This is an optimization exercise on Yosys and OpenROAD, whose aim is small area, a short achievable clock period and few clock cycles per item, not a production implementation. At most, simulation tests tie the RTL to the original design; equivalence was not proved. The series may have gaps, and a smaller design here may also do less where the tests do not look. No functional check of the RTL was part of runs 12 to 19. Power is estimated from default activity; no workload was simulated.

--- config.mk ---
export PLATFORM = sky130hd
export DESIGN_NAME = alu
export DESIGN_NICKNAME = alu
export VERILOG_FILES = /design/flow/design.v
export SDC_FILE = /design/flow/constraint.sdc
export NUM_CORES = 4
export LEC_CHECK = 0
export CAP_MARGIN = 20
export CORE_MARGIN = 2
export CORE_UTILIZATION = 40
export SLEW_MARGIN = 20
export SETUP_SLACK_MARGIN = 7
export TNS_END_PERCENT = 30
--- constraint.sdc ---
create_clock -name core_clock -period 10.0 [get_ports {i_clk}]
set_input_delay 2.0000 -clock core_clock [delete_from_list [all_inputs] [get_ports {i_clk}]]
set_output_delay 2.0000 -clock core_clock [all_outputs]
set_load 0.01 [all_outputs]
--- design.v ---
module alu #(
    parameter INST_W = 4,
    parameter INT_W  = 6,
    parameter FRAC_W = 10,
    parameter DATA_W = INT_W + FRAC_W
)(
    input                      i_clk,
    input                      i_rst_n,
    input                      i_in_valid,
    output                     o_busy,
    input         [INST_W-1:0] i_inst,
    input  signed [DATA_W-1:0] i_data_a,
    input  signed [DATA_W-1:0] i_data_b,
    output                     o_out_valid,
    output        [DATA_W-1:0] o_data
);
integer i;
reg        busy_q;
reg        v1;
reg [3:0]  inst1;
reg [15:0] a1, b1;
reg [15:0] asel1;      
reg [7:0]  enc_one, enc_two, enc_neg;
reg [1:0]  icode;      
wire sp_c1 = (i_data_a[15:11] == 5'b00000);             
wire sp_c5 = !i_data_a[15] && !sp_c1;                   
wire sp_c2 = (i_data_a[15:10] == 6'b111111);            
wire sp_c3 = (i_data_a[15:10] == 6'b111110);            
wire sp_c4 = (i_data_a[15:10] == 6'b111101);            
wire [15:0] sp_k = sp_c1 ? 16'd10922 :
                   sp_c2 ? 16'd5461  :
                   sp_c3 ? 16'd3641  :
                   sp_c4 ? 16'd1820  :
                   sp_c5 ? 16'd16384 : 16'd0;
wire        in_sp = (i_inst == 4'd4);
wire [15:0] op_b = in_sp ? sp_k : i_data_b;
wire [16:0] op_bx = {op_b, 1'b0};
wire        take = i_in_valid && !busy_q;
assign o_busy = busy_q;
always @(posedge i_clk or negedge i_rst_n) begin
    if (!i_rst_n) begin
        busy_q <= 1'b1;
        v1     <= 1'b0;
    end else begin
        busy_q <= 1'b0;
        v1     <= take;
    end
end
always @(posedge i_clk) begin
    inst1 <= i_inst;
    a1    <= i_data_a;
    b1    <= op_b;
    for (i = 0; i < 16; i = i + 1)
        asel1[i] <= take && (i_inst == 4'd3) && (i_data_a[3:0] == i);
    icode <= !in_sp ? 2'd0 : (sp_c1 || sp_c2) ? 2'd1 : sp_c3 ? 2'd2 : sp_c4 ? 2'd3 : 2'd0;
    for (i = 0; i < 8; i = i + 1) begin
        enc_one[i] <= op_bx[2*i+1] ^ op_bx[2*i];
        enc_two[i] <= (op_bx[2*i+2] & ~op_bx[2*i+1] & ~op_bx[2*i]) | (~op_bx[2*i+2] & op_bx[2*i+1] & op_bx[2*i]);
        enc_neg[i] <= op_bx[2*i+2];
    end
end
reg        v2;
reg [1:0]  kind2;      
reg [15:0] x2;         
reg [23:0] m0, m1;     
reg        mc;         
reg [15:0] asel2;
reg [9:0]  hi_rd2;     
reg        ac2;        
reg [5:0]  bh2;        
reg [9:0]  acc_lo [0:15];
reg [9:0]  acc_hi [0:15];
reg [15:0] accw;
reg [9:0]  lo_cur, hi_arr;
always @(*) begin
    lo_cur = 10'd0;
    hi_arr = 10'd0;
    for (i = 0; i < 16; i = i + 1) begin
        lo_cur = lo_cur | ({10{asel1[i] & accw[i]}} & acc_lo[i]);
        hi_arr = hi_arr | ({10{asel1[i] & accw[i]}} & acc_hi[i]);
    end
end
wire       hi_fwd = |(asel1 & asel2);
wire [9:0] hi_sum;
wire [9:0] hi_cur = hi_fwd ? hi_sum : hi_arr;
wire [10:0] lo_sum = {1'b0, lo_cur} + {1'b0, b1[9:0]};
always @(posedge i_clk) begin
    for (i = 0; i < 16; i = i + 1)
        if (asel1[i]) acc_lo[i] <= lo_sum[9:0];
end
always @(posedge i_clk or negedge i_rst_n) begin
    if (!i_rst_n) accw <= 16'd0;
    else          accw <= accw | asel1;
end
wire is_mul = (inst1 == 4'd2);
wire is_sp  = (inst1 == 4'd4);
wire is_acc = (inst1 == 4'd3);
wire bo0 = enc_one[0];
wire bt0 = enc_two[0];
wire bn0 = enc_neg[0];
wire pp0_0 = ((bo0 & a1[0]) | (bt0 & 1'b0)) ^ bn0;
wire pp0_1 = ((bo0 & a1[1]) | (bt0 & a1[0])) ^ bn0;
wire pp0_2 = ((bo0 & a1[2]) | (bt0 & a1[1])) ^ bn0;
wire pp0_3 = ((bo0 & a1[3]) | (bt0 & a1[2])) ^ bn0;
wire pp0_4 = ((bo0 & a1[4]) | (bt0 & a1[3])) ^ bn0;
wire pp0_5 = ((bo0 & a1[5]) | (bt0 & a1[4])) ^ bn0;
wire pp0_6 = ((bo0 & a1[6]) | (bt0 & a1[5])) ^ bn0;
wire pp0_7 = ((bo0 & a1[7]) | (bt0 & a1[6])) ^ bn0;
wire pp0_8 = ((bo0 & a1[8]) | (bt0 & a1[7])) ^ bn0;
wire pp0_9 = ((bo0 & a1[9]) | (bt0 & a1[8])) ^ bn0;
wire pp0_10 = ((bo0 & a1[10]) | (bt0 & a1[9])) ^ bn0;
wire pp0_11 = ((bo0 & a1[11]) | (bt0 & a1[10])) ^ bn0;
wire pp0_12 = ((bo0 & a1[12]) | (bt0 & a1[11])) ^ bn0;
wire pp0_13 = ((bo0 & a1[13]) | (bt0 & a1[12])) ^ bn0;
wire pp0_14 = ((bo0 & a1[14]) | (bt0 & a1[13])) ^ bn0;
wire pp0_15 = ((bo0 & a1[15]) | (bt0 & a1[14])) ^ bn0;
wire pp0_16 = ~(((bo0 & a1[15]) | (bt0 & a1[15])) ^ bn0);
wire bo1 = enc_one[1];
wire bt1 = enc_two[1];
wire bn1 = enc_neg[1];
wire pp1_0 = ((bo1 & a1[0]) | (bt1 & 1'b0)) ^ bn1;
wire pp1_1 = ((bo1 & a1[1]) | (bt1 & a1[0])) ^ bn1;
wire pp1_2 = ((bo1 & a1[2]) | (bt1 & a1[1])) ^ bn1;
wire pp1_3 = ((bo1 & a1[3]) | (bt1 & a1[2])) ^ bn1;
wire pp1_4 = ((bo1 & a1[4]) | (bt1 & a1[3])) ^ bn1;
wire pp1_5 = ((bo1 & a1[5]) | (bt1 & a1[4])) ^ bn1;
wire pp1_6 = ((bo1 & a1[6]) | (bt1 & a1[5])) ^ bn1;
wire pp1_7 = ((bo1 & a1[7]) | (bt1 & a1[6])) ^ bn1;
wire pp1_8 = ((bo1 & a1[8]) | (bt1 & a1[7])) ^ bn1;
wire pp1_9 = ((bo1 & a1[9]) | (bt1 & a1[8])) ^ bn1;
wire pp1_10 = ((bo1 & a1[10]) | (bt1 & a1[9])) ^ bn1;
wire pp1_11 = ((bo1 & a1[11]) | (bt1 & a1[10])) ^ bn1;
wire pp1_12 = ((bo1 & a1[12]) | (bt1 & a1[11])) ^ bn1;
wire pp1_13 = ((bo1 & a1[13]) | (bt1 & a1[12])) ^ bn1;
wire pp1_14 = ((bo1 & a1[14]) | (bt1 & a1[13])) ^ bn1;
wire pp1_15 = ((bo1 & a1[15]) | (bt1 & a1[14])) ^ bn1;
wire pp1_16 = ~(((bo1 & a1[15]) | (bt1 & a1[15])) ^ bn1);
wire bo2 = enc_one[2];
wire bt2 = enc_two[2];
wire bn2 = enc_neg[2];
wire pp2_0 = ((bo2 & a1[0]) | (bt2 & 1'b0)) ^ bn2;
wire pp2_1 = ((bo2 & a1[1]) | (bt2 & a1[0])) ^ bn2;
wire pp2_2 = ((bo2 & a1[2]) | (bt2 & a1[1])) ^ bn2;
wire pp2_3 = ((bo2 & a1[3]) | (bt2 & a1[2])) ^ bn2;
wire pp2_4 = ((bo2 & a1[4]) | (bt2 & a1[3])) ^ bn2;
wire pp2_5 = ((bo2 & a1[5]) | (bt2 & a1[4])) ^ bn2;
wire pp2_6 = ((bo2 & a1[6]) | (bt2 & a1[5])) ^ bn2;
wire pp2_7 = ((bo2 & a1[7]) | (bt2 & a1[6])) ^ bn2;
wire pp2_8 = ((bo2 & a1[8]) | (bt2 & a1[7])) ^ bn2;
wire pp2_9 = ((bo2 & a1[9]) | (bt2 & a1[8])) ^ bn2;
wire pp2_10 = ((bo2 & a1[10]) | (bt2 & a1[9])) ^ bn2;
wire pp2_11 = ((bo2 & a1[11]) | (bt2 & a1[10])) ^ bn2;
wire pp2_12 = ((bo2 & a1[12]) | (bt2 & a1[11])) ^ bn2;
wire pp2_13 = ((bo2 & a1[13]) | (bt2 & a1[12])) ^ bn2;
wire pp2_14 = ((bo2 & a1[14]) | (bt2 & a1[13])) ^ bn2;
wire pp2_15 = ((bo2 & a1[15]) | (bt2 & a1[14])) ^ bn2;
wire pp2_16 = ~(((bo2 & a1[15]) | (bt2 & a1[15])) ^ bn2);
wire bo3 = enc_one[3];
wire bt3 = enc_two[3];
wire bn3 = enc_neg[3];
wire pp3_0 = ((bo3 & a1[0]) | (bt3 & 1'b0)) ^ bn3;
wire pp3_1 = ((bo3 & a1[1]) | (bt3 & a1[0])) ^ bn3;
wire pp3_2 = ((bo3 & a1[2]) | (bt3 & a1[1])) ^ bn3;
wire pp3_3 = ((bo3 & a1[3]) | (bt3 & a1[2])) ^ bn3;
wire pp3_4 = ((bo3 & a1[4]) | (bt3 & a1[3])) ^ bn3;
wire pp3_5 = ((bo3 & a1[5]) | (bt3 & a1[4])) ^ bn3;
wire pp3_6 = ((bo3 & a1[6]) | (bt3 & a1[5])) ^ bn3;
wire pp3_7 = ((bo3 & a1[7]) | (bt3 & a1[6])) ^ bn3;
wire pp3_8 = ((bo3 & a1[8]) | (bt3 & a1[7])) ^ bn3;
wire pp3_9 = ((bo3 & a1[9]) | (bt3 & a1[8])) ^ bn3;
wire pp3_10 = ((bo3 & a1[10]) | (bt3 & a1[9])) ^ bn3;
wire pp3_11 = ((bo3 & a1[11]) | (bt3 & a1[10])) ^ bn3;
wire pp3_12 = ((bo3 & a1[12]) | (bt3 & a1[11])) ^ bn3;
wire pp3_13 = ((bo3 & a1[13]) | (bt3 & a1[12])) ^ bn3;
wire pp3_14 = ((bo3 & a1[14]) | (bt3 & a1[13])) ^ bn3;
wire pp3_15 = ((bo3 & a1[15]) | (bt3 & a1[14])) ^ bn3;
wire pp3_16 = ~(((bo3 & a1[15]) | (bt3 & a1[15])) ^ bn3);
wire bo4 = enc_one[4];
wire bt4 = enc_two[4];
wire bn4 = enc_neg[4];
wire pp4_0 = ((bo4 & a1[0]) | (bt4 & 1'b0)) ^ bn4;
wire pp4_1 = ((bo4 & a1[1]) | (bt4 & a1[0])) ^ bn4;
wire pp4_2 = ((bo4 & a1[2]) | (bt4 & a1[1])) ^ bn4;
wire pp4_3 = ((bo4 & a1[3]) | (bt4 & a1[2])) ^ bn4;
wire pp4_4 = ((bo4 & a1[4]) | (bt4 & a1[3])) ^ bn4;
wire pp4_5 = ((bo4 & a1[5]) | (bt4 & a1[4])) ^ bn4;
wire pp4_6 = ((bo4 & a1[6]) | (bt4 & a1[5])) ^ bn4;
wire pp4_7 = ((bo4 & a1[7]) | (bt4 & a1[6])) ^ bn4;
wire pp4_8 = ((bo4 & a1[8]) | (bt4 & a1[7])) ^ bn4;
wire pp4_9 = ((bo4 & a1[9]) | (bt4 & a1[8])) ^ bn4;
wire pp4_10 = ((bo4 & a1[10]) | (bt4 & a1[9])) ^ bn4;
wire pp4_11 = ((bo4 & a1[11]) | (bt4 & a1[10])) ^ bn4;
wire pp4_12 = ((bo4 & a1[12]) | (bt4 & a1[11])) ^ bn4;
wire pp4_13 = ((bo4 & a1[13]) | (bt4 & a1[12])) ^ bn4;
wire pp4_14 = ((bo4 & a1[14]) | (bt4 & a1[13])) ^ bn4;
wire pp4_15 = ((bo4 & a1[15]) | (bt4 & a1[14])) ^ bn4;
wire pp4_16 = ~(((bo4 & a1[15]) | (bt4 & a1[15])) ^ bn4);
wire bo5 = enc_one[5];
wire bt5 = enc_two[5];
wire bn5 = enc_neg[5];
wire pp5_0 = ((bo5 & a1[0]) | (bt5 & 1'b0)) ^ bn5;
wire pp5_1 = ((bo5 & a1[1]) | (bt5 & a1[0])) ^ bn5;
wire pp5_2 = ((bo5 & a1[2]) | (bt5 & a1[1])) ^ bn5;
wire pp5_3 = ((bo5 & a1[3]) | (bt5 & a1[2])) ^ bn5;
wire pp5_4 = ((bo5 & a1[4]) | (bt5 & a1[3])) ^ bn5;
wire pp5_5 = ((bo5 & a1[5]) | (bt5 & a1[4])) ^ bn5;
wire pp5_6 = ((bo5 & a1[6]) | (bt5 & a1[5])) ^ bn5;
wire pp5_7 = ((bo5 & a1[7]) | (bt5 & a1[6])) ^ bn5;
wire pp5_8 = ((bo5 & a1[8]) | (bt5 & a1[7])) ^ bn5;
wire pp5_9 = ((bo5 & a1[9]) | (bt5 & a1[8])) ^ bn5;
wire pp5_10 = ((bo5 & a1[10]) | (bt5 & a1[9])) ^ bn5;
wire pp5_11 = ((bo5 & a1[11]) | (bt5 & a1[10])) ^ bn5;
wire pp5_12 = ((bo5 & a1[12]) | (bt5 & a1[11])) ^ bn5;
wire pp5_13 = ((bo5 & a1[13]) | (bt5 & a1[12])) ^ bn5;
wire pp5_14 = ((bo5 & a1[14]) | (bt5 & a1[13])) ^ bn5;
wire pp5_15 = ((bo5 & a1[15]) | (bt5 & a1[14])) ^ bn5;
wire pp5_16 = ~(((bo5 & a1[15]) | (bt5 & a1[15])) ^ bn5);
wire bo6 = enc_one[6];
wire bt6 = enc_two[6];
wire bn6 = enc_neg[6];
wire pp6_0 = ((bo6 & a1[0]) | (bt6 & 1'b0)) ^ bn6;
wire pp6_1 = ((bo6 & a1[1]) | (bt6 & a1[0])) ^ bn6;
wire pp6_2 = ((bo6 & a1[2]) | (bt6 & a1[1])) ^ bn6;
wire pp6_3 = ((bo6 & a1[3]) | (bt6 & a1[2])) ^ bn6;
wire pp6_4 = ((bo6 & a1[4]) | (bt6 & a1[3])) ^ bn6;
wire pp6_5 = ((bo6 & a1[5]) | (bt6 & a1[4])) ^ bn6;
wire pp6_6 = ((bo6 & a1[6]) | (bt6 & a1[5])) ^ bn6;
wire pp6_7 = ((bo6 & a1[7]) | (bt6 & a1[6])) ^ bn6;
wire pp6_8 = ((bo6 & a1[8]) | (bt6 & a1[7])) ^ bn6;
wire pp6_9 = ((bo6 & a1[9]) | (bt6 & a1[8])) ^ bn6;
wire pp6_10 = ((bo6 & a1[10]) | (bt6 & a1[9])) ^ bn6;
wire pp6_11 = ((bo6 & a1[11]) | (bt6 & a1[10])) ^ bn6;
wire pp6_12 = ((bo6 & a1[12]) | (bt6 & a1[11])) ^ bn6;
wire pp6_13 = ((bo6 & a1[13]) | (bt6 & a1[12])) ^ bn6;
wire pp6_14 = ((bo6 & a1[14]) | (bt6 & a1[13])) ^ bn6;
wire pp6_15 = ((bo6 & a1[15]) | (bt6 & a1[14])) ^ bn6;
wire pp6_16 = ~(((bo6 & a1[15]) | (bt6 & a1[15])) ^ bn6);
wire bo7 = enc_one[7];
wire bt7 = enc_two[7];
wire bn7 = enc_neg[7];
wire pp7_0 = ((bo7 & a1[0]) | (bt7 & 1'b0)) ^ bn7;
wire pp7_1 = ((bo7 & a1[1]) | (bt7 & a1[0])) ^ bn7;
wire pp7_2 = ((bo7 & a1[2]) | (bt7 & a1[1])) ^ bn7;
wire pp7_3 = ((bo7 & a1[3]) | (bt7 & a1[2])) ^ bn7;
wire pp7_4 = ((bo7 & a1[4]) | (bt7 & a1[3])) ^ bn7;
wire pp7_5 = ((bo7 & a1[5]) | (bt7 & a1[4])) ^ bn7;
wire pp7_6 = ((bo7 & a1[6]) | (bt7 & a1[5])) ^ bn7;
wire pp7_7 = ((bo7 & a1[7]) | (bt7 & a1[6])) ^ bn7;
wire pp7_8 = ((bo7 & a1[8]) | (bt7 & a1[7])) ^ bn7;
wire pp7_9 = ((bo7 & a1[9]) | (bt7 & a1[8])) ^ bn7;
wire pp7_10 = ((bo7 & a1[10]) | (bt7 & a1[9])) ^ bn7;
wire pp7_11 = ((bo7 & a1[11]) | (bt7 & a1[10])) ^ bn7;
wire pp7_12 = ((bo7 & a1[12]) | (bt7 & a1[11])) ^ bn7;
wire pp7_13 = ((bo7 & a1[13]) | (bt7 & a1[12])) ^ bn7;
wire pp7_14 = ((bo7 & a1[14]) | (bt7 & a1[13])) ^ bn7;
wire pp7_15 = ((bo7 & a1[15]) | (bt7 & a1[14])) ^ bn7;
wire pp7_16 = ~(((bo7 & a1[15]) | (bt7 & a1[15])) ^ bn7);
wire kc9 = (icode == 2'd0);
wire kc11 = (icode == 2'd1) | (icode == 2'd2);
wire kc12 = (icode == 2'd2) | (icode == 2'd3);
wire kc13 = (icode == 2'd3);
wire kc14 = (icode == 2'd1) | (icode == 2'd2) | (icode == 2'd3) | bn7;
wire kc15 = (icode == 2'd1);
wire kc16 = (icode == 2'd0) | (icode == 2'd1) | (icode == 2'd2);
wire kc17 = (icode == 2'd0);
wire kc18 = (icode == 2'd1);
wire kc19 = (icode == 2'd0) | (icode == 2'd2);
wire kc20 = (icode == 2'd1) | (icode == 2'd2);
wire kc21 = (icode == 2'd0) | (icode == 2'd2);
wire kc22 = (icode == 2'd1);
wire kc23 = (icode == 2'd0);
wire kc24 = (icode == 2'd1) | (icode == 2'd2) | (icode == 2'd3);
wire hs0 = bn5 ^ pp0_10;
wire hc0 = bn5 & pp0_10;
wire fs0 = kc11 ^ pp0_11 ^ pp1_9;
wire fc0 = (kc11 & pp0_11) | (kc11 & pp1_9) | (pp0_11 & pp1_9);
wire fs1 = bn6 ^ kc12 ^ pp0_12;
wire fc1 = (bn6 & kc12) | (bn6 & pp0_12) | (kc12 & pp0_12);
wire fs2 = pp1_10 ^ pp2_8 ^ pp3_6;
wire fc2 = (pp1_10 & pp2_8) | (pp1_10 & pp3_6) | (pp2_8 & pp3_6);
wire fs3 = kc13 ^ pp0_13 ^ pp1_11;
wire fc3 = (kc13 & pp0_13) | (kc13 & pp1_11) | (pp0_13 & pp1_11);
wire fs4 = pp2_9 ^ pp3_7 ^ pp4_5;
wire fc4 = (pp2_9 & pp3_7) | (pp2_9 & pp4_5) | (pp3_7 & pp4_5);
wire fs5 = kc14 ^ pp0_14 ^ pp1_12;
wire fc5 = (kc14 & pp0_14) | (kc14 & pp1_12) | (pp0_14 & pp1_12);
wire fs6 = pp2_10 ^ pp3_8 ^ pp4_6;
wire fc6 = (pp2_10 & pp3_8) | (pp2_10 & pp4_6) | (pp3_8 & pp4_6);
wire hs1 = pp5_4 ^ pp6_2;
wire hc1 = pp5_4 & pp6_2;
wire fs7 = kc15 ^ pp0_15 ^ pp1_13;
wire fc7 = (kc15 & pp0_15) | (kc15 & pp1_13) | (pp0_15 & pp1_13);
wire fs8 = pp2_11 ^ pp3_9 ^ pp4_7;
wire fc8 = (pp2_11 & pp3_9) | (pp2_11 & pp4_7) | (pp3_9 & pp4_7);
wire fs9 = pp5_5 ^ pp6_3 ^ pp7_1;
wire fc9 = (pp5_5 & pp6_3) | (pp5_5 & pp7_1) | (pp6_3 & pp7_1);
wire fs10 = kc16 ^ pp0_16 ^ pp1_14;
wire fc10 = (kc16 & pp0_16) | (kc16 & pp1_14) | (pp0_16 & pp1_14);
wire fs11 = pp2_12 ^ pp3_10 ^ pp4_8;
wire fc11 = (pp2_12 & pp3_10) | (pp2_12 & pp4_8) | (pp3_10 & pp4_8);
wire fs12 = pp5_6 ^ pp6_4 ^ pp7_2;
wire fc12 = (pp5_6 & pp6_4) | (pp5_6 & pp7_2) | (pp6_4 & pp7_2);
wire fs13 = kc17 ^ pp1_15 ^ pp2_13;
wire fc13 = (kc17 & pp1_15) | (kc17 & pp2_13) | (pp1_15 & pp2_13);
wire fs14 = pp3_11 ^ pp4_9 ^ pp5_7;
wire fc14 = (pp3_11 & pp4_9) | (pp3_11 & pp5_7) | (pp4_9 & pp5_7);
wire hs2 = pp6_5 ^ pp7_3;
wire hc2 = pp6_5 & pp7_3;
wire fs15 = kc18 ^ pp1_16 ^ pp2_14;
wire fc15 = (kc18 & pp1_16) | (kc18 & pp2_14) | (pp1_16 & pp2_14);
wire fs16 = pp3_12 ^ pp4_10 ^ pp5_8;
wire fc16 = (pp3_12 & pp4_10) | (pp3_12 & pp5_8) | (pp4_10 & pp5_8);
wire hs3 = pp6_6 ^ pp7_4;
wire hc3 = pp6_6 & pp7_4;
wire fs17 = kc19 ^ pp2_15 ^ pp3_13;
wire fc17 = (kc19 & pp2_15) | (kc19 & pp3_13) | (pp2_15 & pp3_13);
wire fs18 = pp4_11 ^ pp5_9 ^ pp6_7;
wire fc18 = (pp4_11 & pp5_9) | (pp4_11 & pp6_7) | (pp5_9 & pp6_7);
wire fs19 = kc20 ^ pp2_16 ^ pp3_14;
wire fc19 = (kc20 & pp2_16) | (kc20 & pp3_14) | (pp2_16 & pp3_14);
wire hs4 = pp4_12 ^ pp5_10;
wire hc4 = pp4_12 & pp5_10;
wire fs20 = kc21 ^ pp3_15 ^ pp4_13;
wire fc20 = (kc21 & pp3_15) | (kc21 & pp4_13) | (pp3_15 & pp4_13);
wire hs5 = kc22 ^ pp3_16;
wire hc5 = kc22 & pp3_16;
wire hs6 = bn3 ^ pp0_6;
wire hc6 = bn3 & pp0_6;
wire hs7 = pp0_7 ^ pp1_5;
wire hc7 = pp0_7 & pp1_5;
wire fs21 = bn4 ^ pp0_8 ^ pp1_6;
wire fc21 = (bn4 & pp0_8) | (bn4 & pp1_6) | (pp0_8 & pp1_6);
wire hs8 = pp2_4 ^ pp3_2;
wire hc8 = pp2_4 & pp3_2;
wire fs22 = kc9 ^ pp0_9 ^ pp1_7;
wire fc22 = (kc9 & pp0_9) | (kc9 & pp1_7) | (pp0_9 & pp1_7);
wire fs23 = pp2_5 ^ pp3_3 ^ pp4_1;
wire fc23 = (pp2_5 & pp3_3) | (pp2_5 & pp4_1) | (pp3_3 & pp4_1);
wire fs24 = pp1_8 ^ pp2_6 ^ pp3_4;
wire fc24 = (pp1_8 & pp2_6) | (pp1_8 & pp3_4) | (pp2_6 & pp3_4);
wire fs25 = pp4_2 ^ pp5_0 ^ hs0;
wire fc25 = (pp4_2 & pp5_0) | (pp4_2 & hs0) | (pp5_0 & hs0);
wire fs26 = pp2_7 ^ pp3_5 ^ pp4_3;
wire fc26 = (pp2_7 & pp3_5) | (pp2_7 & pp4_3) | (pp3_5 & pp4_3);
wire fs27 = pp5_1 ^ hc0 ^ fs0;
wire fc27 = (pp5_1 & hc0) | (pp5_1 & fs0) | (hc0 & fs0);
wire fs28 = pp4_4 ^ pp5_2 ^ pp6_0;
wire fc28 = (pp4_4 & pp5_2) | (pp4_4 & pp6_0) | (pp5_2 & pp6_0);
wire fs29 = fc0 ^ fs1 ^ fs2;
wire fc29 = (fc0 & fs1) | (fc0 & fs2) | (fs1 & fs2);
wire fs30 = pp5_3 ^ pp6_1 ^ fc1;
wire fc30 = (pp5_3 & pp6_1) | (pp5_3 & fc1) | (pp6_1 & fc1);
wire fs31 = fc2 ^ fs3 ^ fs4;
wire fc31 = (fc2 & fs3) | (fc2 & fs4) | (fs3 & fs4);
wire fs32 = pp7_0 ^ hs1 ^ fc3;
wire fc32 = (pp7_0 & hs1) | (pp7_0 & fc3) | (hs1 & fc3);
wire fs33 = fc4 ^ fs5 ^ fs6;
wire fc33 = (fc4 & fs5) | (fc4 & fs6) | (fs5 & fs6);
wire fs34 = hc1 ^ fc5 ^ fc6;
wire fc34 = (hc1 & fc5) | (hc1 & fc6) | (fc5 & fc6);
wire fs35 = fs7 ^ fs8 ^ fs9;
wire fc35 = (fs7 & fs8) | (fs7 & fs9) | (fs8 & fs9);
wire fs36 = fc7 ^ fc8 ^ fc9;
wire fc36 = (fc7 & fc8) | (fc7 & fc9) | (fc8 & fc9);
wire fs37 = fs10 ^ fs11 ^ fs12;
wire fc37 = (fs10 & fs11) | (fs10 & fs12) | (fs11 & fs12);
wire fs38 = hs2 ^ fc10 ^ fc11;
wire fc38 = (hs2 & fc10) | (hs2 & fc11) | (fc10 & fc11);
wire fs39 = fc12 ^ fs13 ^ fs14;
wire fc39 = (fc12 & fs13) | (fc12 & fs14) | (fs13 & fs14);
wire fs40 = hc2 ^ hs3 ^ fc13;
wire fc40 = (hc2 & hs3) | (hc2 & fc13) | (hs3 & fc13);
wire fs41 = fc14 ^ fs15 ^ fs16;
wire fc41 = (fc14 & fs15) | (fc14 & fs16) | (fs15 & fs16);
wire fs42 = pp7_5 ^ hc3 ^ fc15;
wire fc42 = (pp7_5 & hc3) | (pp7_5 & fc15) | (hc3 & fc15);
wire fs43 = fc16 ^ fs17 ^ fs18;
wire fc43 = (fc16 & fs17) | (fc16 & fs18) | (fs17 & fs18);
wire fs44 = pp6_8 ^ pp7_6 ^ hs4;
wire fc44 = (pp6_8 & pp7_6) | (pp6_8 & hs4) | (pp7_6 & hs4);
wire fs45 = fc17 ^ fc18 ^ fs19;
wire fc45 = (fc17 & fc18) | (fc17 & fs19) | (fc18 & fs19);
wire fs46 = pp5_11 ^ pp6_9 ^ pp7_7;
wire fc46 = (pp5_11 & pp6_9) | (pp5_11 & pp7_7) | (pp6_9 & pp7_7);
wire fs47 = hc4 ^ fc19 ^ fs20;
wire fc47 = (hc4 & fc19) | (hc4 & fs20) | (fc19 & fs20);
wire fs48 = pp4_14 ^ pp5_12 ^ pp6_10;
wire fc48 = (pp4_14 & pp5_12) | (pp4_14 & pp6_10) | (pp5_12 & pp6_10);
wire fs49 = pp7_8 ^ hs5 ^ fc20;
wire fc49 = (pp7_8 & hs5) | (pp7_8 & fc20) | (hs5 & fc20);
wire fs50 = kc23 ^ pp4_15 ^ pp5_13;
wire fc50 = (kc23 & pp4_15) | (kc23 & pp5_13) | (pp4_15 & pp5_13);
wire fs51 = pp6_11 ^ pp7_9 ^ hc5;
wire fc51 = (pp6_11 & pp7_9) | (pp6_11 & hc5) | (pp7_9 & hc5);
wire fs52 = kc24 ^ pp4_16 ^ pp5_14;
wire fc52 = (kc24 & pp4_16) | (kc24 & pp5_14) | (pp4_16 & pp5_14);
wire hs9 = pp6_12 ^ pp7_10;
wire hc9 = pp6_12 & pp7_10;
wire fs53 = 1'b1 ^ pp5_15 ^ pp6_13;
wire fc53 = (1'b1 & pp5_15) | (1'b1 & pp6_13) | (pp5_15 & pp6_13);
wire hs10 = bn2 ^ pp0_4;
wire hc10 = bn2 & pp0_4;
wire hs11 = pp0_5 ^ pp1_3;
wire hc11 = pp0_5 & pp1_3;
wire fs54 = pp1_4 ^ pp2_2 ^ pp3_0;
wire fc54 = (pp1_4 & pp2_2) | (pp1_4 & pp3_0) | (pp2_2 & pp3_0);
wire fs55 = pp2_3 ^ pp3_1 ^ hc6;
wire fc55 = (pp2_3 & pp3_1) | (pp2_3 & hc6) | (pp3_1 & hc6);
wire fs56 = pp4_0 ^ hc7 ^ hs8;
wire fc56 = (pp4_0 & hc7) | (pp4_0 & hs8) | (hc7 & hs8);
wire fs57 = hc8 ^ fc21 ^ fs22;
wire fc57 = (hc8 & fc21) | (hc8 & fs22) | (fc21 & fs22);
wire fs58 = fc22 ^ fc23 ^ fs24;
wire fc58 = (fc22 & fc23) | (fc22 & fs24) | (fc23 & fs24);
wire fs59 = fc24 ^ fs26 ^ fc25;
wire fc59 = (fc24 & fs26) | (fc24 & fc25) | (fs26 & fc25);
wire fs60 = fc26 ^ fs28 ^ fc27;
wire fc60 = (fc26 & fs28) | (fc26 & fc27) | (fs28 & fc27);
wire fs61 = fc28 ^ fc29 ^ fs30;
wire fc61 = (fc28 & fc29) | (fc28 & fs30) | (fc29 & fs30);
wire fs62 = fc30 ^ fc31 ^ fs32;
wire fc62 = (fc30 & fc31) | (fc30 & fs32) | (fc31 & fs32);
wire fs63 = fc32 ^ fc33 ^ fs34;
wire fc63 = (fc32 & fc33) | (fc32 & fs34) | (fc33 & fs34);
wire fs64 = fc34 ^ fc35 ^ fs36;
wire fc64 = (fc34 & fc35) | (fc34 & fs36) | (fc35 & fs36);
wire fs65 = fc36 ^ fc37 ^ fs38;
wire fc65 = (fc36 & fc37) | (fc36 & fs38) | (fc37 & fs38);
wire fs66 = fc38 ^ fc39 ^ fs40;
wire fc66 = (fc38 & fc39) | (fc38 & fs40) | (fc39 & fs40);
wire fs67 = fc40 ^ fc41 ^ fs42;
wire fc67 = (fc40 & fc41) | (fc40 & fs42) | (fc41 & fs42);
wire fs68 = fc42 ^ fs44 ^ fc43;
wire fc68 = (fc42 & fs44) | (fc42 & fc43) | (fs44 & fc43);
wire fs69 = fs46 ^ fc44 ^ fc45;
wire fc69 = (fs46 & fc44) | (fs46 & fc45) | (fc44 & fc45);
wire fs70 = fc46 ^ fs48 ^ fc47;
wire fc70 = (fc46 & fs48) | (fc46 & fc47) | (fs48 & fc47);
wire fs71 = fc48 ^ fs50 ^ fs51;
wire fc71 = (fc48 & fs50) | (fc48 & fs51) | (fs50 & fs51);
wire fs72 = hs9 ^ fc50 ^ fs52;
wire fc72 = (hs9 & fc50) | (hs9 & fs52) | (fc50 & fs52);
wire fs73 = pp7_11 ^ hc9 ^ fc52;
wire fc73 = (pp7_11 & hc9) | (pp7_11 & fc52) | (hc9 & fc52);
wire fs74 = pp5_16 ^ pp6_14 ^ pp7_12;
wire fc74 = (pp5_16 & pp6_14) | (pp5_16 & pp7_12) | (pp6_14 & pp7_12);
wire hs12 = 1'b1 ^ pp6_15;
wire hc12 = 1'b1 & pp6_15;
wire hs13 = bn1 ^ pp0_2;
wire hc13 = bn1 & pp0_2;
wire hs14 = pp0_3 ^ pp1_1;
wire hc14 = pp0_3 & pp1_1;
wire fs75 = pp1_2 ^ pp2_0 ^ hs10;
wire fc75 = (pp1_2 & pp2_0) | (pp1_2 & hs10) | (pp2_0 & hs10);
wire fs76 = pp2_1 ^ hc10 ^ hs11;
wire fc76 = (pp2_1 & hc10) | (pp2_1 & hs11) | (hc10 & hs11);
wire fs77 = hc11 ^ hs6 ^ fs54;
wire fc77 = (hc11 & hs6) | (hc11 & fs54) | (hs6 & fs54);
wire fs78 = hs7 ^ fc54 ^ fs55;
wire fc78 = (hs7 & fc54) | (hs7 & fs55) | (fc54 & fs55);
wire fs79 = fs21 ^ fc55 ^ fs56;
wire fc79 = (fs21 & fc55) | (fs21 & fs56) | (fc55 & fs56);
wire fs80 = fs23 ^ fc56 ^ fs57;
wire fc80 = (fs23 & fc56) | (fs23 & fs57) | (fc56 & fs57);
wire fs81 = fs25 ^ fc57 ^ fs58;
wire fc81 = (fs25 & fc57) | (fs25 & fs58) | (fc57 & fs58);
wire fs82 = fc58 ^ fs27 ^ fs59;
wire fc82 = (fc58 & fs27) | (fc58 & fs59) | (fs27 & fs59);
wire fs83 = fs29 ^ fc59 ^ fs60;
wire fc83 = (fs29 & fc59) | (fs29 & fs60) | (fc59 & fs60);
wire fs84 = fs31 ^ fc60 ^ fs61;
wire fc84 = (fs31 & fc60) | (fs31 & fs61) | (fc60 & fs61);
wire fs85 = fs33 ^ fc61 ^ fs62;
wire fc85 = (fs33 & fc61) | (fs33 & fs62) | (fc61 & fs62);
wire fs86 = fs35 ^ fc62 ^ fs63;
wire fc86 = (fs35 & fc62) | (fs35 & fs63) | (fc62 & fs63);
wire fs87 = fs37 ^ fc63 ^ fs64;
wire fc87 = (fs37 & fc63) | (fs37 & fs64) | (fc63 & fs64);
wire fs88 = fs39 ^ fc64 ^ fs65;
wire fc88 = (fs39 & fc64) | (fs39 & fs65) | (fc64 & fs65);
wire fs89 = fs41 ^ fc65 ^ fs66;
wire fc89 = (fs41 & fc65) | (fs41 & fs66) | (fc65 & fs66);
wire fs90 = fs43 ^ fc66 ^ fs67;
wire fc90 = (fs43 & fc66) | (fs43 & fs67) | (fc66 & fs67);
wire fs91 = fs45 ^ fc67 ^ fs68;
wire fc91 = (fs45 & fc67) | (fs45 & fs68) | (fc67 & fs68);
wire fs92 = fs47 ^ fc68 ^ fs69;
wire fc92 = (fs47 & fc68) | (fs47 & fs69) | (fc68 & fs69);
wire fs93 = fs49 ^ fc69 ^ fs70;
wire fc93 = (fs49 & fc69) | (fs49 & fs70) | (fc69 & fs70);
wire fs94 = fc49 ^ fs71 ^ fc70;
wire fc94 = (fc49 & fs71) | (fc49 & fc70) | (fs71 & fc70);
wire fs95 = fc51 ^ fs72 ^ fc71;
wire fc95 = (fc51 & fs72) | (fc51 & fc71) | (fs72 & fc71);
wire fs96 = fs53 ^ fc72 ^ fs73;
wire fc96 = (fs53 & fc72) | (fs53 & fs73) | (fc72 & fs73);
wire fs97 = fc53 ^ fs74 ^ fc73;
wire fc97 = (fc53 & fs74) | (fc53 & fc73) | (fs74 & fc73);
wire fs98 = pp7_13 ^ hs12 ^ fc74;
wire fc98 = (pp7_13 & hs12) | (pp7_13 & fc74) | (hs12 & fc74);
wire fs99 = pp6_16 ^ pp7_14 ^ hc12;
wire fc99 = (pp6_16 & pp7_14) | (pp6_16 & hc12) | (pp7_14 & hc12);
wire hs15 = 1'b1 ^ pp7_15;
wire hc15 = 1'b1 & pp7_15;
wire [31:0] mr0 = {1'b1, pp7_16, fc99, fc98, fc97, fc96, fc95, fc94, fc93, fc92, fc91, fc90, fc89, fc88, fc87, fc86, fc85, fc84, fc83, fc82, fc81, fc80, fc79, fc78, fc77, fc76, fc75, hc14, hc13, pp1_0, pp0_1, bn0};
wire [31:0] mr1 = {1'b0, hc15, hs15, fs99, fs98, fs97, fs96, fs95, fs94, fs93, fs92, fs91, fs90, fs89, fs88, fs87, fs86, fs85, fs84, fs83, fs82, fs81, fs80, fs79, fs78, fs77, fs76, fs75, hs14, hs13, 1'b0, pp0_0};
wire [8:0] mlow = {1'b0, mr0[7:0]} + {1'b0, mr1[7:0]};
wire        sub  = inst1[0];
wire [15:0] bx   = b1 ^ {16{sub}};
wire [16:0] as   = {a1[15], a1} + {bx[15], bx} + {16'd0, sub};
wire [15:0] as_s = (as[16] == as[15]) ? as[15:0] : as[16] ? 16'h8000 : 16'h7fff;
wire        is_rot = inst1[0];
wire [3:0]  sh   = is_rot ? (4'd0 - b1[3:0]) : b1[3:0];
wire [15:0] rr   = ({a1, a1} >> sh);
reg  [15:0] therm;                        
always @(*) begin
    for (i = 0; i < 16; i = i + 1)
        therm[i] = (b1[3:0] > i);
end
reg  [15:0] shf;
always @(*) begin
    for (i = 0; i < 16; i = i + 1) begin
        if (is_rot)
            shf[i] = (b1[15:5] != 11'd0 || (b1[4] && therm[i])) ? 1'b0 : rr[i];
        else
            shf[i] = (b1[15:4] != 12'd0 || therm[15-i]) ? a1[15] : rr[i];
    end
end
reg  [4:0]  clz;
always @(*) begin
    clz = 5'd16;
    for (i = 0; i < 16; i = i + 1)
        if (a1[i]) clz = 5'd15 - i;
end
reg [15:0] rmatch;
always @(*) begin
    rmatch = 16'd0;
    for (i = 0; i < 13; i = i + 1)
        rmatch[i] = (a1[i +: 4] == {b1[15-i], b1[14-i], b1[13-i], b1[12-i]});
end
reg [15:0] simple;
always @(*) begin
    case (inst1)
        4'd0, 4'd1: simple = as_s;
        4'd5:       simple = a1 ^ b1;
        4'd6, 4'd7: simple = shf;
        4'd8:       simple = {11'd0, clz};
        default:    simple = rmatch;
    endcase
end
always @(posedge i_clk or negedge i_rst_n) begin
    if (!i_rst_n) v2 <= 1'b0;
    else          v2 <= v1;
end
always @(posedge i_clk) begin
    kind2 <= is_acc ? 2'd1 : is_mul ? 2'd2 : is_sp ? 2'd3 : 2'd0;
    x2    <= is_acc ? {6'd0, lo_sum[9:0]} : simple;
    m0    <= mr0[31:8];
    m1    <= mr1[31:8];
    mc    <= mlow[8];
    asel2 <= asel1;
    hi_rd2 <= hi_cur;
    ac2   <= lo_sum[10];
    bh2   <= b1[15:10];
end
reg        vo;
reg [15:0] out_q;
assign hi_sum = hi_rd2 + {{4{bh2[5]}}, bh2} + {9'd0, ac2};
always @(posedge i_clk) begin
    for (i = 0; i < 16; i = i + 1)
        if (asel2[i]) acc_hi[i] <= hi_sum;
end
wire [23:0] t = m0 + m1 + {23'd0, mc};
wire [15:0] mul_r = (t[23:17] == 7'h00 || t[23:17] == 7'h7f) ? t[17:2] :
                    t[23] ? 16'h8000 : 16'h7fff;
wire [15:0] acc_r = (hi_sum[9:5] == 5'h00 || hi_sum[9:5] == 5'h1f) ? {hi_sum[5:0], x2[9:0]} :
                    hi_sum[9] ? 16'h8000 : 16'h7fff;
always @(posedge i_clk or negedge i_rst_n) begin
    if (!i_rst_n) vo <= 1'b0;
    else          vo <= v2;
end
always @(posedge i_clk) begin
    case (kind2)
        2'd1:    out_q <= acc_r;
        2'd2:    out_q <= mul_r;
        2'd3:    out_q <= t[21:6];
        default: out_q <= x2;
    endcase
end
assign o_out_valid = vo;
assign o_data      = out_q;
endmodule
--- flow/run.sh ---
#!/bin/bash
cd "$(dirname "$0")/.."
echo "export SETUP_SLACK_MARGIN = 7" >> config.mk
echo "export TNS_END_PERCENT = 30" >> config.mk
bash standard.sh > standard.log 2>&1
--- standard.sh ---
#!/bin/bash
# synth_recipe.tcl (not shown) runs the flow's synth.tcl, then flattens the netlist and writes it again
# the make line also repeats each setting of config.mk as NAME=value (left out here)
make -C /OpenROAD-flow-scripts/flow DESIGN_CONFIG=/design/flow/config.mk WORK_HOME=/design/flow/orfs CLKGATE_MAP_FILE= SYNTH_SCRIPT=/design/flow/synth_recipe.tcl "${@:-finish}"
**Run 1: placement view**

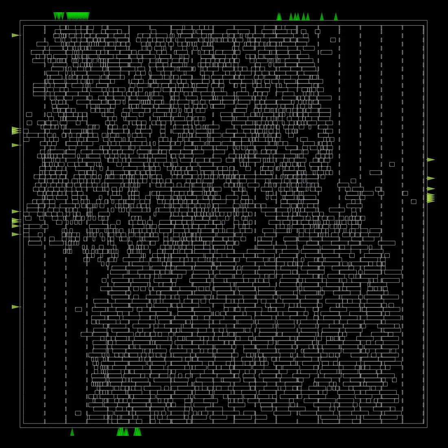
Floorplan Core Area: 68590 um^2
filler cell count: 5904
Final Core Density: 49.98%

**Run 1: routing view**

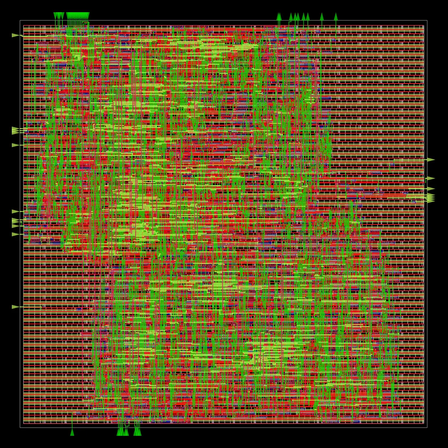
number of vias in the routed layout: 21011
Routed WL: 92.89 mm
Met3 Routed Length: 8.128 mm

**Run 1: logic cells by family**

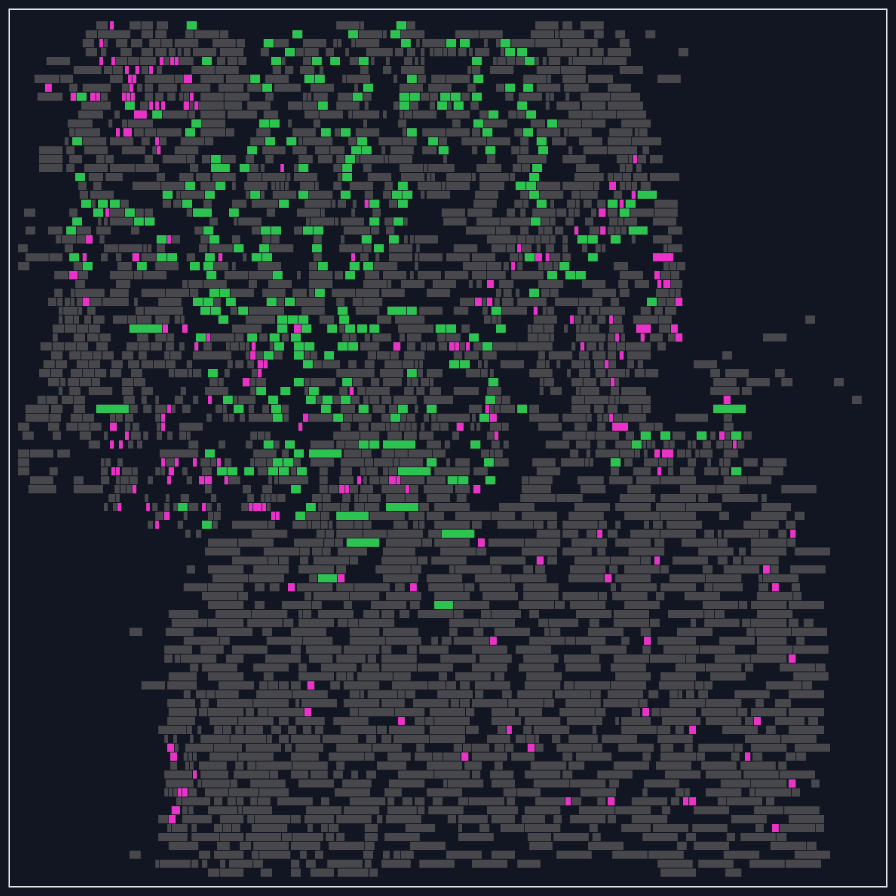
Magenta shows NAND gates, cells 178, where widely spread. Green shows XOR/XNOR gates, cells 270.

==> run 1: sequential cells by signal, summed over array words and instances, names as in the netlist, 7 cells and up <==
| register | cells |
|---|---|
| accw | 16 |
| hi_rd2 | 10 |
| asel1 | 16 |
| enc_neg | 7 |
| b1 | 8 |
| asel2 | 16 |
| a1 | 16 |
| x2 | 16 |
| enc_two | 8 |
| acc_lo | 160 |
| m0 | 23 |
| m1 | 23 |
| out_q | 16 |
| enc_one | 8 |
| acc_hi | 160 |
==> run 1: power by group <==
group          switching, mW  leakage, nW  total, mW  internal, mW
combinational           1.57         7.31       2.77          1.20
sequential             0.149         4.70       2.61          2.46
clock                  0.921        0.972       2.19          1.27
total                   2.64         13.0       7.57          4.93
==> run 1: worst paths after layout <==
| kind | to | cells after the start | slack [ns] |
|---|---|---|---|
| max | acc_lo[15][9] | 16 | 6.60 |
| min reg2reg | v2 | 0 | 0.35 |
| max in group asynchronous | accw[2] | 1 | 8.21 |
| max reg2reg | acc_lo[15][9] | 16 | 6.60 |
| min in group asynchronous | accw[0] | 1 | 1.36 |
| min | v2 | 0 | 0.35 |
==> run 1: metal layers <==
layer  share of wire [%]  GRT usage (%)  vias to the layer above
met4                 4.2          10.60                        0
met2                  45          40.28                     1109
met3                 8.7          4.551                      207
li1                    -              -                     9076
met1                  42          35.50                    10619
met5                   0              0                        -
==> run 1: layout by cell type, fill, tap and decap left out, drive strengths merged, types with 11 or more instances in the layout <==
master,instances
o21ai,75
dfrtp,19
xnor2,156
nand3,28
xor2,114
a21o,24
and2,31
a221oi,66
buf,202
nor2,92
mux2i,67
edfxtp,320
nand2,95
a211oi,12
clkinv,25
clkbuf,65
o21bai,15
nand4,36
nor4,14
o211ai,15
a22o,59
clkdlybuf4s50,30
nor2b,11
ha,86
a22oi,180
dfxtp,183
dlygate4sd2,16
a31oi,21
nand2b,14
nor3,30
a21oi,96
inv,140
fa,103
or2,17
==> run 1: synthesized netlist by cell type, types with 67 or more instances <==
library cell / instances / area, um^2
sky130_fd_sc_hd__dfxtp_1: 183 / 3664
sky130_fd_sc_hd__o21ai_0: 70 / 350.3
sky130_fd_sc_hd__fa_1: 103 / 2062
sky130_fd_sc_hd__xnor2_1: 154 / 1349
sky130_fd_sc_hd__nand2_1: 95 / 356.6
sky130_fd_sc_hd__ha_1: 86 / 1076
sky130_fd_sc_hd__inv_1: 132 / 495.5
sky130_fd_sc_hd__edfxtp_1: 320 / 9609
sky130_fd_sc_hd__mux2i_1: 67 / 670.6
sky130_fd_sc_hd__a22oi_1: 179 / 1344
sky130_fd_sc_hd__nor2_1: 92 / 345.3
sky130_fd_sc_hd__xor2_1: 114 / 998.5
sky130_fd_sc_hd__clkbuf_1: 117 / 439.2
sky130_fd_sc_hd__a21oi_1: 94 / 470.5
==> run 1: final cells by class <==
type,instances,share of cell area [%]
multi-input cells,1557,41.07
well taps,931,3.398
inverters,135,1.537
clock buffers,65,4.362
clock inverters,40,1.387
repair buffers,258,7.687
flip-flops and latches,523,40.56
==> run 1: what timing repair did <==
| item | in CTS | in global routing |
|---|---|---|
| cloned | 15 | 0 |
| buffers inserted | 121 | 23 |
| pin swaps | 77 | 48 |
| gates resized for setup | 308 | 52 |
| hold buffers | 0 | 0 |
| setup endpoints to repair | 277 | 224 |
==> run 1: stage by stage <==
| stage | cells | hold slack [ns] | power [mW] | setup slack (ns) |
|---|---|---|---|---|
| 2_1_floorplan | 2374 | 0.3290 | 4.252 | 6.449 |
| 3_3_place_gp | 3245 | 0.3329 | 4.922 | 5.452 |
| 3_5_place_dp | 3245 | 0.3410 | 4.969 | 5.457 |
| 4_1_cts | 3486 | 0.3540 | 7.468 | 6.660 |
| 5_1_grt | 3509 | 0.3618 | 7.954 | 6.452 |
| 6_report | 3509 | 0.3499 | 7.569 | 6.602 |
==> run 1: kinds of logic (layout without fill, tap and decap cells) <==
kind of cell               count (synthesis)  in the layout  share of synthesized area (%)
AOI/OAI and AO/OA                        630            630                          16.61
DFF                                      523            523                          49.72
and+or+nand+nor                          389            394                          7.005
buffers and inverters                    301            498                          4.137
xor gates and xnor gates                 268            270                          8.473
adders and majority gates                191            191                          11.40
muxes                                     71             71                          2.638
other                                      1              1                        0.01354
==> results_dict.tcl, run 1 <==
set metrics [dict create \
    initial_core_util_pct 40.39 \
    asyncSetResetFlopFracSynth_pct 3.824 \
    timing.hold.worst.class "flip-flop to flip-flop" \
    area.growth.synth_to_final_pct 23.74 \
    setup.worst_path.end_class "flip-flop" \
    placement.io_buffers 56 \
    totalNegativeSetupSlack_ns 0 \
    placedInstanceArea_um2 29540 \
    grt_pass1_wl_mm 137.0 \
    viasPerCell 5.988 \
    syn-mean-instance-area_um2 11.67 \
    grt-ovfl-total 0 \
    timing.critical_path.arrival_ns 3.79 \
    setup_viol 0 \
    powerDensity_nw_per_um2 220.8 \
    clock_transition_at_the_register_clock_pins_on_the_worst_setup_and_hold_paths_after_cts_ns 0.06 \
    synthFlopType "sky130_fd_sc_hd__edfxtp_1" \
    timing_hold_violations_final 0 \
    max-clock-path-buffers 3 \
    die_w_um 267.2 \
    fmax_mhz 294.3 \
    grt_util_all_layers_pct 25.80 \
    path_max_fanout 11 \
    drive_gt1_share_pct 22.19 \
    cp-startpoint "asel1[13]" \
    outcome "timing/DRC/antenna clean" \
    reg2reg_from "asel1[13]" \
    drt.antenna.violating_nets 0 \
    cts-htree-levels 2 \
    dr.pass1.iters 6 \
    timing.critical_path.slowest_stage_cell "sky130_fd_sc_hd__dfxtp_4" \
    multi_input_logic_area_um2 14080 \
    clk-insertion-delay-late_ns 0.65 \
    path_delay_family "compound AO/OA/AOI/OAI gates" \
    final_slew_violations 0 \
    antenna_cells_inserted 0 \
    worst-path-buf-inv 4 \
    ys_ff_latch 523 \
    leakage_nw 12.98 \
    synth_nets 2602 \
]
Testbench counts for the RTL of run 1, summed over its fixed seeds: cycles 3,224, items 3,200.
==> run 1 -> run 2 <==
==> flow/run.sh (replaced) <==
#!/bin/bash
cd "$(dirname "$0")/.."
echo "export SETUP_SLACK_MARGIN = 7" >> config.mk
echo "export TNS_END_PERCENT = 10" >> config.mk
bash standard.sh > standard.log 2>&1
--- a/config.mk
+++ b/config.mk
@@ -10,4 +10,4 @@
 export CORE_UTILIZATION = 40
 export SLEW_MARGIN = 20
 export SETUP_SLACK_MARGIN = 7
-export TNS_END_PERCENT = 30
+export TNS_END_PERCENT = 10
==> run 2 against run 1 <==
  * Still clean
  * Non-clock buffer count fell by 18
  * Via count fell by 2.3%
  * Sequential power barely moved
  * Maximum frequency fell by 1.9%
  * Flip-flop and latch count did not move
==> results_dict.tcl, run 2 <==
set metrics [dict create \
    timing.hold.worst.class "flip-flop to flip-flop" \
    asyncSetResetFlopFracSynth_pct 3.824 \
    multi_input_logic_area_um2 13810 \
    viasPerCell 5.890 \
    synth_area_um2 27700 \
    yosys-top-cells-area "sky130_fd_sc_hd__edfxtp_1 (35%), sky130_fd_sc_hd__dfxtp_1 (13%), sky130_fd_sc_hd__fa_1 (7.4%)" \
    outcome "timing/DRC/antenna clean" \
    final_common_cell "sky130_fd_sc_hd__edfxtp_1" \
    timing.critical_path.arrival_ns 3.88 \
    drc 0 \
    max-clock-path-buffers 3 \
    totalNegativeSetupSlack_ns 0 \
    area.growth.synth_to_final_pct 21.83 \
    yosysMostFrequentCell "sky130_fd_sc_hd__edfxtp_1" \
    floorplan.core_area_um2 68590 \
    r2r_setup_slack_ns 6.54 \
    crit-reg2reg-capture "x2[12]" \
    largest_registers "acc_hi (160), acc_lo (160)" \
    grt_util_all_layers_pct 24.86 \
    synthFlopType "sky130_fd_sc_hd__edfxtp_1" \
    setup_viol 0 \
    via_count 20528 \
    clock_transition_at_the_register_clock_pins_on_the_worst_setup_and_hold_paths_after_cts_ns 0.06 \
    top_cells_by_instance_count_after_synthesis "sky130_fd_sc_hd__edfxtp_1 (320), sky130_fd_sc_hd__dfxtp_1 (183), sky130_fd_sc_hd__a22oi_1 (179), sky130_fd_sc_hd__xnor2_1 (154), sky130_fd_sc_hd__inv_1 (132)" \
    reg2reg_from "a1[1]" \
    leakage_nw 12.75 \
    synth_nets 2602 \
    powerDensity_nw_per_um2 217.9 \
    antenna_cells_inserted 0 \
    ctsHoldBuffers 0 \
    drive_gt1_share_pct 19.11 \
    path_max_fanout 26 \
    placement.io_buffers 56 \
    final_slew_violations 0 \
    area_fraction_of_the_dominant_cell_type_after_synthesis_pct 34.69 \
    finalWirelength_mm 90.08 \
    drt.antenna.violating_nets 0 \
    min_path_cells 0 \
    ys_ff_latch 523 \
    syn-mean-instance-area_um2 11.67 \
    timing.critical_path.slowest_cell_delay_ns 0.47 \
    fillerInstances 5960 \
    setup.worst_path.end_class "flip-flop" \
    clk-insertion-delay-late_ns 0.64 \
    timing.critical_path.slowest_stage_cell "sky130_fd_sc_hd__o41a_1" \
    die_w_um 267.2 \
    r2r_cells 13 \
]
-- run 2: cell counts after synthesis --
No cell type changed its count.
-- run 2: metal layers --
metal / vias up / track usage (%) / share of wire (%)
li1: 9009 / - / -
met1: 10264 / 34.44 / 42
met2: 1063 / 39.31 / 46
met3: 188 / 3.751 / 8.5
met4: 4 / 9.596 / 3.9
met5: - / 0 / 0.030
-- run 2: cell type report --
cell class	count	share of cell area [%]
multi-input combinational	1553	40.91
timing repair buffer	240	7.348
clock inverter	25	0.8749
inverter	135	1.535
clock buffer	78	4.786
sequential	523	41.09
tap	931	3.452
-- run 2: what timing repair did --
item                                    CTS  global route
gates resized for setup                 231            40
endpoints found under the hold margin     0             0
setup buffers                            93            23
endpoints found under the setup margin  244           215
cloned                                   12             4
pin swaps                                70            33
-- run 2: cells by family after synthesis --
| family | share of synthesized area [%] |
|---|---|
| AO/OA/AOI/OAI | 16.61 |
| multiplexers | 2.638 |
| other | 0.01354 |
| AND/OR/NAND/NOR | 7.005 |
| adder cells (fa/ha/maj) | 11.40 |
| XOR/XNOR | 8.473 |
| flip-flops | 49.72 |
| buffers and inverters | 4.137 |
-- run 2: metrics by stage --
step           total power [mW]  utilization [%]  setup slack (ns)  std cells  instance area [um^2]
2_1_floorplan             4.239                -             6.447       2374                 28470
3_3_place_gp              4.868            42.95             5.483       3250                 29460
3_5_place_dp              4.925            42.98             5.514       3250                 29480
4_1_cts                   7.324            48.54             6.635       3458                 33290
5_1_grt                   7.766            49.21             6.459       3485                 33750
6_report                  7.355            49.21             6.536       3485                 33750
-- run 2: report_power, final --
part	internal [mW]	switching (mW)	total, mW
Clock	1.22	0.895	2.11
Combinational	1.14	1.50	2.65
Sequential	2.46	0.142	2.60
Total	4.82	2.54	7.36
-- run 2: worst max path at each step --
| stage | depth (start not counted) | to | start |
|---|---|---|---|
| after floorplan | 6 | enc_two[4] | i_inst[0] |
| after global placement | 12 | x2[10] | enc_neg[0] |
| after detailed placement | 8 | enc_two[6] | i_inst[0] |
| after CTS | 13 | x2[12] | inst1[0] |
| after global routing | 14 | x2[12] | inst1[0] |
| final | 13 | x2[12] | a1[1] |
-- run 2: critical path: cells and delay by family, from the launching register on --
| family | cells | cell delay, ns |
|---|---|---|
| xor gates and xnor gates | 1 | 0.20 |
| buffers and inverters | 2 | 0.54 |
| DFF | 1 | 0.34 |
| adders and majority gates | 1 | 0.31 |
| AOI/OAI and AO/OA | 9 | 1.82 |
**Run 2: met2 routing**

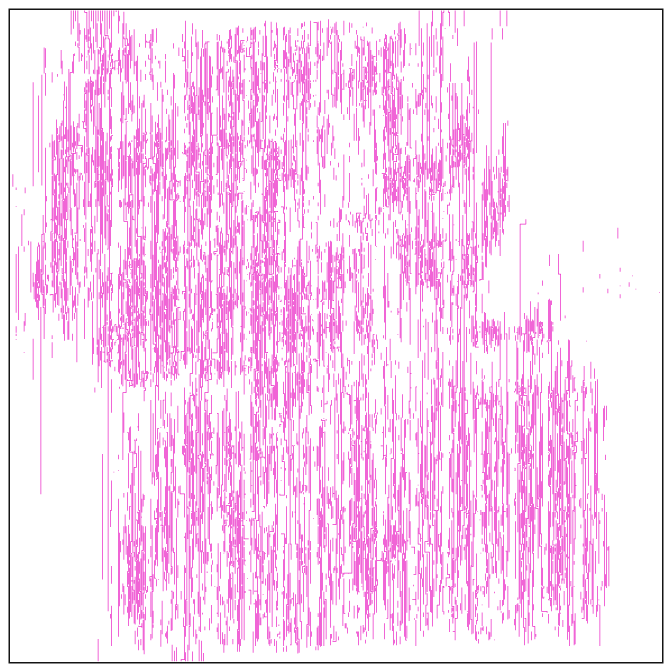
The wires run mostly vertical. The longest straight run is 114 um.

**Run 2: cell area per tile**

The die is cut into 27 by 27 equal tiles; white is low, dark blue is high, 0 to 100% covered.
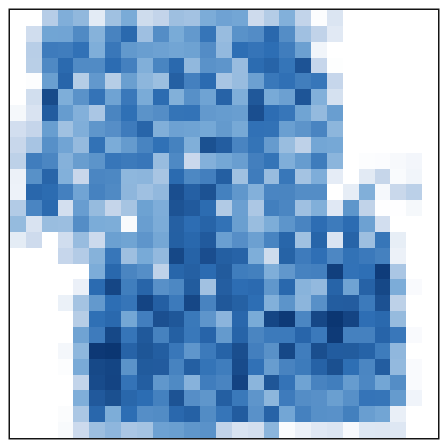
20% of the tiles are nearly empty. The mean over all tiles is 46%. The emptiest ninth of the die: top right.
starting utilization of the core area: 40.39%
Final Core Density: 49.21%

**Run 2: clock network drawn from the DEF**

The bar under the picture is 100 um long.
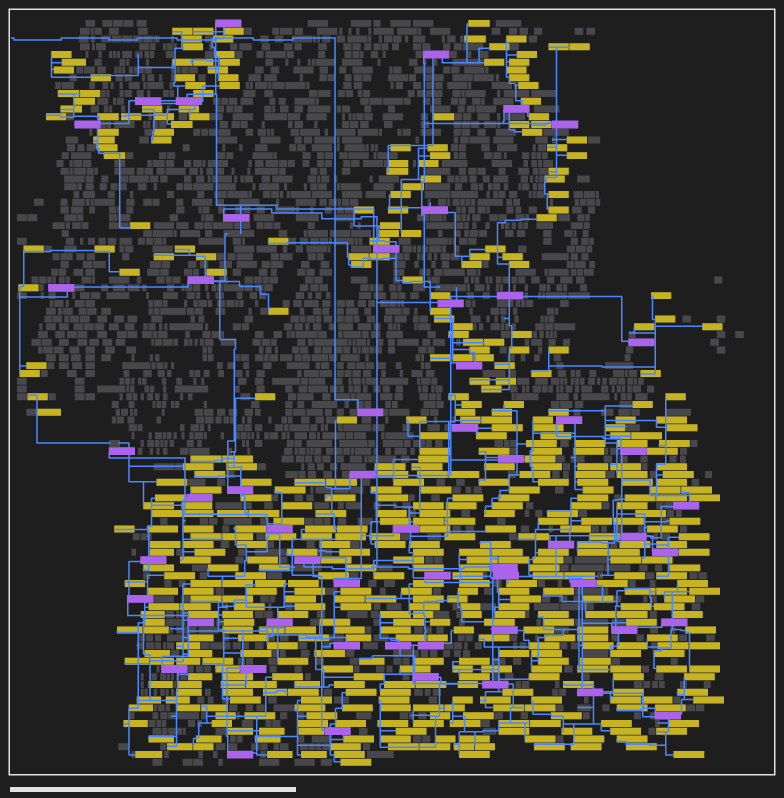
Purple shows cells driving clock nets, count 55. Yellow shows flip-flops, count 523. Blue shows clock wires, length 6530 um.
There are 56 routed clock nets. Position of the flops: widely spread.

==> run 2 -> run 3 <==
==> flow/run.sh (replaced) <==
#!/bin/bash
cd "$(dirname "$0")/.."
cat >> config.mk <<'EOC'
export SETUP_SLACK_MARGIN = 7
export TNS_END_PERCENT = 10
export BUFFER_PORTS_ARGS = -buffer_cell sky130_fd_sc_hd__buf_2
export CTS_ARGS = -sink_clustering_enable -repair_clock_nets -dont_use_dummy_load
EOC
bash standard.sh > standard.log 2>&1
--- a/config.mk
+++ b/config.mk
@@ -11,3 +11,5 @@
 export SLEW_MARGIN = 20
 export SETUP_SLACK_MARGIN = 7
 export TNS_END_PERCENT = 10
+export BUFFER_PORTS_ARGS = -buffer_cell sky130_fd_sc_hd__buf_2
+export CTS_ARGS = -sink_clustering_enable -repair_clock_nets -dont_use_dummy_load
==> run 3 against run 2 <==
  * Still clean on timing, DRC and antenna
  * Clock skew rose by 0.030 ns
  * Flip-flop and latch count did not move
  * Combinational power rose by 4%
  * Cell count fell by 0.89%
  * Hold slack got worse by 0.0032 ns
  * Area after synthesis did not move
  * Sequential power barely moved
  * Critical endpoint is now x2[8]
  * Largest cell class unchanged
  * Largest power group unchanged
  * Highest routed layer is now met4
==> results_dict.tcl, run 3 <==
set metrics [dict create \
    syn-mean-instance-area_um2 11.67 \
    ctsHoldBuffers 0 \
    timing.critical_path.arrival_ns 3.71 \
    groute.layer.met2.usage_pct 39.20 \
    path_delay_family "compound AO/OA/AOI/OAI gates" \
    setup_viol 0 \
    totalNegativeSetupSlack_ns 0 \
    ys_ff_latch 523 \
    clock_transition_at_the_register_clock_pins_on_the_worst_setup_and_hold_paths_after_cts_ns 0.06 \
    yosys-top-cells-area "sky130_fd_sc_hd__edfxtp_1 (35%), sky130_fd_sc_hd__dfxtp_1 (13%), sky130_fd_sc_hd__fa_1 (7.4%)" \
    yosysMostFrequentCell "sky130_fd_sc_hd__edfxtp_1" \
    timing.critical_path.slowest_stage_cell "sky130_fd_sc_hd__dfxtp_4" \
    initial_core_util_pct 40.39 \
    top_cells_by_instance_count_after_synthesis "sky130_fd_sc_hd__edfxtp_1 (320), sky130_fd_sc_hd__dfxtp_1 (183), sky130_fd_sc_hd__a22oi_1 (179), sky130_fd_sc_hd__xnor2_1 (154), sky130_fd_sc_hd__inv_1 (132)" \
    viasPerCell 6.035 \
    placement.io_buffers 56 \
    die_w_um 267.2 \
    fillerInstances 6014 \
    met3_track_demand_over_resource_pct 4.147 \
    synth_area_um2 27700 \
    grt_util_all_layers_pct 24.82 \
    area.growth.synth_to_final_pct 20.28 \
    synth_nets 2602 \
    powerDensity_nw_per_um2 211.6 \
    floorplan.core_area_um2 68590 \
    path_max_fanout 5 \
    worst-path-buf-inv 1 \
    finalWirelength_mm 91.56 \
    r2r_setup_slack_ns 6.68 \
    leakage_nw 12.63 \
    area_fraction_of_the_dominant_cell_type_after_synthesis_pct 34.69 \
    drc 0 \
    timing.hold.worst.class "flip-flop to flip-flop" \
    final_slew_violations 0 \
    initial_antenna_violation_count 1 \
    finish.instance_area_um2 33320 \
    via_count 20846 \
    multi_input_logic_area_um2 13840 \
    drt.antenna.violating_nets 0 \
    gr-max-usage-layer "met2" \
    met1_routing_resource_usage_after_global_routing_pct 34.66 \
    largest_registers "acc_hi (160), acc_lo (160)" \
    placedInstanceArea_um2 29180 \
    asyncSetResetFlopFracSynth_pct 3.824 \
    outcome "timing/DRC/antenna clean" \
]
==> run 3: cell counts after synthesis <==
No cell type changed its count.
==> run 3: logic make-up after synthesis <==
kind of cell | share of synthesized area, %
buf+inv | 4.137
flops | 49.72
fa+ha+maj | 11.40
xor+xnor | 8.473
other cells | 0.01354
compound gates | 16.61
mux | 2.638
simple gates | 7.005
==> run 3: path summary, 6_finish.rpt <==
kind | startpoint | to | cells past startpoint
worst min register to register | v2 | vo | 0
worst max-delay path | enc_one[0] | x2[8] | 13
max in group asynchronous | i_rst_n | accw[4] | 1
worst max register to register | enc_one[0] | x2[8] | 13
worst min-delay path | v2 | vo | 0
min in group asynchronous | i_rst_n | accw[11] | 1
==> run 3: final cells by class <==
cell class | instances | area share (%)
inverters | 135 | 1.558
well taps | 931 | 3.496
repair buffers | 258 | 7.679
flip-flops and latches | 523 | 41.76
multi-input cells | 1554 | 41.53
clock buffers | 53 | 3.980
==> run 3: timing repair <==
item	in CTS	in global routing
buffers inserted	71	61
setup endpoints to repair	207	190
pin swaps	58	66
gates cloned	13	5
resized for setup	159	176
==> run 3: power by group <==
part	internal, mW	total [mW]	switching (mW)
clock	0.922	1.68	0.758
combinational	1.21	2.76	1.55
sequential	2.46	2.61	0.148
==> run 3: worst register-to-register path, stage by stage, from the launching register on <==
cell and delay, ns:
sky130_fd_sc_hd__dfxtp_4 0.35, sky130_fd_sc_hd__buf_12 0.13, sky130_fd_sc_hd__mux2_4 0.31, sky130_fd_sc_hd__fa_2 0.35, sky130_fd_sc_hd__a21o_1 0.18, sky130_fd_sc_hd__a21oi_2 0.17, sky130_fd_sc_hd__o21bai_2 0.12, sky130_fd_sc_hd__a2111oi_4 0.32
sky130_fd_sc_hd__o41a_1 0.24, sky130_fd_sc_hd__o211ai_1 0.19, sky130_fd_sc_hd__mux2_4 0.34, sky130_fd_sc_hd__and2_4 0.20, sky130_fd_sc_hd__o21ai_2 0.07, sky130_fd_sc_hd__nand4_1 0.15
==> run 3: through the flow <==
step | setup slack (ns) | cells | util (%) | power [mW] | hold slack [ns]
6_report | 6.677 | 3454 | 48.58 | 7.050 | 0.3477
5_1_grt | 6.513 | 3454 | 48.58 | 7.434 | 0.3657
4_1_cts | 6.530 | 3388 | 46.77 | 6.824 | 0.3494
3_5_place_dp | 5.765 | 3251 | 42.55 | 4.916 | 0.3402
3_3_place_gp | 5.769 | 3250 | 42.54 | 4.889 | 0.3324
2_1_floorplan | 6.447 | 2374 | - | 4.239 | 0.3290
==> run 3: layer usage <==
layer  routed length, um  vias up  share of wire, %
li1                    -     9035                 -
met1               38110    10494                42
met2               42080     1104                46
met3                8018      213               8.8
met4                3350        0               3.7
met5                   0        -                 0
**Run 3: routing view**

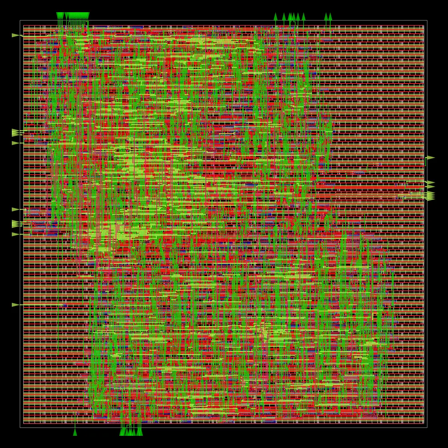
metal2 WL: 42.08 mm
Met3 Routed Length: 8.018 mm
per-cell routed wire length: 26.51 um
detailed-routing wirelength on met1: 38.11 mm

**Run 3: logic cells by family**

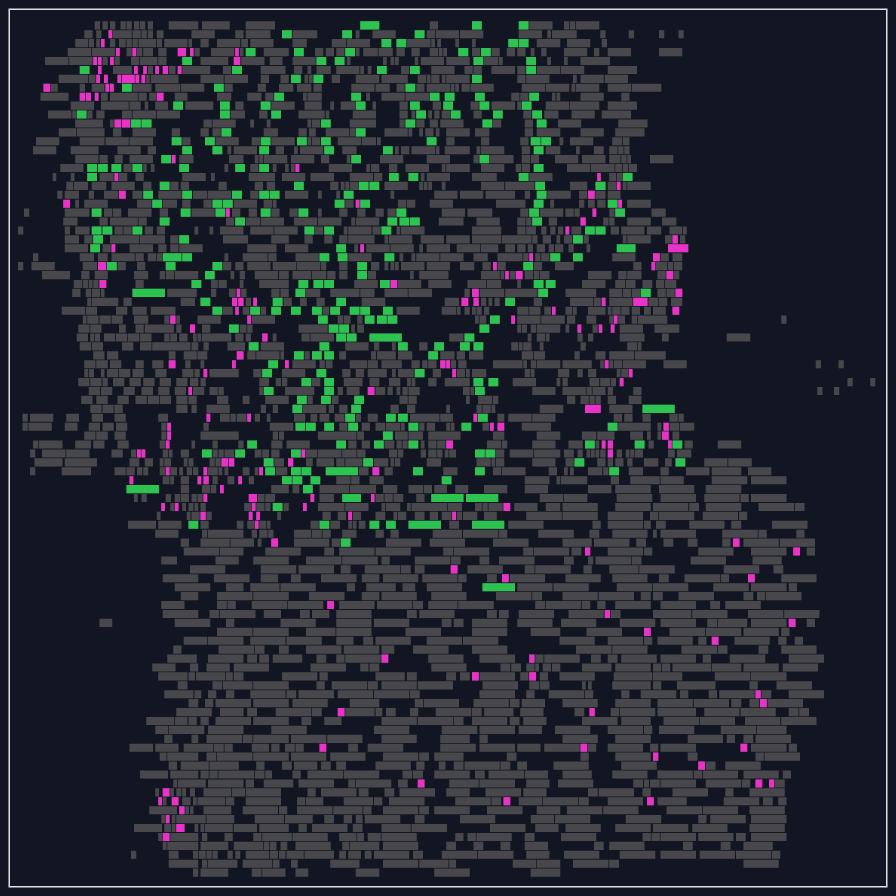
Green shows XOR/XNOR gates, cells 269. Magenta shows NAND gates, cells 178, where widely spread.
most common cell after layout, fill and taps aside: sky130_fd_sc_hd__edfxtp_1
multi-input logic portion of the cell area: 41.53%
final standard cell count with taps included and fillers excluded: 3454

**Run 3: clock network drawn from the DEF**

The bar under the picture is 100 um long.
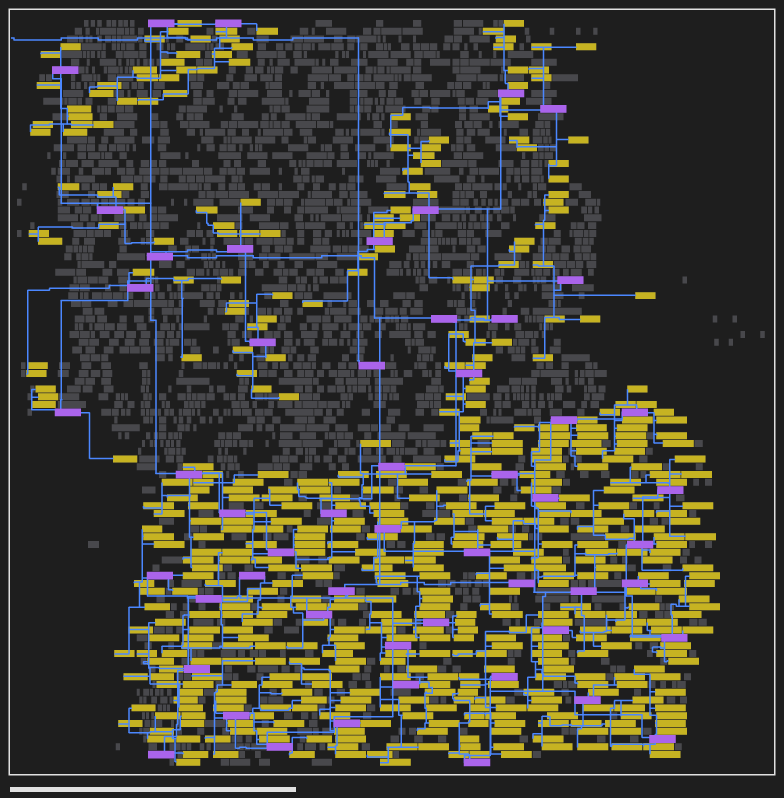
Blue shows clock wires, length 6160 um. Yellow shows flip-flops, count 523. Purple shows cells driving clock nets, count 53.
Position of the flops: widely spread.
Clock group: 1.68 mW
worst-case clock skew: 0.08587 ns
Worst-Skew Late Latency: 0.63 ns

==> run 3 -> run 4 <==
==> flow/run.sh (replaced) <==
#!/bin/bash
cd "$(dirname "$0")/.."
cat >> config.mk <<'EOC'
export SETUP_SLACK_MARGIN = 7
export TNS_END_PERCENT = 10
export BUFFER_PORTS_ARGS = -buffer_cell sky130_fd_sc_hd__buf_2
export CTS_ARGS = -sink_clustering_enable -repair_clock_nets -dont_use_dummy_load -sink_clustering_size 22 -sink_clustering_max_diameter 120
EOC
bash standard.sh > standard.log 2>&1
--- a/config.mk
+++ b/config.mk
@@ -12,4 +12,4 @@
 export SETUP_SLACK_MARGIN = 7
 export TNS_END_PERCENT = 10
 export BUFFER_PORTS_ARGS = -buffer_cell sky130_fd_sc_hd__buf_2
-export CTS_ARGS = -sink_clustering_enable -repair_clock_nets -dont_use_dummy_load
+export CTS_ARGS = -sink_clustering_enable -repair_clock_nets -dont_use_dummy_load -sink_clustering_size 22 -sink_clustering_max_diameter 120
==> run 4 against run 3 <==
  * Still clean on timing, DRC and antenna
  * Register-to-register slack worse by 0.11 ns
  * Global-route usage is 0.33 points lower
  * Worst setup slack worse by 0.14 ns
  * Design area is 4.6% lower
  * Clock power is 32% lower
==> results_dict.tcl, run 4 <==
set metrics [dict create \
    yosys-top-cells-area "sky130_fd_sc_hd__edfxtp_1 (35%), sky130_fd_sc_hd__dfxtp_1 (13%), sky130_fd_sc_hd__fa_1 (7.4%)" \
    synth_edf_count 320 \
    wl_per_cell_um 26.25 \
    dpl_worst_slack_ns 5.765 \
    floorplan.core_area_um2 68590 \
    syn-mean-instance-area_um2 11.67 \
    critical_path.startpoint_type "primary input" \
    ctsHoldBuffers 0 \
    cap_violations 0 \
    clock_transition_at_the_register_clock_pins_on_the_worst_setup_and_hold_paths_after_cts_ns 0.10 \
    final_slew_violations 0 \
    num-nets-final 2680 \
    viasPerCell 5.996 \
    crit-reg2reg-capture "m1[10]" \
    synth_nets 2602 \
    dr.pass1.iters 6 \
    final_common_cell "sky130_fd_sc_hd__edfxtp_1" \
    min_path_cells 0 \
    grt_util_all_layers_pct 24.49 \
    pin_count_of_the_biggest_net_entering_global_routing 32 \
    r2r_setup_slack_ns 6.57 \
    finalWorstPathRequiredPeriod_ns 3.462 \
    placement.io_buffers 56 \
    largest_registers "acc_hi (160), acc_lo (160)" \
    top_cells_by_instance_count_after_synthesis "sky130_fd_sc_hd__edfxtp_1 (320), sky130_fd_sc_hd__dfxtp_1 (183), sky130_fd_sc_hd__a22oi_1 (179), sky130_fd_sc_hd__xnor2_1 (154), sky130_fd_sc_hd__inv_1 (132)" \
    worst_case_clock_skew_ns 0.03665 \
    initial_antenna_violation_count 2 \
    die_w_um 267.2 \
    timing.critical_path.slowest_stage_cell "sky130_fd_sc_hd__or4b_4" \
    r2r_cells 8 \
    powerDensity_nw_per_um2 198.6 \
    area_fraction_of_the_dominant_cell_type_after_synthesis_pct 34.69 \
    area.growth.synth_to_final_pct 14.76 \
    timing_hold_violations_final 0 \
    min_to "vo" \
    clk-insertion-delay-late_ns 0.60 \
    asyncSetResetFlopFracSynth_pct 3.824 \
    setup_viol 0 \
    yosysMostFrequentCell "sky130_fd_sc_hd__edfxtp_1" \
    synth_area_um2 27700 \
    outcome "timing/DRC/antenna clean" \
    leakage_nw 11.96 \
    count_of_different_cell_masters_after_synthesis 83 \
    timing.final.crit_share_pct 34.62 \
    drc 0 \
    yosys_warnings 3 \
    cts-htree-levels 1 \
    initial_core_util_pct 40.39 \
    hold_path_startpoint "v2" \
    slew-limit-headroom_pct 32.92 \
    timing.critical_path.arrival_ns 3.98 \
    timing.critical_path.slowest_cell_delay_ns 0.70 \
    totalNegativeSetupSlack_ns 0 \
    final_critical_path_setup_slack_ns 6.538 \
    synthFlopType "sky130_fd_sc_hd__edfxtp_1" \
    ioPinCount 57 \
    reg2reg_from "enc_one[5]" \
    worst-endpoint-required_ns 10.51 \
    timing.hold.worst.class "flip-flop to flip-flop" \
    drt.antenna.violating_nets 0 \
    ys_ff_latch 523 \
    path_max_fanout 21 \
]
==> run 4: critical path, delay by kind of cell <==
family	cells	cell delay, ns
AO/OA/AOI/OAI	3	0.53
buffers and inverters	1	0.16
AND/OR/NAND/NOR	3	1.28
==> run 4: metrics by stage <==
step	total power [mW]	cell area (um^2)	hold WS (ns)	std cells
6_report	6.315	31790	0.3370	3381
5_1_grt	6.690	31790	0.3642	3381
4_1_cts	6.285	31310	0.3493	3350
3_5_place_dp	4.916	29180	0.3402	3251
3_3_place_gp	4.889	29180	0.3324	3250
2_1_floorplan	4.239	28470	0.3290	2374
==> run 4: logic make-up (layout without fill, tap and decap cells) <==
group | Yosys count | count (layout) | synth area share, %
flops | 523 | 523 | 49.72
other cells | 1 | 1 | 0.01354
buf+inv | 301 | 375 | 4.137
mux | 71 | 71 | 2.638
compound gates | 630 | 630 | 16.61
fa+ha+maj | 191 | 191 | 11.40
xor+xnor | 268 | 268 | 8.473
simple gates | 389 | 391 | 7.005
==> run 4: layer usage <==
layer	vias to the layer above	global-route usage [%]	part of all wire, %
met1	10233	34.39	42
met4	0	7.152	2.9
li1	8872	-	-
met2	1015	39.45	46
met5	-	0	0
met3	154	3.420	8.7
==> run 4: report_power, final <==
part           total, mW  switching (mW)  leakage (nW)  internal (mW)
logic               2.58            1.48          6.93           1.09
clock network       1.15           0.666         0.333          0.480
registers           2.59           0.137          4.69           2.45
==> run 4: layout make-up <==
class                   instances  area, um^2
fillers                      6132       36790
multi-input cells            1552       13570
repair buffers                213        1998
flip-flops and latches        523       13860
well taps                     931        1165
clock buffers                  27       675.6
inverters                     135       519.2
==> run 4: worst max path at each step <==
stage	startpoint	endpoint	slack (ns)	cells past startpoint
after floorplan	i_inst[0]	enc_two[4]	6.45	6
after global placement	enc_one[0]	x2[10]	5.77	12
after detailed placement	hi_rd2[0]	out_q[14]	5.76	13
after CTS	accw[7]	x2[9]	6.51	17
after global routing	accw[14]	acc_lo[10][8]	6.41	16
final	i_inst[1]	enc_two[6]	6.54	7
==> run 4: timing repair <==
action / in CTS / in global routing
resized for setup: 153 / 45
gates cloned: 11 / 4
buffers inserted: 61 / 27
pin swaps: 55 / 41
endpoints found under the hold margin: 0 / 0
endpoints found under the setup margin: 223 / 206
**Run 4: met2 routing**

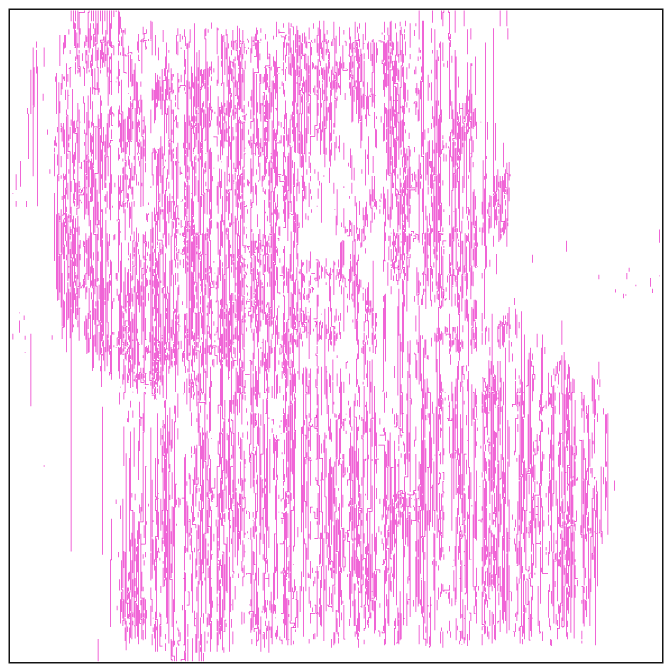
The wires run mostly vertical. The layer holds 46% of the routed length. The longest straight run is 99.3 um. 2243 nets have wire on it.
met2 Use GR: 39.45%
Routed WL: 88.75 mm
number of vias in the routed layout: 20274

**Run 4: cell area per tile**

The die is cut into 27 by 27 equal tiles; white is low, dark blue is high, 0 to 100% covered.
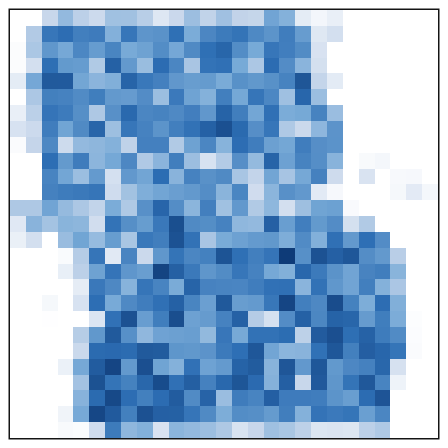
The mean over all tiles is 43%. The emptiest ninth of the die: top right. 12% of the tiles are over 75% full. The fullest tile reaches 96%. 22% of the tiles are nearly empty.
Final Core Density: 46.35%

**Run 4: placement view**

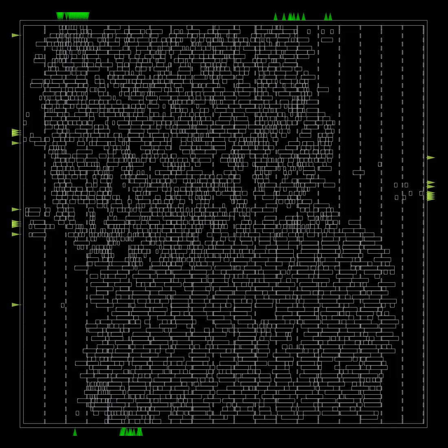
register share of the cell area: 43.61%
filler cell count: 6132
FFs & Latches: 523
Tap Count: 931

==> run 4 -> run 5 <==
==> flow/run.sh (replaced) <==
#!/bin/bash
cd "$(dirname "$0")/.."
cat >> config.mk <<'EOC'
export TNS_END_PERCENT = 10
export BUFFER_PORTS_ARGS = -buffer_cell sky130_fd_sc_hd__buf_2
export CTS_ARGS = -sink_clustering_enable -repair_clock_nets -dont_use_dummy_load -sink_clustering_size 22 -sink_clustering_max_diameter 120
EOC
cp config.mk config_cts.mk
echo "export SETUP_SLACK_MARGIN = 6.0" >> config.mk
bash standard.sh cts > standard_cts.log 2>&1
cp config_cts.mk config.mk
echo "export SETUP_SLACK_MARGIN = 6.0" >> config.mk
bash standard.sh finish > standard.log 2>&1
--- a/config.mk
+++ b/config.mk
@@ -9,7 +9,7 @@
 export CORE_MARGIN = 2
 export CORE_UTILIZATION = 40
 export SLEW_MARGIN = 20
-export SETUP_SLACK_MARGIN = 7
 export TNS_END_PERCENT = 10
 export BUFFER_PORTS_ARGS = -buffer_cell sky130_fd_sc_hd__buf_2
 export CTS_ARGS = -sink_clustering_enable -repair_clock_nets -dont_use_dummy_load -sink_clustering_size 22 -sink_clustering_max_diameter 120
+export SETUP_SLACK_MARGIN = 6.0
==> run 5 against run 4 <==
  * Still clean on timing, DRC and antenna
  * Power shrank 2.5%
  * Wire length grew 0.19%
  * Critical path depth is 6 higher
  * Synthesized cell count unchanged
  * Clock skew increased by 0.026 ns
  * Count of clock-buffer cells in the layout up 2
  * Hold slack improved by 0.014 ns
  * Design area decreased by 5.5%
  * Area after synthesis unchanged
  * Largest power group unchanged
==> results_dict.tcl, run 5 <==
set metrics [dict create \
    initial_antenna_violation_count 2 \
    reg2reg_from "asel1[1]" \
    synth_area_um2 27700 \
    critical_path.startpoint_type "flip-flop" \
    final_slew_violations 0 \
    report.power.total_mw 6.160 \
    ir_drop_mv 0.1402 \
    yosys-top-cells-area "sky130_fd_sc_hd__edfxtp_1 (35%), sky130_fd_sc_hd__dfxtp_1 (13%), sky130_fd_sc_hd__fa_1 (7.4%)" \
    largest_registers "acc_hi (160), acc_lo (160)" \
    finish.instance_area_um2 30060 \
    syn-mean-instance-area_um2 11.67 \
    grt_util_all_layers_pct 24.52 \
    initial_core_util_pct 40.39 \
    slew-limit-headroom_pct 29.32 \
    timing_worst_slew_pin_value_ns 1.055 \
    worst-endpoint-required_ns 10.34 \
    timing.final.crit_share_pct 40.00 \
    synth_nets 2602 \
    path_delay_family "compound AO/OA/AOI/OAI gates" \
    area_fraction_of_the_dominant_cell_type_after_synthesis_pct 34.69 \
    finalHoldWorstSlack_ns 0.3507 \
    timing.hold.worst.class "flip-flop to flip-flop" \
    dieArea_um2 71370 \
    placedInstanceArea_um2 29000 \
    powerDensity_nw_per_um2 204.9 \
    yosys_warnings 3 \
    setup.worst_path.end_class "flip-flop" \
    placement.io_buffers 56 \
    wl_per_cell_um 27.03 \
    clock_transition_at_the_register_clock_pins_on_the_worst_setup_and_hold_paths_after_cts_ns 0.08 \
    timing.critical_path.slowest_stage_cell "sky130_fd_sc_hd__dfxtp_1" \
    outcome "timing/DRC/antenna clean" \
    asyncSetResetFlopFracSynth_pct 3.824 \
    min_to "v2" \
    drc 0 \
    die_y_um 267.2 \
    count_of_different_cell_masters_after_synthesis 83 \
    cp.depth 13 \
    die_w_um 267.2 \
    hold_path_startpoint "v1" \
    worst_case_clock_skew_ns 0.06295 \
    cap_violations 0 \
    pin_count_of_the_biggest_net_entering_global_routing 41 \
    crit-reg2reg-capture "acc_lo[1][9]" \
    leakage_nw 11.25 \
    finalWorstPathRequiredPeriod_ns 4.000 \
    worst-path-buf-inv 3 \
    dr.pass1.iters 5 \
    r2r_cells 13 \
    clk-insertion-delay-late_ns 0.62 \
    floorplan.core_area_um2 68590 \
    cp-startpoint "asel1[1]" \
    timing_hold_violations_final 0 \
    top_cells_by_instance_count_after_synthesis "sky130_fd_sc_hd__edfxtp_1 (320), sky130_fd_sc_hd__dfxtp_1 (183), sky130_fd_sc_hd__a22oi_1 (179), sky130_fd_sc_hd__xnor2_1 (154), sky130_fd_sc_hd__inv_1 (132)" \
    drt.antenna.violating_nets 0 \
    timing.critical_path.arrival_ns 4.34 \
    ctsHoldBuffers 0 \
    final_critical_path_setup_slack_ns 6.000 \
    timing.critical_path.slowest_cell_delay_ns 0.51 \
    viasPerCell 5.967 \
    gpl.final_weighted_congestion 0.9505 \
    ys_ff_latch 523 \
    synthFlopType "sky130_fd_sc_hd__edfxtp_1" \
    yosysMostFrequentCell "sky130_fd_sc_hd__edfxtp_1" \
    place.detailed.instances 3246 \
    cts-htree-levels 1 \
    dpl_worst_slack_ns 4.971 \
    ioPinCount 57 \
    min_path_cells 0 \
    num-nets-final 2589 \
    path_max_fanout 20 \
    layoutNonFillerInstCount 3290 \
    grt-ovfl-total 0 \
    area.growth.synth_to_final_pct 8.509 \
    synth_edf_count 320 \
    r2r_setup_slack_ns 6.00 \
    totalNegativeSetupSlack_ns 0 \
    sink_count_of_the_clock_tree 523 \
    final_common_cell "sky130_fd_sc_hd__edfxtp_1" \
    setup_viol 0 \
]
[run 5: cell types whose count changed in the layout (fill, tap and decap cells not counted), sizes merged]
cell | previous run | this run
and2 | 29 | 27
bufbuf | 7 | 0
buf | 202 | 121
clkbuf | 31 | 30
[run 5: how the worst max path moves through the flow]
stage                        end  slack [ns]
finish              acc_lo[1][9]        6.00
global route        acc_lo[1][9]        5.81
CTS                        x2[7]        5.88
detailed placement         x2[9]        4.97
global placement           x2[9]        5.11
floorplan                  x2[7]        6.05
[run 5: layout make-up]
cell class              instances  area (um^2)
repair buffers                122        854.6
clock buffers                  29        725.7
well taps                     931         1165
multi-input cells            1550        13010
flip-flops and latches        523        13790
inverters                     135        513.0
fillers                      6331        38530
[run 5: power breakdown]
group / switching (mW) / internal (mW)
registers: 0.109 / 2.45
clock network: 0.687 / 0.513
logic: 1.46 / 0.941
total: 2.25 / 3.91
[run 5: logic make-up (layout without fill, tap and decap cells)]
kind of cell               count (synthesis)  after routing  synth area share [%]
AOI/OAI and AO/OA                        630            630                 16.61
xor gates and xnor gates                 268            268                 8.473
adders and majority gates                191            191                 11.40
buffers and inverters                    301            286                 4.137
DFF                                      523            523                 49.72
muxes                                     71             71                 2.638
other                                      1              1               0.01354
and+or+nand+nor                          389            389                 7.005
[run 5: timing repair]
item,4_1_cts,5_1_grt
setup endpoints to repair,84,89
setup buffers,4,9
gates cloned,0,1
gates resized for setup,26,23
pin swaps,1,10
[run 5: per-layer routing]
layer | part of all wire (%) | routed length, um | vias up | track usage, %
met5 | 0.022 | 20 | - | 0
met4 | 3.3 | 2934 | 4 | 6.757
met3 | 7.6 | 6732 | 144 | 3.273
met2 | 47 | 41560 | 965 | 40.18
met1 | 42 | 37670 | 9862 | 34.09
li1 | - | - | 8657 | -
**Run 5: clock network drawn from the DEF**

The bar under the picture is 100 um long.
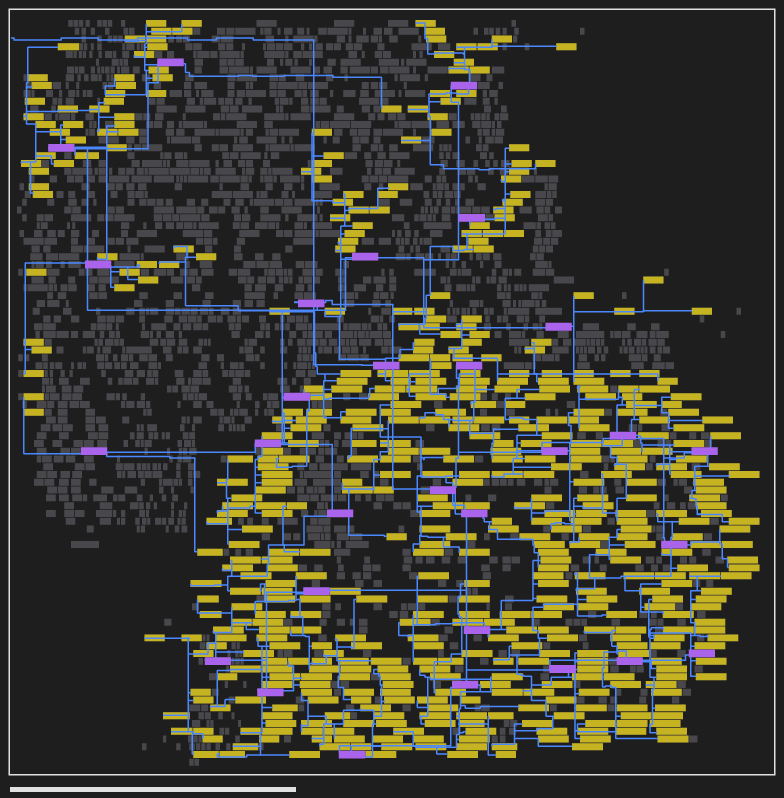
Blue shows clock wires, length 5990 um. Yellow shows flip-flops, count 523. Purple shows cells driving clock nets, count 29.
Position of the flops: widely spread. There are 30 routed clock nets.
share of power burned in the clock network: 19.5%
Clock group: 1.20 mW

**Run 5: placement view**

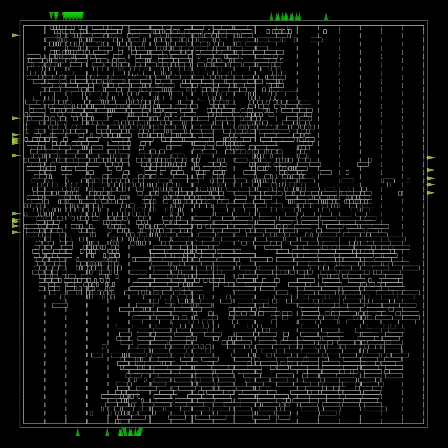
number of core rows: 96
Final Core Density: 43.83%
filler cell count: 6331

**Run 5: met2 routing**

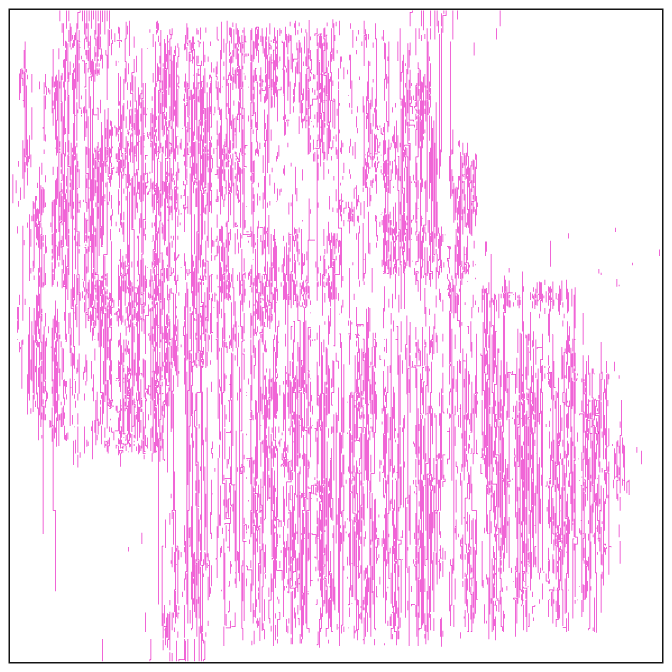
The layer holds 47% of the routed length. The layer carries 41.6 mm of wire.
number of vias in the routed layout: 19632
met2 Use GR: 40.18%
Routed WL: 88.91 mm

==> run 5 -> run 6 <==
--- a/flow/run.sh
+++ b/flow/run.sh
@@ -9,5 +9,5 @@
 echo "export SETUP_SLACK_MARGIN = 6.0" >> config.mk
 bash standard.sh cts > standard_cts.log 2>&1
 cp config_cts.mk config.mk
-echo "export SETUP_SLACK_MARGIN = 6.0" >> config.mk
+echo "export SETUP_SLACK_MARGIN = 5.8" >> config.mk
 bash standard.sh finish > standard.log 2>&1
--- a/config.mk
+++ b/config.mk
@@ -12,4 +12,4 @@
 export TNS_END_PERCENT = 10
 export BUFFER_PORTS_ARGS = -buffer_cell sky130_fd_sc_hd__buf_2
 export CTS_ARGS = -sink_clustering_enable -repair_clock_nets -dont_use_dummy_load -sink_clustering_size 22 -sink_clustering_max_diameter 120
-export SETUP_SLACK_MARGIN = 6.0
+export SETUP_SLACK_MARGIN = 5.8
==> run 6 against run 5 <==
  * Wire length fell by 0.36%
  * Register-to-register slack lost 0.09 ns
  * Critical endpoint unchanged
  * Area after synthesis is the same
  * Cell count is 0.15% lower
  * Largest power group unchanged
  * Highest routed layer unchanged
  * Still clean
  * Flip-flop and latch count stayed put
  * Synthesized cell count stayed put
  * Largest cell class unchanged
==> results_dict.tcl, run 6 <==
set metrics [dict create \
    worst_case_clock_skew_ns 0.06473 \
    pin_count_of_the_biggest_net_entering_global_routing 41 \
    timing_hold_violations_final 0 \
    placement.io_buffers 56 \
    wl_per_cell_um 26.97 \
    timing.critical_path.arrival_ns 4.43 \
    die_y_um 267.2 \
    totalNegativeSetupSlack_ns 0 \
    ioPinCount 57 \
    dr.pass1.iters 6 \
    critical_path_class "flip-flop to flip-flop" \
    ys_ff_latch 523 \
    critical_path.startpoint_type "flip-flop" \
    clk-insertion-delay-late_ns 0.62 \
    cts-htree-levels 1 \
    grt_pass1_vias 19175 \
    synthFlopType "sky130_fd_sc_hd__edfxtp_1" \
    yosys_warnings 3 \
    grt-ovfl-total 0 \
    cts_inserted_buffers 29 \
    asyncSetResetFlopFracSynth_pct 3.824 \
    top_cells_by_instance_count_after_synthesis "sky130_fd_sc_hd__edfxtp_1 (320), sky130_fd_sc_hd__dfxtp_1 (183), sky130_fd_sc_hd__a22oi_1 (179), sky130_fd_sc_hd__xnor2_1 (154), sky130_fd_sc_hd__inv_1 (132)" \
    initial_core_util_pct 40.39 \
    detailedPlacementHpwl_mm 60.71 \
    dieArea_um2 71370 \
    setup_viol 0 \
    placedInstanceArea_um2 29000 \
    worst-endpoint-required_ns 10.34 \
    synth_nets 2602 \
    synth_area_um2 27700 \
    path_max_fanout 20 \
    powerDensity_nw_per_um2 205.5 \
    max-clock-path-buffers 3 \
    outcome "timing/DRC/antenna clean" \
    timing_worst_slew_pin_value_ns 1.077 \
    finalWorstPathRequiredPeriod_ns 4.089 \
    sink_count_of_the_clock_tree 523 \
    grt_util_all_layers_pct 24.52 \
    largest_registers "acc_hi (160), acc_lo (160)" \
    yosys-top-cells-area "sky130_fd_sc_hd__edfxtp_1 (35%), sky130_fd_sc_hd__dfxtp_1 (13%), sky130_fd_sc_hd__fa_1 (7.4%)" \
    area.growth.synth_to_final_pct 8.157 \
    syn-mean-instance-area_um2 11.67 \
    drive_gt1_share_pct 9.346 \
    slew-limit-headroom_pct 27.87 \
    area_fraction_of_the_dominant_cell_type_after_synthesis_pct 34.69 \
    r2r_setup_slack_ns 5.91 \
    min_path_cells 0 \
    synth_edf_count 320 \
    count_of_different_cell_masters_after_synthesis 83 \
    r2r_cells 12 \
    fmax_mhz 244.5 \
    initial_antenna_violation_count 2 \
    final_common_cell "sky130_fd_sc_hd__edfxtp_1" \
    setup.worst_path.end_class "flip-flop" \
    final_slew_violations 0 \
    die_w_um 267.2 \
    fillerInstances 6332 \
    placementRows 96 \
    antenna_cells_inserted 0 \
    cap_violations 0 \
    floorplan.core_area_um2 68590 \
    num-nets-final 2584 \
    ctsHoldBuffers 0 \
    unrepaired_setup_endpoints_after_global_routing "true" \
    timing.hold.worst.class "flip-flop to flip-flop" \
    clock_transition_at_the_register_clock_pins_on_the_worst_setup_and_hold_paths_after_cts_ns 0.08 \
    yosysMostFrequentCell "sky130_fd_sc_hd__edfxtp_1" \
    tritoncts_clock_tree "done" \
    drt.antenna.violating_nets 0 \
    gpl.final_weighted_congestion 0.9505 \
    viasPerCell 5.985 \
    ir_drop_mv 0.1395 \
    drc 0 \
    leakage_nw 11.21 \
    finish.instance_area_um2 29960 \
    finalWirelength_mm 88.59 \
    timing.final.crit_share_pct 40.89 \
]
-- run 6: cell counts after synthesis --
No cell type changed its count.
-- run 6: timing repair --
action	in CTS	in global routing
pin swaps	1	3
setup endpoints to repair	84	62
gates resized for setup	26	12
setup buffers	4	5
gates cloned	0	0
-- run 6: power breakdown --
| part | leakage [nW] | total (mW) | internal [mW] | switching, mW |
|---|---|---|---|---|
| logic | 6.17 | 2.40 | 0.937 | 1.46 |
| registers | 4.68 | 2.56 | 2.45 | 0.108 |
| clock network | 0.357 | 1.20 | 0.513 | 0.685 |
| total | 11.2 | 6.16 | 3.90 | 2.25 |
-- run 6: cells by family after synthesis --
family          Yosys count  share of synthesized area [%]
simple gates            389                          7.005
flops                   523                          49.72
buf+inv                 301                          4.137
mux                      71                          2.638
other cells               1                        0.01354
compound gates          630                          16.61
xor+xnor                268                          8.473
fa+ha+maj               191                          11.40
-- run 6: per-stage QoR --
step           instances  worst slack, ns  total power, mW  utilization, %  hold slack, ns
2_1_floorplan       2374            6.047            4.208               -          0.3290
3_3_place_gp        3246            5.106            4.901           42.28          0.3334
3_5_place_dp        3246            4.971            4.957           42.28          0.3347
4_1_cts             3279            5.880            6.142           43.48          0.3499
5_1_grt             3285            5.737            6.505           43.68          0.3623
6_report            3285            5.911            6.156           43.68          0.3511
-- run 6: cell type report --
| cell class | instances | area, um^2 | share of cell area [%] |
|---|---|---|---|
| sequential | 523 | 13780 | 46.01 |
| multi-input combinational | 1550 | 12990 | 43.34 |
| timing repair buffer | 117 | 787.0 | 2.627 |
| inverter | 135 | 513.0 | 1.712 |
| clock buffer | 29 | 725.7 | 2.422 |
| tap | 931 | 1165 | 3.888 |
-- run 6: final timing paths --
path,end,from
max in group asynchronous,accw[1],i_rst_n
max,acc_lo[1][9],asel1[1]
min,v2,v1
min reg2reg,v2,v1
min in group asynchronous,v2,i_rst_n
max reg2reg,acc_lo[1][9],asel1[1]
-- run 6: worst max-delay path: stages (launching register included) --
cell                       delay, ns
sky130_fd_sc_hd__dfxtp_1        0.50
sky130_fd_sc_hd__and2_1         0.23
sky130_fd_sc_hd__buf_4          0.23
sky130_fd_sc_hd__a22o_1         0.22
sky130_fd_sc_hd__a221oi_1       0.50
sky130_fd_sc_hd__nand4_1        0.33
sky130_fd_sc_hd__ha_1           0.43
sky130_fd_sc_hd__a21oi_1        0.27
sky130_fd_sc_hd__o21bai_1       0.12
sky130_fd_sc_hd__a21oi_2        0.30
sky130_fd_sc_hd__o21ai_1        0.23
sky130_fd_sc_hd__xor2_4         0.24
sky130_fd_sc_hd__buf_4          0.19
-- run 6: routing by layer --
layer | part of all wire (%) | wire length [um] | track usage, % | vias up
met5 | 0.023 | 20 | 0 | -
met4 | 3.0 | 2702 | 6.757 | 4
met3 | 7.5 | 6632 | 3.273 | 137
met2 | 47 | 41620 | 40.18 | 906
met1 | 42 | 37620 | 34.09 | 9972
li1 | - | - | - | 8641
**Run 6: clock network drawn from the DEF**

The bar under the picture is 100 um long.
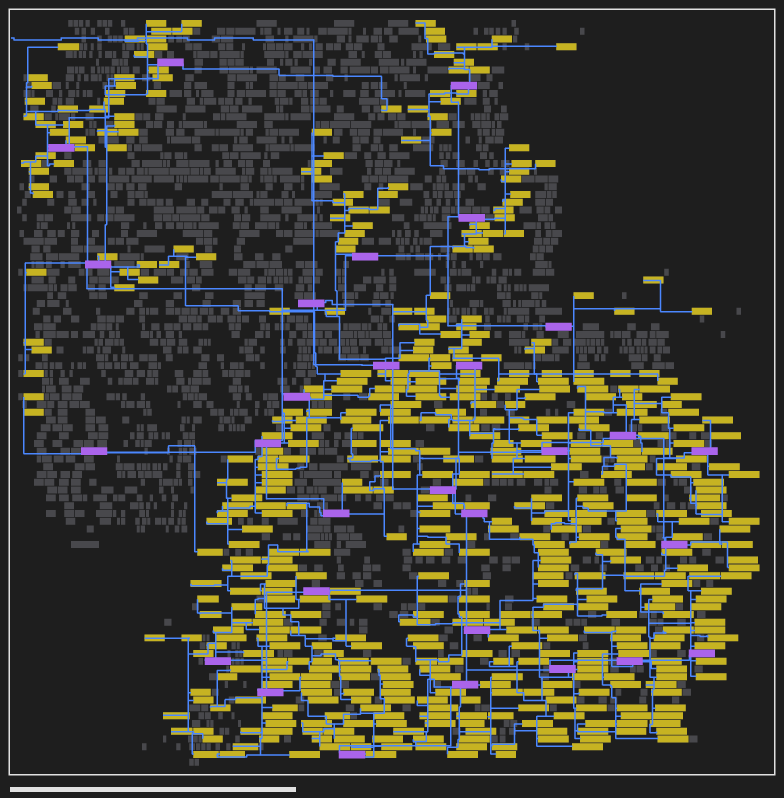
Blue shows clock wires, length 5970 um. Yellow shows flip-flops, count 523. Purple shows cells driving clock nets, count 29.
Position of the flops: widely spread.

**Run 6: routing view**

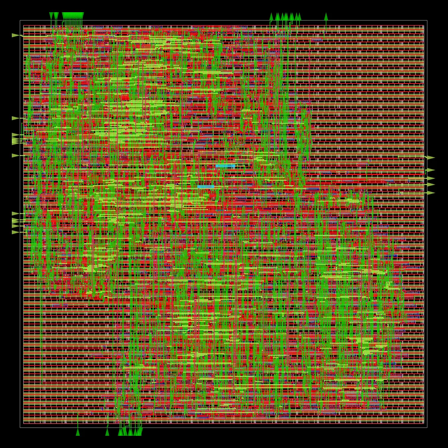
metal2 WL: 41.62 mm
Met3 Routed Length: 6.632 mm
number of vias in the routed layout: 19660
top routing layer used: met5

**Run 6: cell area per tile**

The die is cut into 27 by 27 equal tiles; white is low, dark blue is high, 0 to 100% covered.
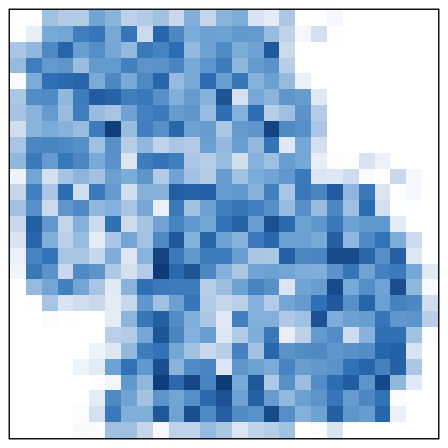
20% of the tiles are nearly empty. The fullest tile reaches 96%. 9.6% of the tiles are over 75% full. The mean over all tiles is 40%. The emptiest ninth of the die: top right.

==> run 6 -> run 7 <==
==> flow/run.sh (replaced) <==
#!/bin/bash
cd "$(dirname "$0")/.."
cat >> config.mk <<'EOC'
export TNS_END_PERCENT = 10
export BUFFER_PORTS_ARGS = -buffer_cell sky130_fd_sc_hd__buf_2
export CTS_ARGS = -sink_clustering_enable -repair_clock_nets -dont_use_dummy_load -sink_clustering_size 22 -sink_clustering_max_diameter 120
EOC
cp config.mk config_cts.mk
echo "export SETUP_SLACK_MARGIN = 7" >> config.mk
bash standard.sh cts > standard_cts.log 2>&1
cp config_cts.mk config.mk
echo "export SETUP_SLACK_MARGIN = 6.3" >> config.mk
bash standard.sh finish > standard.log 2>&1
--- a/config.mk
+++ b/config.mk
@@ -12,4 +12,4 @@
 export TNS_END_PERCENT = 10
 export BUFFER_PORTS_ARGS = -buffer_cell sky130_fd_sc_hd__buf_2
 export CTS_ARGS = -sink_clustering_enable -repair_clock_nets -dont_use_dummy_load -sink_clustering_size 22 -sink_clustering_max_diameter 120
-export SETUP_SLACK_MARGIN = 5.8
+export SETUP_SLACK_MARGIN = 6.3
==> run 7 against run 6 <==
  * Area after synthesis is the same
  * Non-clock buffer count grew 66
  * Clock power shrank 4%
  * Hold slack lost 0.0013 ns
  * First-iteration DRC count shrank 7.7%
  * Clock skew shrank 0.031 ns
  * Synthesized cell count is the same
  * Global-route usage is essentially flat
  * Critical path type unchanged
  * Critical endpoint is now m1[7]
  * Largest cell class unchanged
  * Largest power group unchanged
==> results_dict.tcl, run 7 <==
set metrics [dict create \
    drc 0 \
    synth_nets 2602 \
    leakage_nw 11.74 \
    cp-startpoint "enc_neg[1]" \
    path_max_fanout 31 \
    crit_end "m1[7]" \
    asyncSetResetFlopFracSynth_pct 3.824 \
    fmax_mhz 286.4 \
    powerDensity_nw_per_um2 200.8 \
    ir_drop_mv 0.1376 \
    worst-endpoint-required_ns 10.47 \
    cap_violations 0 \
    initial_antenna_violation_count 2 \
    timing.critical_path.slowest_stage_cell "sky130_fd_sc_hd__fa_1" \
    drive_gt1_share_pct 15.45 \
    clock-root-buffer "sky130_fd_sc_hd__clkbuf_16" \
    reg2reg_from "enc_neg[1]" \
    critical_path.startpoint_type "flip-flop" \
    crit-reg2reg-capture "m1[7]" \
    yosys-top-cells-area "sky130_fd_sc_hd__edfxtp_1 (35%), sky130_fd_sc_hd__dfxtp_1 (13%), sky130_fd_sc_hd__fa_1 (7.4%)" \
    layout.cells.most_common_list "sky130_fd_sc_hd__edfxtp_1 (320), sky130_fd_sc_hd__a22oi_1 (169), sky130_fd_sc_hd__dfxtp_1 (155)" \
    cp.depth 8 \
    timing_hold_violations_final 0 \
    timing.critical_path.slowest_cell_delay_ns 0.51 \
    path_delay_family "adder cells" \
    placementRows 96 \
    grt_util_all_layers_pct 24.49 \
    synth_area_um2 27700 \
    area_fraction_of_the_dominant_cell_type_after_synthesis_pct 34.69 \
    count_of_different_cell_masters_after_synthesis 83 \
    cts_inserted_buffers 27 \
    slew-limit-headroom_pct 33.68 \
    die_y_um 267.2 \
    critical_path_class "flip-flop to flip-flop" \
    synthDominantAreaCellType "sky130_fd_sc_hd__edfxtp_1" \
    gpl.final_weighted_congestion 0.9378 \
    r2r_setup_slack_ns 6.51 \
    die_w_um 267.2 \
    detailedPlacementHpwl_mm 54.85 \
    finalWorstPathRequiredPeriod_ns 3.492 \
    worst_case_clock_skew_ns 0.03359 \
    num-nets-final 2650 \
    clk-insertion-delay-late_ns 0.60 \
    synthFlopType "sky130_fd_sc_hd__edfxtp_1" \
    dieArea_um2 71370 \
    ys_ff_latch 523 \
    ctsHoldBuffers 0 \
    setup.worst_path.end_class "flip-flop" \
    timing_worst_slew_pin_value_ns 0.9927 \
    final_critical_path_setup_slack_ns 6.508 \
    outcome "timing/DRC/antenna clean" \
    antenna_cells_inserted 0 \
    sequential_fraction_of_the_synthesis_area_pct 49.72 \
    tritoncts_clock_tree "done" \
    largest_registers "acc_hi (160), acc_lo (160)" \
    clock_transition_at_the_register_clock_pins_on_the_worst_setup_and_hold_paths_after_cts_ns 0.10 \
    yosys_warnings 3 \
    place.detailed.instances 3251 \
    layoutNonFillerInstCount 3351 \
    dpl_worst_slack_ns 5.765 \
    timing.final.crit_share_pct 34.92 \
    pin_count_of_the_biggest_net_entering_global_routing 32 \
    floorplan.core_area_um2 68590 \
    grt-ovfl-total 0 \
    dr.pass1.iters 8 \
    netlist_instances 2374 \
    ioPinCount 57 \
    totalNegativeSetupSlack_ns 0 \
    finalHoldWorstSlack_ns 0.3498 \
    final_slew_violations 0 \
    timing.hold.worst.class "flip-flop to flip-flop" \
    syn-mean-instance-area_um2 11.67 \
    timing.critical_path.arrival_ns 3.96 \
    max-clock-path-buffers 3 \
    drtIter0Drc 2072 \
    yosysMostFrequentCell "sky130_fd_sc_hd__edfxtp_1" \
    cts-htree-levels 1 \
    r2r_cells 8 \
    wl_per_cell_um 26.25 \
    final_util_pct 45.68 \
    grt_pass1_wl_mm 130.7 \
    unrepaired_setup_endpoints_after_global_routing "true" \
    synth_edf_count 320 \
    setup_viol 0 \
    sink_count_of_the_clock_tree 523 \
    top_cells_by_instance_count_after_synthesis "sky130_fd_sc_hd__edfxtp_1 (320), sky130_fd_sc_hd__dfxtp_1 (183), sky130_fd_sc_hd__a22oi_1 (179), sky130_fd_sc_hd__xnor2_1 (154), sky130_fd_sc_hd__inv_1 (132)" \
    initial_core_util_pct 40.39 \
    drt.antenna.violating_nets 0 \
    placement.io_buffers 56 \
    worst-path-buf-inv 3 \
    critical_path.cell_chain "buf_4 -> clkinv_4 -> xnor2_1 -> fa_1 -> fa_1 -> fa_1 -> inv_1 -> fa_1" \
    area.growth.synth_to_final_pct 13.10 \
    grt_pass1_vias 20183 \
    viasPerCell 5.997 \
    cell_with_the_most_instances_on_the_worst_path "sky130_fd_sc_hd__fa_1" \
    final_common_cell "sky130_fd_sc_hd__edfxtp_1" \
]
## run 7: timing repair
item / in CTS / in global routing
hold endpoints to repair: 0 / 0
setup endpoints to repair: 223 / 19
gates resized for setup: 153 / 1
setup buffers: 61 / 1
cloned: 11 / 0
pin swaps: 55 / 2
## run 7: kinds of logic after synthesis
family	count (synthesis)	synth area share (%)
AO/OA/AOI/OAI	630	16.61
XOR/XNOR	268	8.473
adder cells (fa/ha/maj)	191	11.40
buffers and inverters	301	4.137
flip-flops	523	49.72
multiplexers	71	2.638
other	1	0.01354
AND/OR/NAND/NOR	389	7.005
## run 7: final cells by class
class / count / area [um^2]
fillers: 6164 / 37250
clock buffers: 27 / 675.6
well taps: 931 / 1165
repair buffers: 183 / 1632
multi-input cells: 1552 / 13480
inverters: 135 / 518.0
flip-flops and latches: 523 / 13860
## run 7: worst register-to-register path, stage by stage (launching register included)
cell	delay (ns)
sky130_fd_sc_hd__dfxtp_1	0.32
sky130_fd_sc_hd__buf_4	0.49
sky130_fd_sc_hd__clkinv_4	0.36
sky130_fd_sc_hd__xnor2_1	0.30
sky130_fd_sc_hd__fa_1	0.48
sky130_fd_sc_hd__fa_1	0.43
sky130_fd_sc_hd__fa_1	0.51
sky130_fd_sc_hd__inv_1	0.07
sky130_fd_sc_hd__fa_1	0.42
## run 7: how the worst min path moves through the flow
stage | from | end | slack [ns] | cells past startpoint
after floorplan | b1[10] | bh2[0] | 0.33 | 0
after global placement | v2 | vo | 0.33 | 0
after detailed placement | v2 | vo | 0.34 | 0
after CTS | v2 | vo | 0.35 | 0
after global routing | v2 | vo | 0.36 | 0
final | v2 | vo | 0.35 | 0
## run 7: per-stage QoR
step                area, um^2  total power, mW
global route             31330            6.663
global placement         29180            4.889
CTS                      31310            6.285
detailed placement       29180            4.916
floorplan                28470            4.239
finish                   31330            6.292
## run 7: power breakdown
part	switching, mW	total (mW)	internal [mW]
clock	0.665	1.15	0.480
sequential	0.137	2.59	2.45
combinational	1.48	2.56	1.08
total	2.28	6.29	4.01
## run 7: routing by layer
| metal | wire, um | GRT usage, % | vias to the layer above |
|---|---|---|---|
| li1 | - | - | 8795 |
| met1 | 37780 | 34.39 | 10158 |
| met2 | 40530 | 39.45 | 977 |
| met3 | 7012 | 3.420 | 167 |
| met4 | 2644 | 7.152 | 0 |
| met5 | 0 | 0 | - |
**Run 7: clock network drawn from the DEF**

The bar under the picture is 100 um long.
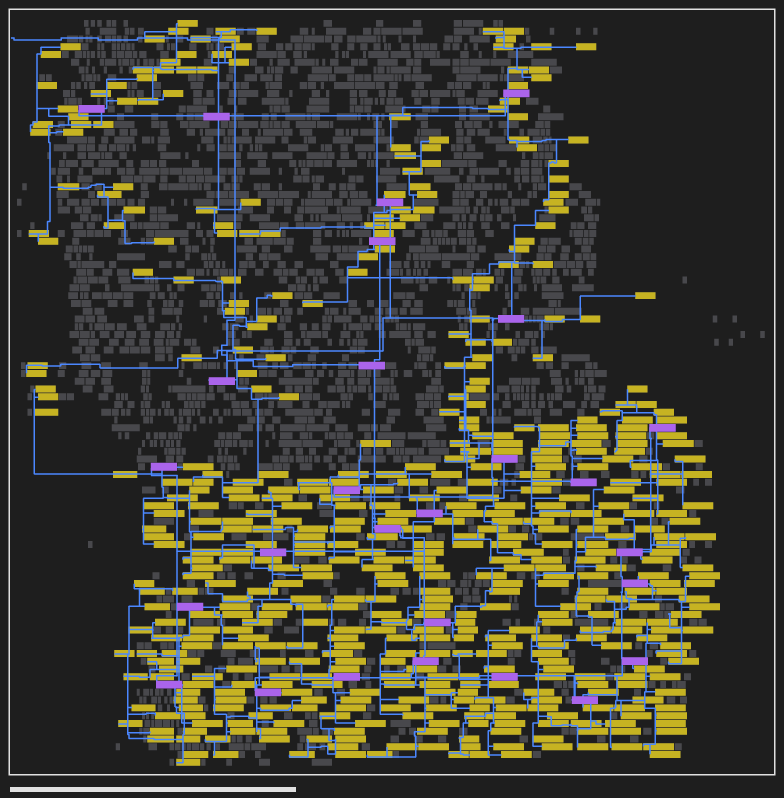
Purple shows cells driving clock nets, count 27. Blue shows clock wires, length 5730 um. Yellow shows flip-flops, count 523.
There are 28 routed clock nets.

**Run 7: met2 routing**

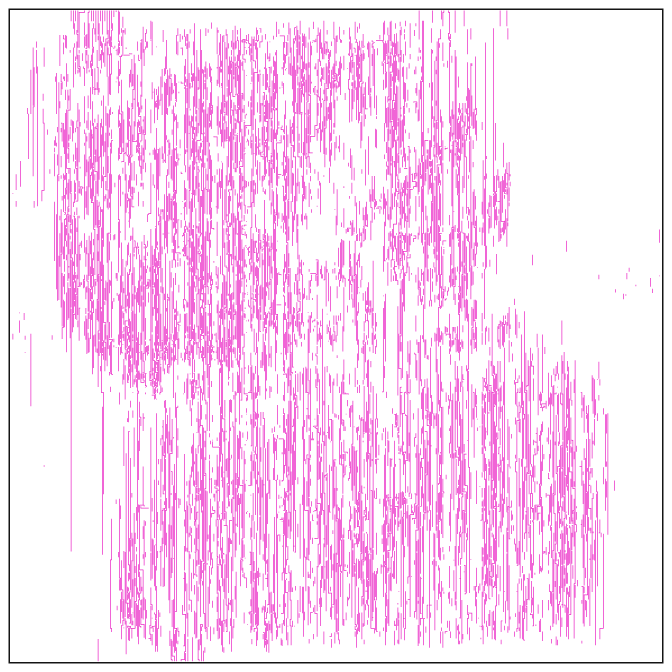
2217 nets have wire on it. The longest straight run is 99.3 um. The layer carries 40.5 mm of wire.
number of vias in the routed layout: 20097
Routed WL: 87.96 mm
met2 Use GR: 39.45%

**Run 7: cell area per tile**

The die is cut into 27 by 27 equal tiles; white is low, dark blue is high, 0 to 100% covered.
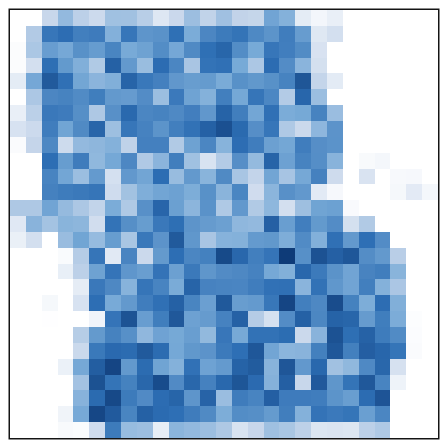
The emptiest ninth of the die: top right. The fullest tile reaches 96%. 22% of the tiles are nearly empty. The mean over all tiles is 42%. 11% of the tiles are over 75% full.

==> run 7 -> run 8 <==
==> flow/run.sh (replaced) <==
#!/bin/bash
cd "$(dirname "$0")/.."
cat >> config.mk <<'EOC'
export TNS_END_PERCENT = 5
export BUFFER_PORTS_ARGS = -buffer_cell sky130_fd_sc_hd__buf_2
export CTS_ARGS = -sink_clustering_enable -repair_clock_nets -dont_use_dummy_load -sink_clustering_size 22 -sink_clustering_max_diameter 120
EOC
cp config.mk config_cts.mk
echo "export SETUP_SLACK_MARGIN = 7.3" >> config.mk
bash standard.sh cts > standard_cts.log 2>&1
cp config_cts.mk config.mk
echo "export SETUP_SLACK_MARGIN = 6.3" >> config.mk
bash standard.sh finish > standard.log 2>&1
--- a/config.mk
+++ b/config.mk
@@ -9,7 +9,7 @@
 export CORE_MARGIN = 2
 export CORE_UTILIZATION = 40
 export SLEW_MARGIN = 20
-export TNS_END_PERCENT = 10
+export TNS_END_PERCENT = 5
 export BUFFER_PORTS_ARGS = -buffer_cell sky130_fd_sc_hd__buf_2
 export CTS_ARGS = -sink_clustering_enable -repair_clock_nets -dont_use_dummy_load -sink_clustering_size 22 -sink_clustering_max_diameter 120
 export SETUP_SLACK_MARGIN = 6.3
==> run 8 against run 7 <==
  * Still clean
  * Via count grew 0.45%
  * Global-route usage grew 0.67 points
  * Maximum frequency shrank 2.1%
  * Critical path depth grew 1
  * Wire length grew 2.2%
  * Combinational power shrank 3%
  * Sequential power is essentially flat
  * Non-clock buffer count grew 1
  * Power shrank 1.1%
  * Synthesized cell count is the same
  * Clock skew grew 0.073 ns
  * Critical endpoint is now m1[8]
  * Largest cell class unchanged
  * Highest routed layer unchanged
==> results_dict.tcl, run 8 <==
set metrics [dict create \
    yosysMostFrequentCell "sky130_fd_sc_hd__edfxtp_1" \
    critical_path.cell_chain "a22oi_1 -> xor2_1 -> fa_1 -> inv_1 -> fa_1 -> inv_1 -> fa_1 -> inv_1 -> fa_1" \
    num-nets-final 2655 \
    finalWorstPathRequiredPeriod_ns 3.567 \
    slew-limit-headroom_pct 34.51 \
    clock-root-buffer "sky130_fd_sc_hd__clkbuf_16" \
    fmax_mhz 280.3 \
    yosys-top-cells-area "sky130_fd_sc_hd__edfxtp_1 (35%), sky130_fd_sc_hd__dfxtp_1 (13%), sky130_fd_sc_hd__fa_1 (7.4%)" \
    yosys_warnings 3 \
    timing.critical_path.slowest_stage_cell "sky130_fd_sc_hd__dfxtp_1" \
    critical_path.startpoint_type "flip-flop" \
    timing.critical_path.slowest_cell_delay_ns 0.91 \
    outcome "timing/DRC/antenna clean" \
    dr.pass1.iters 6 \
    reg2reg_from "enc_one[2]" \
    antenna_cells_inserted 0 \
    area_fraction_of_the_dominant_cell_type_after_synthesis_pct 34.69 \
    gpl.final_weighted_congestion 0.9167 \
    grt_pass1_wl_mm 133.7 \
    ir_drop_mv 0.1463 \
    floorplan.core_area_um2 68590 \
    finalHoldWorstSlack_ns 0.3591 \
    synth_area_um2 27700 \
    max-clock-path-buffers 3 \
    grt-ovfl-total 0 \
    grt_pass1_vias 20020 \
    drt.antenna.violating_nets 0 \
    drive_gt1_share_pct 14.76 \
    path_max_fanout 17 \
    cell_with_the_most_instances_on_the_worst_path "sky130_fd_sc_hd__fa_1" \
    drc 0 \
    clock_transition_at_the_register_clock_pins_on_the_worst_setup_and_hold_paths_after_cts_ns 0.09 \
    setup_viol 0 \
    grt_util_all_layers_pct 25.16 \
    wl_per_cell_um 26.78 \
    netlist_instances 2374 \
    power_frac_clock_pct 18.9 \
    placement.io_buffers 56 \
    timing.critical_path.arrival_ns 3.99 \
    viasPerCell 6.015 \
    placementRows 96 \
    placedInstanceArea_um2 29070 \
    switching_share_pct 36.85 \
    die_w_um 267.2 \
    total_switching_power_mw 2.292 \
    timing_hold_violations_final 0 \
    synthFlopType "sky130_fd_sc_hd__edfxtp_1" \
    seq_power_share_pct 41.3 \
    initial_core_util_pct 40.39 \
    largest_registers "acc_hi (160), acc_lo (160)" \
    ioPinCount 57 \
    timing.hold.worst.class "flip-flop to flip-flop" \
    dieArea_um2 71370 \
    sequential_fraction_of_the_synthesis_area_pct 49.72 \
    proportion_of_power_drawn_by_combinational_gates_pct 39.8 \
    hold_path_startpoint "v2" \
    totalNegativeSetupSlack_ns 0 \
    cts-htree-levels 1 \
    final_critical_path_setup_slack_ns 6.433 \
    place.detailed.instances 3249 \
    cp-startpoint "enc_one[2]" \
    synthDominantAreaCellType "sky130_fd_sc_hd__edfxtp_1" \
    dpl_worst_slack_ns 5.266 \
    initial_antenna_violation_count 1 \
    critical_path_class "flip-flop to flip-flop" \
    unrepaired_setup_endpoints_after_global_routing "true" \
    powerDensity_nw_per_um2 198.5 \
    clk-insertion-delay-late_ns 0.63 \
    report.power.total_mw 6.220 \
    count_of_different_cell_masters_after_synthesis 83 \
    setup.worst_path.end_class "flip-flop" \
    final_common_cell "sky130_fd_sc_hd__edfxtp_1" \
    timing.final.crit_share_pct 35.67 \
    top_cells_by_instance_count_after_synthesis "sky130_fd_sc_hd__edfxtp_1 (320), sky130_fd_sc_hd__dfxtp_1 (183), sky130_fd_sc_hd__a22oi_1 (179), sky130_fd_sc_hd__xnor2_1 (154), sky130_fd_sc_hd__inv_1 (132)" \
    pin_count_of_the_biggest_net_entering_global_routing 32 \
    finish.instance_area_um2 31330 \
    tritoncts_clock_tree "done" \
    worst-endpoint-required_ns 10.42 \
    final_slew_violations 0 \
    timing_worst_slew_pin_value_ns 0.9775 \
    worst_case_clock_skew_ns 0.1062 \
    sink_count_of_the_clock_tree 523 \
    cts_inserted_buffers 28 \
    synth_edf_count 320 \
    synth_nets 2602 \
    layout.cells.most_common_list "sky130_fd_sc_hd__edfxtp_1 (320), sky130_fd_sc_hd__a22oi_1 (179), sky130_fd_sc_hd__dfxtp_1 (163)" \
    power_report.internal_total_mw 3.928 \
    die_y_um 267.2 \
    detailedPlacementHpwl_mm 57.33 \
    syn-mean-instance-area_um2 11.67 \
    leakage_nw 11.79 \
    drtIter0Drc 2181 \
    ys_ff_latch 523 \
    asyncSetResetFlopFracSynth_pct 3.824 \
    cap_violations 0 \
    area.growth.synth_to_final_pct 13.10 \
]
run 8: cell counts after synthesis:
Identical to the previous run, type by type.
run 8: path summary, 6_finish.rpt:
path | to | slack [ns] | cells past startpoint
setup reg to reg | m1[8] | 6.43 | 9
min in group asynchronous | vo | 1.36 | 1
hold / removal | vo | 0.36 | 0
max in group asynchronous | accw[0] | 8.16 | 1
setup / recovery | m1[8] | 6.43 | 9
hold reg to reg | vo | 0.36 | 0
run 8: area by class of cell:
type,instances,area (um^2)
Tap cell,931,1165
Timing Repair Buffer,184,1674
Inverter,135,518.0
Sequential cell,523,13850
Multi-Input combinational cell,1555,13430
Clock buffer,28,700.7
Fill cell,6169,37260
run 8: metal layers:
layer,vias up,track usage [%],part of all wire (%)
met3,166,3.558,8.4
li1,8806,-,-
met1,10165,35.00,42
met4,0,7.561,3.2
met2,1051,40.78,47
met5,-,0,0
run 8: logic make-up (layout without fill, tap and decap cells):
family | count (synthesis) | count (layout) | share of synthesized area [%]
other | 1 | 1 | 0.01354
buffers and inverters | 301 | 347 | 4.137
and+or+nand+nor | 389 | 394 | 7.005
DFF | 523 | 523 | 49.72
adders and majority gates | 191 | 191 | 11.40
AOI/OAI and AO/OA | 630 | 630 | 16.61
muxes | 71 | 71 | 2.638
xor gates and xnor gates | 268 | 268 | 8.473
run 8: timing repair:
| action | 4_1_cts | 5_1_grt |
|---|---|---|
| pin swaps | 42 | 2 |
| setup buffers | 66 | 1 |
| setup endpoints to repair | 284 | 23 |
| resized for setup | 167 | 0 |
| gates cloned | 12 | 0 |
| hold buffers | 0 | 0 |
run 8: worst max-delay path: cells and delay by family (launching register included):
family	cells	cell delay, ns
adder cells (fa/ha/maj)	4	1.83
flip-flops	1	0.91
AO/OA/AOI/OAI	1	0.23
buffers and inverters	3	0.23
XOR/XNOR	1	0.22
run 8: power by group through the flow:
stage	clock network (mW)	registers (mW)	logic, mW
floorplan	0	2.55	1.67
global placement	0	2.62	2.34
detailed placement	0	2.62	2.38
CTS	1.19	2.57	2.45
global route	1.25	2.58	2.74
finish	1.17	2.57	2.48
**Run 8: logic cells by family**

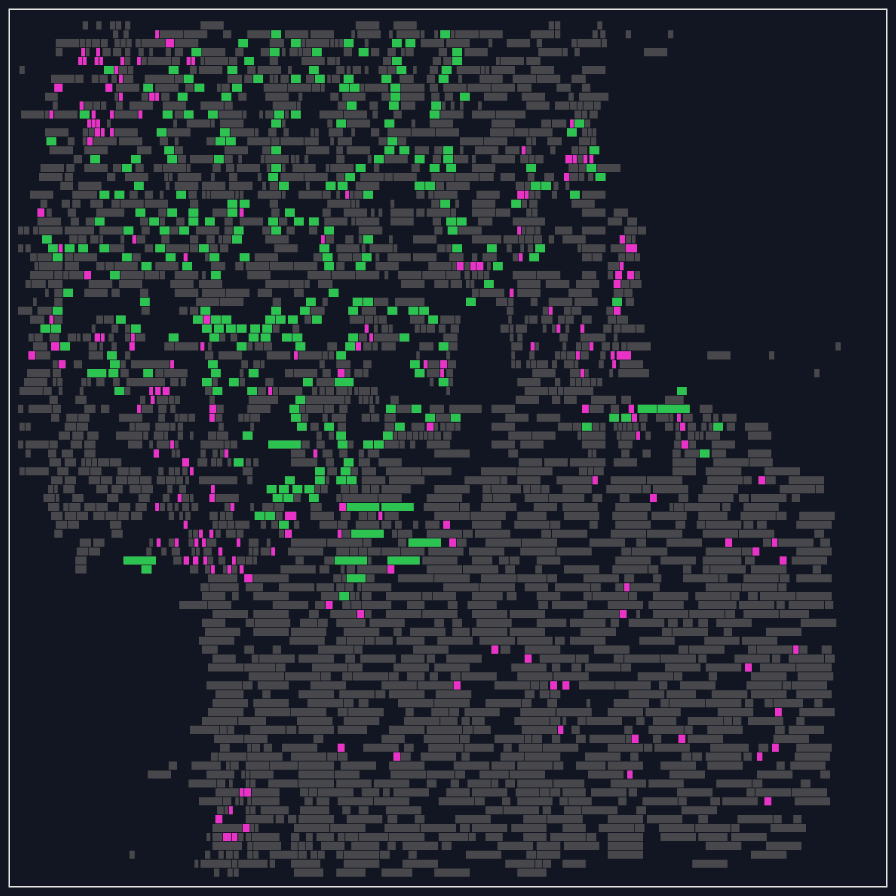
Magenta shows NAND gates, cells 178, where widely spread. Green shows XOR/XNOR gates, cells 268.
final standard cell count with taps included and fillers excluded: 3356
multi-input logic portion of the cell area: 42.85%

**Run 8: routing view**

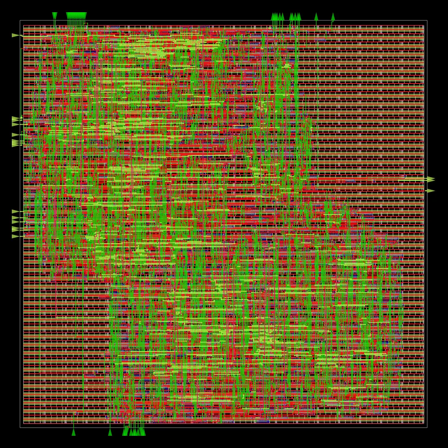
detailed-routing wirelength on met1: 37.53 mm
metal2 WL: 41.98 mm
Routed WL: 89.86 mm
number of vias in the routed layout: 20188
Met3 Routed Length: 7.517 mm

**Run 8: placement view**

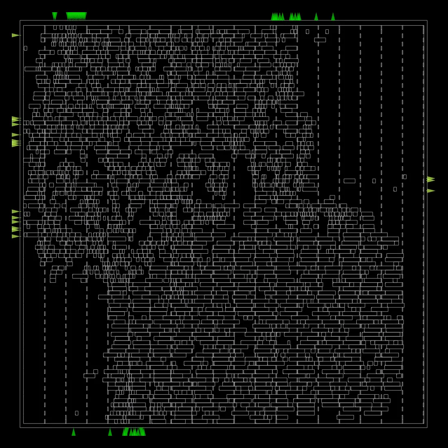
filler cell count: 6169
register share of the cell area: 44.20%
Final Core Density: 45.68%

==> run 8 -> run 9 <==
==> flow/run.sh (replaced) <==
#!/bin/bash
cd "$(dirname "$0")/.."
cat >> config.mk <<'EOC'
export TNS_END_PERCENT = 10
export BUFFER_PORTS_ARGS = -buffer_cell sky130_fd_sc_hd__buf_2
export CTS_ARGS = -sink_clustering_enable -repair_clock_nets -dont_use_dummy_load -sink_clustering_size 22 -sink_clustering_max_diameter 120
EOC
cp config.mk config_cts.mk
echo "export SETUP_SLACK_MARGIN = 6.75" >> config.mk
bash standard.sh cts > standard_cts.log 2>&1
cp config_cts.mk config.mk
echo "export SETUP_SLACK_MARGIN = 6.4" >> config.mk
bash standard.sh finish > standard.log 2>&1
--- a/config.mk
+++ b/config.mk
@@ -9,7 +9,7 @@
 export CORE_MARGIN = 2
 export CORE_UTILIZATION = 40
 export SLEW_MARGIN = 20
-export TNS_END_PERCENT = 5
+export TNS_END_PERCENT = 10
 export BUFFER_PORTS_ARGS = -buffer_cell sky130_fd_sc_hd__buf_2
 export CTS_ARGS = -sink_clustering_enable -repair_clock_nets -dont_use_dummy_load -sink_clustering_size 22 -sink_clustering_max_diameter 120
-export SETUP_SLACK_MARGIN = 6.3
+export SETUP_SLACK_MARGIN = 6.4
==> run 9 against run 8 <==
  * Register-to-register slack hardly changed
  * Critical path type unchanged
  * Area after synthesis did not move
  * Power grew 2.7%
  * Clock skew fell by 0.0012 ns
  * Design area rose by 1.2%
  * Maximum frequency increased by 0.42%
  * Sequential share of layout area shrank 0.48 points
  * Synthesized cell count did not move
  * Critical path depth up 4
  * Cell count is 0.42% higher
  * Count of clock-buffer cells in the layout is the same
==> results_dict.tcl, run 9 <==
set metrics [dict create \
    outcome "timing/DRC/antenna clean" \
    count_of_different_cell_masters_after_synthesis 83 \
    setup_viol 0 \
    clk-insertion-delay-late_ns 0.64 \
    grt-ovfl-total 0 \
    powerDensity_nw_per_um2 201.5 \
    critical_path_class "flip-flop to flip-flop" \
    synth_edf_count 320 \
    total_switching_power_mw 2.339 \
    ioPinCount 57 \
    dr.pass1.iters 5 \
    fmax_mhz 281.5 \
    clock-root-buffer "sky130_fd_sc_hd__clkbuf_16" \
    cts_inserted_buffers 28 \
    final_common_cell "sky130_fd_sc_hd__edfxtp_1" \
    drt.antenna.violating_nets 0 \
    placedInstanceArea_um2 29080 \
    clock_transition_at_the_register_clock_pins_on_the_worst_setup_and_hold_paths_after_cts_ns 0.10 \
    unrepaired_setup_endpoints_after_global_routing "true" \
    pin_count_of_the_biggest_net_entering_global_routing 32 \
    grt_pass1_wl_mm 133.9 \
    area_fraction_of_the_dominant_cell_type_after_synthesis_pct 34.69 \
    wl_met1_mm 36.88 \
    met3_routed_length_mm 7.947 \
    top_cells_by_instance_count_after_synthesis "sky130_fd_sc_hd__edfxtp_1 (320), sky130_fd_sc_hd__dfxtp_1 (183), sky130_fd_sc_hd__a22oi_1 (179), sky130_fd_sc_hd__xnor2_1 (154), sky130_fd_sc_hd__inv_1 (132)" \
    ctsHoldBuffers 0 \
    initial_core_util_pct 40.39 \
    drc 0 \
    synth_nets 2602 \
    floorplan.core_area_um2 68590 \
    synth_area_um2 27700 \
    yosysMostFrequentCell "sky130_fd_sc_hd__edfxtp_1" \
    layout.cells.most_common_list "sky130_fd_sc_hd__edfxtp_1 (320), sky130_fd_sc_hd__a22oi_1 (179), sky130_fd_sc_hd__dfxtp_1 (154)" \
    ys_ff_latch 523 \
    sink_count_of_the_clock_tree 523 \
    dpl_worst_slack_ns 5.371 \
    fillerInstances 6153 \
    syn-mean-instance-area_um2 11.67 \
    worst_case_clock_skew_ns 0.1050 \
    reg2reg_from "b1[2]" \
    register_area_um2 13860 \
    setup.worst_path.end_class "flip-flop" \
    yosys-top-cells-area "sky130_fd_sc_hd__edfxtp_1 (35%), sky130_fd_sc_hd__dfxtp_1 (13%), sky130_fd_sc_hd__fa_1 (7.4%)" \
    seq_power_share_pct 40.5 \
    final_util_pct 46.22 \
    detailedPlacementHpwl_mm 56.60 \
    cts-htree-levels 1 \
    finalWorstPathRequiredPeriod_ns 3.552 \
    via_count 20252 \
    cp-startpoint "b1[2]" \
    synthDominantAreaCellType "sky130_fd_sc_hd__edfxtp_1" \
    asyncSetResetFlopFracSynth_pct 3.824 \
    drive_gt1_share_pct 16.41 \
    num-nets-final 2668 \
    timing.hold.worst.class "flip-flop to flip-flop" \
    path_max_fanout 22 \
    proportion_of_power_drawn_by_combinational_gates_pct 41.2 \
    cap_violations 0 \
    final_slew_violations 0 \
    die_y_um 267.2 \
    timing_hold_violations_final 0 \
    largest_registers "acc_hi (160), acc_lo (160)" \
    leakage_nw 11.92 \
    power_report.internal_total_mw 4.049 \
    worst-endpoint-required_ns 10.48 \
    gpl.final_weighted_congestion 0.9121 \
    timing_worst_slew_pin_value_ns 1.144 \
    critical_path.startpoint_type "flip-flop" \
    timing.critical_path.arrival_ns 4.03 \
    timing.final.crit_share_pct 35.52 \
    multi_input_logic_area_um2 13570 \
    placementRows 96 \
    synthFlopType "sky130_fd_sc_hd__edfxtp_1" \
    dieArea_um2 71370 \
    switching_share_pct 36.61 \
    tritoncts_clock_tree "done" \
    max-clock-path-buffers 3 \
    slew-limit-headroom_pct 23.57 \
    grt_pass1_vias 20455 \
    netlist_instances 2374 \
    final_critical_path_setup_slack_ns 6.448 \
    finish.instance_area_um2 31700 \
    totalNegativeSetupSlack_ns 0 \
    sequential_fraction_of_the_synthesis_area_pct 49.72 \
    yosys_warnings 3 \
    maxUsedRoutingLayer "met5" \
    power_frac_clock_pct 18.3 \
    placement.io_buffers 56 \
    drtIter0Drc 2306 \
    hold_path_startpoint "v2" \
    die_w_um 267.2 \
    area.growth.synth_to_final_pct 14.43 \
    viasPerCell 6.009 \
    initial_antenna_violation_count 3 \
    ir_drop_mv 0.1392 \
]
==> run 9: metrics by stage <==
stage	hold slack [ns]	instances	power (mW)
2_1_floorplan	0.3290	2374	4.217
6_report	0.3577	3370	6.387
3_5_place_dp	0.3371	3248	4.994
4_1_cts	0.3637	3368	6.373
5_1_grt	0.3614	3369	6.751
3_3_place_gp	0.3334	3248	4.937
==> run 9: worst paths after layout <==
| check | endpoint | slack [ns] | cells past startpoint |
|---|---|---|---|
| hold / removal | vo | 0.36 | 0 |
| min in group asynchronous | v1 | 1.35 | 1 |
| setup reg to reg | x2[11] | 6.45 | 13 |
| max in group asynchronous | accw[10] | 8.17 | 1 |
| hold reg to reg | vo | 0.36 | 0 |
| setup / recovery | x2[11] | 6.45 | 13 |
==> run 9: cells by family (layout without fill, tap and decap cells) <==
family | after synthesis | after routing | share of synthesized area (%)
compound gates | 630 | 630 | 16.61
flops | 523 | 523 | 49.72
simple gates | 389 | 392 | 7.005
buf+inv | 301 | 362 | 4.137
xor+xnor | 268 | 268 | 8.473
fa+ha+maj | 191 | 191 | 11.40
mux | 71 | 71 | 2.638
other cells | 1 | 2 | 0.01354
==> run 9: power groups by stage <==
stage	combinational (mW)	sequential [mW]	clock [mW]
after detailed placement	2.38	2.61	0
after global placement	2.32	2.61	0
after CTS	2.60	2.59	1.19
after global routing	2.90	2.60	1.25
final	2.63	2.59	1.17
after floorplan	1.67	2.55	0
==> run 9: routing by layer <==
layer / global-route usage [%] / up-vias
met3: 4.487 / 209
met5: 0 / -
met1: 34.02 / 10113
met2: 40.12 / 1084
met4: 9.444 / 2
li1: - / 8844
==> run 9: worst max-delay path, cell delays in order, from the launching register on <==
cell,delay [ns]
sky130_fd_sc_hd__dfxtp_1,0.31
sky130_fd_sc_hd__buf_4,0.36
sky130_fd_sc_hd__xor2_1,0.13
sky130_fd_sc_hd__ha_1,0.36
sky130_fd_sc_hd__a21o_1,0.16
sky130_fd_sc_hd__a21oi_2,0.07
sky130_fd_sc_hd__o21bai_1,0.23
sky130_fd_sc_hd__a2111oi_2,0.13
sky130_fd_sc_hd__o41a_1,0.37
sky130_fd_sc_hd__o211ai_1,0.31
sky130_fd_sc_hd__o21ai_1,0.17
sky130_fd_sc_hd__xnor2_2,0.43
sky130_fd_sc_hd__o21ai_2,0.14
sky130_fd_sc_hd__a31oi_2,0.25
==> run 9: layout make-up <==
cell class	instances	area share, %
flip-flops and latches	523	43.72
multi-input cells	1553	42.80
repair buffers	199	5.956
well taps	931	3.675
clock buffers	28	2.210
inverters	135	1.634
diodes	1	0.007894
==> run 9: repair_timing <==
action,CTS,global route
setup buffers,77,1
cloned,15,0
setup endpoints to repair,215,29
pin swaps,70,3
gates resized for setup,204,0
**Run 9: clock network drawn from the DEF**

The bar under the picture is 100 um long.
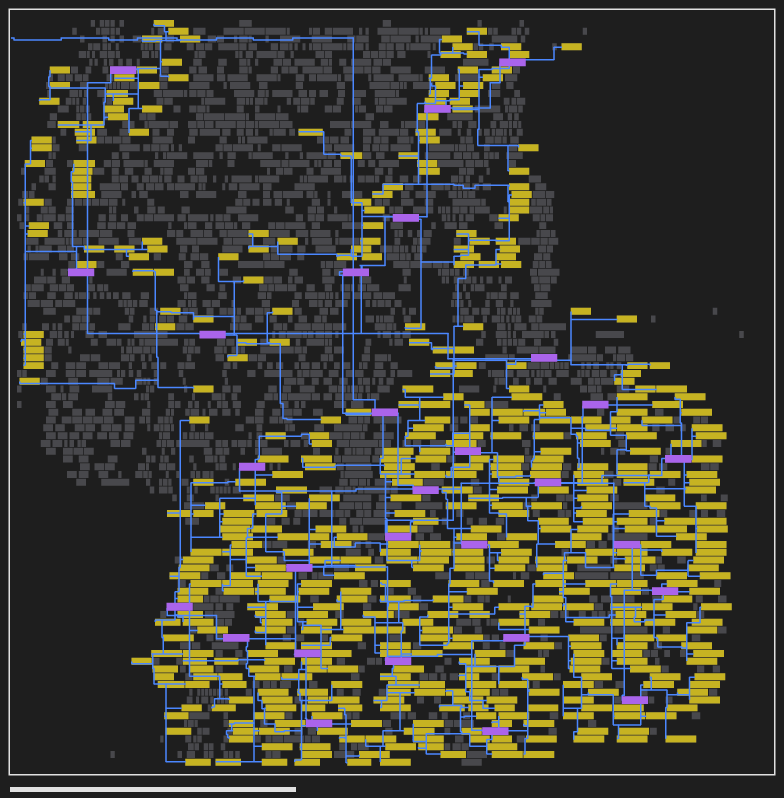
Yellow shows flip-flops, count 523. Purple shows cells driving clock nets, count 28. Blue shows clock wires, length 5820 um.
Position of the flops: widely spread. There are 29 routed clock nets.

**Run 9: logic cells by family**

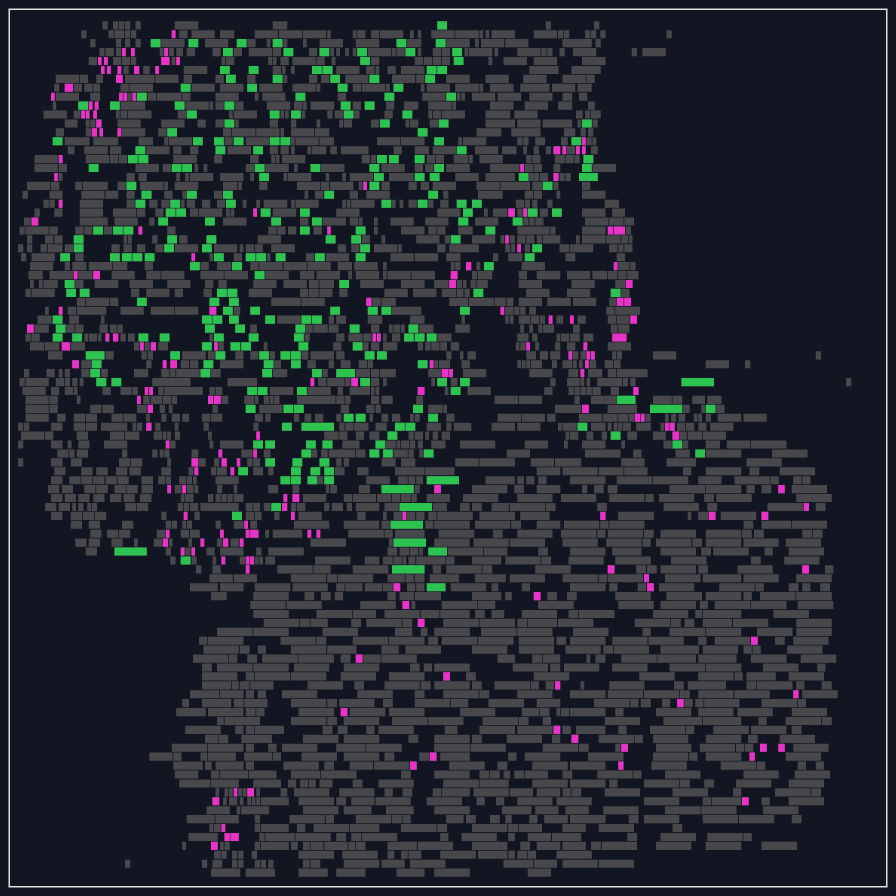
Green shows XOR/XNOR gates, cells 268. Magenta shows NAND gates, cells 178, where widely spread.
multi-input logic portion of the cell area: 42.80%
final standard cell count with taps included and fillers excluded: 3370

**Run 9: routing view**

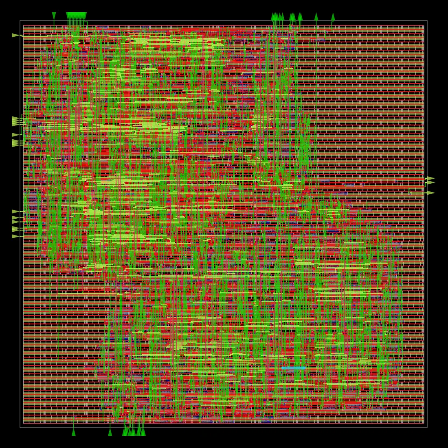
all-layer global routing usage: 25.09%
metal2 WL: 41.44 mm
per-cell routed wire length: 26.68 um
Routed WL: 89.90 mm

==> run 9 -> run 10 <==
==> flow/run.sh (replaced) <==
#!/bin/bash
cd "$(dirname "$0")/.."
cat >> config.mk <<'EOC'
export TNS_END_PERCENT = 10
export BUFFER_PORTS_ARGS = -buffer_cell sky130_fd_sc_hd__buf_2
export CTS_ARGS = -sink_clustering_enable -repair_clock_nets -dont_use_dummy_load -sink_clustering_size 22 -sink_clustering_max_diameter 120
EOC
cp config.mk config_cts.mk
echo "export SETUP_SLACK_MARGIN = 6.55" >> config.mk
bash standard.sh cts > standard_cts.log 2>&1
cp config_cts.mk config.mk
echo "export SETUP_SLACK_MARGIN = 6.2" >> config.mk
bash standard.sh finish > standard.log 2>&1
--- a/config.mk
+++ b/config.mk
@@ -12,4 +12,4 @@
 export TNS_END_PERCENT = 10
 export BUFFER_PORTS_ARGS = -buffer_cell sky130_fd_sc_hd__buf_2
 export CTS_ARGS = -sink_clustering_enable -repair_clock_nets -dont_use_dummy_load -sink_clustering_size 22 -sink_clustering_max_diameter 120
-export SETUP_SLACK_MARGIN = 6.4
+export SETUP_SLACK_MARGIN = 6.2
==> run 10 against run 9 <==
  * Utilization shrank 1.7 points
  * Global-route usage decreased by 1.4 points
  * Largest power group is now sequential cells
  * Combinational power decreased by 8.0%
  * First-iteration DRC count fell by 3.2%
  * Still clean on timing, DRC and antenna
  * Area after synthesis unchanged
  * Critical path type unchanged
  * Sequential power hardly changed
  * Via count fell by 2.4%
  * Design area fell by 3.6%
  * Clock power about the same
  * Critical path depth is 3 lower
==> results_dict.tcl, run 10 <==
set metrics [dict create \
    totalNegativeSetupSlack_ns 0 \
    crit-reg2reg-capture "m1[12]" \
    hold_path_startpoint "v1" \
    leakage_nw 11.48 \
    synthDominantAreaCellType "sky130_fd_sc_hd__edfxtp_1" \
    detailedPlacementHpwl_mm 54.96 \
    r2r_cells 10 \
    path_delay_family "adder cells" \
    clock_transition_at_the_register_clock_pins_on_the_worst_setup_and_hold_paths_after_cts_ns 0.09 \
    drive_gt1_share_pct 12.14 \
    timing.hold.worst.class "flip-flop to flip-flop" \
    initial_core_util_pct 40.39 \
    yosys-top-cells-area "sky130_fd_sc_hd__edfxtp_1 (35%), sky130_fd_sc_hd__dfxtp_1 (13%), sky130_fd_sc_hd__fa_1 (7.4%)" \
    dr.pass1.iters 7 \
    die_y_um 267.2 \
    drtIter0Drc 2232 \
    initial_antenna_violation_count 1 \
    tritoncts_clock_tree "done" \
    final_slew_violations 0 \
    area.growth.synth_to_final_pct 10.32 \
    timing.critical_path.arrival_ns 3.98 \
    clock-root-buffer "sky130_fd_sc_hd__clkbuf_16" \
    placedInstanceArea_um2 29050 \
    grt-ovfl-total 0 \
    min_to "v2" \
    report.power.total_mw 6.146 \
    worst_case_clock_skew_ns 0.09165 \
    timing.final.crit_share_pct 35.41 \
    drt.antenna.violating_nets 0 \
    antenna_cells_inserted 0 \
    via_count 19761 \
    count_of_different_cell_masters_after_synthesis 83 \
    path_max_fanout 15 \
    outcome "timing/DRC/antenna clean" \
    setup.worst_path.end_class "flip-flop" \
    viasPerCell 5.968 \
    placementRows 96 \
    timing.critical_path.slowest_cell_delay_ns 0.57 \
    ctsHoldBuffers 0 \
    grt_pass1_wl_mm 127.3 \
    critical_path.cell_chain "buf_4 -> inv_1 -> xnor2_1 -> fa_1 -> inv_1 -> fa_1 -> inv_1 -> fa_1 -> inv_1 -> fa_1" \
    grt_pass1_vias 19737 \
    drc 0 \
    floorplan.core_area_um2 68590 \
    timing_hold_violations_final 0 \
    largest_registers "acc_hi (160), acc_lo (160)" \
]
run 10: cells by family (layout without fill, tap and decap cells):
family                     after synthesis  after routing  share of synthesized area, %
xor gates and xnor gates               268            268                         8.473
and+or+nand+nor                        389            391                         7.005
muxes                                   71             71                         2.638
AOI/OAI and AO/OA                      630            630                         16.61
adders and majority gates              191            191                         11.40
buffers and inverters                  301            305                         4.137
DFF                                    523            523                         49.72
other                                    1              1                       0.01354
run 10: metrics by stage:
step           setup WS, ns  instances
6_report              6.459       3311
5_1_grt               6.219       3311
4_1_cts               6.492       3310
3_5_place_dp          5.219       3244
3_3_place_gp          5.410       3244
2_1_floorplan         6.445       2374
run 10: power breakdown:
| group | internal, mW | leakage, nW | switching (mW) |
|---|---|---|---|
| clock | 0.496 | 0.345 | 0.666 |
| combinational | 0.960 | 6.44 | 1.46 |
| sequential | 2.45 | 4.69 | 0.111 |
run 10: worst register-to-register path, delay by kind of cell (launching register included):
kind,cells,cell delay (ns)
adders and majority gates,4,1.78
buffers and inverters,5,1.02
DFF,1,0.31
xor gates and xnor gates,1,0.31
run 10: timing repair:
action,4_1_cts,5_1_grt
setup endpoints to repair,184,0
buffers inserted,32,0
resized for setup,102,0
run 10: final cells by class:
cell class / count / area (um^2) / area share [%]
sequential: 523 / 13840 / 45.29
multi-input combinational: 1552 / 13200 / 43.21
tap: 931 / 1165 / 3.812
timing repair buffer: 142 / 1137 / 3.722
clock buffer: 28 / 700.7 / 2.293
inverter: 135 / 514.2 / 1.683
run 10: how the worst max path moves through the flow:
stage                 endpoint  slack, ns  depth (start not counted)
finish                  m1[12]       6.46                         10
global placement         x2[9]       5.41                         15
floorplan           enc_two[4]       6.44                          6
detailed placement       x2[9]       5.22                         15
CTS                   out_q[2]       6.49                         11
global route             x2[8]       6.22                         18
run 10: routing by layer:
layer  share of wire [%]  wire, um  vias up  track usage, %
li1                    -         -     8707               -
met1                  42     36160    10019           33.02
met2                  47     40230      905           38.91
met3                 7.3      6186      130           2.694
met4                 3.0      2523        0           7.136
met5                   0         0        -               0
**Run 10: cell area per tile**

The die is cut into 27 by 27 equal tiles; white is low, dark blue is high, 0 to 100% covered.
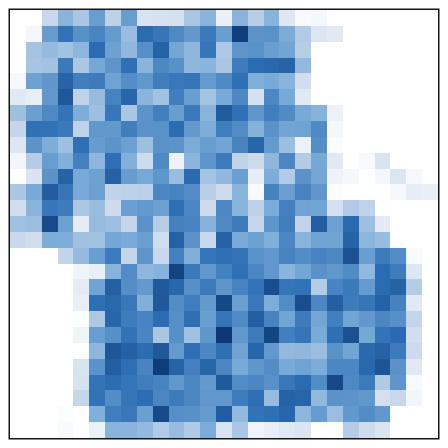
The mean over all tiles is 41%. The fullest tile reaches 97%. The emptiest ninth of the die: top right. The densest ninth of the die: bottom middle. 22% of the tiles are nearly empty.

**Run 10: met2 routing**

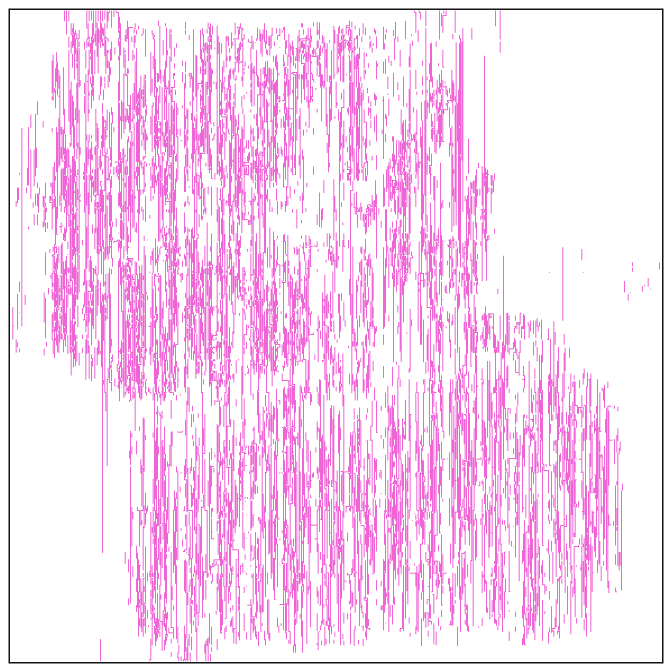
The longest straight run is 101 um. The wires run mostly vertical. The layer carries 40.2 mm of wire.
Routed WL: 85.09 mm
met2 Use GR: 38.91%

**Run 10: logic cells by family**

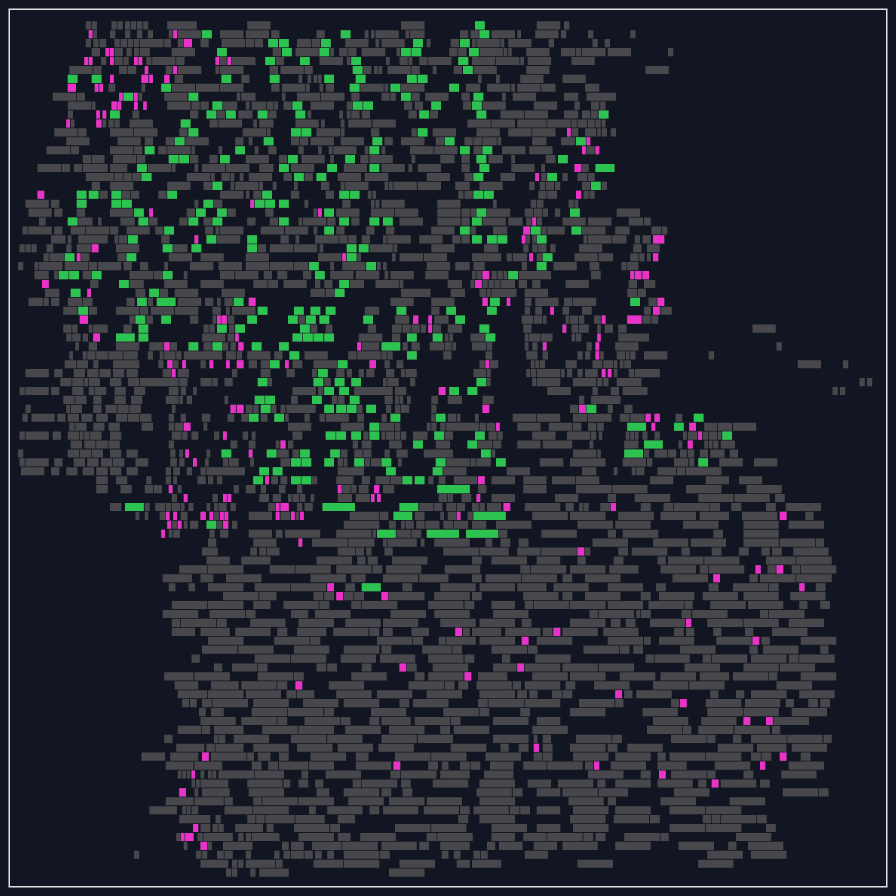
Magenta shows NAND gates, cells 178, where widely spread. Green shows XOR/XNOR gates, cells 268.

==> run 10 -> run 11 <==
--- a/flow/run.sh
+++ b/flow/run.sh
@@ -1,7 +1,7 @@
 #!/bin/bash
 cd "$(dirname "$0")/.."
 cat >> config.mk <<'EOC'
-export TNS_END_PERCENT = 10
+export TNS_END_PERCENT = 20
 export BUFFER_PORTS_ARGS = -buffer_cell sky130_fd_sc_hd__buf_2
 export CTS_ARGS = -sink_clustering_enable -repair_clock_nets -dont_use_dummy_load -sink_clustering_size 22 -sink_clustering_max_diameter 120
 EOC
--- a/config.mk
+++ b/config.mk
@@ -9,7 +9,7 @@
 export CORE_MARGIN = 2
 export CORE_UTILIZATION = 40
 export SLEW_MARGIN = 20
-export TNS_END_PERCENT = 10
+export TNS_END_PERCENT = 20
 export BUFFER_PORTS_ARGS = -buffer_cell sky130_fd_sc_hd__buf_2
 export CTS_ARGS = -sink_clustering_enable -repair_clock_nets -dont_use_dummy_load -sink_clustering_size 22 -sink_clustering_max_diameter 120
 export SETUP_SLACK_MARGIN = 6.2
==> run 11 against run 10 <==
  * Die area did not move
  * Register-to-register slack worse by 0.04 ns
  * Highest routed layer is now met5
  * Power is 0.39% higher
  * Count of clock-buffer cells in the layout unchanged
  * Utilization barely moved
  * Cell count is 0.15% lower
  * Sequential share of layout area barely moved
==> results_dict.tcl, run 11 <==
set metrics [dict create \
    outcome "timing/DRC/antenna clean" \
    netlist_instances 2374 \
    drc 0 \
    synthDominantAreaCellType "sky130_fd_sc_hd__edfxtp_1" \
    clock_transition_at_the_register_clock_pins_on_the_worst_setup_and_hold_paths_after_cts_ns 0.09 \
    final_slew_violations 0 \
    synth_edf_count 320 \
    tritoncts_clock_tree "done" \
    max-clock-path-buffers 3 \
    cts_inserted_buffers 28 \
    setup.worst_path.end_class "flip-flop" \
    groute.layer.met2.usage_pct 38.25 \
    totalNegativeSetupSlack_ns 0 \
    timing.critical_path.slowest_cell_delay_ns 0.44 \
    timing.critical_path.slowest_stage_cell "sky130_fd_sc_hd__fa_1" \
    worst-path-buf-inv 3 \
    asyncSetResetFlopFracSynth_pct 3.824 \
    placement.io_buffers 56 \
    worst_case_clock_skew_ns 0.08279 \
    initial_antenna_violation_count 1 \
    path_max_fanout 20 \
    initial_core_util_pct 40.39 \
    layout.cells.most_common_list "sky130_fd_sc_hd__edfxtp_1 (320), sky130_fd_sc_hd__a22oi_1 (179), sky130_fd_sc_hd__dfxtp_1 (163)" \
    path_delay_family "compound AO/OA/AOI/OAI gates" \
    yosysMostFrequentCell "sky130_fd_sc_hd__edfxtp_1" \
    num-nets-final 2605 \
    detailedPlacementHpwl_mm 55.45 \
    timing_hold_violations_final 0 \
    place.detailed.instances 3244 \
    gr-max-usage-layer "met2" \
    grt_util_all_layers_pct 23.80 \
    top_cells_by_instance_count_after_synthesis "sky130_fd_sc_hd__edfxtp_1 (320), sky130_fd_sc_hd__dfxtp_1 (183), sky130_fd_sc_hd__a22oi_1 (179), sky130_fd_sc_hd__xnor2_1 (154), sky130_fd_sc_hd__inv_1 (132)" \
    timing_worst_slew_pin_value_ns 1.055 \
    viasPerCell 5.964 \
    critical_path.cell_chain "and2_1 -> buf_8 -> a22o_1 -> a221oi_2 -> nand4_1 -> ha_1 -> fa_1 -> a21oi_1 -> nor2_1 -> nor2_2 -> o21bai_1 -> a21oi_2 -> o21bai_1 -> a21oi_2 -> buf_4 -> xnor2_4 -> buf_12" \
    antenna_cells_inserted 0 \
    drtIter0Drc 2121 \
    cts-htree-levels 1 \
    drive_gt1_share_pct 12.00 \
    report.power.total_mw 6.170 \
    ioPinCount 57 \
    sequential_fraction_of_the_synthesis_area_pct 49.72 \
    area.growth.synth_to_final_pct 10.41 \
    grt-ovfl-total 0 \
    yosys_warnings 3 \
    yosys-top-cells-area "sky130_fd_sc_hd__edfxtp_1 (35%), sky130_fd_sc_hd__dfxtp_1 (13%), sky130_fd_sc_hd__fa_1 (7.4%)" \
    placementRows 96 \
    grt_pass1_wl_mm 127.4 \
    largest_registers "acc_hi (160), acc_lo (160)" \
    timing.final.crit_share_pct 35.77 \
    powerDensity_nw_per_um2 201.7 \
    count_of_different_cell_masters_after_synthesis 83 \
    floorplan.core_area_um2 68590 \
    met3_track_demand_over_resource_pct 3.558 \
    synth_area_um2 27700 \
    setup_viol 0 \
    grt_pass1_vias 19362 \
    critical_path.startpoint_type "flip-flop" \
    synth_nets 2602 \
    fmax_mhz 279.6 \
    finalWorstPathRequiredPeriod_ns 3.577 \
    clock-root-buffer "sky130_fd_sc_hd__clkbuf_16" \
    sink_count_of_the_clock_tree 523 \
    worst-endpoint-required_ns 10.39 \
    slew-limit-headroom_pct 29.29 \
    met1_routing_resource_usage_after_global_routing_pct 33.58 \
    die_y_um 267.2 \
    timing.hold.worst.class "flip-flop to flip-flop" \
    fillerInstances 6240 \
    area_fraction_of_the_dominant_cell_type_after_synthesis_pct 34.69 \
    drt.antenna.violating_nets 0 \
    finalWirelength_mm 85.68 \
    dr.pass1.iters 7 \
    leakage_nw 11.47 \
    ir_drop_mv 0.1324 \
    timing.critical_path.arrival_ns 3.97 \
    gpl.final_weighted_congestion 0.9507 \
    synthFlopType "sky130_fd_sc_hd__edfxtp_1" \
]
run 11: routing by layer:
layer | up-vias | share of wire, % | wire length [um]
met5 | - | 0.015 | 13
met4 | 2 | 2.7 | 2278
met3 | 138 | 7.9 | 6789
met2 | 951 | 46 | 39640
met1 | 9934 | 43 | 36950
li1 | 8692 | - | -
run 11: what timing repair did:
item / 4_1_cts / 5_1_grt
hold buffers: 0 / 0
setup endpoints to repair: 165 / 0
resized for setup: 103 / 0
buffers inserted: 30 / 0
run 11: through the flow:
stage	setup WS (ns)	cell area, um^2
after global placement	5.506	29030
after floorplan	6.445	27870
final	6.423	30580
after CTS	6.473	30560
after detailed placement	5.378	29040
after global routing	6.221	30580
run 11: cells by family after synthesis:
kind of cell | Yosys count | synth area share [%]
compound gates | 630 | 16.61
xor+xnor | 268 | 8.473
fa+ha+maj | 191 | 11.40
buf+inv | 301 | 4.137
flops | 523 | 49.72
mux | 71 | 2.638
other cells | 1 | 0.01354
simple gates | 389 | 7.005
run 11: area by class of cell:
| cell class | instances | area [um^2] | area share [%] |
|---|---|---|---|
| tap | 931 | 1165 | 3.809 |
| timing repair buffer | 139 | 1127 | 3.686 |
| multi-input combinational | 1550 | 13240 | 43.28 |
| inverter | 135 | 513.0 | 1.677 |
| clock buffer | 28 | 700.7 | 2.291 |
| sequential | 523 | 13840 | 45.26 |
run 11: final timing paths:
path | startpoint | end | slack (ns) | depth (start not counted)
hold reg to reg | v1 | v2 | 0.35 | 0
setup / recovery | accw[2] | acc_lo[6][8] | 6.42 | 17
setup reg to reg | accw[2] | acc_lo[6][8] | 6.42 | 17
hold / removal | v1 | v2 | 0.35 | 0
max in group asynchronous | i_rst_n | accw[7] | 8.19 | 1
min in group asynchronous | i_rst_n | v2 | 1.37 | 1
run 11: power by group:
part	switching [mW]	leakage [nW]	internal [mW]	total, mW
registers	0.113	4.69	2.45	2.56
logic	1.46	6.43	0.964	2.43
clock network	0.685	0.345	0.496	1.18
**Run 11: routing view**

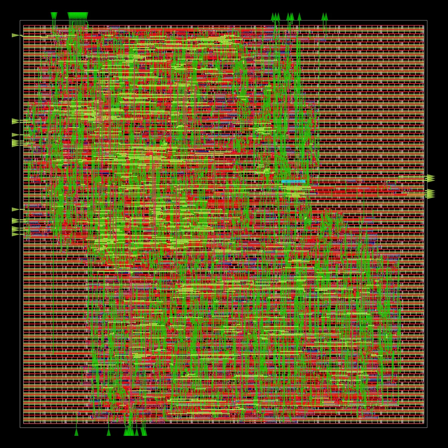
Met3 Routed Length: 6.789 mm
number of vias in the routed layout: 19717
per-cell routed wire length: 25.92 um
metal2 WL: 39.64 mm

**Run 11: logic cells by family**

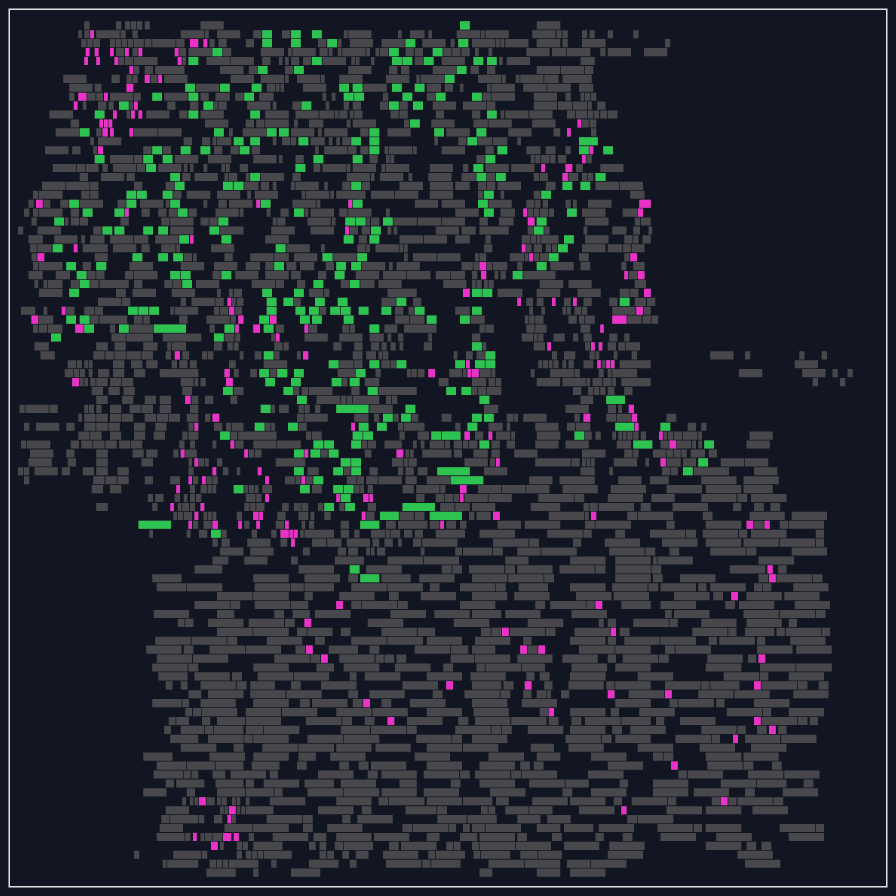
Green shows XOR/XNOR gates, cells 268. Magenta shows NAND gates, cells 178, where widely spread.
final standard cell count with taps included and fillers excluded: 3306
multi-input logic portion of the cell area: 43.28%

**Run 11: cell area per tile**

The die is cut into 27 by 27 equal tiles; white is low, dark blue is high, 0 to 100% covered.
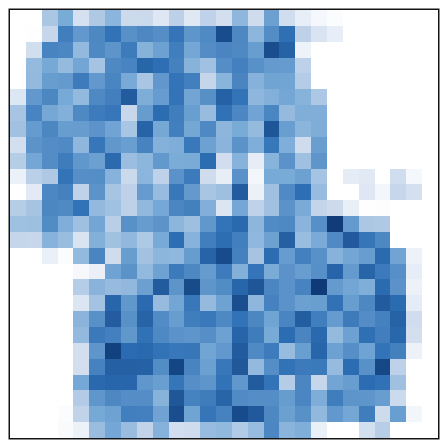
9.1% of the tiles are over 75% full. The densest ninth of the die: bottom middle. 22% of the tiles are nearly empty. The mean over all tiles is 41%.
Final Core Density: 44.59%

==> run 11 -> run 12 <==
--- a/design.v
+++ b/design.v
@@ -17,11 +17,13 @@
 integer i;
 reg        busy_q;
 reg        v1;
-reg [3:0]  inst1;
 reg [15:0] a1, b1;
 reg [15:0] asel1;      
 reg [7:0]  enc_one, enc_two, enc_neg;
 reg [1:0]  icode;      
+reg [1:0]  kind1;      
+reg        sub1, rot1;                       
+reg        op_as1, op_xor1, op_sh1, op_clz1;  
 wire sp_c1 = (i_data_a[15:11] == 5'b00000);             
 wire sp_c5 = !i_data_a[15] && !sp_c1;                   
 wire sp_c2 = (i_data_a[15:10] == 6'b111111);            
@@ -47,11 +49,17 @@
     end
 end
 always @(posedge i_clk) begin
-    inst1 <= i_inst;
     a1    <= i_data_a;
     b1    <= op_b;
     for (i = 0; i < 16; i = i + 1)
         asel1[i] <= take && (i_inst == 4'd3) && (i_data_a[3:0] == i);
+    kind1   <= (i_inst == 4'd3) ? 2'd1 : (i_inst == 4'd2) ? 2'd2 : in_sp ? 2'd3 : 2'd0;
+    sub1    <= (i_inst == 4'd1);
+    rot1    <= (i_inst == 4'd7);
+    op_as1  <= (i_inst == 4'd0) || (i_inst == 4'd1);
+    op_xor1 <= (i_inst == 4'd5);
+    op_sh1  <= (i_inst == 4'd6) || (i_inst == 4'd7);
+    op_clz1 <= (i_inst == 4'd8);
     icode <= !in_sp ? 2'd0 : (sp_c1 || sp_c2) ? 2'd1 : sp_c3 ? 2'd2 : sp_c4 ? 2'd3 : 2'd0;
     for (i = 0; i < 8; i = i + 1) begin
         enc_one[i] <= op_bx[2*i+1] ^ op_bx[2*i];
@@ -92,9 +100,7 @@
     if (!i_rst_n) accw <= 16'd0;
     else          accw <= accw | asel1;
 end
-wire is_mul = (inst1 == 4'd2);
-wire is_sp  = (inst1 == 4'd4);
-wire is_acc = (inst1 == 4'd3);
+wire is_acc = (kind1 == 2'd1);
 wire bo0 = enc_one[0];
 wire bt0 = enc_two[0];
 wire bn0 = enc_neg[0];
@@ -505,11 +511,11 @@
 wire [31:0] mr0 = {1'b1, pp7_16, fc99, fc98, fc97, fc96, fc95, fc94, fc93, fc92, fc91, fc90, fc89, fc88, fc87, fc86, fc85, fc84, fc83, fc82, fc81, fc80, fc79, fc78, fc77, fc76, fc75, hc14, hc13, pp1_0, pp0_1, bn0};
 wire [31:0] mr1 = {1'b0, hc15, hs15, fs99, fs98, fs97, fs96, fs95, fs94, fs93, fs92, fs91, fs90, fs89, fs88, fs87, fs86, fs85, fs84, fs83, fs82, fs81, fs80, fs79, fs78, fs77, fs76, fs75, hs14, hs13, 1'b0, pp0_0};
 wire [8:0] mlow = {1'b0, mr0[7:0]} + {1'b0, mr1[7:0]};
-wire        sub  = inst1[0];
+wire        sub  = sub1;
 wire [15:0] bx   = b1 ^ {16{sub}};
 wire [16:0] as   = {a1[15], a1} + {bx[15], bx} + {16'd0, sub};
 wire [15:0] as_s = (as[16] == as[15]) ? as[15:0] : as[16] ? 16'h8000 : 16'h7fff;
-wire        is_rot = inst1[0];
+wire        is_rot = rot1;
 wire [3:0]  sh   = is_rot ? (4'd0 - b1[3:0]) : b1[3:0];
 wire [15:0] rr   = ({a1, a1} >> sh);
 reg  [15:0] therm;                        
@@ -538,22 +544,18 @@
     for (i = 0; i < 13; i = i + 1)
         rmatch[i] = (a1[i +: 4] == {b1[15-i], b1[14-i], b1[13-i], b1[12-i]});
 end
-reg [15:0] simple;
-always @(*) begin
-    case (inst1)
-        4'd0, 4'd1: simple = as_s;
-        4'd5:       simple = a1 ^ b1;
-        4'd6, 4'd7: simple = shf;
-        4'd8:       simple = {11'd0, clz};
-        default:    simple = rmatch;
-    endcase
-end
+wire op_rm1 = !(op_as1 || op_xor1 || op_sh1 || op_clz1);
+wire [15:0] simple = ({16{op_as1}}  & as_s) |
+                     ({16{op_xor1}} & (a1 ^ b1)) |
+                     ({16{op_sh1}}  & shf) |
+                     ({16{op_clz1}} & {11'd0, clz}) |
+                     ({16{op_rm1}}  & rmatch);
 always @(posedge i_clk or negedge i_rst_n) begin
     if (!i_rst_n) v2 <= 1'b0;
     else          v2 <= v1;
 end
 always @(posedge i_clk) begin
-    kind2 <= is_acc ? 2'd1 : is_mul ? 2'd2 : is_sp ? 2'd3 : 2'd0;
+    kind2 <= kind1;
     x2    <= is_acc ? {6'd0, lo_sum[9:0]} : simple;
     m0    <= mr0[31:8];
     m1    <= mr1[31:8];
==> flow/run.sh (replaced) <==
#!/bin/bash
cd "$(dirname "$0")/.."
cat >> config.mk <<'EOC'
export SETUP_SLACK_MARGIN = 7
export TNS_END_PERCENT = 10
export BUFFER_PORTS_ARGS = -buffer_cell sky130_fd_sc_hd__buf_2
export CTS_ARGS = -sink_clustering_enable -repair_clock_nets -dont_use_dummy_load
EOC
bash standard.sh > standard.log 2>&1
==> config.mk (replaced) <==
export PLATFORM = sky130hd
export DESIGN_NAME = alu
export DESIGN_NICKNAME = alu
export VERILOG_FILES = /design/flow/design.v
export SDC_FILE = /design/flow/constraint.sdc
export NUM_CORES = 4
export LEC_CHECK = 0
export CAP_MARGIN = 20
export CORE_MARGIN = 2
export CORE_UTILIZATION = 40
export SLEW_MARGIN = 20
export SETUP_SLACK_MARGIN = 7
export TNS_END_PERCENT = 10
export BUFFER_PORTS_ARGS = -buffer_cell sky130_fd_sc_hd__buf_2
export CTS_ARGS = -sink_clustering_enable -repair_clock_nets -dont_use_dummy_load
==> run 12 against run 11 <==
  * Still clean on timing, DRC and antenna
  * Hold slack better by 0.0011 ns
  * Clock power up 53%
  * Non-clock buffer count up 87
  * Combinational power up 13%
  * Design area up 9.3%
  * Power up 16%
==> results_dict.tcl, run 12 <==
set metrics [dict create \
    placementRows 97 \
    area.growth.synth_to_final_pct 18.83 \
    timing.critical_path.arrival_ns 3.91 \
    r2r_setup_slack_ns 6.59 \
    yosysMostFrequentCell "sky130_fd_sc_hd__edfxtp_1" \
    ir_drop_mv 0.1697 \
    ys_ff_latch 527 \
    grt_util_all_layers_pct 24.45 \
    viasPerCell 5.964 \
    yosys_warnings 3 \
    syn-mean-instance-area_um2 11.61 \
    unrepaired_setup_endpoints_after_global_routing "true" \
    totalNegativeSetupSlack_ns 0 \
    path_max_fanout 17 \
    ctsHoldBuffers 0 \
    detailedPlacementHpwl_mm 57.55 \
    timing_worst_slew_pin_value_ns 1.127 \
    grt_pass1_wl_mm 135.4 \
    drt.antenna.violating_nets 0 \
    sequential_fraction_of_the_synthesis_area_pct 49.23 \
    timing.final.crit_share_pct 34.12 \
    initial_core_util_pct 40.32 \
    setup.worst_path.end_class "flip-flop" \
    die_w_um 269.2 \
    min_path_cells 0 \
    asyncSetResetFlopFracSynth_pct 3.795 \
    tritoncts_clock_tree "done" \
    initial_antenna_violation_count 1 \
    area_fraction_of_the_dominant_cell_type_after_synthesis_pct 34.15 \
    yosys-top-cells-area "sky130_fd_sc_hd__edfxtp_1 (34%), sky130_fd_sc_hd__dfxtp_1 (13%), sky130_fd_sc_hd__fa_1 (7.3%)" \
    reg2reg_from "accw[2]" \
    grt_pass1_vias 21017 \
    drc 0 \
    layout.cells.most_common_list "sky130_fd_sc_hd__edfxtp_1 (320), sky130_fd_sc_hd__a22oi_1 (155), sky130_fd_sc_hd__dfxtp_1 (155)" \
    crit-reg2reg-capture "x2[4]" \
    drive_gt1_share_pct 21.44 \
    finalWorstPathRequiredPeriod_ns 3.412 \
    synth_area_um2 28140 \
    synth_edf_count 320 \
    critical_path_class "flip-flop to flip-flop" \
    gpl.final_weighted_congestion 0.8680 \
    grt-ovfl-total 0 \
    leakage_nw 12.55 \
    synthFlopType "sky130_fd_sc_hd__edfxtp_1" \
    synthDominantAreaCellType "sky130_fd_sc_hd__edfxtp_1" \
    timing.hold.worst.class "flip-flop to flip-flop" \
    dieArea_um2 72490 \
    clock_transition_at_the_register_clock_pins_on_the_worst_setup_and_hold_paths_after_cts_ns 0.06 \
    pin_count_of_the_biggest_net_entering_global_routing 30 \
    largest_registers "acc_hi (160), acc_lo (160)" \
    critical_path.startpoint_type "flip-flop" \
    drtIter0Drc 1991 \
    worst_case_clock_skew_ns 0.1026 \
    ioPinCount 57 \
    max-clock-path-buffers 3 \
    placement.io_buffers 56 \
    worst-endpoint-required_ns 10.50 \
    cap_violations 0 \
    num-nets-final 2767 \
    final_common_cell "sky130_fd_sc_hd__edfxtp_1" \
    die_y_um 269.2 \
    min_to "vo" \
    count_of_different_cell_masters_after_synthesis 93 \
    cts-htree-levels 2 \
    powerDensity_nw_per_um2 213.7 \
    r2r_cells 11 \
    outcome "timing/DRC/antenna clean" \
    final_slew_violations 0 \
    netlist_instances 2424 \
    floorplan.core_area_um2 69790 \
    finalHoldWorstSlack_ns 0.3546 \
    cts_inserted_buffers 58 \
    clock-root-buffer "sky130_fd_sc_hd__clkbuf_16" \
    dr.pass1.iters 5 \
    slew-limit-headroom_pct 24.70 \
    setup_viol 0 \
    sink_count_of_the_clock_tree 527 \
    hold_path_startpoint "v2" \
    synth_nets 2652 \
    fmax_mhz 293.1 \
    top_cells_by_instance_count_after_synthesis "sky130_fd_sc_hd__edfxtp_1 (320), sky130_fd_sc_hd__dfxtp_1 (187), sky130_fd_sc_hd__a22oi_1 (173), sky130_fd_sc_hd__xnor2_1 (151), sky130_fd_sc_hd__inv_1 (139)" \
    timing_hold_violations_final 0 \
]
==> run 12: changes by cell type after synthesis, sizes merged, moves of 12 or more <==
| cell | before | now |
|---|---|---|
| mux4 | 1 | 17 |
| a21oi | 96 | 79 |
| nand2 | 95 | 107 |
| mux2i | 67 | 33 |
| nand3 | 28 | 51 |
==> run 12: critical path: stages (launching register included) <==
cell	delay, ns
sky130_fd_sc_hd__dfrtp_1	0.38
sky130_fd_sc_hd__and2_4	0.17
sky130_fd_sc_hd__buf_12	0.13
sky130_fd_sc_hd__a22o_1	0.23
sky130_fd_sc_hd__a221oi_2	0.30
sky130_fd_sc_hd__nand4_1	0.20
sky130_fd_sc_hd__ha_4	0.34
sky130_fd_sc_hd__a21o_1	0.17
sky130_fd_sc_hd__a21oi_4	0.07
sky130_fd_sc_hd__buf_4	0.14
sky130_fd_sc_hd__xnor2_2	0.83
sky130_fd_sc_hd__o22a_1	0.29
==> run 12: layer usage <==
layer | wire length (um) | global-route usage, % | up-vias
li1 | - | - | 9121
met1 | 38180 | 33.37 | 10454
met2 | 43080 | 40.39 | 992
met3 | 6777 | 3.366 | 175
met4 | 2907 | 7.468 | 2
met5 | 45 | 0.4605 | -
==> run 12: timing repair <==
item                                    4_1_cts  5_1_grt
hold endpoints to repair                      0        0
gates resized for setup                     160      100
gates cloned                                 12        1
pin swaps                                    33       48
buffers inserted                             76       30
endpoints found under the setup margin      225      236
==> run 12: layout make-up <==
class | count | area (um^2)
diodes | 1 | 2.502
inverters | 143 | 556.8
well taps | 940 | 1176
multi-input cells | 1583 | 14150
clock buffers | 58 | 1451
fillers | 6156 | 36340
repair buffers | 226 | 2160
flip-flops and latches | 527 | 13950
==> run 12: through the flow <==
stage / instance area, um^2 / util, % / setup WS [ns] / instances / power [mW]
finish: 33440 / 47.92 / 6.588 / 3478 / 7.145
CTS: 32750 / 46.92 / 6.563 / 3446 / 6.924
global placement: 29610 / 42.43 / 5.806 / 3300 / 5.020
global route: 33440 / 47.92 / 6.472 / 3477 / 7.508
detailed placement: 29620 / 42.44 / 5.692 / 3300 / 5.059
floorplan: 28990 / - / 6.727 / 2424 / 4.321
==> run 12: worst max-delay path by stage <==
stage | start | slack, ns | end
CTS | hi_rd2[0] | 6.56 | out_q[9]
floorplan | i_inst[1] | 6.73 | enc_two[4]
finish | accw[2] | 6.59 | x2[4]
global route | accw[12] | 6.47 | acc_lo[10][8]
global placement | asel1[8] | 5.81 | acc_lo[12][9]
detailed placement | enc_one[0] | 5.69 | x2[2]
==> run 12: logic make-up (layout without fill, tap and decap cells) <==
logic type | Yosys count | count (layout) | synth area share, %
adder cells (fa/ha/maj) | 189 | 189 | 11.15
XOR/XNOR | 260 | 260 | 8.092
AO/OA/AOI/OAI | 629 | 629 | 16.49
multiplexers | 51 | 51 | 2.574
buffers and inverters | 315 | 427 | 4.415
flip-flops | 527 | 527 | 49.23
AND/OR/NAND/NOR | 452 | 453 | 8.034
other | 1 | 2 | 0.01333
==> run 12: report_power, final <==
group          leakage, nW  switching [mW]  internal, mW
combinational         7.11            1.62          1.12
sequential            4.72           0.133          2.48
clock                0.715           0.791          1.00
**Run 12: clock network drawn from the DEF**

The bar under the picture is 100 um long.
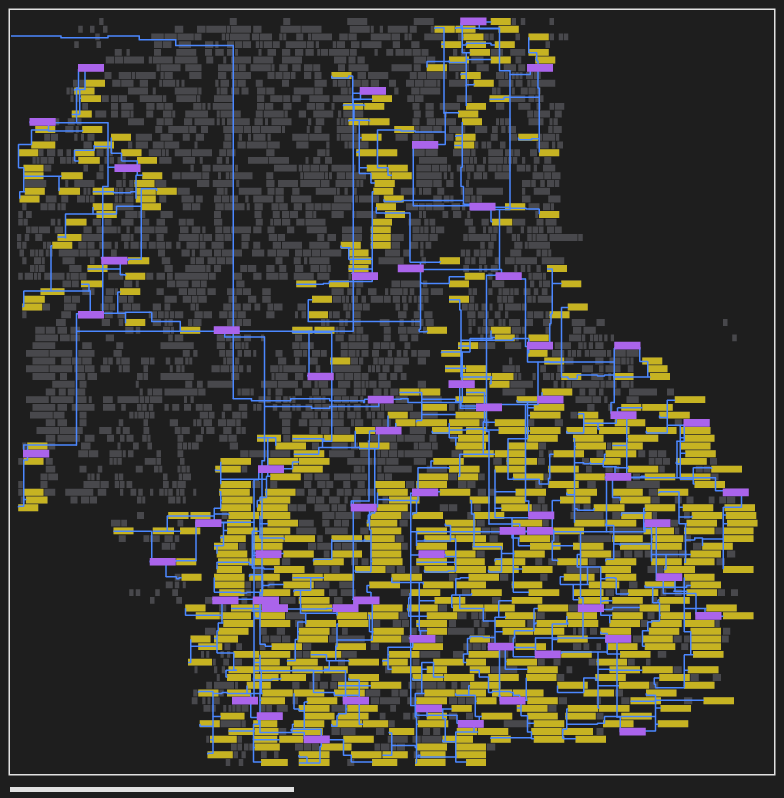
Purple shows cells driving clock nets, count 58. Blue shows clock wires, length 6560 um. Yellow shows flip-flops, count 527.
There are 59 routed clock nets. Position of the flops: widely spread.
Clock group: 1.80 mW
Worst-Skew Late Latency: 0.66 ns
share of power burned in the clock network: 25.1%

**Run 12: routing view**

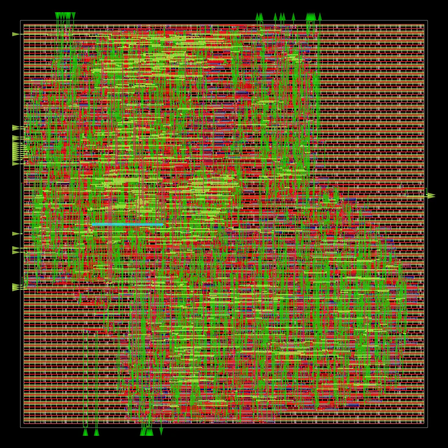
per-cell routed wire length: 26.16 um
Routed WL: 90.98 mm
metal2 WL: 43.08 mm
detailed-routing wirelength on met1: 38.18 mm

**Run 12: met2 routing**

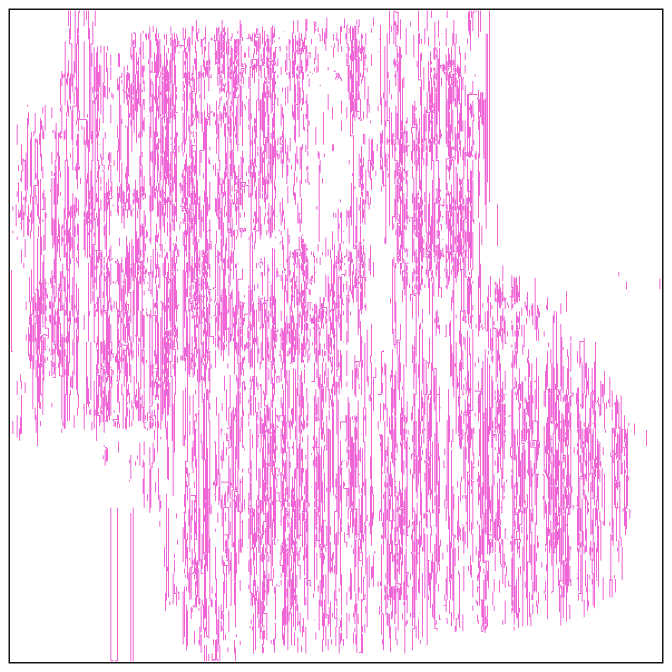
The longest straight run is 108 um. The layer carries 43.1 mm of wire.
number of vias in the routed layout: 20744
met2 Use GR: 40.39%

==> run 12 -> run 13 <==
--- a/design.v
+++ b/design.v
@@ -72,10 +72,10 @@
 reg [15:0] x2;         
 reg [23:0] m0, m1;     
 reg        mc;         
-reg [15:0] asel2;
-reg [9:0]  hi_rd2;     
+reg [3:0]  idx2;       
+reg        acc2;       
+reg [9:0]  hi_pre2;    
 reg        ac2;        
-reg [5:0]  bh2;        
 reg [9:0]  acc_lo [0:15];
 reg [9:0]  acc_hi [0:15];
 reg [15:0] accw;
@@ -88,9 +88,10 @@
         hi_arr = hi_arr | ({10{asel1[i] & accw[i]}} & acc_hi[i]);
     end
 end
-wire       hi_fwd = |(asel1 & asel2);
+wire       hi_fwd = acc2 && asel1[idx2];
 wire [9:0] hi_sum;
 wire [9:0] hi_cur = hi_fwd ? hi_sum : hi_arr;
+wire [9:0] hi_pre = hi_cur + {{4{b1[15]}}, b1[15:10]};
 wire [10:0] lo_sum = {1'b0, lo_cur} + {1'b0, b1[9:0]};
 always @(posedge i_clk) begin
     for (i = 0; i < 16; i = i + 1)
@@ -560,17 +561,17 @@
     m0    <= mr0[31:8];
     m1    <= mr1[31:8];
     mc    <= mlow[8];
-    asel2 <= asel1;
-    hi_rd2 <= hi_cur;
+    idx2  <= a1[3:0];
+    acc2  <= |asel1;
+    hi_pre2 <= hi_pre;
     ac2   <= lo_sum[10];
-    bh2   <= b1[15:10];
 end
 reg        vo;
 reg [15:0] out_q;
-assign hi_sum = hi_rd2 + {{4{bh2[5]}}, bh2} + {9'd0, ac2};
+assign hi_sum = hi_pre2 + {9'd0, ac2};
 always @(posedge i_clk) begin
     for (i = 0; i < 16; i = i + 1)
-        if (asel2[i]) acc_hi[i] <= hi_sum;
+        if (acc2 && idx2 == i) acc_hi[i] <= hi_sum;
 end
 wire [23:0] t = m0 + m1 + {23'd0, mc};
 wire [15:0] mul_r = (t[23:17] == 7'h00 || t[23:17] == 7'h7f) ? t[17:2] :
--- a/flow/run.sh
+++ b/flow/run.sh
@@ -6,4 +6,4 @@
 export BUFFER_PORTS_ARGS = -buffer_cell sky130_fd_sc_hd__buf_2
 export CTS_ARGS = -sink_clustering_enable -repair_clock_nets -dont_use_dummy_load
 EOC
-bash standard.sh > standard.log 2>&1
+bash standard.sh CORE_UTILIZATION=60 PLACE_DENSITY=0.7 finish > standard.log 2>&1
==> run 13 against run 12 <==
  * Still clean on timing, DRC and antenna
  * Flip-flop and latch count decreased by 17
  * Sequential share of layout area down 0.23 points
  * Combinational power about the same
  * Maximum frequency rose by 1.9%
  * Sequential power fell by 3%
  * Cell count fell by 8.6%
  * Hold slack worse by 0.0088 ns
  * Wire length rose by 0.16%
  * Highest routed layer is now met4
==> results_dict.tcl, run 13 <==
set metrics [dict create \
    unrepaired_setup_endpoints_after_global_routing "true" \
    outcome "timing/DRC/antenna clean" \
    yosys_warnings 3 \
    min_to "vo" \
    yosys-top-cells-area "sky130_fd_sc_hd__edfxtp_1 (34%), sky130_fd_sc_hd__dfxtp_1 (12%), sky130_fd_sc_hd__fa_1 (7.3%)" \
    largest_registers "acc_hi (160), acc_lo (160)" \
    crit-reg2reg-capture "m1[11]" \
    timing.hold.worst.class "flip-flop to flip-flop" \
    r2r_setup_slack_ns 6.65 \
    clock-root-buffer "sky130_fd_sc_hd__clkbuf_16" \
    final_slew_violations 0 \
    gpl.final_weighted_congestion 0.9639 \
    layout.cells.most_common_list "sky130_fd_sc_hd__edfxtp_1 (320), sky130_fd_sc_hd__a22oi_1 (175), sky130_fd_sc_hd__xnor2_1 (162)" \
    via_count 21621 \
    timing.critical_path.slowest_stage_cell "sky130_fd_sc_hd__fa_1" \
    path_max_fanout 15 \
    top_cells_by_instance_count_after_synthesis "sky130_fd_sc_hd__edfxtp_1 (320), sky130_fd_sc_hd__a22oi_1 (182), sky130_fd_sc_hd__dfxtp_1 (170), sky130_fd_sc_hd__xnor2_1 (169), sky130_fd_sc_hd__inv_1 (141)" \
    grt_pass1_wl_mm 134.4 \
    area.growth.synth_to_final_pct 17.25 \
    timing.final.crit_share_pct 33.49 \
    detailedPlacementHpwl_mm 53.57 \
    timing_worst_slew_pin_value_ns 1.103 \
    clk-insertion-delay-late_ns 0.61 \
    area_fraction_of_the_dominant_cell_type_after_synthesis_pct 34.28 \
    grt_pass1_vias 20670 \
    fmax_mhz 298.6 \
    report.power.total_mw 6.887 \
    drt.antenna.violating_nets 0 \
    finalHoldWorstSlack_ns 0.3457 \
    grt-ovfl-total 0 \
    wl_per_cell_um 28.66 \
    synth_area_um2 28030 \
    cap_violations 0 \
    timing_hold_violations_final 0 \
    critical_path.startpoint_type "flip-flop" \
    num-nets-final 2802 \
    dieArea_um2 48460 \
    r2r_cells 9 \
    cp-startpoint "enc_neg[4]" \
    sequential_fraction_of_the_synthesis_area_pct 48.21 \
    worst_case_clock_skew_ns 0.06745 \
    finalWirelength_mm 91.13 \
    timing.critical_path.slowest_cell_delay_ns 0.57 \
    critical_path.cell_chain "buf_4 -> clkinvlp_4 -> buf_12 -> xnor2_1 -> fa_1 -> fa_1 -> fa_1 -> inv_1 -> fa_1" \
    slew-limit-headroom_pct 26.04 \
    critical_path_class "flip-flop to flip-flop" \
    timing.critical_path.arrival_ns 3.76 \
    final_common_cell "sky130_fd_sc_hd__edfxtp_1" \
    setup.worst_path.end_class "flip-flop" \
    placementRows 79 \
    cell_with_the_most_instances_on_the_worst_path "sky130_fd_sc_hd__fa_1" \
    yosysMostFrequentCell "sky130_fd_sc_hd__edfxtp_1" \
    cts_inserted_buffers 51 \
    drive_gt1_share_pct 22.02 \
    synthDominantAreaCellType "sky130_fd_sc_hd__edfxtp_1" \
    leakage_nw 12.61 \
    initial_antenna_violation_count 1 \
    dr.pass1.iters 6 \
]
run 13: worst max path at each step:
stage / to / slack, ns / cells past startpoint
floorplan: enc_two[2] / 6.58 / 8
global placement: x2[11] / 5.66 / 9
detailed placement: x2[11] / 5.60 / 9
CTS: acc_lo[4][8] / 6.68 / 17
global route: x2[8] / 6.54 / 15
finish: m1[11] / 6.65 / 9
run 13: power by group:
group	leakage (nW)	internal, mW	switching, mW
clock network	0.628	0.889	0.722
registers	4.58	2.41	0.121
logic	7.40	1.12	1.63
run 13: worst register-to-register path, delay by kind of cell, from the launching register on:
kind / cells / cell delay, ns
buf+inv: 4 / 0.80
xor+xnor: 1 / 0.22
flops: 1 / 0.30
fa+ha+maj: 4 / 1.86
run 13: kinds of logic after synthesis:
group	Yosys count	share of synthesized area [%]
simple gates	450	8.187
buf+inv	318	4.352
mux	59	3.102
xor+xnor	262	8.186
fa+ha+maj	191	11.26
compound gates	637	16.69
flops	510	48.21
other cells	1	0.01338
run 13: metrics by stage:
step | worst slack, ns | util, % | std cells
finish | 6.651 | 70.89 | 3180
detailed placement | 5.599 | 62.99 | 2975
global placement | 5.657 | 62.97 | 2975
CTS | 6.679 | 70.31 | 3163
global route | 6.543 | 70.88 | 3177
floorplan | 6.576 | - | 2428
run 13: repair_timing:
action | in CTS | in global routing
setup endpoints to repair | 215 | 212
pin swaps | 52 | 23
cloned | 19 | 0
buffers inserted | 118 | 13
hold buffers | 0 | 0
hold endpoints to repair | 0 | 0
resized for setup | 172 | 30
run 13: layout make-up:
cell class	count	area, um^2
fill	3217	13490
sequential	510	13630
multi-input combinational	1607	14160
tap	607	759.5
clock buffer	51	1276
inverter	145	576.8
antenna	3	7.507
timing repair buffer	257	2454
run 13: layer usage:
layer	track usage (%)	up-vias
met5	0	-
met4	12.82	0
met3	9.265	267
met2	56.90	1506
met1	54.68	10613
li1	-	9235
**Run 13: placement view**

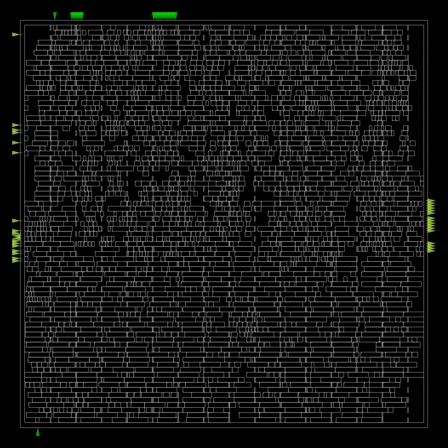
Floorplan Core Area: 46360 um^2
register share of the cell area: 41.47%

**Run 13: routing view**

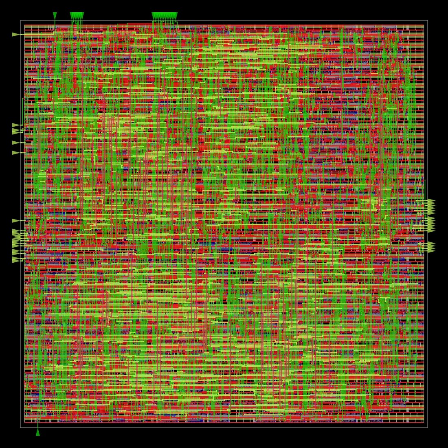
detailed-routing wirelength on met1: 35.23 mm
top routing layer used: met4

**Run 13: clock network drawn from the DEF**

The bar under the picture is 50 um long.
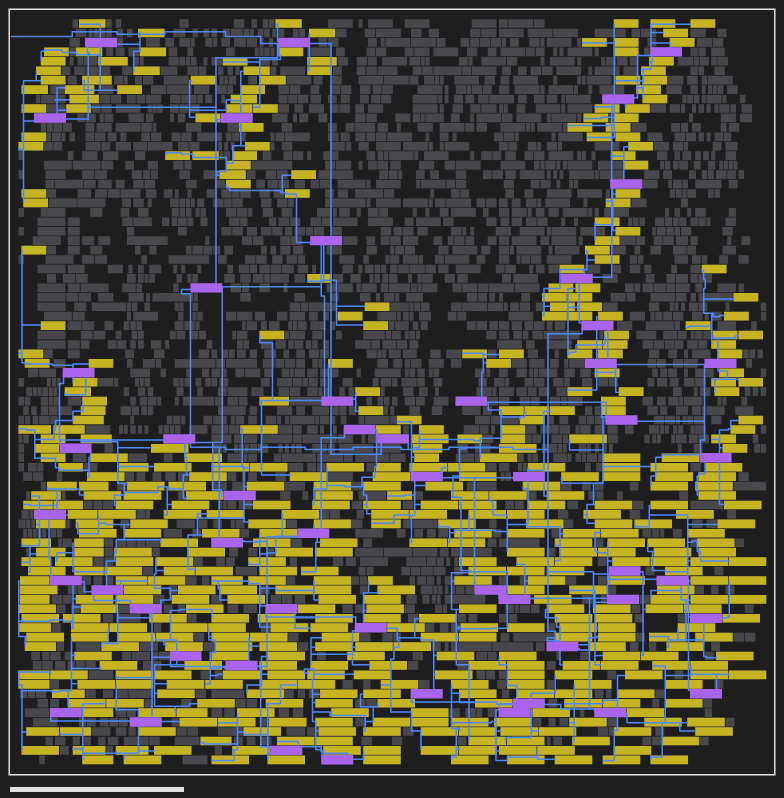
Yellow shows flip-flops, count 510. Blue shows clock wires, length 5540 um. Purple shows cells driving clock nets, count 51.
Position of the flops: widely spread. There are 52 routed clock nets.

==> run 13 -> run 14 <==
==> flow/run.sh (replaced) <==
#!/bin/bash
cd "$(dirname "$0")/.."
cat >> config.mk <<'EOC'
export ABC_AREA = 1
export SETUP_SLACK_MARGIN = 7
export TNS_END_PERCENT = 10
export BUFFER_PORTS_ARGS = -buffer_cell sky130_fd_sc_hd__buf_2
export CTS_ARGS = -sink_clustering_enable -repair_clock_nets -dont_use_dummy_load -sink_clustering_size 22 -sink_clustering_max_diameter 120
EOC
bash standard.sh > standard.log 2>&1
--- a/config.mk
+++ b/config.mk
@@ -9,7 +9,8 @@
 export CORE_MARGIN = 2
 export CORE_UTILIZATION = 40
 export SLEW_MARGIN = 20
+export ABC_AREA = 1
 export SETUP_SLACK_MARGIN = 7
 export TNS_END_PERCENT = 10
 export BUFFER_PORTS_ARGS = -buffer_cell sky130_fd_sc_hd__buf_2
-export CTS_ARGS = -sink_clustering_enable -repair_clock_nets -dont_use_dummy_load
+export CTS_ARGS = -sink_clustering_enable -repair_clock_nets -dont_use_dummy_load -sink_clustering_size 22 -sink_clustering_max_diameter 120
==> run 14 against run 13 <==
  * Still clean
  * Maximum frequency is 1.1% higher
  * Hold slack better by 0.016 ns
  * First-iteration DRC count is 27% lower
  * Sequential power decreased by 2%
  * Critical path depth rose by 2
==> results_dict.tcl, run 14 <==
set metrics [dict create \
    power_report.internal_total_mw 3.837 \
    clk-insertion-delay-late_ns 0.61 \
    floorplan.core_area_um2 71610 \
    synth_area_um2 29020 \
    num-nets-final 3490 \
    cp-startpoint "enc_neg[2]" \
    unrepaired_setup_endpoints_after_global_routing "true" \
    cts-htree-levels 1 \
    proportion_of_power_drawn_by_combinational_gates_pct 43.0 \
    timing.hold.worst.class "flip-flop to flip-flop" \
    setup.worst_path.end_class "flip-flop" \
    cell_with_the_most_instances_on_the_worst_path "sky130_fd_sc_hd__fa_1" \
    placementRows 98 \
    drive_gt1_share_pct 18.26 \
    crit_end "m1[9]" \
    switching_share_pct 39.68 \
    area_fraction_of_the_dominant_cell_type_after_synthesis_pct 33.11 \
    synthFlopType "sky130_fd_sc_hd__edfxtp_1" \
    fillerInstances 6753 \
    viasPerCell 5.499 \
    worst-path-buf-inv 6 \
    cts_inserted_buffers 27 \
    totalNegativeSetupSlack_ns 0 \
    path_delay_family "adder cells" \
    timing_worst_slew_pin_value_ns 1.023 \
    initial_antenna_violation_count 1 \
    timing.critical_path.arrival_ns 3.78 \
    clock-root-buffer "sky130_fd_sc_hd__clkbuf_16" \
    seq_power_share_pct 39.1 \
    outcome "timing/DRC/antenna clean" \
    r2r_setup_slack_ns 6.69 \
    final_slew_violations 0 \
    detailedPlacementHpwl_mm 62.03 \
    timing.critical_path.slowest_cell_delay_ns 0.54 \
    cap_violations 0 \
    cp.depth 11 \
    grt_pass1_wl_mm 137.2 \
    worst_case_clock_skew_ns 0.05530 \
    timing_hold_violations_final 0 \
    dr.pass1.iters 6 \
    yosys-top-cells-area "sky130_fd_sc_hd__edfxtp_1 (33%), sky130_fd_sc_hd__dfxtp_1 (12%), sky130_fd_sc_hd__nand2_1 (8.6%)" \
    synthDominantAreaCellType "sky130_fd_sc_hd__edfxtp_1" \
    path_max_fanout 18 \
    layout.cells.most_common_list "sky130_fd_sc_hd__nand2_1 (637), sky130_fd_sc_hd__edfxtp_1 (320), sky130_fd_sc_hd__inv_1 (298)" \
    netlist_instances 3123 \
    leakage_nw 13.82 \
    grt-ovfl-total 0 \
    power_frac_clock_pct 17.9 \
    yosys_warnings 3 \
    dieArea_um2 74730 \
    critical_path.cell_chain "buf_4 -> clkinvlp_4 -> buf_4 -> xor2_1 -> fa_1 -> inv_1 -> fa_1 -> inv_1 -> fa_1 -> inv_1 -> fa_1" \
    largest_registers "acc_hi (160), acc_lo (160)" \
    area.growth.synth_to_final_pct 15.23 \
    sequential_fraction_of_the_synthesis_area_pct 46.56 \
    timing.final.crit_share_pct 33.13 \
    top_cells_by_instance_count_after_synthesis "sky130_fd_sc_hd__nand2_1 (664), sky130_fd_sc_hd__inv_1 (327), sky130_fd_sc_hd__edfxtp_1 (320), sky130_fd_sc_hd__xor2_1 (197), sky130_fd_sc_hd__dfxtp_1 (170)" \
    grt_pass1_vias 22397 \
    timing.critical_path.slowest_stage_cell "sky130_fd_sc_hd__fa_1" \
    fmax_mhz 301.8 \
    critical_path_class "flip-flop to flip-flop" \
    total_switching_power_mw 2.524 \
    slew-limit-headroom_pct 31.56 \
    drt.antenna.violating_nets 0 \
    initial_core_util_pct 40.53 \
    ys_ff_latch 510 \
    yosysMostFrequentCell "sky130_fd_sc_hd__nand2_1" \
    gpl.final_weighted_congestion 0.9358 \
    r2r_cells 11 \
    critical_path.startpoint_type "flip-flop" \
    antenna_cells_inserted 0 \
    crit-reg2reg-capture "m1[9]" \
]
-- run 14: per-layer routing --
layer,routed length (um),GRT usage (%),vias up
met3,7964,4.789,221
met4,3878,9.735,0
li1,-,-,10734
met1,39470,33.31,11108
met5,0,0,-
met2,41010,37.67,1076
-- run 14: how the worst min path moves through the flow --
stage	to	depth (start not counted)	slack (ns)	start
finish	vo	0	0.36	v2
detailed placement	vo	0	0.34	v2
CTS	vo	0	0.37	v2
global route	v2	0	0.38	v1
floorplan	kind2[0]	0	0.33	kind1[0]
global placement	v2	0	0.34	v1
-- run 14: repair_timing --
| action | CTS | global route |
|---|---|---|
| hold buffers | 0 | 0 |
| cloned | 9 | 2 |
| setup endpoints to repair | 259 | 214 |
| pin swaps | 17 | 34 |
| setup buffers | 93 | 50 |
| resized for setup | 161 | 110 |
-- run 14: final cells by class --
class / instances / area (um^2) / share of cell area [%]
multi-input cells: 2099 / 14320 / 42.81
flip-flops and latches: 510 / 13600 / 40.67
repair buffers: 239 / 2012 / 6.016
inverters: 374 / 1589 / 4.751
well taps: 950 / 1189 / 3.554
clock buffers: 27 / 675.6 / 2.020
repair inverters: 9 / 57.56 / 0.1721
-- run 14: power by group through the flow --
stage / clock network (mW) / registers (mW) / logic (mW)
5_1_grt: 1.22 / 2.50 / 3.06
3_5_place_dp: 0 / 2.53 / 2.66
6_report: 1.14 / 2.49 / 2.74
3_3_place_gp: 0 / 2.53 / 2.63
2_1_floorplan: 0 / 2.50 / 1.90
4_1_cts: 1.16 / 2.49 / 2.70
-- run 14: metrics by stage --
| step | power, mW | hold slack, ns | cells | worst slack, ns | util [%] |
|---|---|---|---|---|---|
| after floorplan | 4.393 | 0.3308 | 3123 | 6.911 | - |
| after global placement | 5.163 | 0.3352 | 4025 | 5.691 | 42.38 |
| after detailed placement | 5.191 | 0.3378 | 4026 | 5.646 | 42.41 |
| after CTS | 6.349 | 0.3683 | 4155 | 6.739 | 45.50 |
| after global routing | 6.784 | 0.3780 | 4208 | 6.576 | 46.70 |
| final | 6.361 | 0.3619 | 4208 | 6.687 | 46.70 |
-- run 14: kinds of logic (layout without fill, tap and decap cells) --
group,after synthesis,in the layout,share of synthesized area (%)
mux,1,1,0.03880
other cells,1,1,0.01292
flops,510,510,46.56
simple gates,1120,1120,17.07
fa+ha+maj,191,191,10.87
xor+xnor,229,229,6.975
buf+inv,515,649,7.048
compound gates,556,557,11.42
**Run 14: logic cells by family**

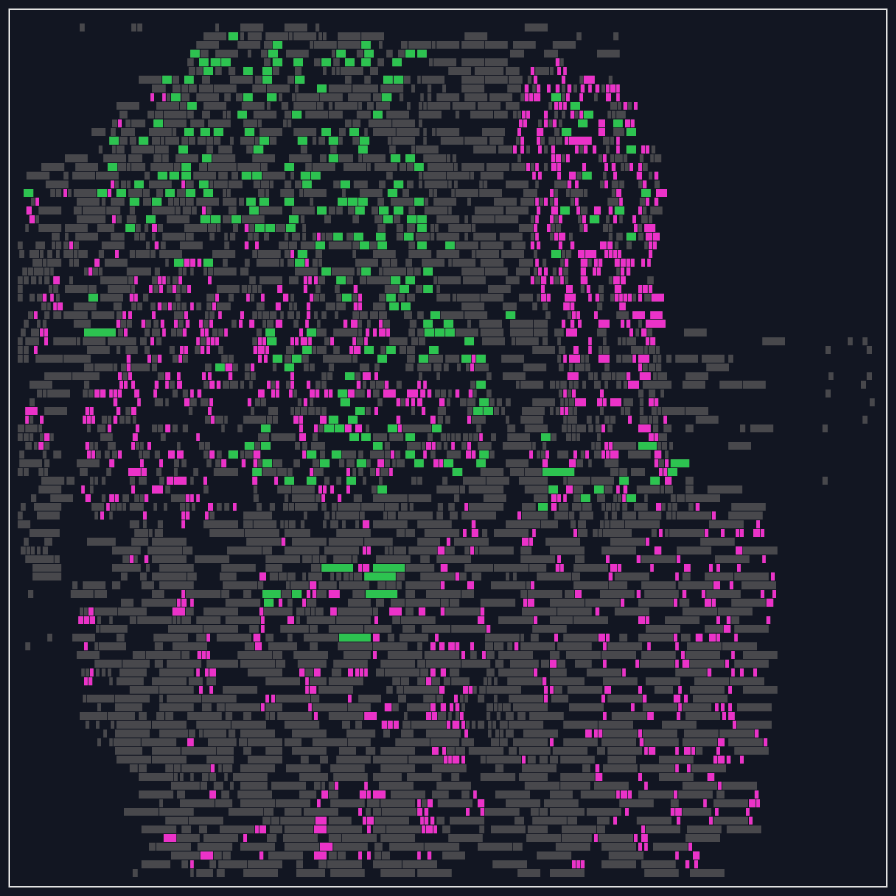
Green shows XOR/XNOR gates, cells 229. Magenta shows NAND gates, cells 872, where widely spread.
most common cell after layout, fill and taps aside: sky130_fd_sc_hd__nand2_1
multi-input logic portion of the cell area: 42.81%
final standard cell count with taps included and fillers excluded: 4208

**Run 14: met2 routing**

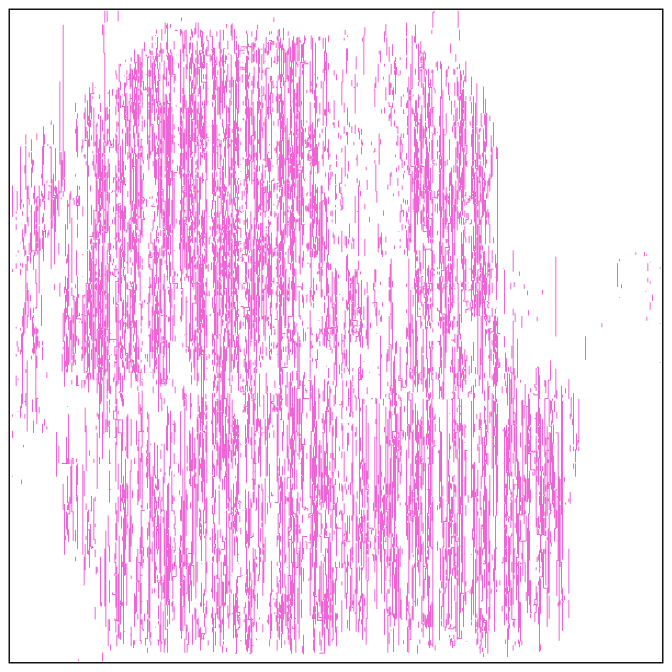
The layer carries 41.0 mm of wire. The longest straight run is 113 um. 2781 nets have wire on it. The layer holds 44% of the routed length.
met2 Use GR: 37.67%
Routed WL: 92.32 mm
number of vias in the routed layout: 23139

**Run 14: routing view**

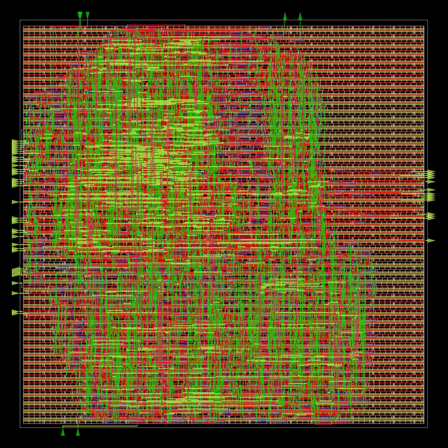
per-cell routed wire length: 21.94 um
Met3 Routed Length: 7.964 mm

==> run 14 -> run 15 <==
--- a/flow/run.sh
+++ b/flow/run.sh
@@ -1,7 +1,6 @@
 #!/bin/bash
 cd "$(dirname "$0")/.."
 cat >> config.mk <<'EOC'
-export ABC_AREA = 1
 export SETUP_SLACK_MARGIN = 7
 export TNS_END_PERCENT = 10
 export BUFFER_PORTS_ARGS = -buffer_cell sky130_fd_sc_hd__buf_2
--- a/config.mk
+++ b/config.mk
@@ -9,7 +9,6 @@
 export CORE_MARGIN = 2
 export CORE_UTILIZATION = 40
 export SLEW_MARGIN = 20
-export ABC_AREA = 1
 export SETUP_SLACK_MARGIN = 7
 export TNS_END_PERCENT = 10
 export BUFFER_PORTS_ARGS = -buffer_cell sky130_fd_sc_hd__buf_2
==> run 15 against run 14 <==
  * Still clean
  * Sequential share of layout area rose by 1.0 points
  * Clock skew increased by 0.025 ns
  * Utilization up 0.18 points
  * Critical path depth fell by 3
  * Non-clock buffer count is 17 higher
  * First-iteration DRC count increased by 3.1%
  * Largest cell class unchanged
  * Largest power group unchanged
==> results_dict.tcl, run 15 <==
set metrics [dict create \
    outcome "timing/DRC/antenna clean" \
    cts-htree-levels 1 \
    yosys-top-cells-area "sky130_fd_sc_hd__edfxtp_1 (34%), sky130_fd_sc_hd__dfxtp_1 (12%), sky130_fd_sc_hd__fa_1 (7.3%)" \
    area.growth.synth_to_final_pct 16.52 \
    syn-mean-instance-area_um2 11.54 \
    die_w_um 268.7 \
    tritoncts_clock_tree "done" \
    final_util_pct 46.88 \
    synth_top_family_by_area "compound AO/OA/AOI/OAI gates" \
    timing.final.crit_share_pct 34.49 \
    grt_pass1_wl_mm 137.3 \
    reg2reg_from "enc_two[4]" \
    grt_pass1_vias 20524 \
    gr-max-usage-layer "met2" \
    timing.critical_path.slowest_stage_cell "sky130_fd_sc_hd__dfxtp_1" \
    timing.critical_path.slowest_cell_delay_ns 0.93 \
    placementRows 97 \
    critical_path_class "flip-flop to flip-flop" \
    max-clock-path-buffers 3 \
    critical_path.cell_chain "a22oi_1 -> xnor2_1 -> fa_1 -> inv_1 -> fa_1 -> fa_1 -> inv_1 -> fa_1" \
    synthFlopType "sky130_fd_sc_hd__edfxtp_1" \
    dieArea_um2 72210 \
    place.detailed.instances 3306 \
    sink_count_of_the_clock_tree 510 \
    drive_gt1_share_pct 21.44 \
    worst_case_clock_skew_ns 0.08066 \
    multiplexer_share_of_the_synthesized_area_pct 3.102 \
    initial_antenna_violation_count 2 \
    drc 0 \
    area_fraction_of_the_dominant_cell_type_after_synthesis_pct 34.28 \
    fmax_mhz 289.9 \
    cell_with_the_most_instances_on_the_worst_path "sky130_fd_sc_hd__fa_1" \
    grt_util_all_layers_pct 25.71 \
    unrepaired_setup_endpoints_after_global_routing "true" \
    timing_worst_slew_pin_value_ns 0.9774 \
    synth_area_um2 28030 \
    setup_viol 0 \
    worst-endpoint-required_ns 10.42 \
    leakage_nw 12.32 \
    path_max_fanout 16 \
    gpl.final_weighted_congestion 0.9362 \
    dr.pass1.iters 6 \
    cap_violations 0 \
    synth_edf_count 320 \
    count_of_different_cell_masters_after_synthesis 90 \
    ctsHoldBuffers 0 \
    final_common_cell "sky130_fd_sc_hd__edfxtp_1" \
    critical_path.startpoint_type "flip-flop" \
    min_to "vo" \
    drtIter0Drc 2450 \
    num-nets-final 2779 \
    yosys_warnings 3 \
    clock_transition_at_the_register_clock_pins_on_the_worst_setup_and_hold_paths_after_cts_ns 0.09 \
    r2r_setup_slack_ns 6.55 \
    largest_registers "acc_hi (160), acc_lo (160)" \
    timing.hold.worst.class "flip-flop to flip-flop" \
    synth_nets 2658 \
    yosysMostFrequentCell "sky130_fd_sc_hd__edfxtp_1" \
    final_slew_violations 0 \
    timing.critical_path.arrival_ns 3.87 \
    min_path_cells 0 \
    grt-ovfl-total 0 \
    asyncSetResetFlopFracSynth_pct 3.922 \
    viasPerCell 6.093 \
    die_y_um 268.7 \
    sequential_fraction_of_the_synthesis_area_pct 48.21 \
    ioPinCount 57 \
    totalNegativeSetupSlack_ns 0 \
    netlist_instances 2428 \
    synth_compound_area_share_pct 16.69 \
    wl_per_cell_um 26.98 \
    synthDominantAreaCellType "sky130_fd_sc_hd__edfxtp_1" \
    drt.antenna.violating_nets 0 \
    antenna_cells_inserted 0 \
    slew-limit-headroom_pct 34.60 \
    met1_routing_resource_usage_after_global_routing_pct 36.64 \
    placement.io_buffers 56 \
    powerDensity_nw_per_um2 197.7 \
    via_count 21245 \
    synth-adder-area-share_pct 11.26 \
    initial_core_util_pct 40.24 \
    crit-reg2reg-capture "m1[6]" \
    detailedPlacementHpwl_mm 57.27 \
    layoutNonFillerInstCount 3487 \
    pin_count_of_the_biggest_net_entering_global_routing 31 \
    layout.cells.most_common_list "sky130_fd_sc_hd__edfxtp_1 (320), sky130_fd_sc_hd__a22oi_1 (171), sky130_fd_sc_hd__xnor2_1 (162)" \
    post_synth_and_or_nand_nor_area_fraction_pct 8.186 \
    cts_inserted_buffers 28 \
    yosys.area_share.xor_xnor_pct 8.186 \
    met3_track_demand_over_resource_pct 4.767 \
    ys_ff_latch 510 \
    clock-root-buffer "sky130_fd_sc_hd__clkbuf_16" \
    report.power.total_mw 6.456 \
    top_cells_by_instance_count_after_synthesis "sky130_fd_sc_hd__edfxtp_1 (320), sky130_fd_sc_hd__a22oi_1 (182), sky130_fd_sc_hd__dfxtp_1 (170), sky130_fd_sc_hd__xnor2_1 (169), sky130_fd_sc_hd__inv_1 (141)" \
    setup.worst_path.end_class "flip-flop" \
    hold_path_startpoint "v2" \
    r2r_cells 8 \
    floorplan.core_area_um2 69660 \
    finalWorstPathRequiredPeriod_ns 3.449 \
    ir_drop_mv 0.1234 \
    timing_hold_violations_final 0 \
]
==> run 15: cell count changes in the layout (fill, tap and decap cells not counted), sizes merged, moves of 45 or more <==
cell,change
xor2,-105
o22ai,-121
o21ai,-107
xnor2,+138
a22o,+45
a21oi,-62
nor2,-51
inv,-192
nand2,-607
a22oi,+178
nand3,-73
==> run 15: power by group <==
| part | switching [mW] | total, mW | internal [mW] |
|---|---|---|---|
| clock network | 0.656 | 1.15 | 0.496 |
| logic | 1.64 | 2.77 | 1.13 |
| registers | 0.131 | 2.54 | 2.41 |
==> run 15: worst max path at each step <==
stage | start | end | slack, ns | cells past startpoint
final | enc_two[4] | m1[6] | 6.55 | 8
after floorplan | i_inst[1] | enc_two[2] | 6.58 | 8
after global routing | asel1[15] | hi_pre2[9] | 6.51 | 14
after CTS | accw[11] | acc_lo[9][9] | 6.66 | 14
after global placement | enc_neg[0] | x2[11] | 6.00 | 9
after detailed placement | enc_neg[0] | x2[13] | 5.94 | 11
==> run 15: logic make-up (layout without fill, tap and decap cells) <==
group | count (synthesis) | in the layout
AO/OA/AOI/OAI | 637 | 638
AND/OR/NAND/NOR | 450 | 457
multiplexers | 59 | 59
adder cells (fa/ha/maj) | 191 | 191
buffers and inverters | 318 | 429
XOR/XNOR | 262 | 262
flip-flops | 510 | 510
other | 1 | 1
==> run 15: final cells by class <==
cell class                      count  area (um^2)
Multi-Input combinational cell   1608        14170
Fill cell                        6320        37000
Sequential cell                   510        13620
Clock buffer                       28        700.7
Tap cell                          940         1176
Inverter                          145        565.5
Timing Repair Buffer              256         2421
==> run 15: metrics by stage <==
stage | worst slack [ns] | hold WS [ns] | instance area (um^2)
global placement | 6.003 | 0.3383 | 29580
detailed placement | 5.942 | 0.3387 | 29590
finish | 6.551 | 0.3012 | 32660
global route | 6.510 | 0.3133 | 32660
floorplan | 6.576 | 0.3312 | 28910
CTS | 6.661 | 0.3080 | 32280
==> run 15: metal layers <==
layer  part of all wire [%]  vias to the layer above
met2                     44                     1181
met3                    9.8                      186
met4                    3.4                        2
met1                     43                    10685
met5                  0.013                        -
li1                       -                     9191
==> run 15: timing repair <==
action                     CTS  global route
setup buffers              111            24
gates resized for setup    165            33
setup endpoints to repair  250           245
gates cloned                17             1
pin swaps                   51            42
==> run 15: worst max-delay path, delay by kind of cell, from the launching register on <==
family | cells | cell delay, ns
AOI/OAI and AO/OA | 1 | 0.19
xor gates and xnor gates | 1 | 0.20
adders and majority gates | 4 | 1.88
buffers and inverters | 2 | 0.10
DFF | 1 | 0.93
**Run 15: clock network drawn from the DEF**

The bar under the picture is 100 um long.
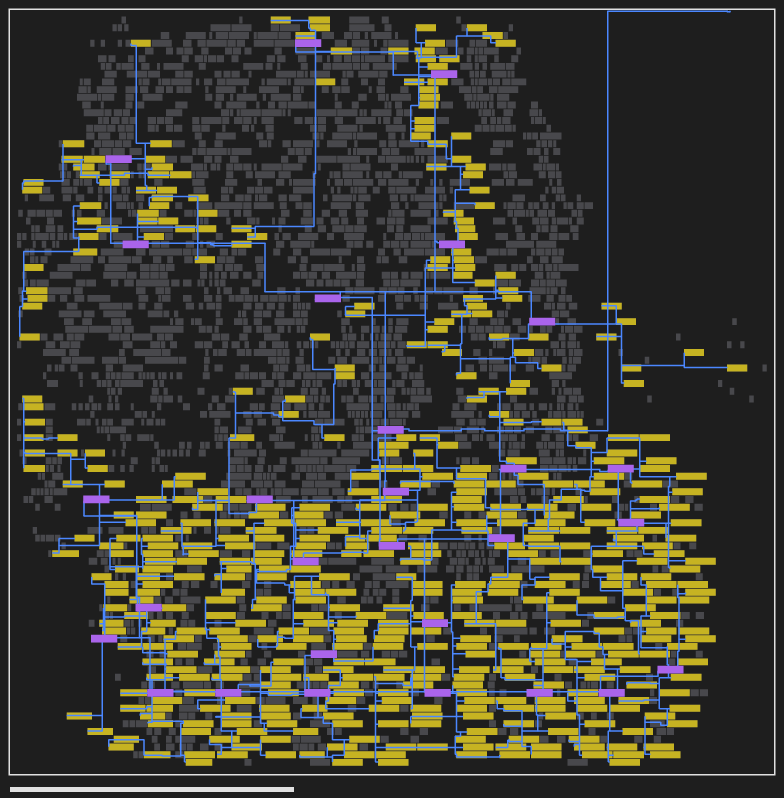
Blue shows clock wires, length 5690 um. Purple shows cells driving clock nets, count 28. Yellow shows flip-flops, count 510.
There are 29 routed clock nets.
share of power burned in the clock network: 17.8%
Worst-Skew Late Latency: 0.62 ns

**Run 15: cell area per tile**

The die is cut into 27 by 27 equal tiles; white is low, dark blue is high, 0 to 100% covered.
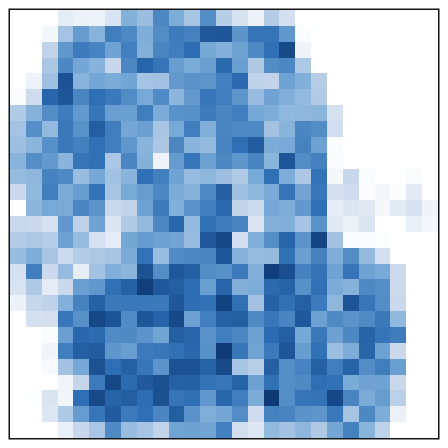
19% of the tiles are nearly empty. The densest ninth of the die: bottom middle. 12% of the tiles are over 75% full. The fullest tile reaches 97%. The mean over all tiles is 44%.

**Run 15: met2 routing**

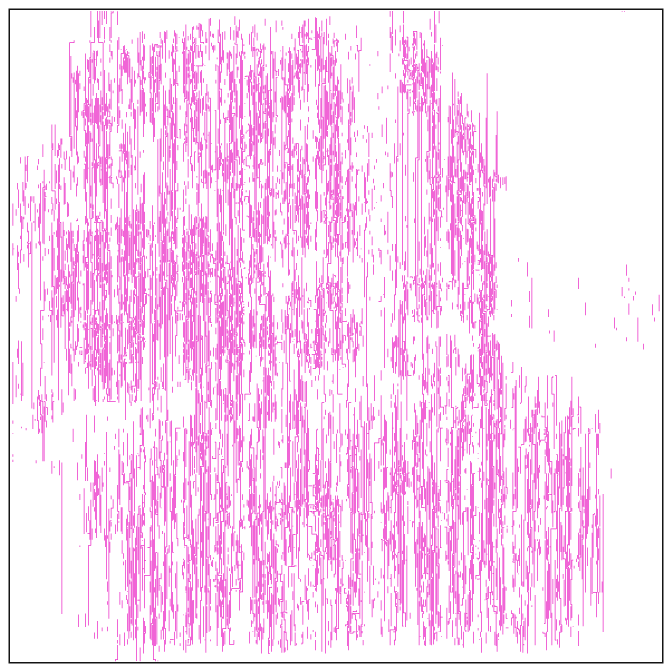
The layer holds 44% of the routed length. 2352 nets have wire on it. The layer carries 41.6 mm of wire. The wires run mostly vertical.
met2 Use GR: 39.82%
Routed WL: 94.09 mm

==> run 15 -> run 16 <==
==> flow/run.sh (replaced) <==
#!/bin/bash
cd "$(dirname "$0")/.."
cat >> config.mk <<'EOC'
export TNS_END_PERCENT = 10
export BUFFER_PORTS_ARGS = -buffer_cell sky130_fd_sc_hd__buf_2
export CTS_ARGS = -sink_clustering_enable -repair_clock_nets -dont_use_dummy_load -sink_clustering_size 22 -sink_clustering_max_diameter 120
EOC
cp config.mk config_cts.mk
echo "export SETUP_SLACK_MARGIN = 7" >> config.mk
bash standard.sh cts > standard_cts.log 2>&1
cp config_cts.mk config.mk
echo "export SETUP_SLACK_MARGIN = 6.3" >> config.mk
bash standard.sh finish > standard.log 2>&1
--- a/config.mk
+++ b/config.mk
@@ -9,7 +9,7 @@
 export CORE_MARGIN = 2
 export CORE_UTILIZATION = 40
 export SLEW_MARGIN = 20
-export SETUP_SLACK_MARGIN = 7
 export TNS_END_PERCENT = 10
 export BUFFER_PORTS_ARGS = -buffer_cell sky130_fd_sc_hd__buf_2
 export CTS_ARGS = -sink_clustering_enable -repair_clock_nets -dont_use_dummy_load -sink_clustering_size 22 -sink_clustering_max_diameter 120
+export SETUP_SLACK_MARGIN = 6.3
==> run 16 against run 15 <==
  * Critical path depth did not move
  * Non-clock buffer count fell by 24
  * Clock skew is 0.0021 ns higher
  * Critical path type unchanged
  * Sequential share of layout area rose by 0.48 points
  * First-iteration DRC count decreased by 4.2%
  * Hold slack is essentially flat
  * Via count fell by 0.53%
==> results_dict.tcl, run 16 <==
set metrics [dict create \
    outcome "timing/DRC/antenna clean" \
    unrepaired_setup_endpoints_after_global_routing "false" \
    met1_routing_resource_usage_after_global_routing_pct 36.64 \
    synth_edf_count 320 \
    critical_path_class "flip-flop to flip-flop" \
    sink_count_of_the_clock_tree 510 \
    top_cells_by_instance_count_after_synthesis "sky130_fd_sc_hd__edfxtp_1 (320), sky130_fd_sc_hd__a22oi_1 (182), sky130_fd_sc_hd__dfxtp_1 (170), sky130_fd_sc_hd__xnor2_1 (169), sky130_fd_sc_hd__inv_1 (141)" \
    detailedPlacementHpwl_mm 57.27 \
    path_max_fanout 16 \
    max-clock-path-buffers 3 \
    groute.layer.met2.usage_pct 39.82 \
    clk-insertion-delay-late_ns 0.62 \
    netlist_instances 2428 \
    report.power.total_mw 6.319 \
    dieArea_um2 72210 \
    final_common_cell "sky130_fd_sc_hd__edfxtp_1" \
    drc 0 \
    initial_antenna_violation_count 2 \
    cts-htree-levels 1 \
    count_of_different_cell_masters_after_synthesis 90 \
    largest_registers "acc_hi (160), acc_lo (160)" \
    met3_track_demand_over_resource_pct 4.767 \
    drt.antenna.violating_nets 0 \
    wl_per_cell_um 27.03 \
    sequential_fraction_of_the_synthesis_area_pct 48.21 \
    clock_transition_at_the_register_clock_pins_on_the_worst_setup_and_hold_paths_after_cts_ns 0.09 \
    slew-limit-headroom_pct 35.81 \
    ioPinCount 57 \
    layout.cells.most_common_list "sky130_fd_sc_hd__edfxtp_1 (320), sky130_fd_sc_hd__a22oi_1 (172), sky130_fd_sc_hd__xnor2_1 (162)" \
    timing_hold_violations_final 0 \
    die_w_um 268.7 \
    synth_area_um2 28030 \
    leakage_nw 12.16 \
    asyncSetResetFlopFracSynth_pct 3.922 \
    num-nets-final 2754 \
    final_slew_violations 0 \
    ctsHoldBuffers 0 \
    fmax_mhz 289.9 \
    synthDominantAreaCellType "sky130_fd_sc_hd__edfxtp_1" \
    timing_worst_slew_pin_value_ns 0.9593 \
    antenna_cells_inserted 0 \
]
==> run 16: cell counts after synthesis <==
Identical to the previous run, type by type.
==> run 16: path summary, 6_finish.rpt <==
kind / to / slack [ns] / cells past startpoint / start
max: m1[6] / 6.55 / 8 / enc_two[4]
min: vo / 0.30 / 0 / v2
max reg2reg: m1[6] / 6.55 / 8 / enc_two[4]
min reg2reg: vo / 0.30 / 0 / v2
max in group asynchronous: accw[2] / 8.20 / 1 / i_rst_n
min in group asynchronous: accw[6] / 1.37 / 1 / i_rst_n
==> run 16: worst max-delay path, stage by stage, from the launching register on <==
cell and delay, ns:
sky130_fd_sc_hd__dfxtp_1 0.94, sky130_fd_sc_hd__a22oi_1 0.19, sky130_fd_sc_hd__xnor2_1 0.20, sky130_fd_sc_hd__fa_1 0.49, sky130_fd_sc_hd__inv_1 0.05, sky130_fd_sc_hd__fa_1 0.39, sky130_fd_sc_hd__fa_1 0.52, sky130_fd_sc_hd__inv_1 0.05
sky130_fd_sc_hd__fa_1 0.47
==> run 16: cell families after synthesis <==
| group | count (synthesis) | share of synthesized area (%) |
|---|---|---|
| and+or+nand+nor | 450 | 8.187 |
| xor gates and xnor gates | 262 | 8.186 |
| other | 1 | 0.01338 |
| muxes | 59 | 3.102 |
| adders and majority gates | 191 | 11.26 |
| buffers and inverters | 318 | 4.352 |
| AOI/OAI and AO/OA | 637 | 16.69 |
| DFF | 510 | 48.21 |
==> run 16: area by class of cell <==
cell class | count | area, um^2
Fill cell | 6364 | 37380
Multi-Input combinational cell | 1607 | 14020
Sequential cell | 510 | 13620
Timing Repair Buffer | 232 | 2196
Tap cell | 940 | 1176
Clock buffer | 28 | 700.7
Inverter | 145 | 565.5
==> run 16: where the power goes <==
part / switching, mW / internal (mW)
sequential: 0.128 / 2.40
clock: 0.659 / 0.496
combinational: 1.57 / 1.06
total: 2.36 / 3.96
==> run 16: stage by stage <==
stage | worst slack, ns | cell area (um^2)
6_report | 6.551 | 32280
3_5_place_dp | 5.942 | 29590
5_1_grt | 6.366 | 32280
2_1_floorplan | 6.576 | 28910
4_1_cts | 6.661 | 32280
3_3_place_gp | 6.003 | 29580
==> run 16: what timing repair did <==
| item | in CTS | in global routing |
|---|---|---|
| endpoints found under the setup margin | 250 | 0 |
| gates resized for setup | 165 | 0 |
| setup buffers | 111 | 0 |
==> run 16: metal layers <==
| metal | share of wire [%] | up-vias |
|---|---|---|
| met1 | 42 | 10627 |
| met5 | 0.011 | - |
| met4 | 3.1 | 2 |
| met2 | 45 | 1194 |
| li1 | - | 9144 |
| met3 | 10 | 165 |
**Run 16: cell area per tile**

The die is cut into 27 by 27 equal tiles; white is low, dark blue is high, 0 to 100% covered.
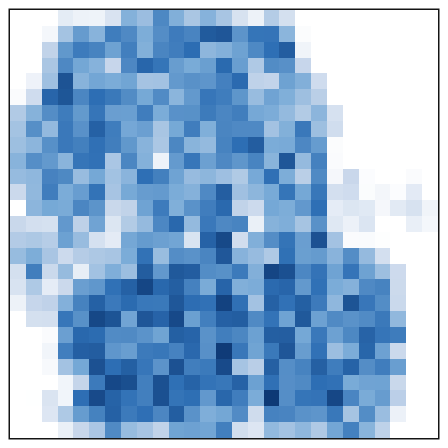
11% of the tiles are over 75% full. The emptiest ninth of the die: top right. The fullest tile reaches 97%. The densest ninth of the die: bottom middle.
starting utilization of the core area: 40.24%
Final Core Density: 46.34%
Floorplan Core Area: 69660 um^2

**Run 16: placement view**

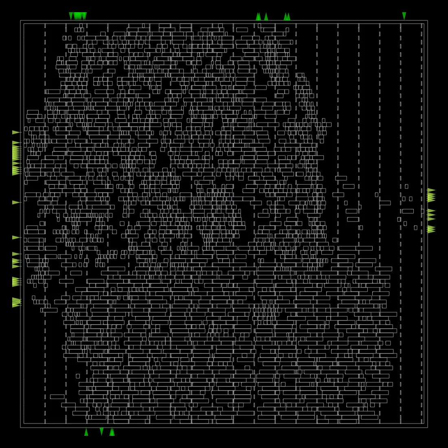
number of core rows: 97
register share of the cell area: 42.19%

**Run 16: clock network drawn from the DEF**

The bar under the picture is 100 um long.
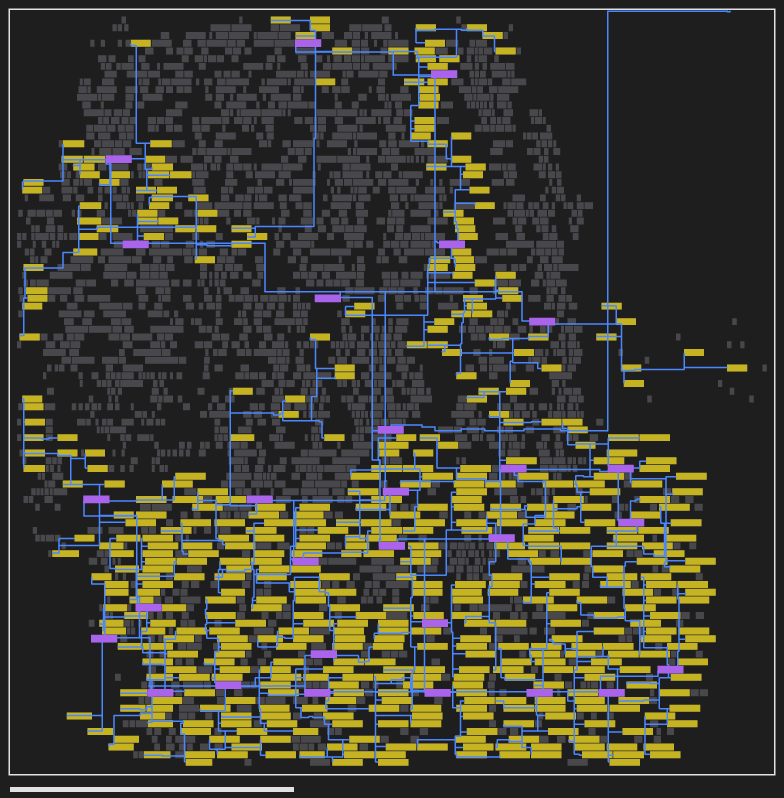
Purple shows cells driving clock nets, count 28. Yellow shows flip-flops, count 510. Blue shows clock wires, length 5740 um.
Position of the flops: widely spread.
worst-case clock skew: 0.08275 ns
Clock group: 1.16 mW

==> run 16 -> run 17 <==
--- a/design.v
+++ b/design.v
@@ -72,10 +72,10 @@
 reg [15:0] x2;         
 reg [23:0] m0, m1;     
 reg        mc;         
-reg [3:0]  idx2;       
-reg        acc2;       
-reg [9:0]  hi_pre2;    
+reg [15:0] asel2;
+reg [9:0]  hi_rd2;     
 reg        ac2;        
+reg [5:0]  bh2;        
 reg [9:0]  acc_lo [0:15];
 reg [9:0]  acc_hi [0:15];
 reg [15:0] accw;
@@ -88,10 +88,9 @@
         hi_arr = hi_arr | ({10{asel1[i] & accw[i]}} & acc_hi[i]);
     end
 end
-wire       hi_fwd = acc2 && asel1[idx2];
+wire       hi_fwd = |(asel1 & asel2);
 wire [9:0] hi_sum;
 wire [9:0] hi_cur = hi_fwd ? hi_sum : hi_arr;
-wire [9:0] hi_pre = hi_cur + {{4{b1[15]}}, b1[15:10]};
 wire [10:0] lo_sum = {1'b0, lo_cur} + {1'b0, b1[9:0]};
 always @(posedge i_clk) begin
     for (i = 0; i < 16; i = i + 1)
@@ -561,17 +560,17 @@
     m0    <= mr0[31:8];
     m1    <= mr1[31:8];
     mc    <= mlow[8];
-    idx2  <= a1[3:0];
-    acc2  <= |asel1;
-    hi_pre2 <= hi_pre;
+    asel2 <= asel1;
+    hi_rd2 <= hi_cur;
     ac2   <= lo_sum[10];
+    bh2   <= b1[15:10];
 end
 reg        vo;
 reg [15:0] out_q;
-assign hi_sum = hi_pre2 + {9'd0, ac2};
+assign hi_sum = hi_rd2 + {{4{bh2[5]}}, bh2} + {9'd0, ac2};
 always @(posedge i_clk) begin
     for (i = 0; i < 16; i = i + 1)
-        if (acc2 && idx2 == i) acc_hi[i] <= hi_sum;
+        if (asel2[i]) acc_hi[i] <= hi_sum;
 end
 wire [23:0] t = m0 + m1 + {23'd0, mc};
 wire [15:0] mul_r = (t[23:17] == 7'h00 || t[23:17] == 7'h7f) ? t[17:2] :
==> run 17 against run 16 <==
  * Die area is 0.39% higher
  * Count of clock-buffer cells in the layout up 1
  * Critical path type unchanged
  * Hold slack improved by 0.059 ns
  * Clock power hardly changed
  * Critical endpoint is now m1[9]
  * Design area decreased by 0.60%
  * Still clean on timing, DRC and antenna
  * Utilization down 0.36 points
  * Largest cell class is now flip-flops and latches
  * Area after synthesis increased by 0.39%
  * Sequential power grew 2%
  * Register-to-register slack hardly changed
  * Flip-flop and latch count is 17 higher
  * Clock skew is 0.0066 ns lower
  * Sequential share of layout area up 1.2 points
==> results_dict.tcl, run 17 <==
set metrics [dict create \
    tritoncts_clock_tree "done" \
    timing.hold.worst.class "flip-flop to flip-flop" \
    fillerInstances 6267 \
    top_cells_by_instance_count_after_synthesis "sky130_fd_sc_hd__edfxtp_1 (320), sky130_fd_sc_hd__dfxtp_1 (187), sky130_fd_sc_hd__a22oi_1 (173), sky130_fd_sc_hd__xnor2_1 (151), sky130_fd_sc_hd__inv_1 (139)" \
    timing.final.crit_share_pct 34.40 \
    report.power.total_mw 6.314 \
    path_max_fanout 17 \
    yosys-top-cells-area "sky130_fd_sc_hd__edfxtp_1 (34%), sky130_fd_sc_hd__dfxtp_1 (13%), sky130_fd_sc_hd__fa_1 (7.3%)" \
    multi_input_logic_area_um2 13810 \
    register_area_um2 13930 \
    yosys.area_share.xor_xnor_pct 8.092 \
    final_common_cell "sky130_fd_sc_hd__edfxtp_1" \
    worst_case_clock_skew_ns 0.07616 \
    clk-insertion-delay-late_ns 0.63 \
    timing_worst_slew_pin_value_ns 1.083 \
    die_y_um 269.2 \
    ys_ff_latch 527 \
    antenna_cells_inserted 0 \
    clock-root-buffer "sky130_fd_sc_hd__clkbuf_16" \
    sink_count_of_the_clock_tree 527 \
    drt.antenna.violating_nets 0 \
    initial_antenna_violation_count 1 \
    slew-limit-headroom_pct 27.46 \
    synth_area_um2 28140 \
    finalHoldWorstSlack_ns 0.3604 \
    layout.cells.most_common_list "sky130_fd_sc_hd__edfxtp_1 (320), sky130_fd_sc_hd__dfxtp_1 (161), sky130_fd_sc_hd__a22oi_1 (155)" \
    timing.critical_path.slowest_stage_cell "sky130_fd_sc_hd__dfxtp_1" \
    synthDominantAreaCellType "sky130_fd_sc_hd__edfxtp_1" \
    unrepaired_setup_endpoints_after_global_routing "false" \
    dpl_worst_slack_ns 5.692 \
    final_util_pct 45.98 \
    timing.critical_path.slowest_cell_delay_ns 0.89 \
    critical_path.startpoint_type "flip-flop" \
    synth_nets 2652 \
    outcome "timing/DRC/antenna clean" \
    synth-adder-area-share_pct 11.15 \
    detailedPlacementHpwl_mm 57.55 \
    fmax_mhz 290.7 \
    drtIter0Drc 2075 \
    totalNegativeSetupSlack_ns 0 \
    multiplexer_share_of_the_synthesized_area_pct 2.574 \
    clock_transition_at_the_register_clock_pins_on_the_worst_setup_and_hold_paths_after_cts_ns 0.09 \
    powerDensity_nw_per_um2 196.8 \
    count_of_different_cell_masters_after_synthesis 93 \
    timing.critical_path.arrival_ns 3.90 \
    yosys_warnings 3 \
    drc 0 \
    grt_pass1_wl_mm 133.4 \
    post_synth_and_or_nand_nor_area_fraction_pct 8.034 \
    syn-mean-instance-area_um2 11.61 \
    synth_edf_count 320 \
    num-nets-final 2709 \
    critical_path_class "flip-flop to flip-flop" \
    dieArea_um2 72490 \
    placementRows 97 \
    worst-endpoint-required_ns 10.46 \
    yosysMostFrequentCell "sky130_fd_sc_hd__edfxtp_1" \
    area.growth.synth_to_final_pct 14.03 \
    pin_count_of_the_biggest_net_entering_global_routing 42 \
    max-clock-path-buffers 3 \
    final_slew_violations 0 \
    viasPerCell 5.938 \
    critical_path.cell_chain "a22oi_1 -> xor2_1 -> fa_1 -> fa_2 -> fa_1 -> inv_1 -> fa_1" \
    dr.pass1.iters 6 \
    grt-ovfl-total 0 \
    die_w_um 269.2 \
    cap_violations 0 \
    cell_with_the_most_instances_on_the_worst_path "sky130_fd_sc_hd__fa_1" \
    initial_core_util_pct 40.32 \
    synthFlopType "sky130_fd_sc_hd__edfxtp_1" \
    ioPinCount 57 \
    cts-htree-levels 1 \
    timing_hold_violations_final 0 \
    sequential_fraction_of_the_synthesis_area_pct 49.23 \
    drive_gt1_share_pct 17.43 \
    leakage_nw 11.99 \
    largest_registers "acc_hi (160), acc_lo (160)" \
    finalWorstPathRequiredPeriod_ns 3.440 \
    gpl.final_weighted_congestion 0.8680 \
    final_critical_path_setup_slack_ns 6.560 \
    synth_compound_area_share_pct 16.49 \
    ir_drop_mv 0.1426 \
    cts_inserted_buffers 29 \
    grt_pass1_vias 20789 \
    asyncSetResetFlopFracSynth_pct 3.795 \
    area_fraction_of_the_dominant_cell_type_after_synthesis_pct 34.15 \
    netlist_instances 2424 \
    setup_viol 0 \
    wl_per_cell_um 25.94 \
    placement.io_buffers 56 \
    synth_top_family_by_area "compound AO/OA/AOI/OAI gates" \
    setup.worst_path.end_class "flip-flop" \
]
run 17: changes by cell type after synthesis, moves of 14 or more:
| cell | change |
|---|---|
| sky130_fd_sc_hd__nand2_1 | +35 |
| sky130_fd_sc_hd__xnor2_1 | -18 |
| sky130_fd_sc_hd__nor2_1 | -45 |
| sky130_fd_sc_hd__o22a_1 | +14 |
| sky130_fd_sc_hd__nand3_1 | +16 |
| sky130_fd_sc_hd__a21oi_1 | -16 |
| sky130_fd_sc_hd__xor2_1 | +16 |
| sky130_fd_sc_hd__dfxtp_1 | +17 |
run 17: worst max-delay path, delay by kind of cell, from the launching register on:
| family | cells | cell delay (ns) |
|---|---|---|
| xor+xnor | 1 | 0.23 |
| buf+inv | 1 | 0.11 |
| flops | 1 | 0.89 |
| compound gates | 1 | 0.23 |
| fa+ha+maj | 4 | 1.87 |
run 17: path summary, 6_finish.rpt:
path,endpoint,cells past startpoint,slack [ns],startpoint
hold reg to reg,v2,0,0.36,v1
setup reg to reg,m1[9],7,6.56,enc_one[2]
setup / recovery,m1[9],7,6.56,enc_one[2]
max in group asynchronous,accw[4],1,8.16,i_rst_n
hold / removal,v2,0,0.36,v1
min in group asynchronous,v1,1,1.38,i_rst_n
run 17: layer usage:
metal,vias up,part of all wire [%],track usage (%)
met5,-,0,0
met4,0,3.3,7.615
met3,161,8.7,4.649
met2,963,47,39.32
met1,10160,42,32.37
li1,9018,-,-
run 17: logic make-up (layout without fill, tap and decap cells):
| family | Yosys count | in the layout |
|---|---|---|
| compound gates | 629 | 629 |
| flops | 527 | 527 |
| simple gates | 452 | 453 |
| buf+inv | 315 | 367 |
| xor+xnor | 260 | 262 |
| fa+ha+maj | 189 | 189 |
| mux | 51 | 51 |
| other cells | 1 | 1 |
run 17: cell type report:
type | instances | area share [%]
multi-input combinational | 1585 | 43.04
timing repair buffer | 195 | 5.880
clock buffer | 29 | 2.262
sequential | 527 | 43.42
tap | 940 | 3.665
inverter | 143 | 1.735
run 17: power breakdown:
part	total, mW	internal (mW)	switching [mW]	leakage, nW
logic	2.54	1.00	1.53	6.91
clock network	1.18	0.513	0.670	0.357
registers	2.59	2.47	0.124	4.72
total	6.31	3.99	2.33	12.0
run 17: repair_timing:
item / in CTS / in global routing
buffers inserted: 77 / 0
gates resized for setup: 180 / 0
setup endpoints to repair: 234 / 0
hold buffers: 0 / 0
run 17: through the flow:
| step | cells | cell area (um^2) |
|---|---|---|
| after floorplan | 2424 | 28990 |
| after global placement | 3300 | 29610 |
| after detailed placement | 3300 | 29620 |
| after CTS | 3419 | 32090 |
| after global routing | 3419 | 32090 |
| final | 3419 | 32090 |
**Run 17: routing view**

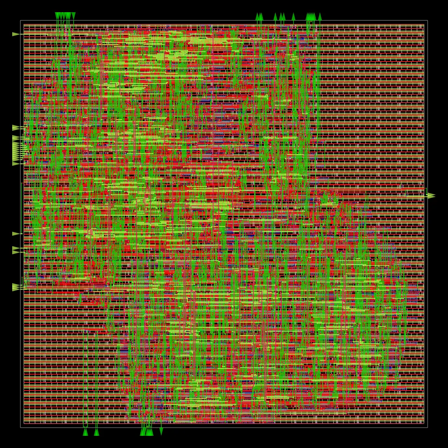
number of vias in the routed layout: 20302
all-layer global routing usage: 24.10%
Routed WL: 88.70 mm

**Run 17: placement view**

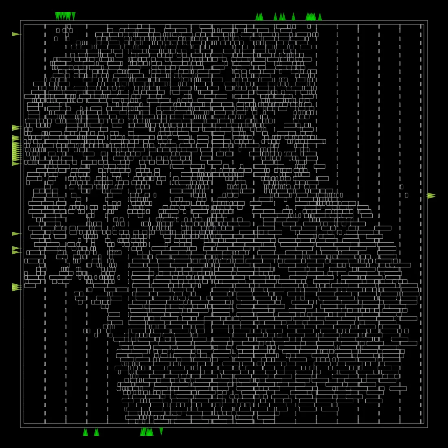
Floorplan Core Area: 69790 um^2
FFs & Latches: 527

**Run 17: cell area per tile**

The die is cut into 27 by 27 equal tiles; white is low, dark blue is high, 0 to 100% covered.
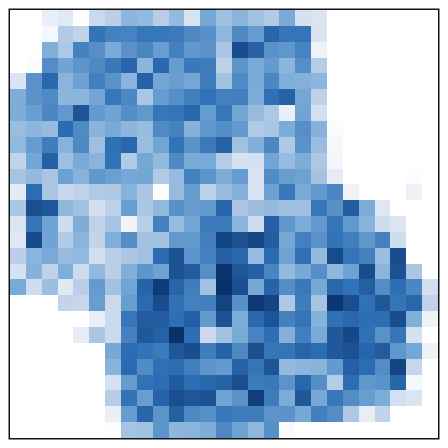
22% of the tiles are nearly empty. The emptiest ninth of the die: top right. The fullest tile reaches 100%. The mean over all tiles is 43%. 14% of the tiles are over 75% full. The densest ninth of the die: bottom middle.

==> run 17 -> run 18 <==
--- a/design.v
+++ b/design.v
@@ -15,7 +15,7 @@
     output        [DATA_W-1:0] o_data
 );
 integer i;
-reg        busy_q;
+reg        ready_q;    
 reg        v1;
 reg [15:0] a1, b1;
 reg [15:0] asel1;      
@@ -35,22 +35,22 @@
                    sp_c4 ? 16'd1820  :
                    sp_c5 ? 16'd16384 : 16'd0;
 wire        in_sp = (i_inst == 4'd4);
-wire [15:0] op_b = in_sp ? sp_k : i_data_b;
-wire [16:0] op_bx = {op_b, 1'b0};
-wire        take = i_in_valid && !busy_q;
-assign o_busy = busy_q;
+wire [16:0] bx_in = {i_data_b, 1'b0};
+wire [16:0] bx_sp = {sp_k, 1'b0};
+wire        take = i_in_valid && ready_q;
+assign o_busy = !ready_q;
 always @(posedge i_clk or negedge i_rst_n) begin
     if (!i_rst_n) begin
-        busy_q <= 1'b1;
+        ready_q <= 1'b0;
         v1     <= 1'b0;
     end else begin
-        busy_q <= 1'b0;
+        ready_q <= 1'b1;
         v1     <= take;
     end
 end
 always @(posedge i_clk) begin
     a1    <= i_data_a;
-    b1    <= op_b;
+    b1    <= i_data_b;
     for (i = 0; i < 16; i = i + 1)
         asel1[i] <= take && (i_inst == 4'd3) && (i_data_a[3:0] == i);
     kind1   <= (i_inst == 4'd3) ? 2'd1 : (i_inst == 4'd2) ? 2'd2 : in_sp ? 2'd3 : 2'd0;
@@ -62,9 +62,10 @@
     op_clz1 <= (i_inst == 4'd8);
     icode <= !in_sp ? 2'd0 : (sp_c1 || sp_c2) ? 2'd1 : sp_c3 ? 2'd2 : sp_c4 ? 2'd3 : 2'd0;
     for (i = 0; i < 8; i = i + 1) begin
-        enc_one[i] <= op_bx[2*i+1] ^ op_bx[2*i];
-        enc_two[i] <= (op_bx[2*i+2] & ~op_bx[2*i+1] & ~op_bx[2*i]) | (~op_bx[2*i+2] & op_bx[2*i+1] & op_bx[2*i]);
-        enc_neg[i] <= op_bx[2*i+2];
+        enc_one[i] <= in_sp ? (bx_sp[2*i+1] ^ bx_sp[2*i]) : (bx_in[2*i+1] ^ bx_in[2*i]);
+        enc_two[i] <= in_sp ? ((bx_sp[2*i+2] & ~bx_sp[2*i+1] & ~bx_sp[2*i]) | (~bx_sp[2*i+2] & bx_sp[2*i+1] & bx_sp[2*i]))
+                            : ((bx_in[2*i+2] & ~bx_in[2*i+1] & ~bx_in[2*i]) | (~bx_in[2*i+2] & bx_in[2*i+1] & bx_in[2*i]));
+        enc_neg[i] <= in_sp ? bx_sp[2*i+2] : bx_in[2*i+2];
     end
 end
 reg        v2;
@@ -72,10 +73,10 @@
 reg [15:0] x2;         
 reg [23:0] m0, m1;     
 reg        mc;         
-reg [15:0] asel2;
-reg [9:0]  hi_rd2;     
+reg [3:0]  idx2;       
+reg        acc2;       
+reg [9:0]  hi_pre2;    
 reg        ac2;        
-reg [5:0]  bh2;        
 reg [9:0]  acc_lo [0:15];
 reg [9:0]  acc_hi [0:15];
 reg [15:0] accw;
@@ -88,9 +89,10 @@
         hi_arr = hi_arr | ({10{asel1[i] & accw[i]}} & acc_hi[i]);
     end
 end
-wire       hi_fwd = |(asel1 & asel2);
+wire       hi_fwd = acc2 && asel1[idx2];
 wire [9:0] hi_sum;
 wire [9:0] hi_cur = hi_fwd ? hi_sum : hi_arr;
+wire [9:0] hi_pre = hi_cur + {{4{b1[15]}}, b1[15:10]};
 wire [10:0] lo_sum = {1'b0, lo_cur} + {1'b0, b1[9:0]};
 always @(posedge i_clk) begin
     for (i = 0; i < 16; i = i + 1)
@@ -560,17 +562,17 @@
     m0    <= mr0[31:8];
     m1    <= mr1[31:8];
     mc    <= mlow[8];
-    asel2 <= asel1;
-    hi_rd2 <= hi_cur;
+    idx2  <= a1[3:0];
+    acc2  <= |asel1;
+    hi_pre2 <= hi_pre;
     ac2   <= lo_sum[10];
-    bh2   <= b1[15:10];
 end
 reg        vo;
 reg [15:0] out_q;
-assign hi_sum = hi_rd2 + {{4{bh2[5]}}, bh2} + {9'd0, ac2};
+assign hi_sum = hi_pre2 + {9'd0, ac2};
 always @(posedge i_clk) begin
     for (i = 0; i < 16; i = i + 1)
-        if (asel2[i]) acc_hi[i] <= hi_sum;
+        if (acc2 && idx2 == i) acc_hi[i] <= hi_sum;
 end
 wire [23:0] t = m0 + m1 + {23'd0, mc};
 wire [15:0] mul_r = (t[23:17] == 7'h00 || t[23:17] == 7'h7f) ? t[17:2] :
==> run 18 against run 17 <==
  * Still clean on timing, DRC and antenna
  * Critical path depth up 5
  * Power shrank 3.2%
  * Hold slack got worse by 0.00097 ns
  * Die area down 0.85%
  * Count of clock-buffer cells in the layout unchanged
  * Clock skew fell by 0.013 ns
  * Largest cell class unchanged
==> results_dict.tcl, run 18 <==
set metrics [dict create \
    grt-ovfl-total 0 \
    slew-limit-headroom_pct 24.73 \
    unrepaired_setup_endpoints_after_global_routing "true" \
    sequential_fraction_of_the_synthesis_area_pct 49.08 \
    via_count 20877 \
    count_of_different_cell_masters_after_synthesis 80 \
    grt_pass1_wl_mm 134.1 \
    largest_registers "acc_hi (160), acc_lo (160)" \
    viasPerCell 5.999 \
    placedInstanceArea_um2 29340 \
    synthDominantAreaCellType "sky130_fd_sc_hd__edfxtp_1" \
    dr.pass1.iters 6 \
    setup.worst_path.end_class "flip-flop" \
    top_cells_by_instance_count_after_synthesis "sky130_fd_sc_hd__edfxtp_1 (320), sky130_fd_sc_hd__dfxtp_1 (179), sky130_fd_sc_hd__a22oi_1 (175), sky130_fd_sc_hd__xnor2_1 (147), sky130_fd_sc_hd__inv_1 (137)" \
    timing.final.crit_share_pct 36.04 \
    detailedPlacementHpwl_mm 57.66 \
    yosys_warnings 3 \
    clk-insertion-delay-late_ns 0.61 \
    timing.hold.worst.class "flip-flop to flip-flop" \
    area.growth.synth_to_final_pct 13.55 \
    critical_path.startpoint_type "flip-flop" \
    pin_count_of_the_biggest_net_entering_global_routing 29 \
    crit-reg2reg-capture "out_q[9]" \
    outcome "timing/DRC/antenna clean" \
    asyncSetResetFlopFracSynth_pct 3.854 \
    drtIter0Drc 2664 \
    path_max_fanout 8 \
    yosysMostFrequentCell "sky130_fd_sc_hd__edfxtp_1" \
    finish.instance_area_um2 31680 \
    cts_inserted_buffers 29 \
    timing.critical_path.arrival_ns 4.07 \
    syn-mean-instance-area_um2 11.35 \
    clock-root-buffer "sky130_fd_sc_hd__clkbuf_16" \
    switching_share_pct 35.50 \
    max-clock-path-buffers 3 \
    fmax_mhz 277.5 \
    cts-htree-levels 1 \
    ioPinCount 57 \
    r2r_cells 12 \
    gpl.final_weighted_congestion 0.9010 \
    powerDensity_nw_per_um2 193.0 \
    reg2reg_from "m1[4]" \
    finalHoldWorstSlack_ns 0.3594 \
    netlist_instances 2459 \
    area_fraction_of_the_dominant_cell_type_after_synthesis_pct 34.44 \
    placement.io_buffers 56 \
    finalWorstPathRequiredPeriod_ns 3.604 \
    drc 0 \
    synth_nets 2687 \
]
## run 18: changes by cell type after synthesis, moves of 11 or more
cell	change
sky130_fd_sc_hd__o22a_1	-15
sky130_fd_sc_hd__clkbuf_1	+13
sky130_fd_sc_hd__mux4_2	-11
sky130_fd_sc_hd__nand3_1	-20
sky130_fd_sc_hd__nor2_1	+42
sky130_fd_sc_hd__a21oi_1	+14
sky130_fd_sc_hd__mux2i_1	+32
## run 18: layer usage
layer	global-route usage (%)	share of wire (%)	up-vias
met1	34.67	41	10457
li1	-	-	9142
met5	0	0.0089	-
met2	41.39	47	1117
met4	6.749	3.1	2
met3	2.905	8.8	159
## run 18: worst max path at each step
stage	startpoint	end	slack, ns	cells after the start
final	m1[4]	out_q[9]	6.40	12
after global routing	idx2[0]	hi_pre2[8]	6.25	17
after CTS	m1[3]	out_q[8]	6.47	11
after detailed placement	asel1[15]	acc_lo[4][6]	5.76	11
after global placement	i_inst[1]	enc_one[6]	5.85	6
after floorplan	idx2[0]	hi_pre2[9]	6.66	18
## run 18: what timing repair did
| item | CTS | global route |
|---|---|---|
| resized for setup | 125 | 6 |
| pin swaps | 57 | 4 |
| endpoints found under the setup margin | 244 | 12 |
| gates cloned | 11 | 0 |
| buffers inserted | 114 | 1 |
## run 18: power by group through the flow
stage	logic (mW)	registers [mW]	clock network, mW
4_1_cts	2.33	2.57	1.19
3_3_place_gp	2.15	2.60	0
5_1_grt	2.62	2.58	1.26
2_1_floorplan	1.57	2.53	0
6_report	2.37	2.57	1.18
3_5_place_dp	2.18	2.60	0
## run 18: cell families after synthesis
group,count (synthesis),synth area share (%)
and+or+nand+nor,489,8.665
DFF,519,49.08
adders and majority gates,189,11.22
AOI/OAI and AO/OA,615,15.70
other,1,0.01344
buffers and inverters,313,4.251
xor gates and xnor gates,260,8.162
muxes,73,2.911
## run 18: layout make-up
cell class | instances | area (um^2) | area share [%]
inverters | 141 | 538.0 | 1.698
clock buffers | 29 | 725.7 | 2.291
flip-flops and latches | 519 | 13780 | 43.51
repair buffers | 224 | 1754 | 5.537
well taps | 931 | 1165 | 3.677
diodes | 1 | 2.502 | 0.007899
multi-input cells | 1635 | 13710 | 43.28
## run 18: worst max-delay path, stage by stage, from the launching register on
cell and delay, ns:
sky130_fd_sc_hd__dfxtp_1 0.31, sky130_fd_sc_hd__ha_1 0.31, sky130_fd_sc_hd__o21a_1 0.13, sky130_fd_sc_hd__or2_1 0.26, sky130_fd_sc_hd__a311o_1 0.43, sky130_fd_sc_hd__a211o_1 0.34, sky130_fd_sc_hd__and3_4 0.15, sky130_fd_sc_hd__or2_0 0.20
sky130_fd_sc_hd__or4b_1 0.54, sky130_fd_sc_hd__mux2_4 0.34, sky130_fd_sc_hd__buf_4 0.17, sky130_fd_sc_hd__o21ai_1 0.17, sky130_fd_sc_hd__nand2_2 0.13
## run 18: stage by stage
step,std cells,worst slack (ns)
5_1_grt,3479,6.246
6_report,3480,6.396
4_1_cts,3477,6.474
3_3_place_gp,3323,5.854
2_1_floorplan,2459,6.663
3_5_place_dp,3323,5.763
**Run 18: met2 routing**

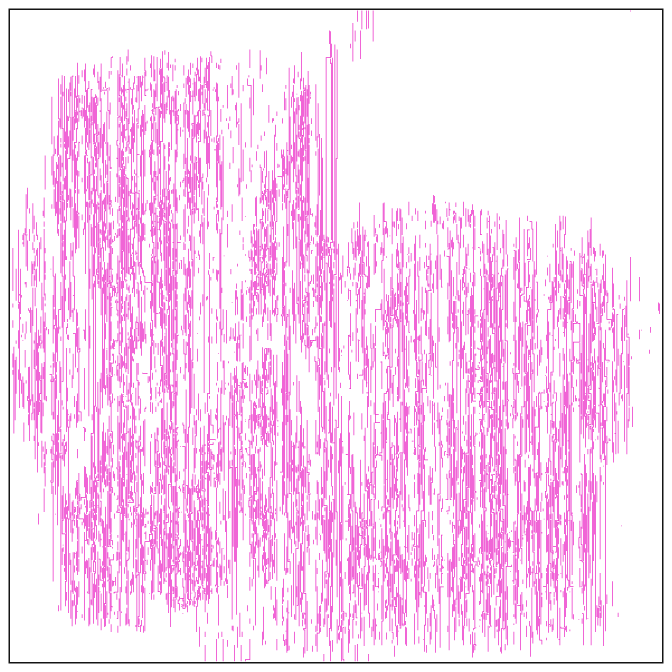
The wires run mostly vertical. 2329 nets have wire on it.
Routed WL: 90.23 mm
met2 Use GR: 41.39%

**Run 18: placement view**

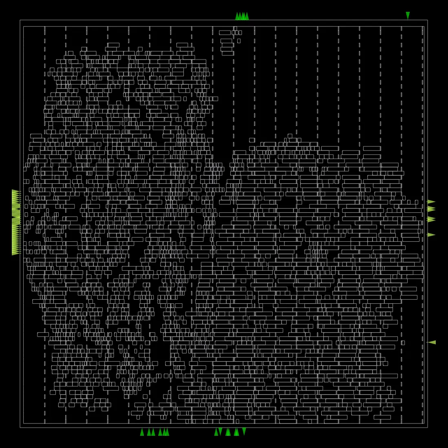
register share of the cell area: 43.51%
number of core rows: 96
Floorplan Core Area: 68830 um^2
FFs & Latches: 519

**Run 18: logic cells by family**

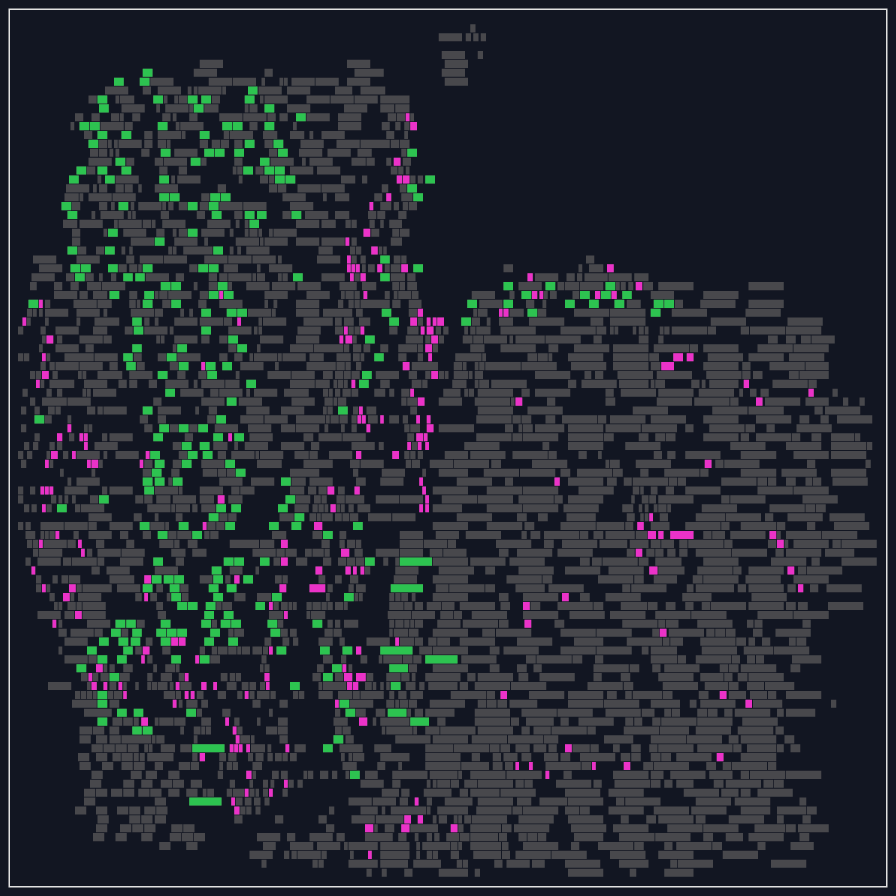
Green shows XOR/XNOR gates, cells 260. Magenta shows NAND gates, cells 211.
multi-input logic portion of the cell area: 43.28%
most common cell after layout, fill and taps aside: sky130_fd_sc_hd__edfxtp_1
final standard cell count with taps included and fillers excluded: 3480

==> run 18 -> run 19 <==
--- a/design.v
+++ b/design.v
@@ -17,13 +17,11 @@
 integer i;
 reg        ready_q;    
 reg        v1;
+reg [3:0]  inst1;
 reg [15:0] a1, b1;
 reg [15:0] asel1;      
 reg [7:0]  enc_one, enc_two, enc_neg;
 reg [1:0]  icode;      
-reg [1:0]  kind1;      
-reg        sub1, rot1;                       
-reg        op_as1, op_xor1, op_sh1, op_clz1;  
 wire sp_c1 = (i_data_a[15:11] == 5'b00000);             
 wire sp_c5 = !i_data_a[15] && !sp_c1;                   
 wire sp_c2 = (i_data_a[15:10] == 6'b111111);            
@@ -49,17 +47,11 @@
     end
 end
 always @(posedge i_clk) begin
+    inst1 <= i_inst;
     a1    <= i_data_a;
     b1    <= i_data_b;
     for (i = 0; i < 16; i = i + 1)
         asel1[i] <= take && (i_inst == 4'd3) && (i_data_a[3:0] == i);
-    kind1   <= (i_inst == 4'd3) ? 2'd1 : (i_inst == 4'd2) ? 2'd2 : in_sp ? 2'd3 : 2'd0;
-    sub1    <= (i_inst == 4'd1);
-    rot1    <= (i_inst == 4'd7);
-    op_as1  <= (i_inst == 4'd0) || (i_inst == 4'd1);
-    op_xor1 <= (i_inst == 4'd5);
-    op_sh1  <= (i_inst == 4'd6) || (i_inst == 4'd7);
-    op_clz1 <= (i_inst == 4'd8);
     icode <= !in_sp ? 2'd0 : (sp_c1 || sp_c2) ? 2'd1 : sp_c3 ? 2'd2 : sp_c4 ? 2'd3 : 2'd0;
     for (i = 0; i < 8; i = i + 1) begin
         enc_one[i] <= in_sp ? (bx_sp[2*i+1] ^ bx_sp[2*i]) : (bx_in[2*i+1] ^ bx_in[2*i]);
@@ -73,10 +65,10 @@
 reg [15:0] x2;         
 reg [23:0] m0, m1;     
 reg        mc;         
-reg [3:0]  idx2;       
-reg        acc2;       
-reg [9:0]  hi_pre2;    
+reg [15:0] asel2;
+reg [9:0]  hi_rd2;     
 reg        ac2;        
+reg [5:0]  bh2;        
 reg [9:0]  acc_lo [0:15];
 reg [9:0]  acc_hi [0:15];
 reg [15:0] accw;
@@ -89,10 +81,9 @@
         hi_arr = hi_arr | ({10{asel1[i] & accw[i]}} & acc_hi[i]);
     end
 end
-wire       hi_fwd = acc2 && asel1[idx2];
+wire       hi_fwd = |(asel1 & asel2);
 wire [9:0] hi_sum;
 wire [9:0] hi_cur = hi_fwd ? hi_sum : hi_arr;
-wire [9:0] hi_pre = hi_cur + {{4{b1[15]}}, b1[15:10]};
 wire [10:0] lo_sum = {1'b0, lo_cur} + {1'b0, b1[9:0]};
 always @(posedge i_clk) begin
     for (i = 0; i < 16; i = i + 1)
@@ -102,7 +93,9 @@
     if (!i_rst_n) accw <= 16'd0;
     else          accw <= accw | asel1;
 end
-wire is_acc = (kind1 == 2'd1);
+wire is_mul = (inst1 == 4'd2);
+wire is_sp  = (inst1 == 4'd4);
+wire is_acc = (inst1 == 4'd3);
 wire bo0 = enc_one[0];
 wire bt0 = enc_two[0];
 wire bn0 = enc_neg[0];
@@ -513,11 +506,11 @@
 wire [31:0] mr0 = {1'b1, pp7_16, fc99, fc98, fc97, fc96, fc95, fc94, fc93, fc92, fc91, fc90, fc89, fc88, fc87, fc86, fc85, fc84, fc83, fc82, fc81, fc80, fc79, fc78, fc77, fc76, fc75, hc14, hc13, pp1_0, pp0_1, bn0};
 wire [31:0] mr1 = {1'b0, hc15, hs15, fs99, fs98, fs97, fs96, fs95, fs94, fs93, fs92, fs91, fs90, fs89, fs88, fs87, fs86, fs85, fs84, fs83, fs82, fs81, fs80, fs79, fs78, fs77, fs76, fs75, hs14, hs13, 1'b0, pp0_0};
 wire [8:0] mlow = {1'b0, mr0[7:0]} + {1'b0, mr1[7:0]};
-wire        sub  = sub1;
+wire        sub  = inst1[0];
 wire [15:0] bx   = b1 ^ {16{sub}};
 wire [16:0] as   = {a1[15], a1} + {bx[15], bx} + {16'd0, sub};
 wire [15:0] as_s = (as[16] == as[15]) ? as[15:0] : as[16] ? 16'h8000 : 16'h7fff;
-wire        is_rot = rot1;
+wire        is_rot = inst1[0];
 wire [3:0]  sh   = is_rot ? (4'd0 - b1[3:0]) : b1[3:0];
 wire [15:0] rr   = ({a1, a1} >> sh);
 reg  [15:0] therm;                        
@@ -546,33 +539,37 @@
     for (i = 0; i < 13; i = i + 1)
         rmatch[i] = (a1[i +: 4] == {b1[15-i], b1[14-i], b1[13-i], b1[12-i]});
 end
-wire op_rm1 = !(op_as1 || op_xor1 || op_sh1 || op_clz1);
-wire [15:0] simple = ({16{op_as1}}  & as_s) |
-                     ({16{op_xor1}} & (a1 ^ b1)) |
-                     ({16{op_sh1}}  & shf) |
-                     ({16{op_clz1}} & {11'd0, clz}) |
-                     ({16{op_rm1}}  & rmatch);
+reg [15:0] simple;
+always @(*) begin
+    case (inst1)
+        4'd0, 4'd1: simple = as_s;
+        4'd5:       simple = a1 ^ b1;
+        4'd6, 4'd7: simple = shf;
+        4'd8:       simple = {11'd0, clz};
+        default:    simple = rmatch;
+    endcase
+end
 always @(posedge i_clk or negedge i_rst_n) begin
     if (!i_rst_n) v2 <= 1'b0;
     else          v2 <= v1;
 end
 always @(posedge i_clk) begin
-    kind2 <= kind1;
+    kind2 <= is_acc ? 2'd1 : is_mul ? 2'd2 : is_sp ? 2'd3 : 2'd0;
     x2    <= is_acc ? {6'd0, lo_sum[9:0]} : simple;
     m0    <= mr0[31:8];
     m1    <= mr1[31:8];
     mc    <= mlow[8];
-    idx2  <= a1[3:0];
-    acc2  <= |asel1;
-    hi_pre2 <= hi_pre;
+    asel2 <= asel1;
+    hi_rd2 <= hi_cur;
     ac2   <= lo_sum[10];
+    bh2   <= b1[15:10];
 end
 reg        vo;
 reg [15:0] out_q;
-assign hi_sum = hi_pre2 + {9'd0, ac2};
+assign hi_sum = hi_rd2 + {{4{bh2[5]}}, bh2} + {9'd0, ac2};
 always @(posedge i_clk) begin
     for (i = 0; i < 16; i = i + 1)
-        if (acc2 && idx2 == i) acc_hi[i] <= hi_sum;
+        if (asel2[i]) acc_hi[i] <= hi_sum;
 end
 wire [23:0] t = m0 + m1 + {23'd0, mc};
 wire [15:0] mul_r = (t[23:17] == 7'h00 || t[23:17] == 7'h7f) ? t[17:2] :
==> flow/run.sh (replaced) <==
#!/bin/bash
cd "$(dirname "$0")/.."
cat >> config.mk <<'EOC'
export TNS_END_PERCENT = 10
export BUFFER_PORTS_ARGS = -buffer_cell sky130_fd_sc_hd__buf_2
export CTS_ARGS = -sink_clustering_enable -repair_clock_nets -dont_use_dummy_load -sink_clustering_size 22 -sink_clustering_max_diameter 120
EOC
cp config.mk config_cts.mk
echo "export SETUP_SLACK_MARGIN = 6.55" >> config.mk
bash standard.sh cts > standard_cts.log 2>&1
cp config_cts.mk config.mk
echo "export SETUP_SLACK_MARGIN = 6.2" >> config.mk
bash standard.sh finish > standard.log 2>&1
--- a/config.mk
+++ b/config.mk
@@ -12,4 +12,4 @@
 export TNS_END_PERCENT = 10
 export BUFFER_PORTS_ARGS = -buffer_cell sky130_fd_sc_hd__buf_2
 export CTS_ARGS = -sink_clustering_enable -repair_clock_nets -dont_use_dummy_load -sink_clustering_size 22 -sink_clustering_max_diameter 120
-export SETUP_SLACK_MARGIN = 6.3
+export SETUP_SLACK_MARGIN = 6.2
==> run 19 against run 18 <==
  * Still clean
  * Non-clock buffer count down 52
  * Flip-flop and latch count increased by 13
  * Maximum frequency grew 1.1%
  * Wire length shrank 5.4%
  * Die area increased by 0.35%
  * Combinational power shrank 7%
  * Global-route usage down 1.4 points
  * Sequential power about the same
  * Count of clock-buffer cells in the layout is the same
  * Hold slack worse by 0.072 ns
  * Largest cell class unchanged
==> results_dict.tcl, run 19 <==
set metrics [dict create \
    outcome "timing/DRC/antenna clean" \
    timing.critical_path.slowest_cell_delay_ns 0.46 \
    gpl.final_weighted_congestion 0.9201 \
    proportion_of_power_drawn_by_combinational_gates_pct 37.0 \
    synth_edf_count 320 \
    max-clock-path-buffers 3 \
    switching_share_pct 35.41 \
    viasPerCell 5.926 \
    clk-insertion-delay-late_ns 0.62 \
    final_slew_violations 0 \
    timing.critical_path.arrival_ns 4.04 \
    netlist_instances 2404 \
    power_report.internal_total_mw 3.860 \
    cts_inserted_buffers 29 \
    timing.critical_path.slowest_stage_cell "sky130_fd_sc_hd__fa_1" \
    seq_power_share_pct 43.3 \
    totalNegativeSetupSlack_ns 0 \
    critical_path.startpoint_type "flip-flop" \
    area_fraction_of_the_dominant_cell_type_after_synthesis_pct 34.32 \
    top_cells_by_instance_count_after_synthesis "sky130_fd_sc_hd__edfxtp_1 (320), sky130_fd_sc_hd__dfxtp_1 (192), sky130_fd_sc_hd__a22oi_1 (183), sky130_fd_sc_hd__xnor2_1 (147), sky130_fd_sc_hd__clkbuf_1 (132)" \
    cts-htree-levels 1 \
    die_y_um 268.6 \
    setup.worst_path.end_class "flip-flop" \
    grt_util_all_layers_pct 23.52 \
    drtIter0Drc 2359 \
    asyncSetResetFlopFracSynth_pct 3.759 \
    powerDensity_nw_per_um2 191.7 \
    multi_input_logic_area_um2 13250 \
    clock-root-buffer "sky130_fd_sc_hd__clkbuf_16" \
    register_area_um2 14010 \
    fmax_mhz 280.5 \
    largest_registers "acc_hi (160), acc_lo (160)" \
    slew-limit-headroom_pct 31.39 \
    path_max_fanout 19 \
    count_of_different_cell_masters_after_synthesis 88 \
    ioPinCount 57 \
    power_frac_clock_pct 19.7 \
    via_count 19983 \
    final_common_cell "sky130_fd_sc_hd__edfxtp_1" \
    grt_pass1_wl_mm 127.6 \
    yosysMostFrequentCell "sky130_fd_sc_hd__edfxtp_1" \
    synth_area_um2 28000 \
    timing.final.crit_share_pct 35.64 \
    grt_pass1_vias 20003 \
    timing.hold.worst.class "flip-flop to flip-flop" \
    wl_per_cell_um 25.30 \
    finalWorstPathRequiredPeriod_ns 3.565 \
    antenna_cells_inserted 0 \
    dr.pass1.iters 6 \
    drive_gt1_share_pct 12.95 \
    placementRows 97 \
    drc 0 \
    yosys_warnings 3 \
    sequential_fraction_of_the_synthesis_area_pct 49.84 \
    synth_nets 2630 \
    synthFlopType "sky130_fd_sc_hd__edfxtp_1" \
    critical_path.cell_chain "fa_1 -> inv_1 -> fa_2 -> nor2b_1 -> o31a_1 -> o21ai_2 -> a21oi_1 -> xor2_1 -> buf_6 -> nor4_4 -> o21a_1 -> nand2b_1 -> o22a_1 -> o32a_1" \
    placement.io_buffers 56 \
    pin_count_of_the_biggest_net_entering_global_routing 40 \
    unrepaired_setup_endpoints_after_global_routing "false" \
    synthDominantAreaCellType "sky130_fd_sc_hd__edfxtp_1" \
    die_w_um 268.6 \
    grt-ovfl-total 0 \
    clock_transition_at_the_register_clock_pins_on_the_worst_setup_and_hold_paths_after_cts_ns 0.09 \
    finalHoldWorstSlack_ns 0.2870 \
    placedInstanceArea_um2 29330 \
    syn-mean-instance-area_um2 11.65 \
    fillerInstances 6458 \
    finish.instance_area_um2 31170 \
    area.growth.synth_to_final_pct 11.32 \
    detailedPlacementHpwl_mm 56.32 \
]
-- run 19: cell count changes in the layout (fill, tap and decap cells not counted), sizes merged, moves of 7 or more --
cell   before  now
nor3       40   30
buf       223  166
and4        2    9
nand3      31   43
nor2      132   86
and2       33   24
nand2     110   90
o32a        1    8
o22a        0   20
maj3        0    7
a22oi     175  183
dfxtp     179  192
inv       136  128
-- run 19: what timing repair did --
item / 4_1_cts / 5_1_grt
endpoints found under the setup margin: 172 / 1
gates resized for setup: 118 / 1
endpoints found under the hold margin: 0 / 0
cloned: 7 / 0
buffers inserted: 54 / 0
pin swaps: 27 / 1
-- run 19: stage by stage --
step	setup slack [ns]	instances
after detailed placement	5.354	3282
after CTS	6.508	3372
after global placement	5.425	3282
after floorplan	6.530	2404
after global routing	6.209	3372
final	6.436	3372
-- run 19: area by class of cell --
class                           instances  area share (%)
Clock buffer                           29           2.328
Inverter                              131           1.594
Multi-Input combinational cell       1568           42.52
Sequential cell                       532           44.96
Tap cell                              940           3.773
Timing Repair Buffer                  172           4.829
-- run 19: cells by family (layout without fill, tap and decap cells) --
kind of cell | after synthesis | in the layout | share of synthesized area [%]
simple gates | 421 | 422 | 7.771
fa+ha+maj | 194 | 194 | 11.37
compound gates | 620 | 620 | 16.14
buf+inv | 305 | 332 | 4.147
flops | 532 | 532 | 49.84
mux | 67 | 67 | 2.467
other cells | 1 | 1 | 0.01339
xor+xnor | 264 | 264 | 8.258
-- run 19: critical path: cells and delay by family, from the launching register on --
family / cells / cell delay [ns]
AOI/OAI and AO/OA: 6 / 1.38
xor gates and xnor gates: 1 / 0.16
adders and majority gates: 2 / 0.70
buffers and inverters: 2 / 0.26
DFF: 1 / 0.33
and+or+nand+nor: 3 / 0.61
-- run 19: power groups by stage --
stage          registers [mW]  clock network, mW  logic, mW
2_1_floorplan            2.58                  0       1.57
3_3_place_gp             2.64                  0       2.12
3_5_place_dp             2.64                  0       2.16
4_1_cts                  2.59               1.20       2.21
5_1_grt                  2.60               1.28       2.48
6_report                 2.59               1.18       2.21
-- run 19: metal layers --
| metal | global-route usage [%] | routed length (um) | up-vias |
|---|---|---|---|
| met4 | 6.982 | 2535 | 0 |
| met3 | 3.114 | 6371 | 158 |
| li1 | - | - | 8868 |
| met1 | 31.98 | 36080 | 10083 |
| met2 | 39.24 | 40320 | 874 |
| met5 | 0 | 0 | - |
-- run 19: worst paths after layout --
kind | startpoint | to | slack [ns] | depth (start not counted)
max | hi_rd2[0] | out_q[12] | 6.44 | 14
min | v2 | vo | 0.29 | 0
max reg2reg | hi_rd2[0] | out_q[12] | 6.44 | 14
min reg2reg | v2 | vo | 0.29 | 0
max in group asynchronous | i_rst_n | accw[2] | 8.19 | 1
min in group asynchronous | i_rst_n | accw[0] | 1.36 | 1
**Run 19: met2 routing**

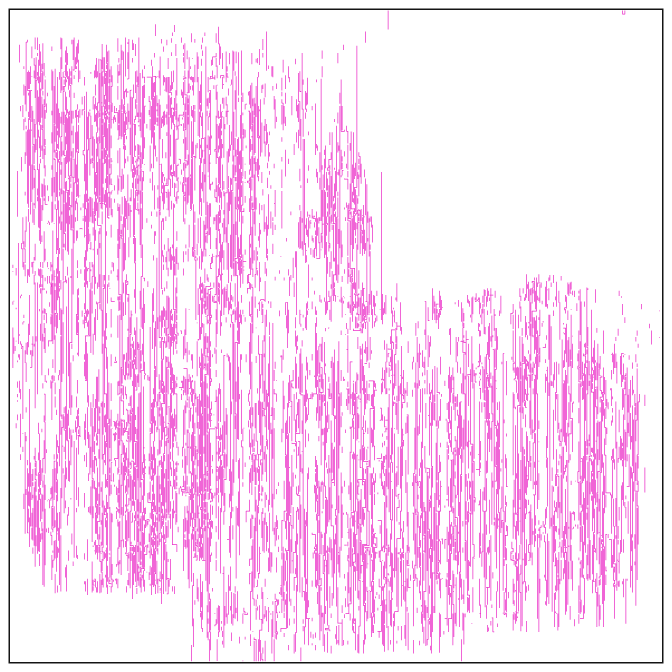
The wires run mostly vertical. 2218 nets have wire on it. The layer carries 40.3 mm of wire. The layer holds 47% of the routed length. The longest straight run is 88.1 um.
Routed WL: 85.31 mm
met2 Use GR: 39.24%

**Run 19: cell area per tile**

The die is cut into 27 by 27 equal tiles; white is low, dark blue is high, 0 to 100% covered.
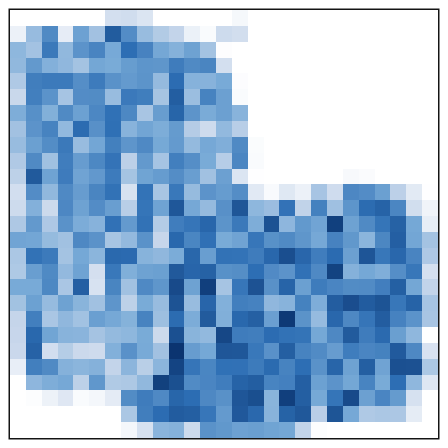
The mean over all tiles is 42%. The fullest tile reaches 98%. 24% of the tiles are nearly empty. The densest ninth of the die: bottom middle. 12% of the tiles are over 75% full.
starting utilization of the core area: 40.19%
Final Core Density: 44.74%
Floorplan Core Area: 69660 um^2

**Run 19: clock network drawn from the DEF**

The bar under the picture is 100 um long.
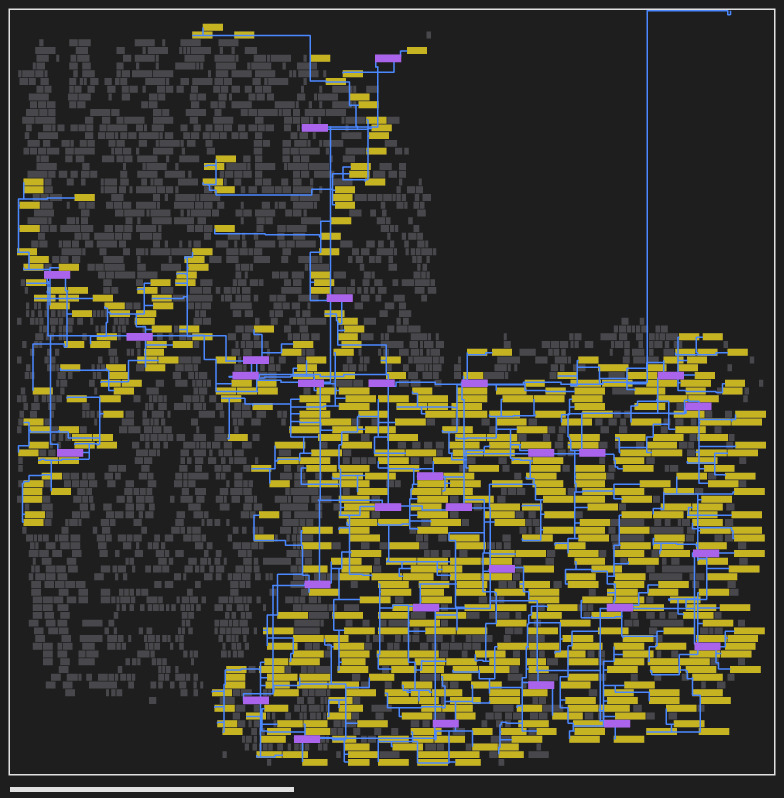
Yellow shows flip-flops, count 532. Blue shows clock wires, length 5580 um. Purple shows cells driving clock nets, count 29.
There are 30 routed clock nets.

==> separate check: timing with driven ports <==
The results above use ideal ports. As a check the final layouts listed here were re-extracted and re-timed, cells and wires unchanged.
Step 1 assumes that a clkbuf_16 drives the clock port and a buf_2 every other input.
Step 2 also shifts input and output timing later by t, the mid clock arrival at the registers, as if the neighbouring blocks saw the same clock.
Slacks: ideal / step 1 / step 2; pairs: ideal / step 1.
run	t (ns)	setup WS [ns]
run 1	0.678	6.602 / 6.602 / 6.085
run 2	0.682	6.536 / 6.536 / 5.983
run 3	0.653	6.677 / 6.677 / 6.054
run 4	0.652	6.538 / 6.573 / 5.926
run 5	0.654	6.000 / 6.000 / 5.554
run 6	0.653	5.911 / 5.911 / 5.562
run 7	0.653	6.508 / 6.508 / 5.918
run 8	0.651	6.433 / 6.433 / 5.917
run 9	0.654	6.448 / 6.448 / 5.940
run 10	0.654	6.459 / 6.459 / 5.883
run 11	0.668	6.423 / 6.423 / 5.830
run 12	0.673	6.588 / 6.588 / 5.994
run 13	0.639	6.651 / 6.651 / 6.084
run 14	0.647	6.687 / 6.687 / 6.276
run 15	0.641	6.551 / 6.551 / 6.066
run 16	0.642	6.551 / 6.551 / 6.075
run 17	0.654	6.560 / 6.560 / 6.016
run 18	0.647	6.396 / 6.396 / 6.232
run 19	0.637	6.435 / 6.435 / 6.248
After both steps every run listed still meets setup and hold.
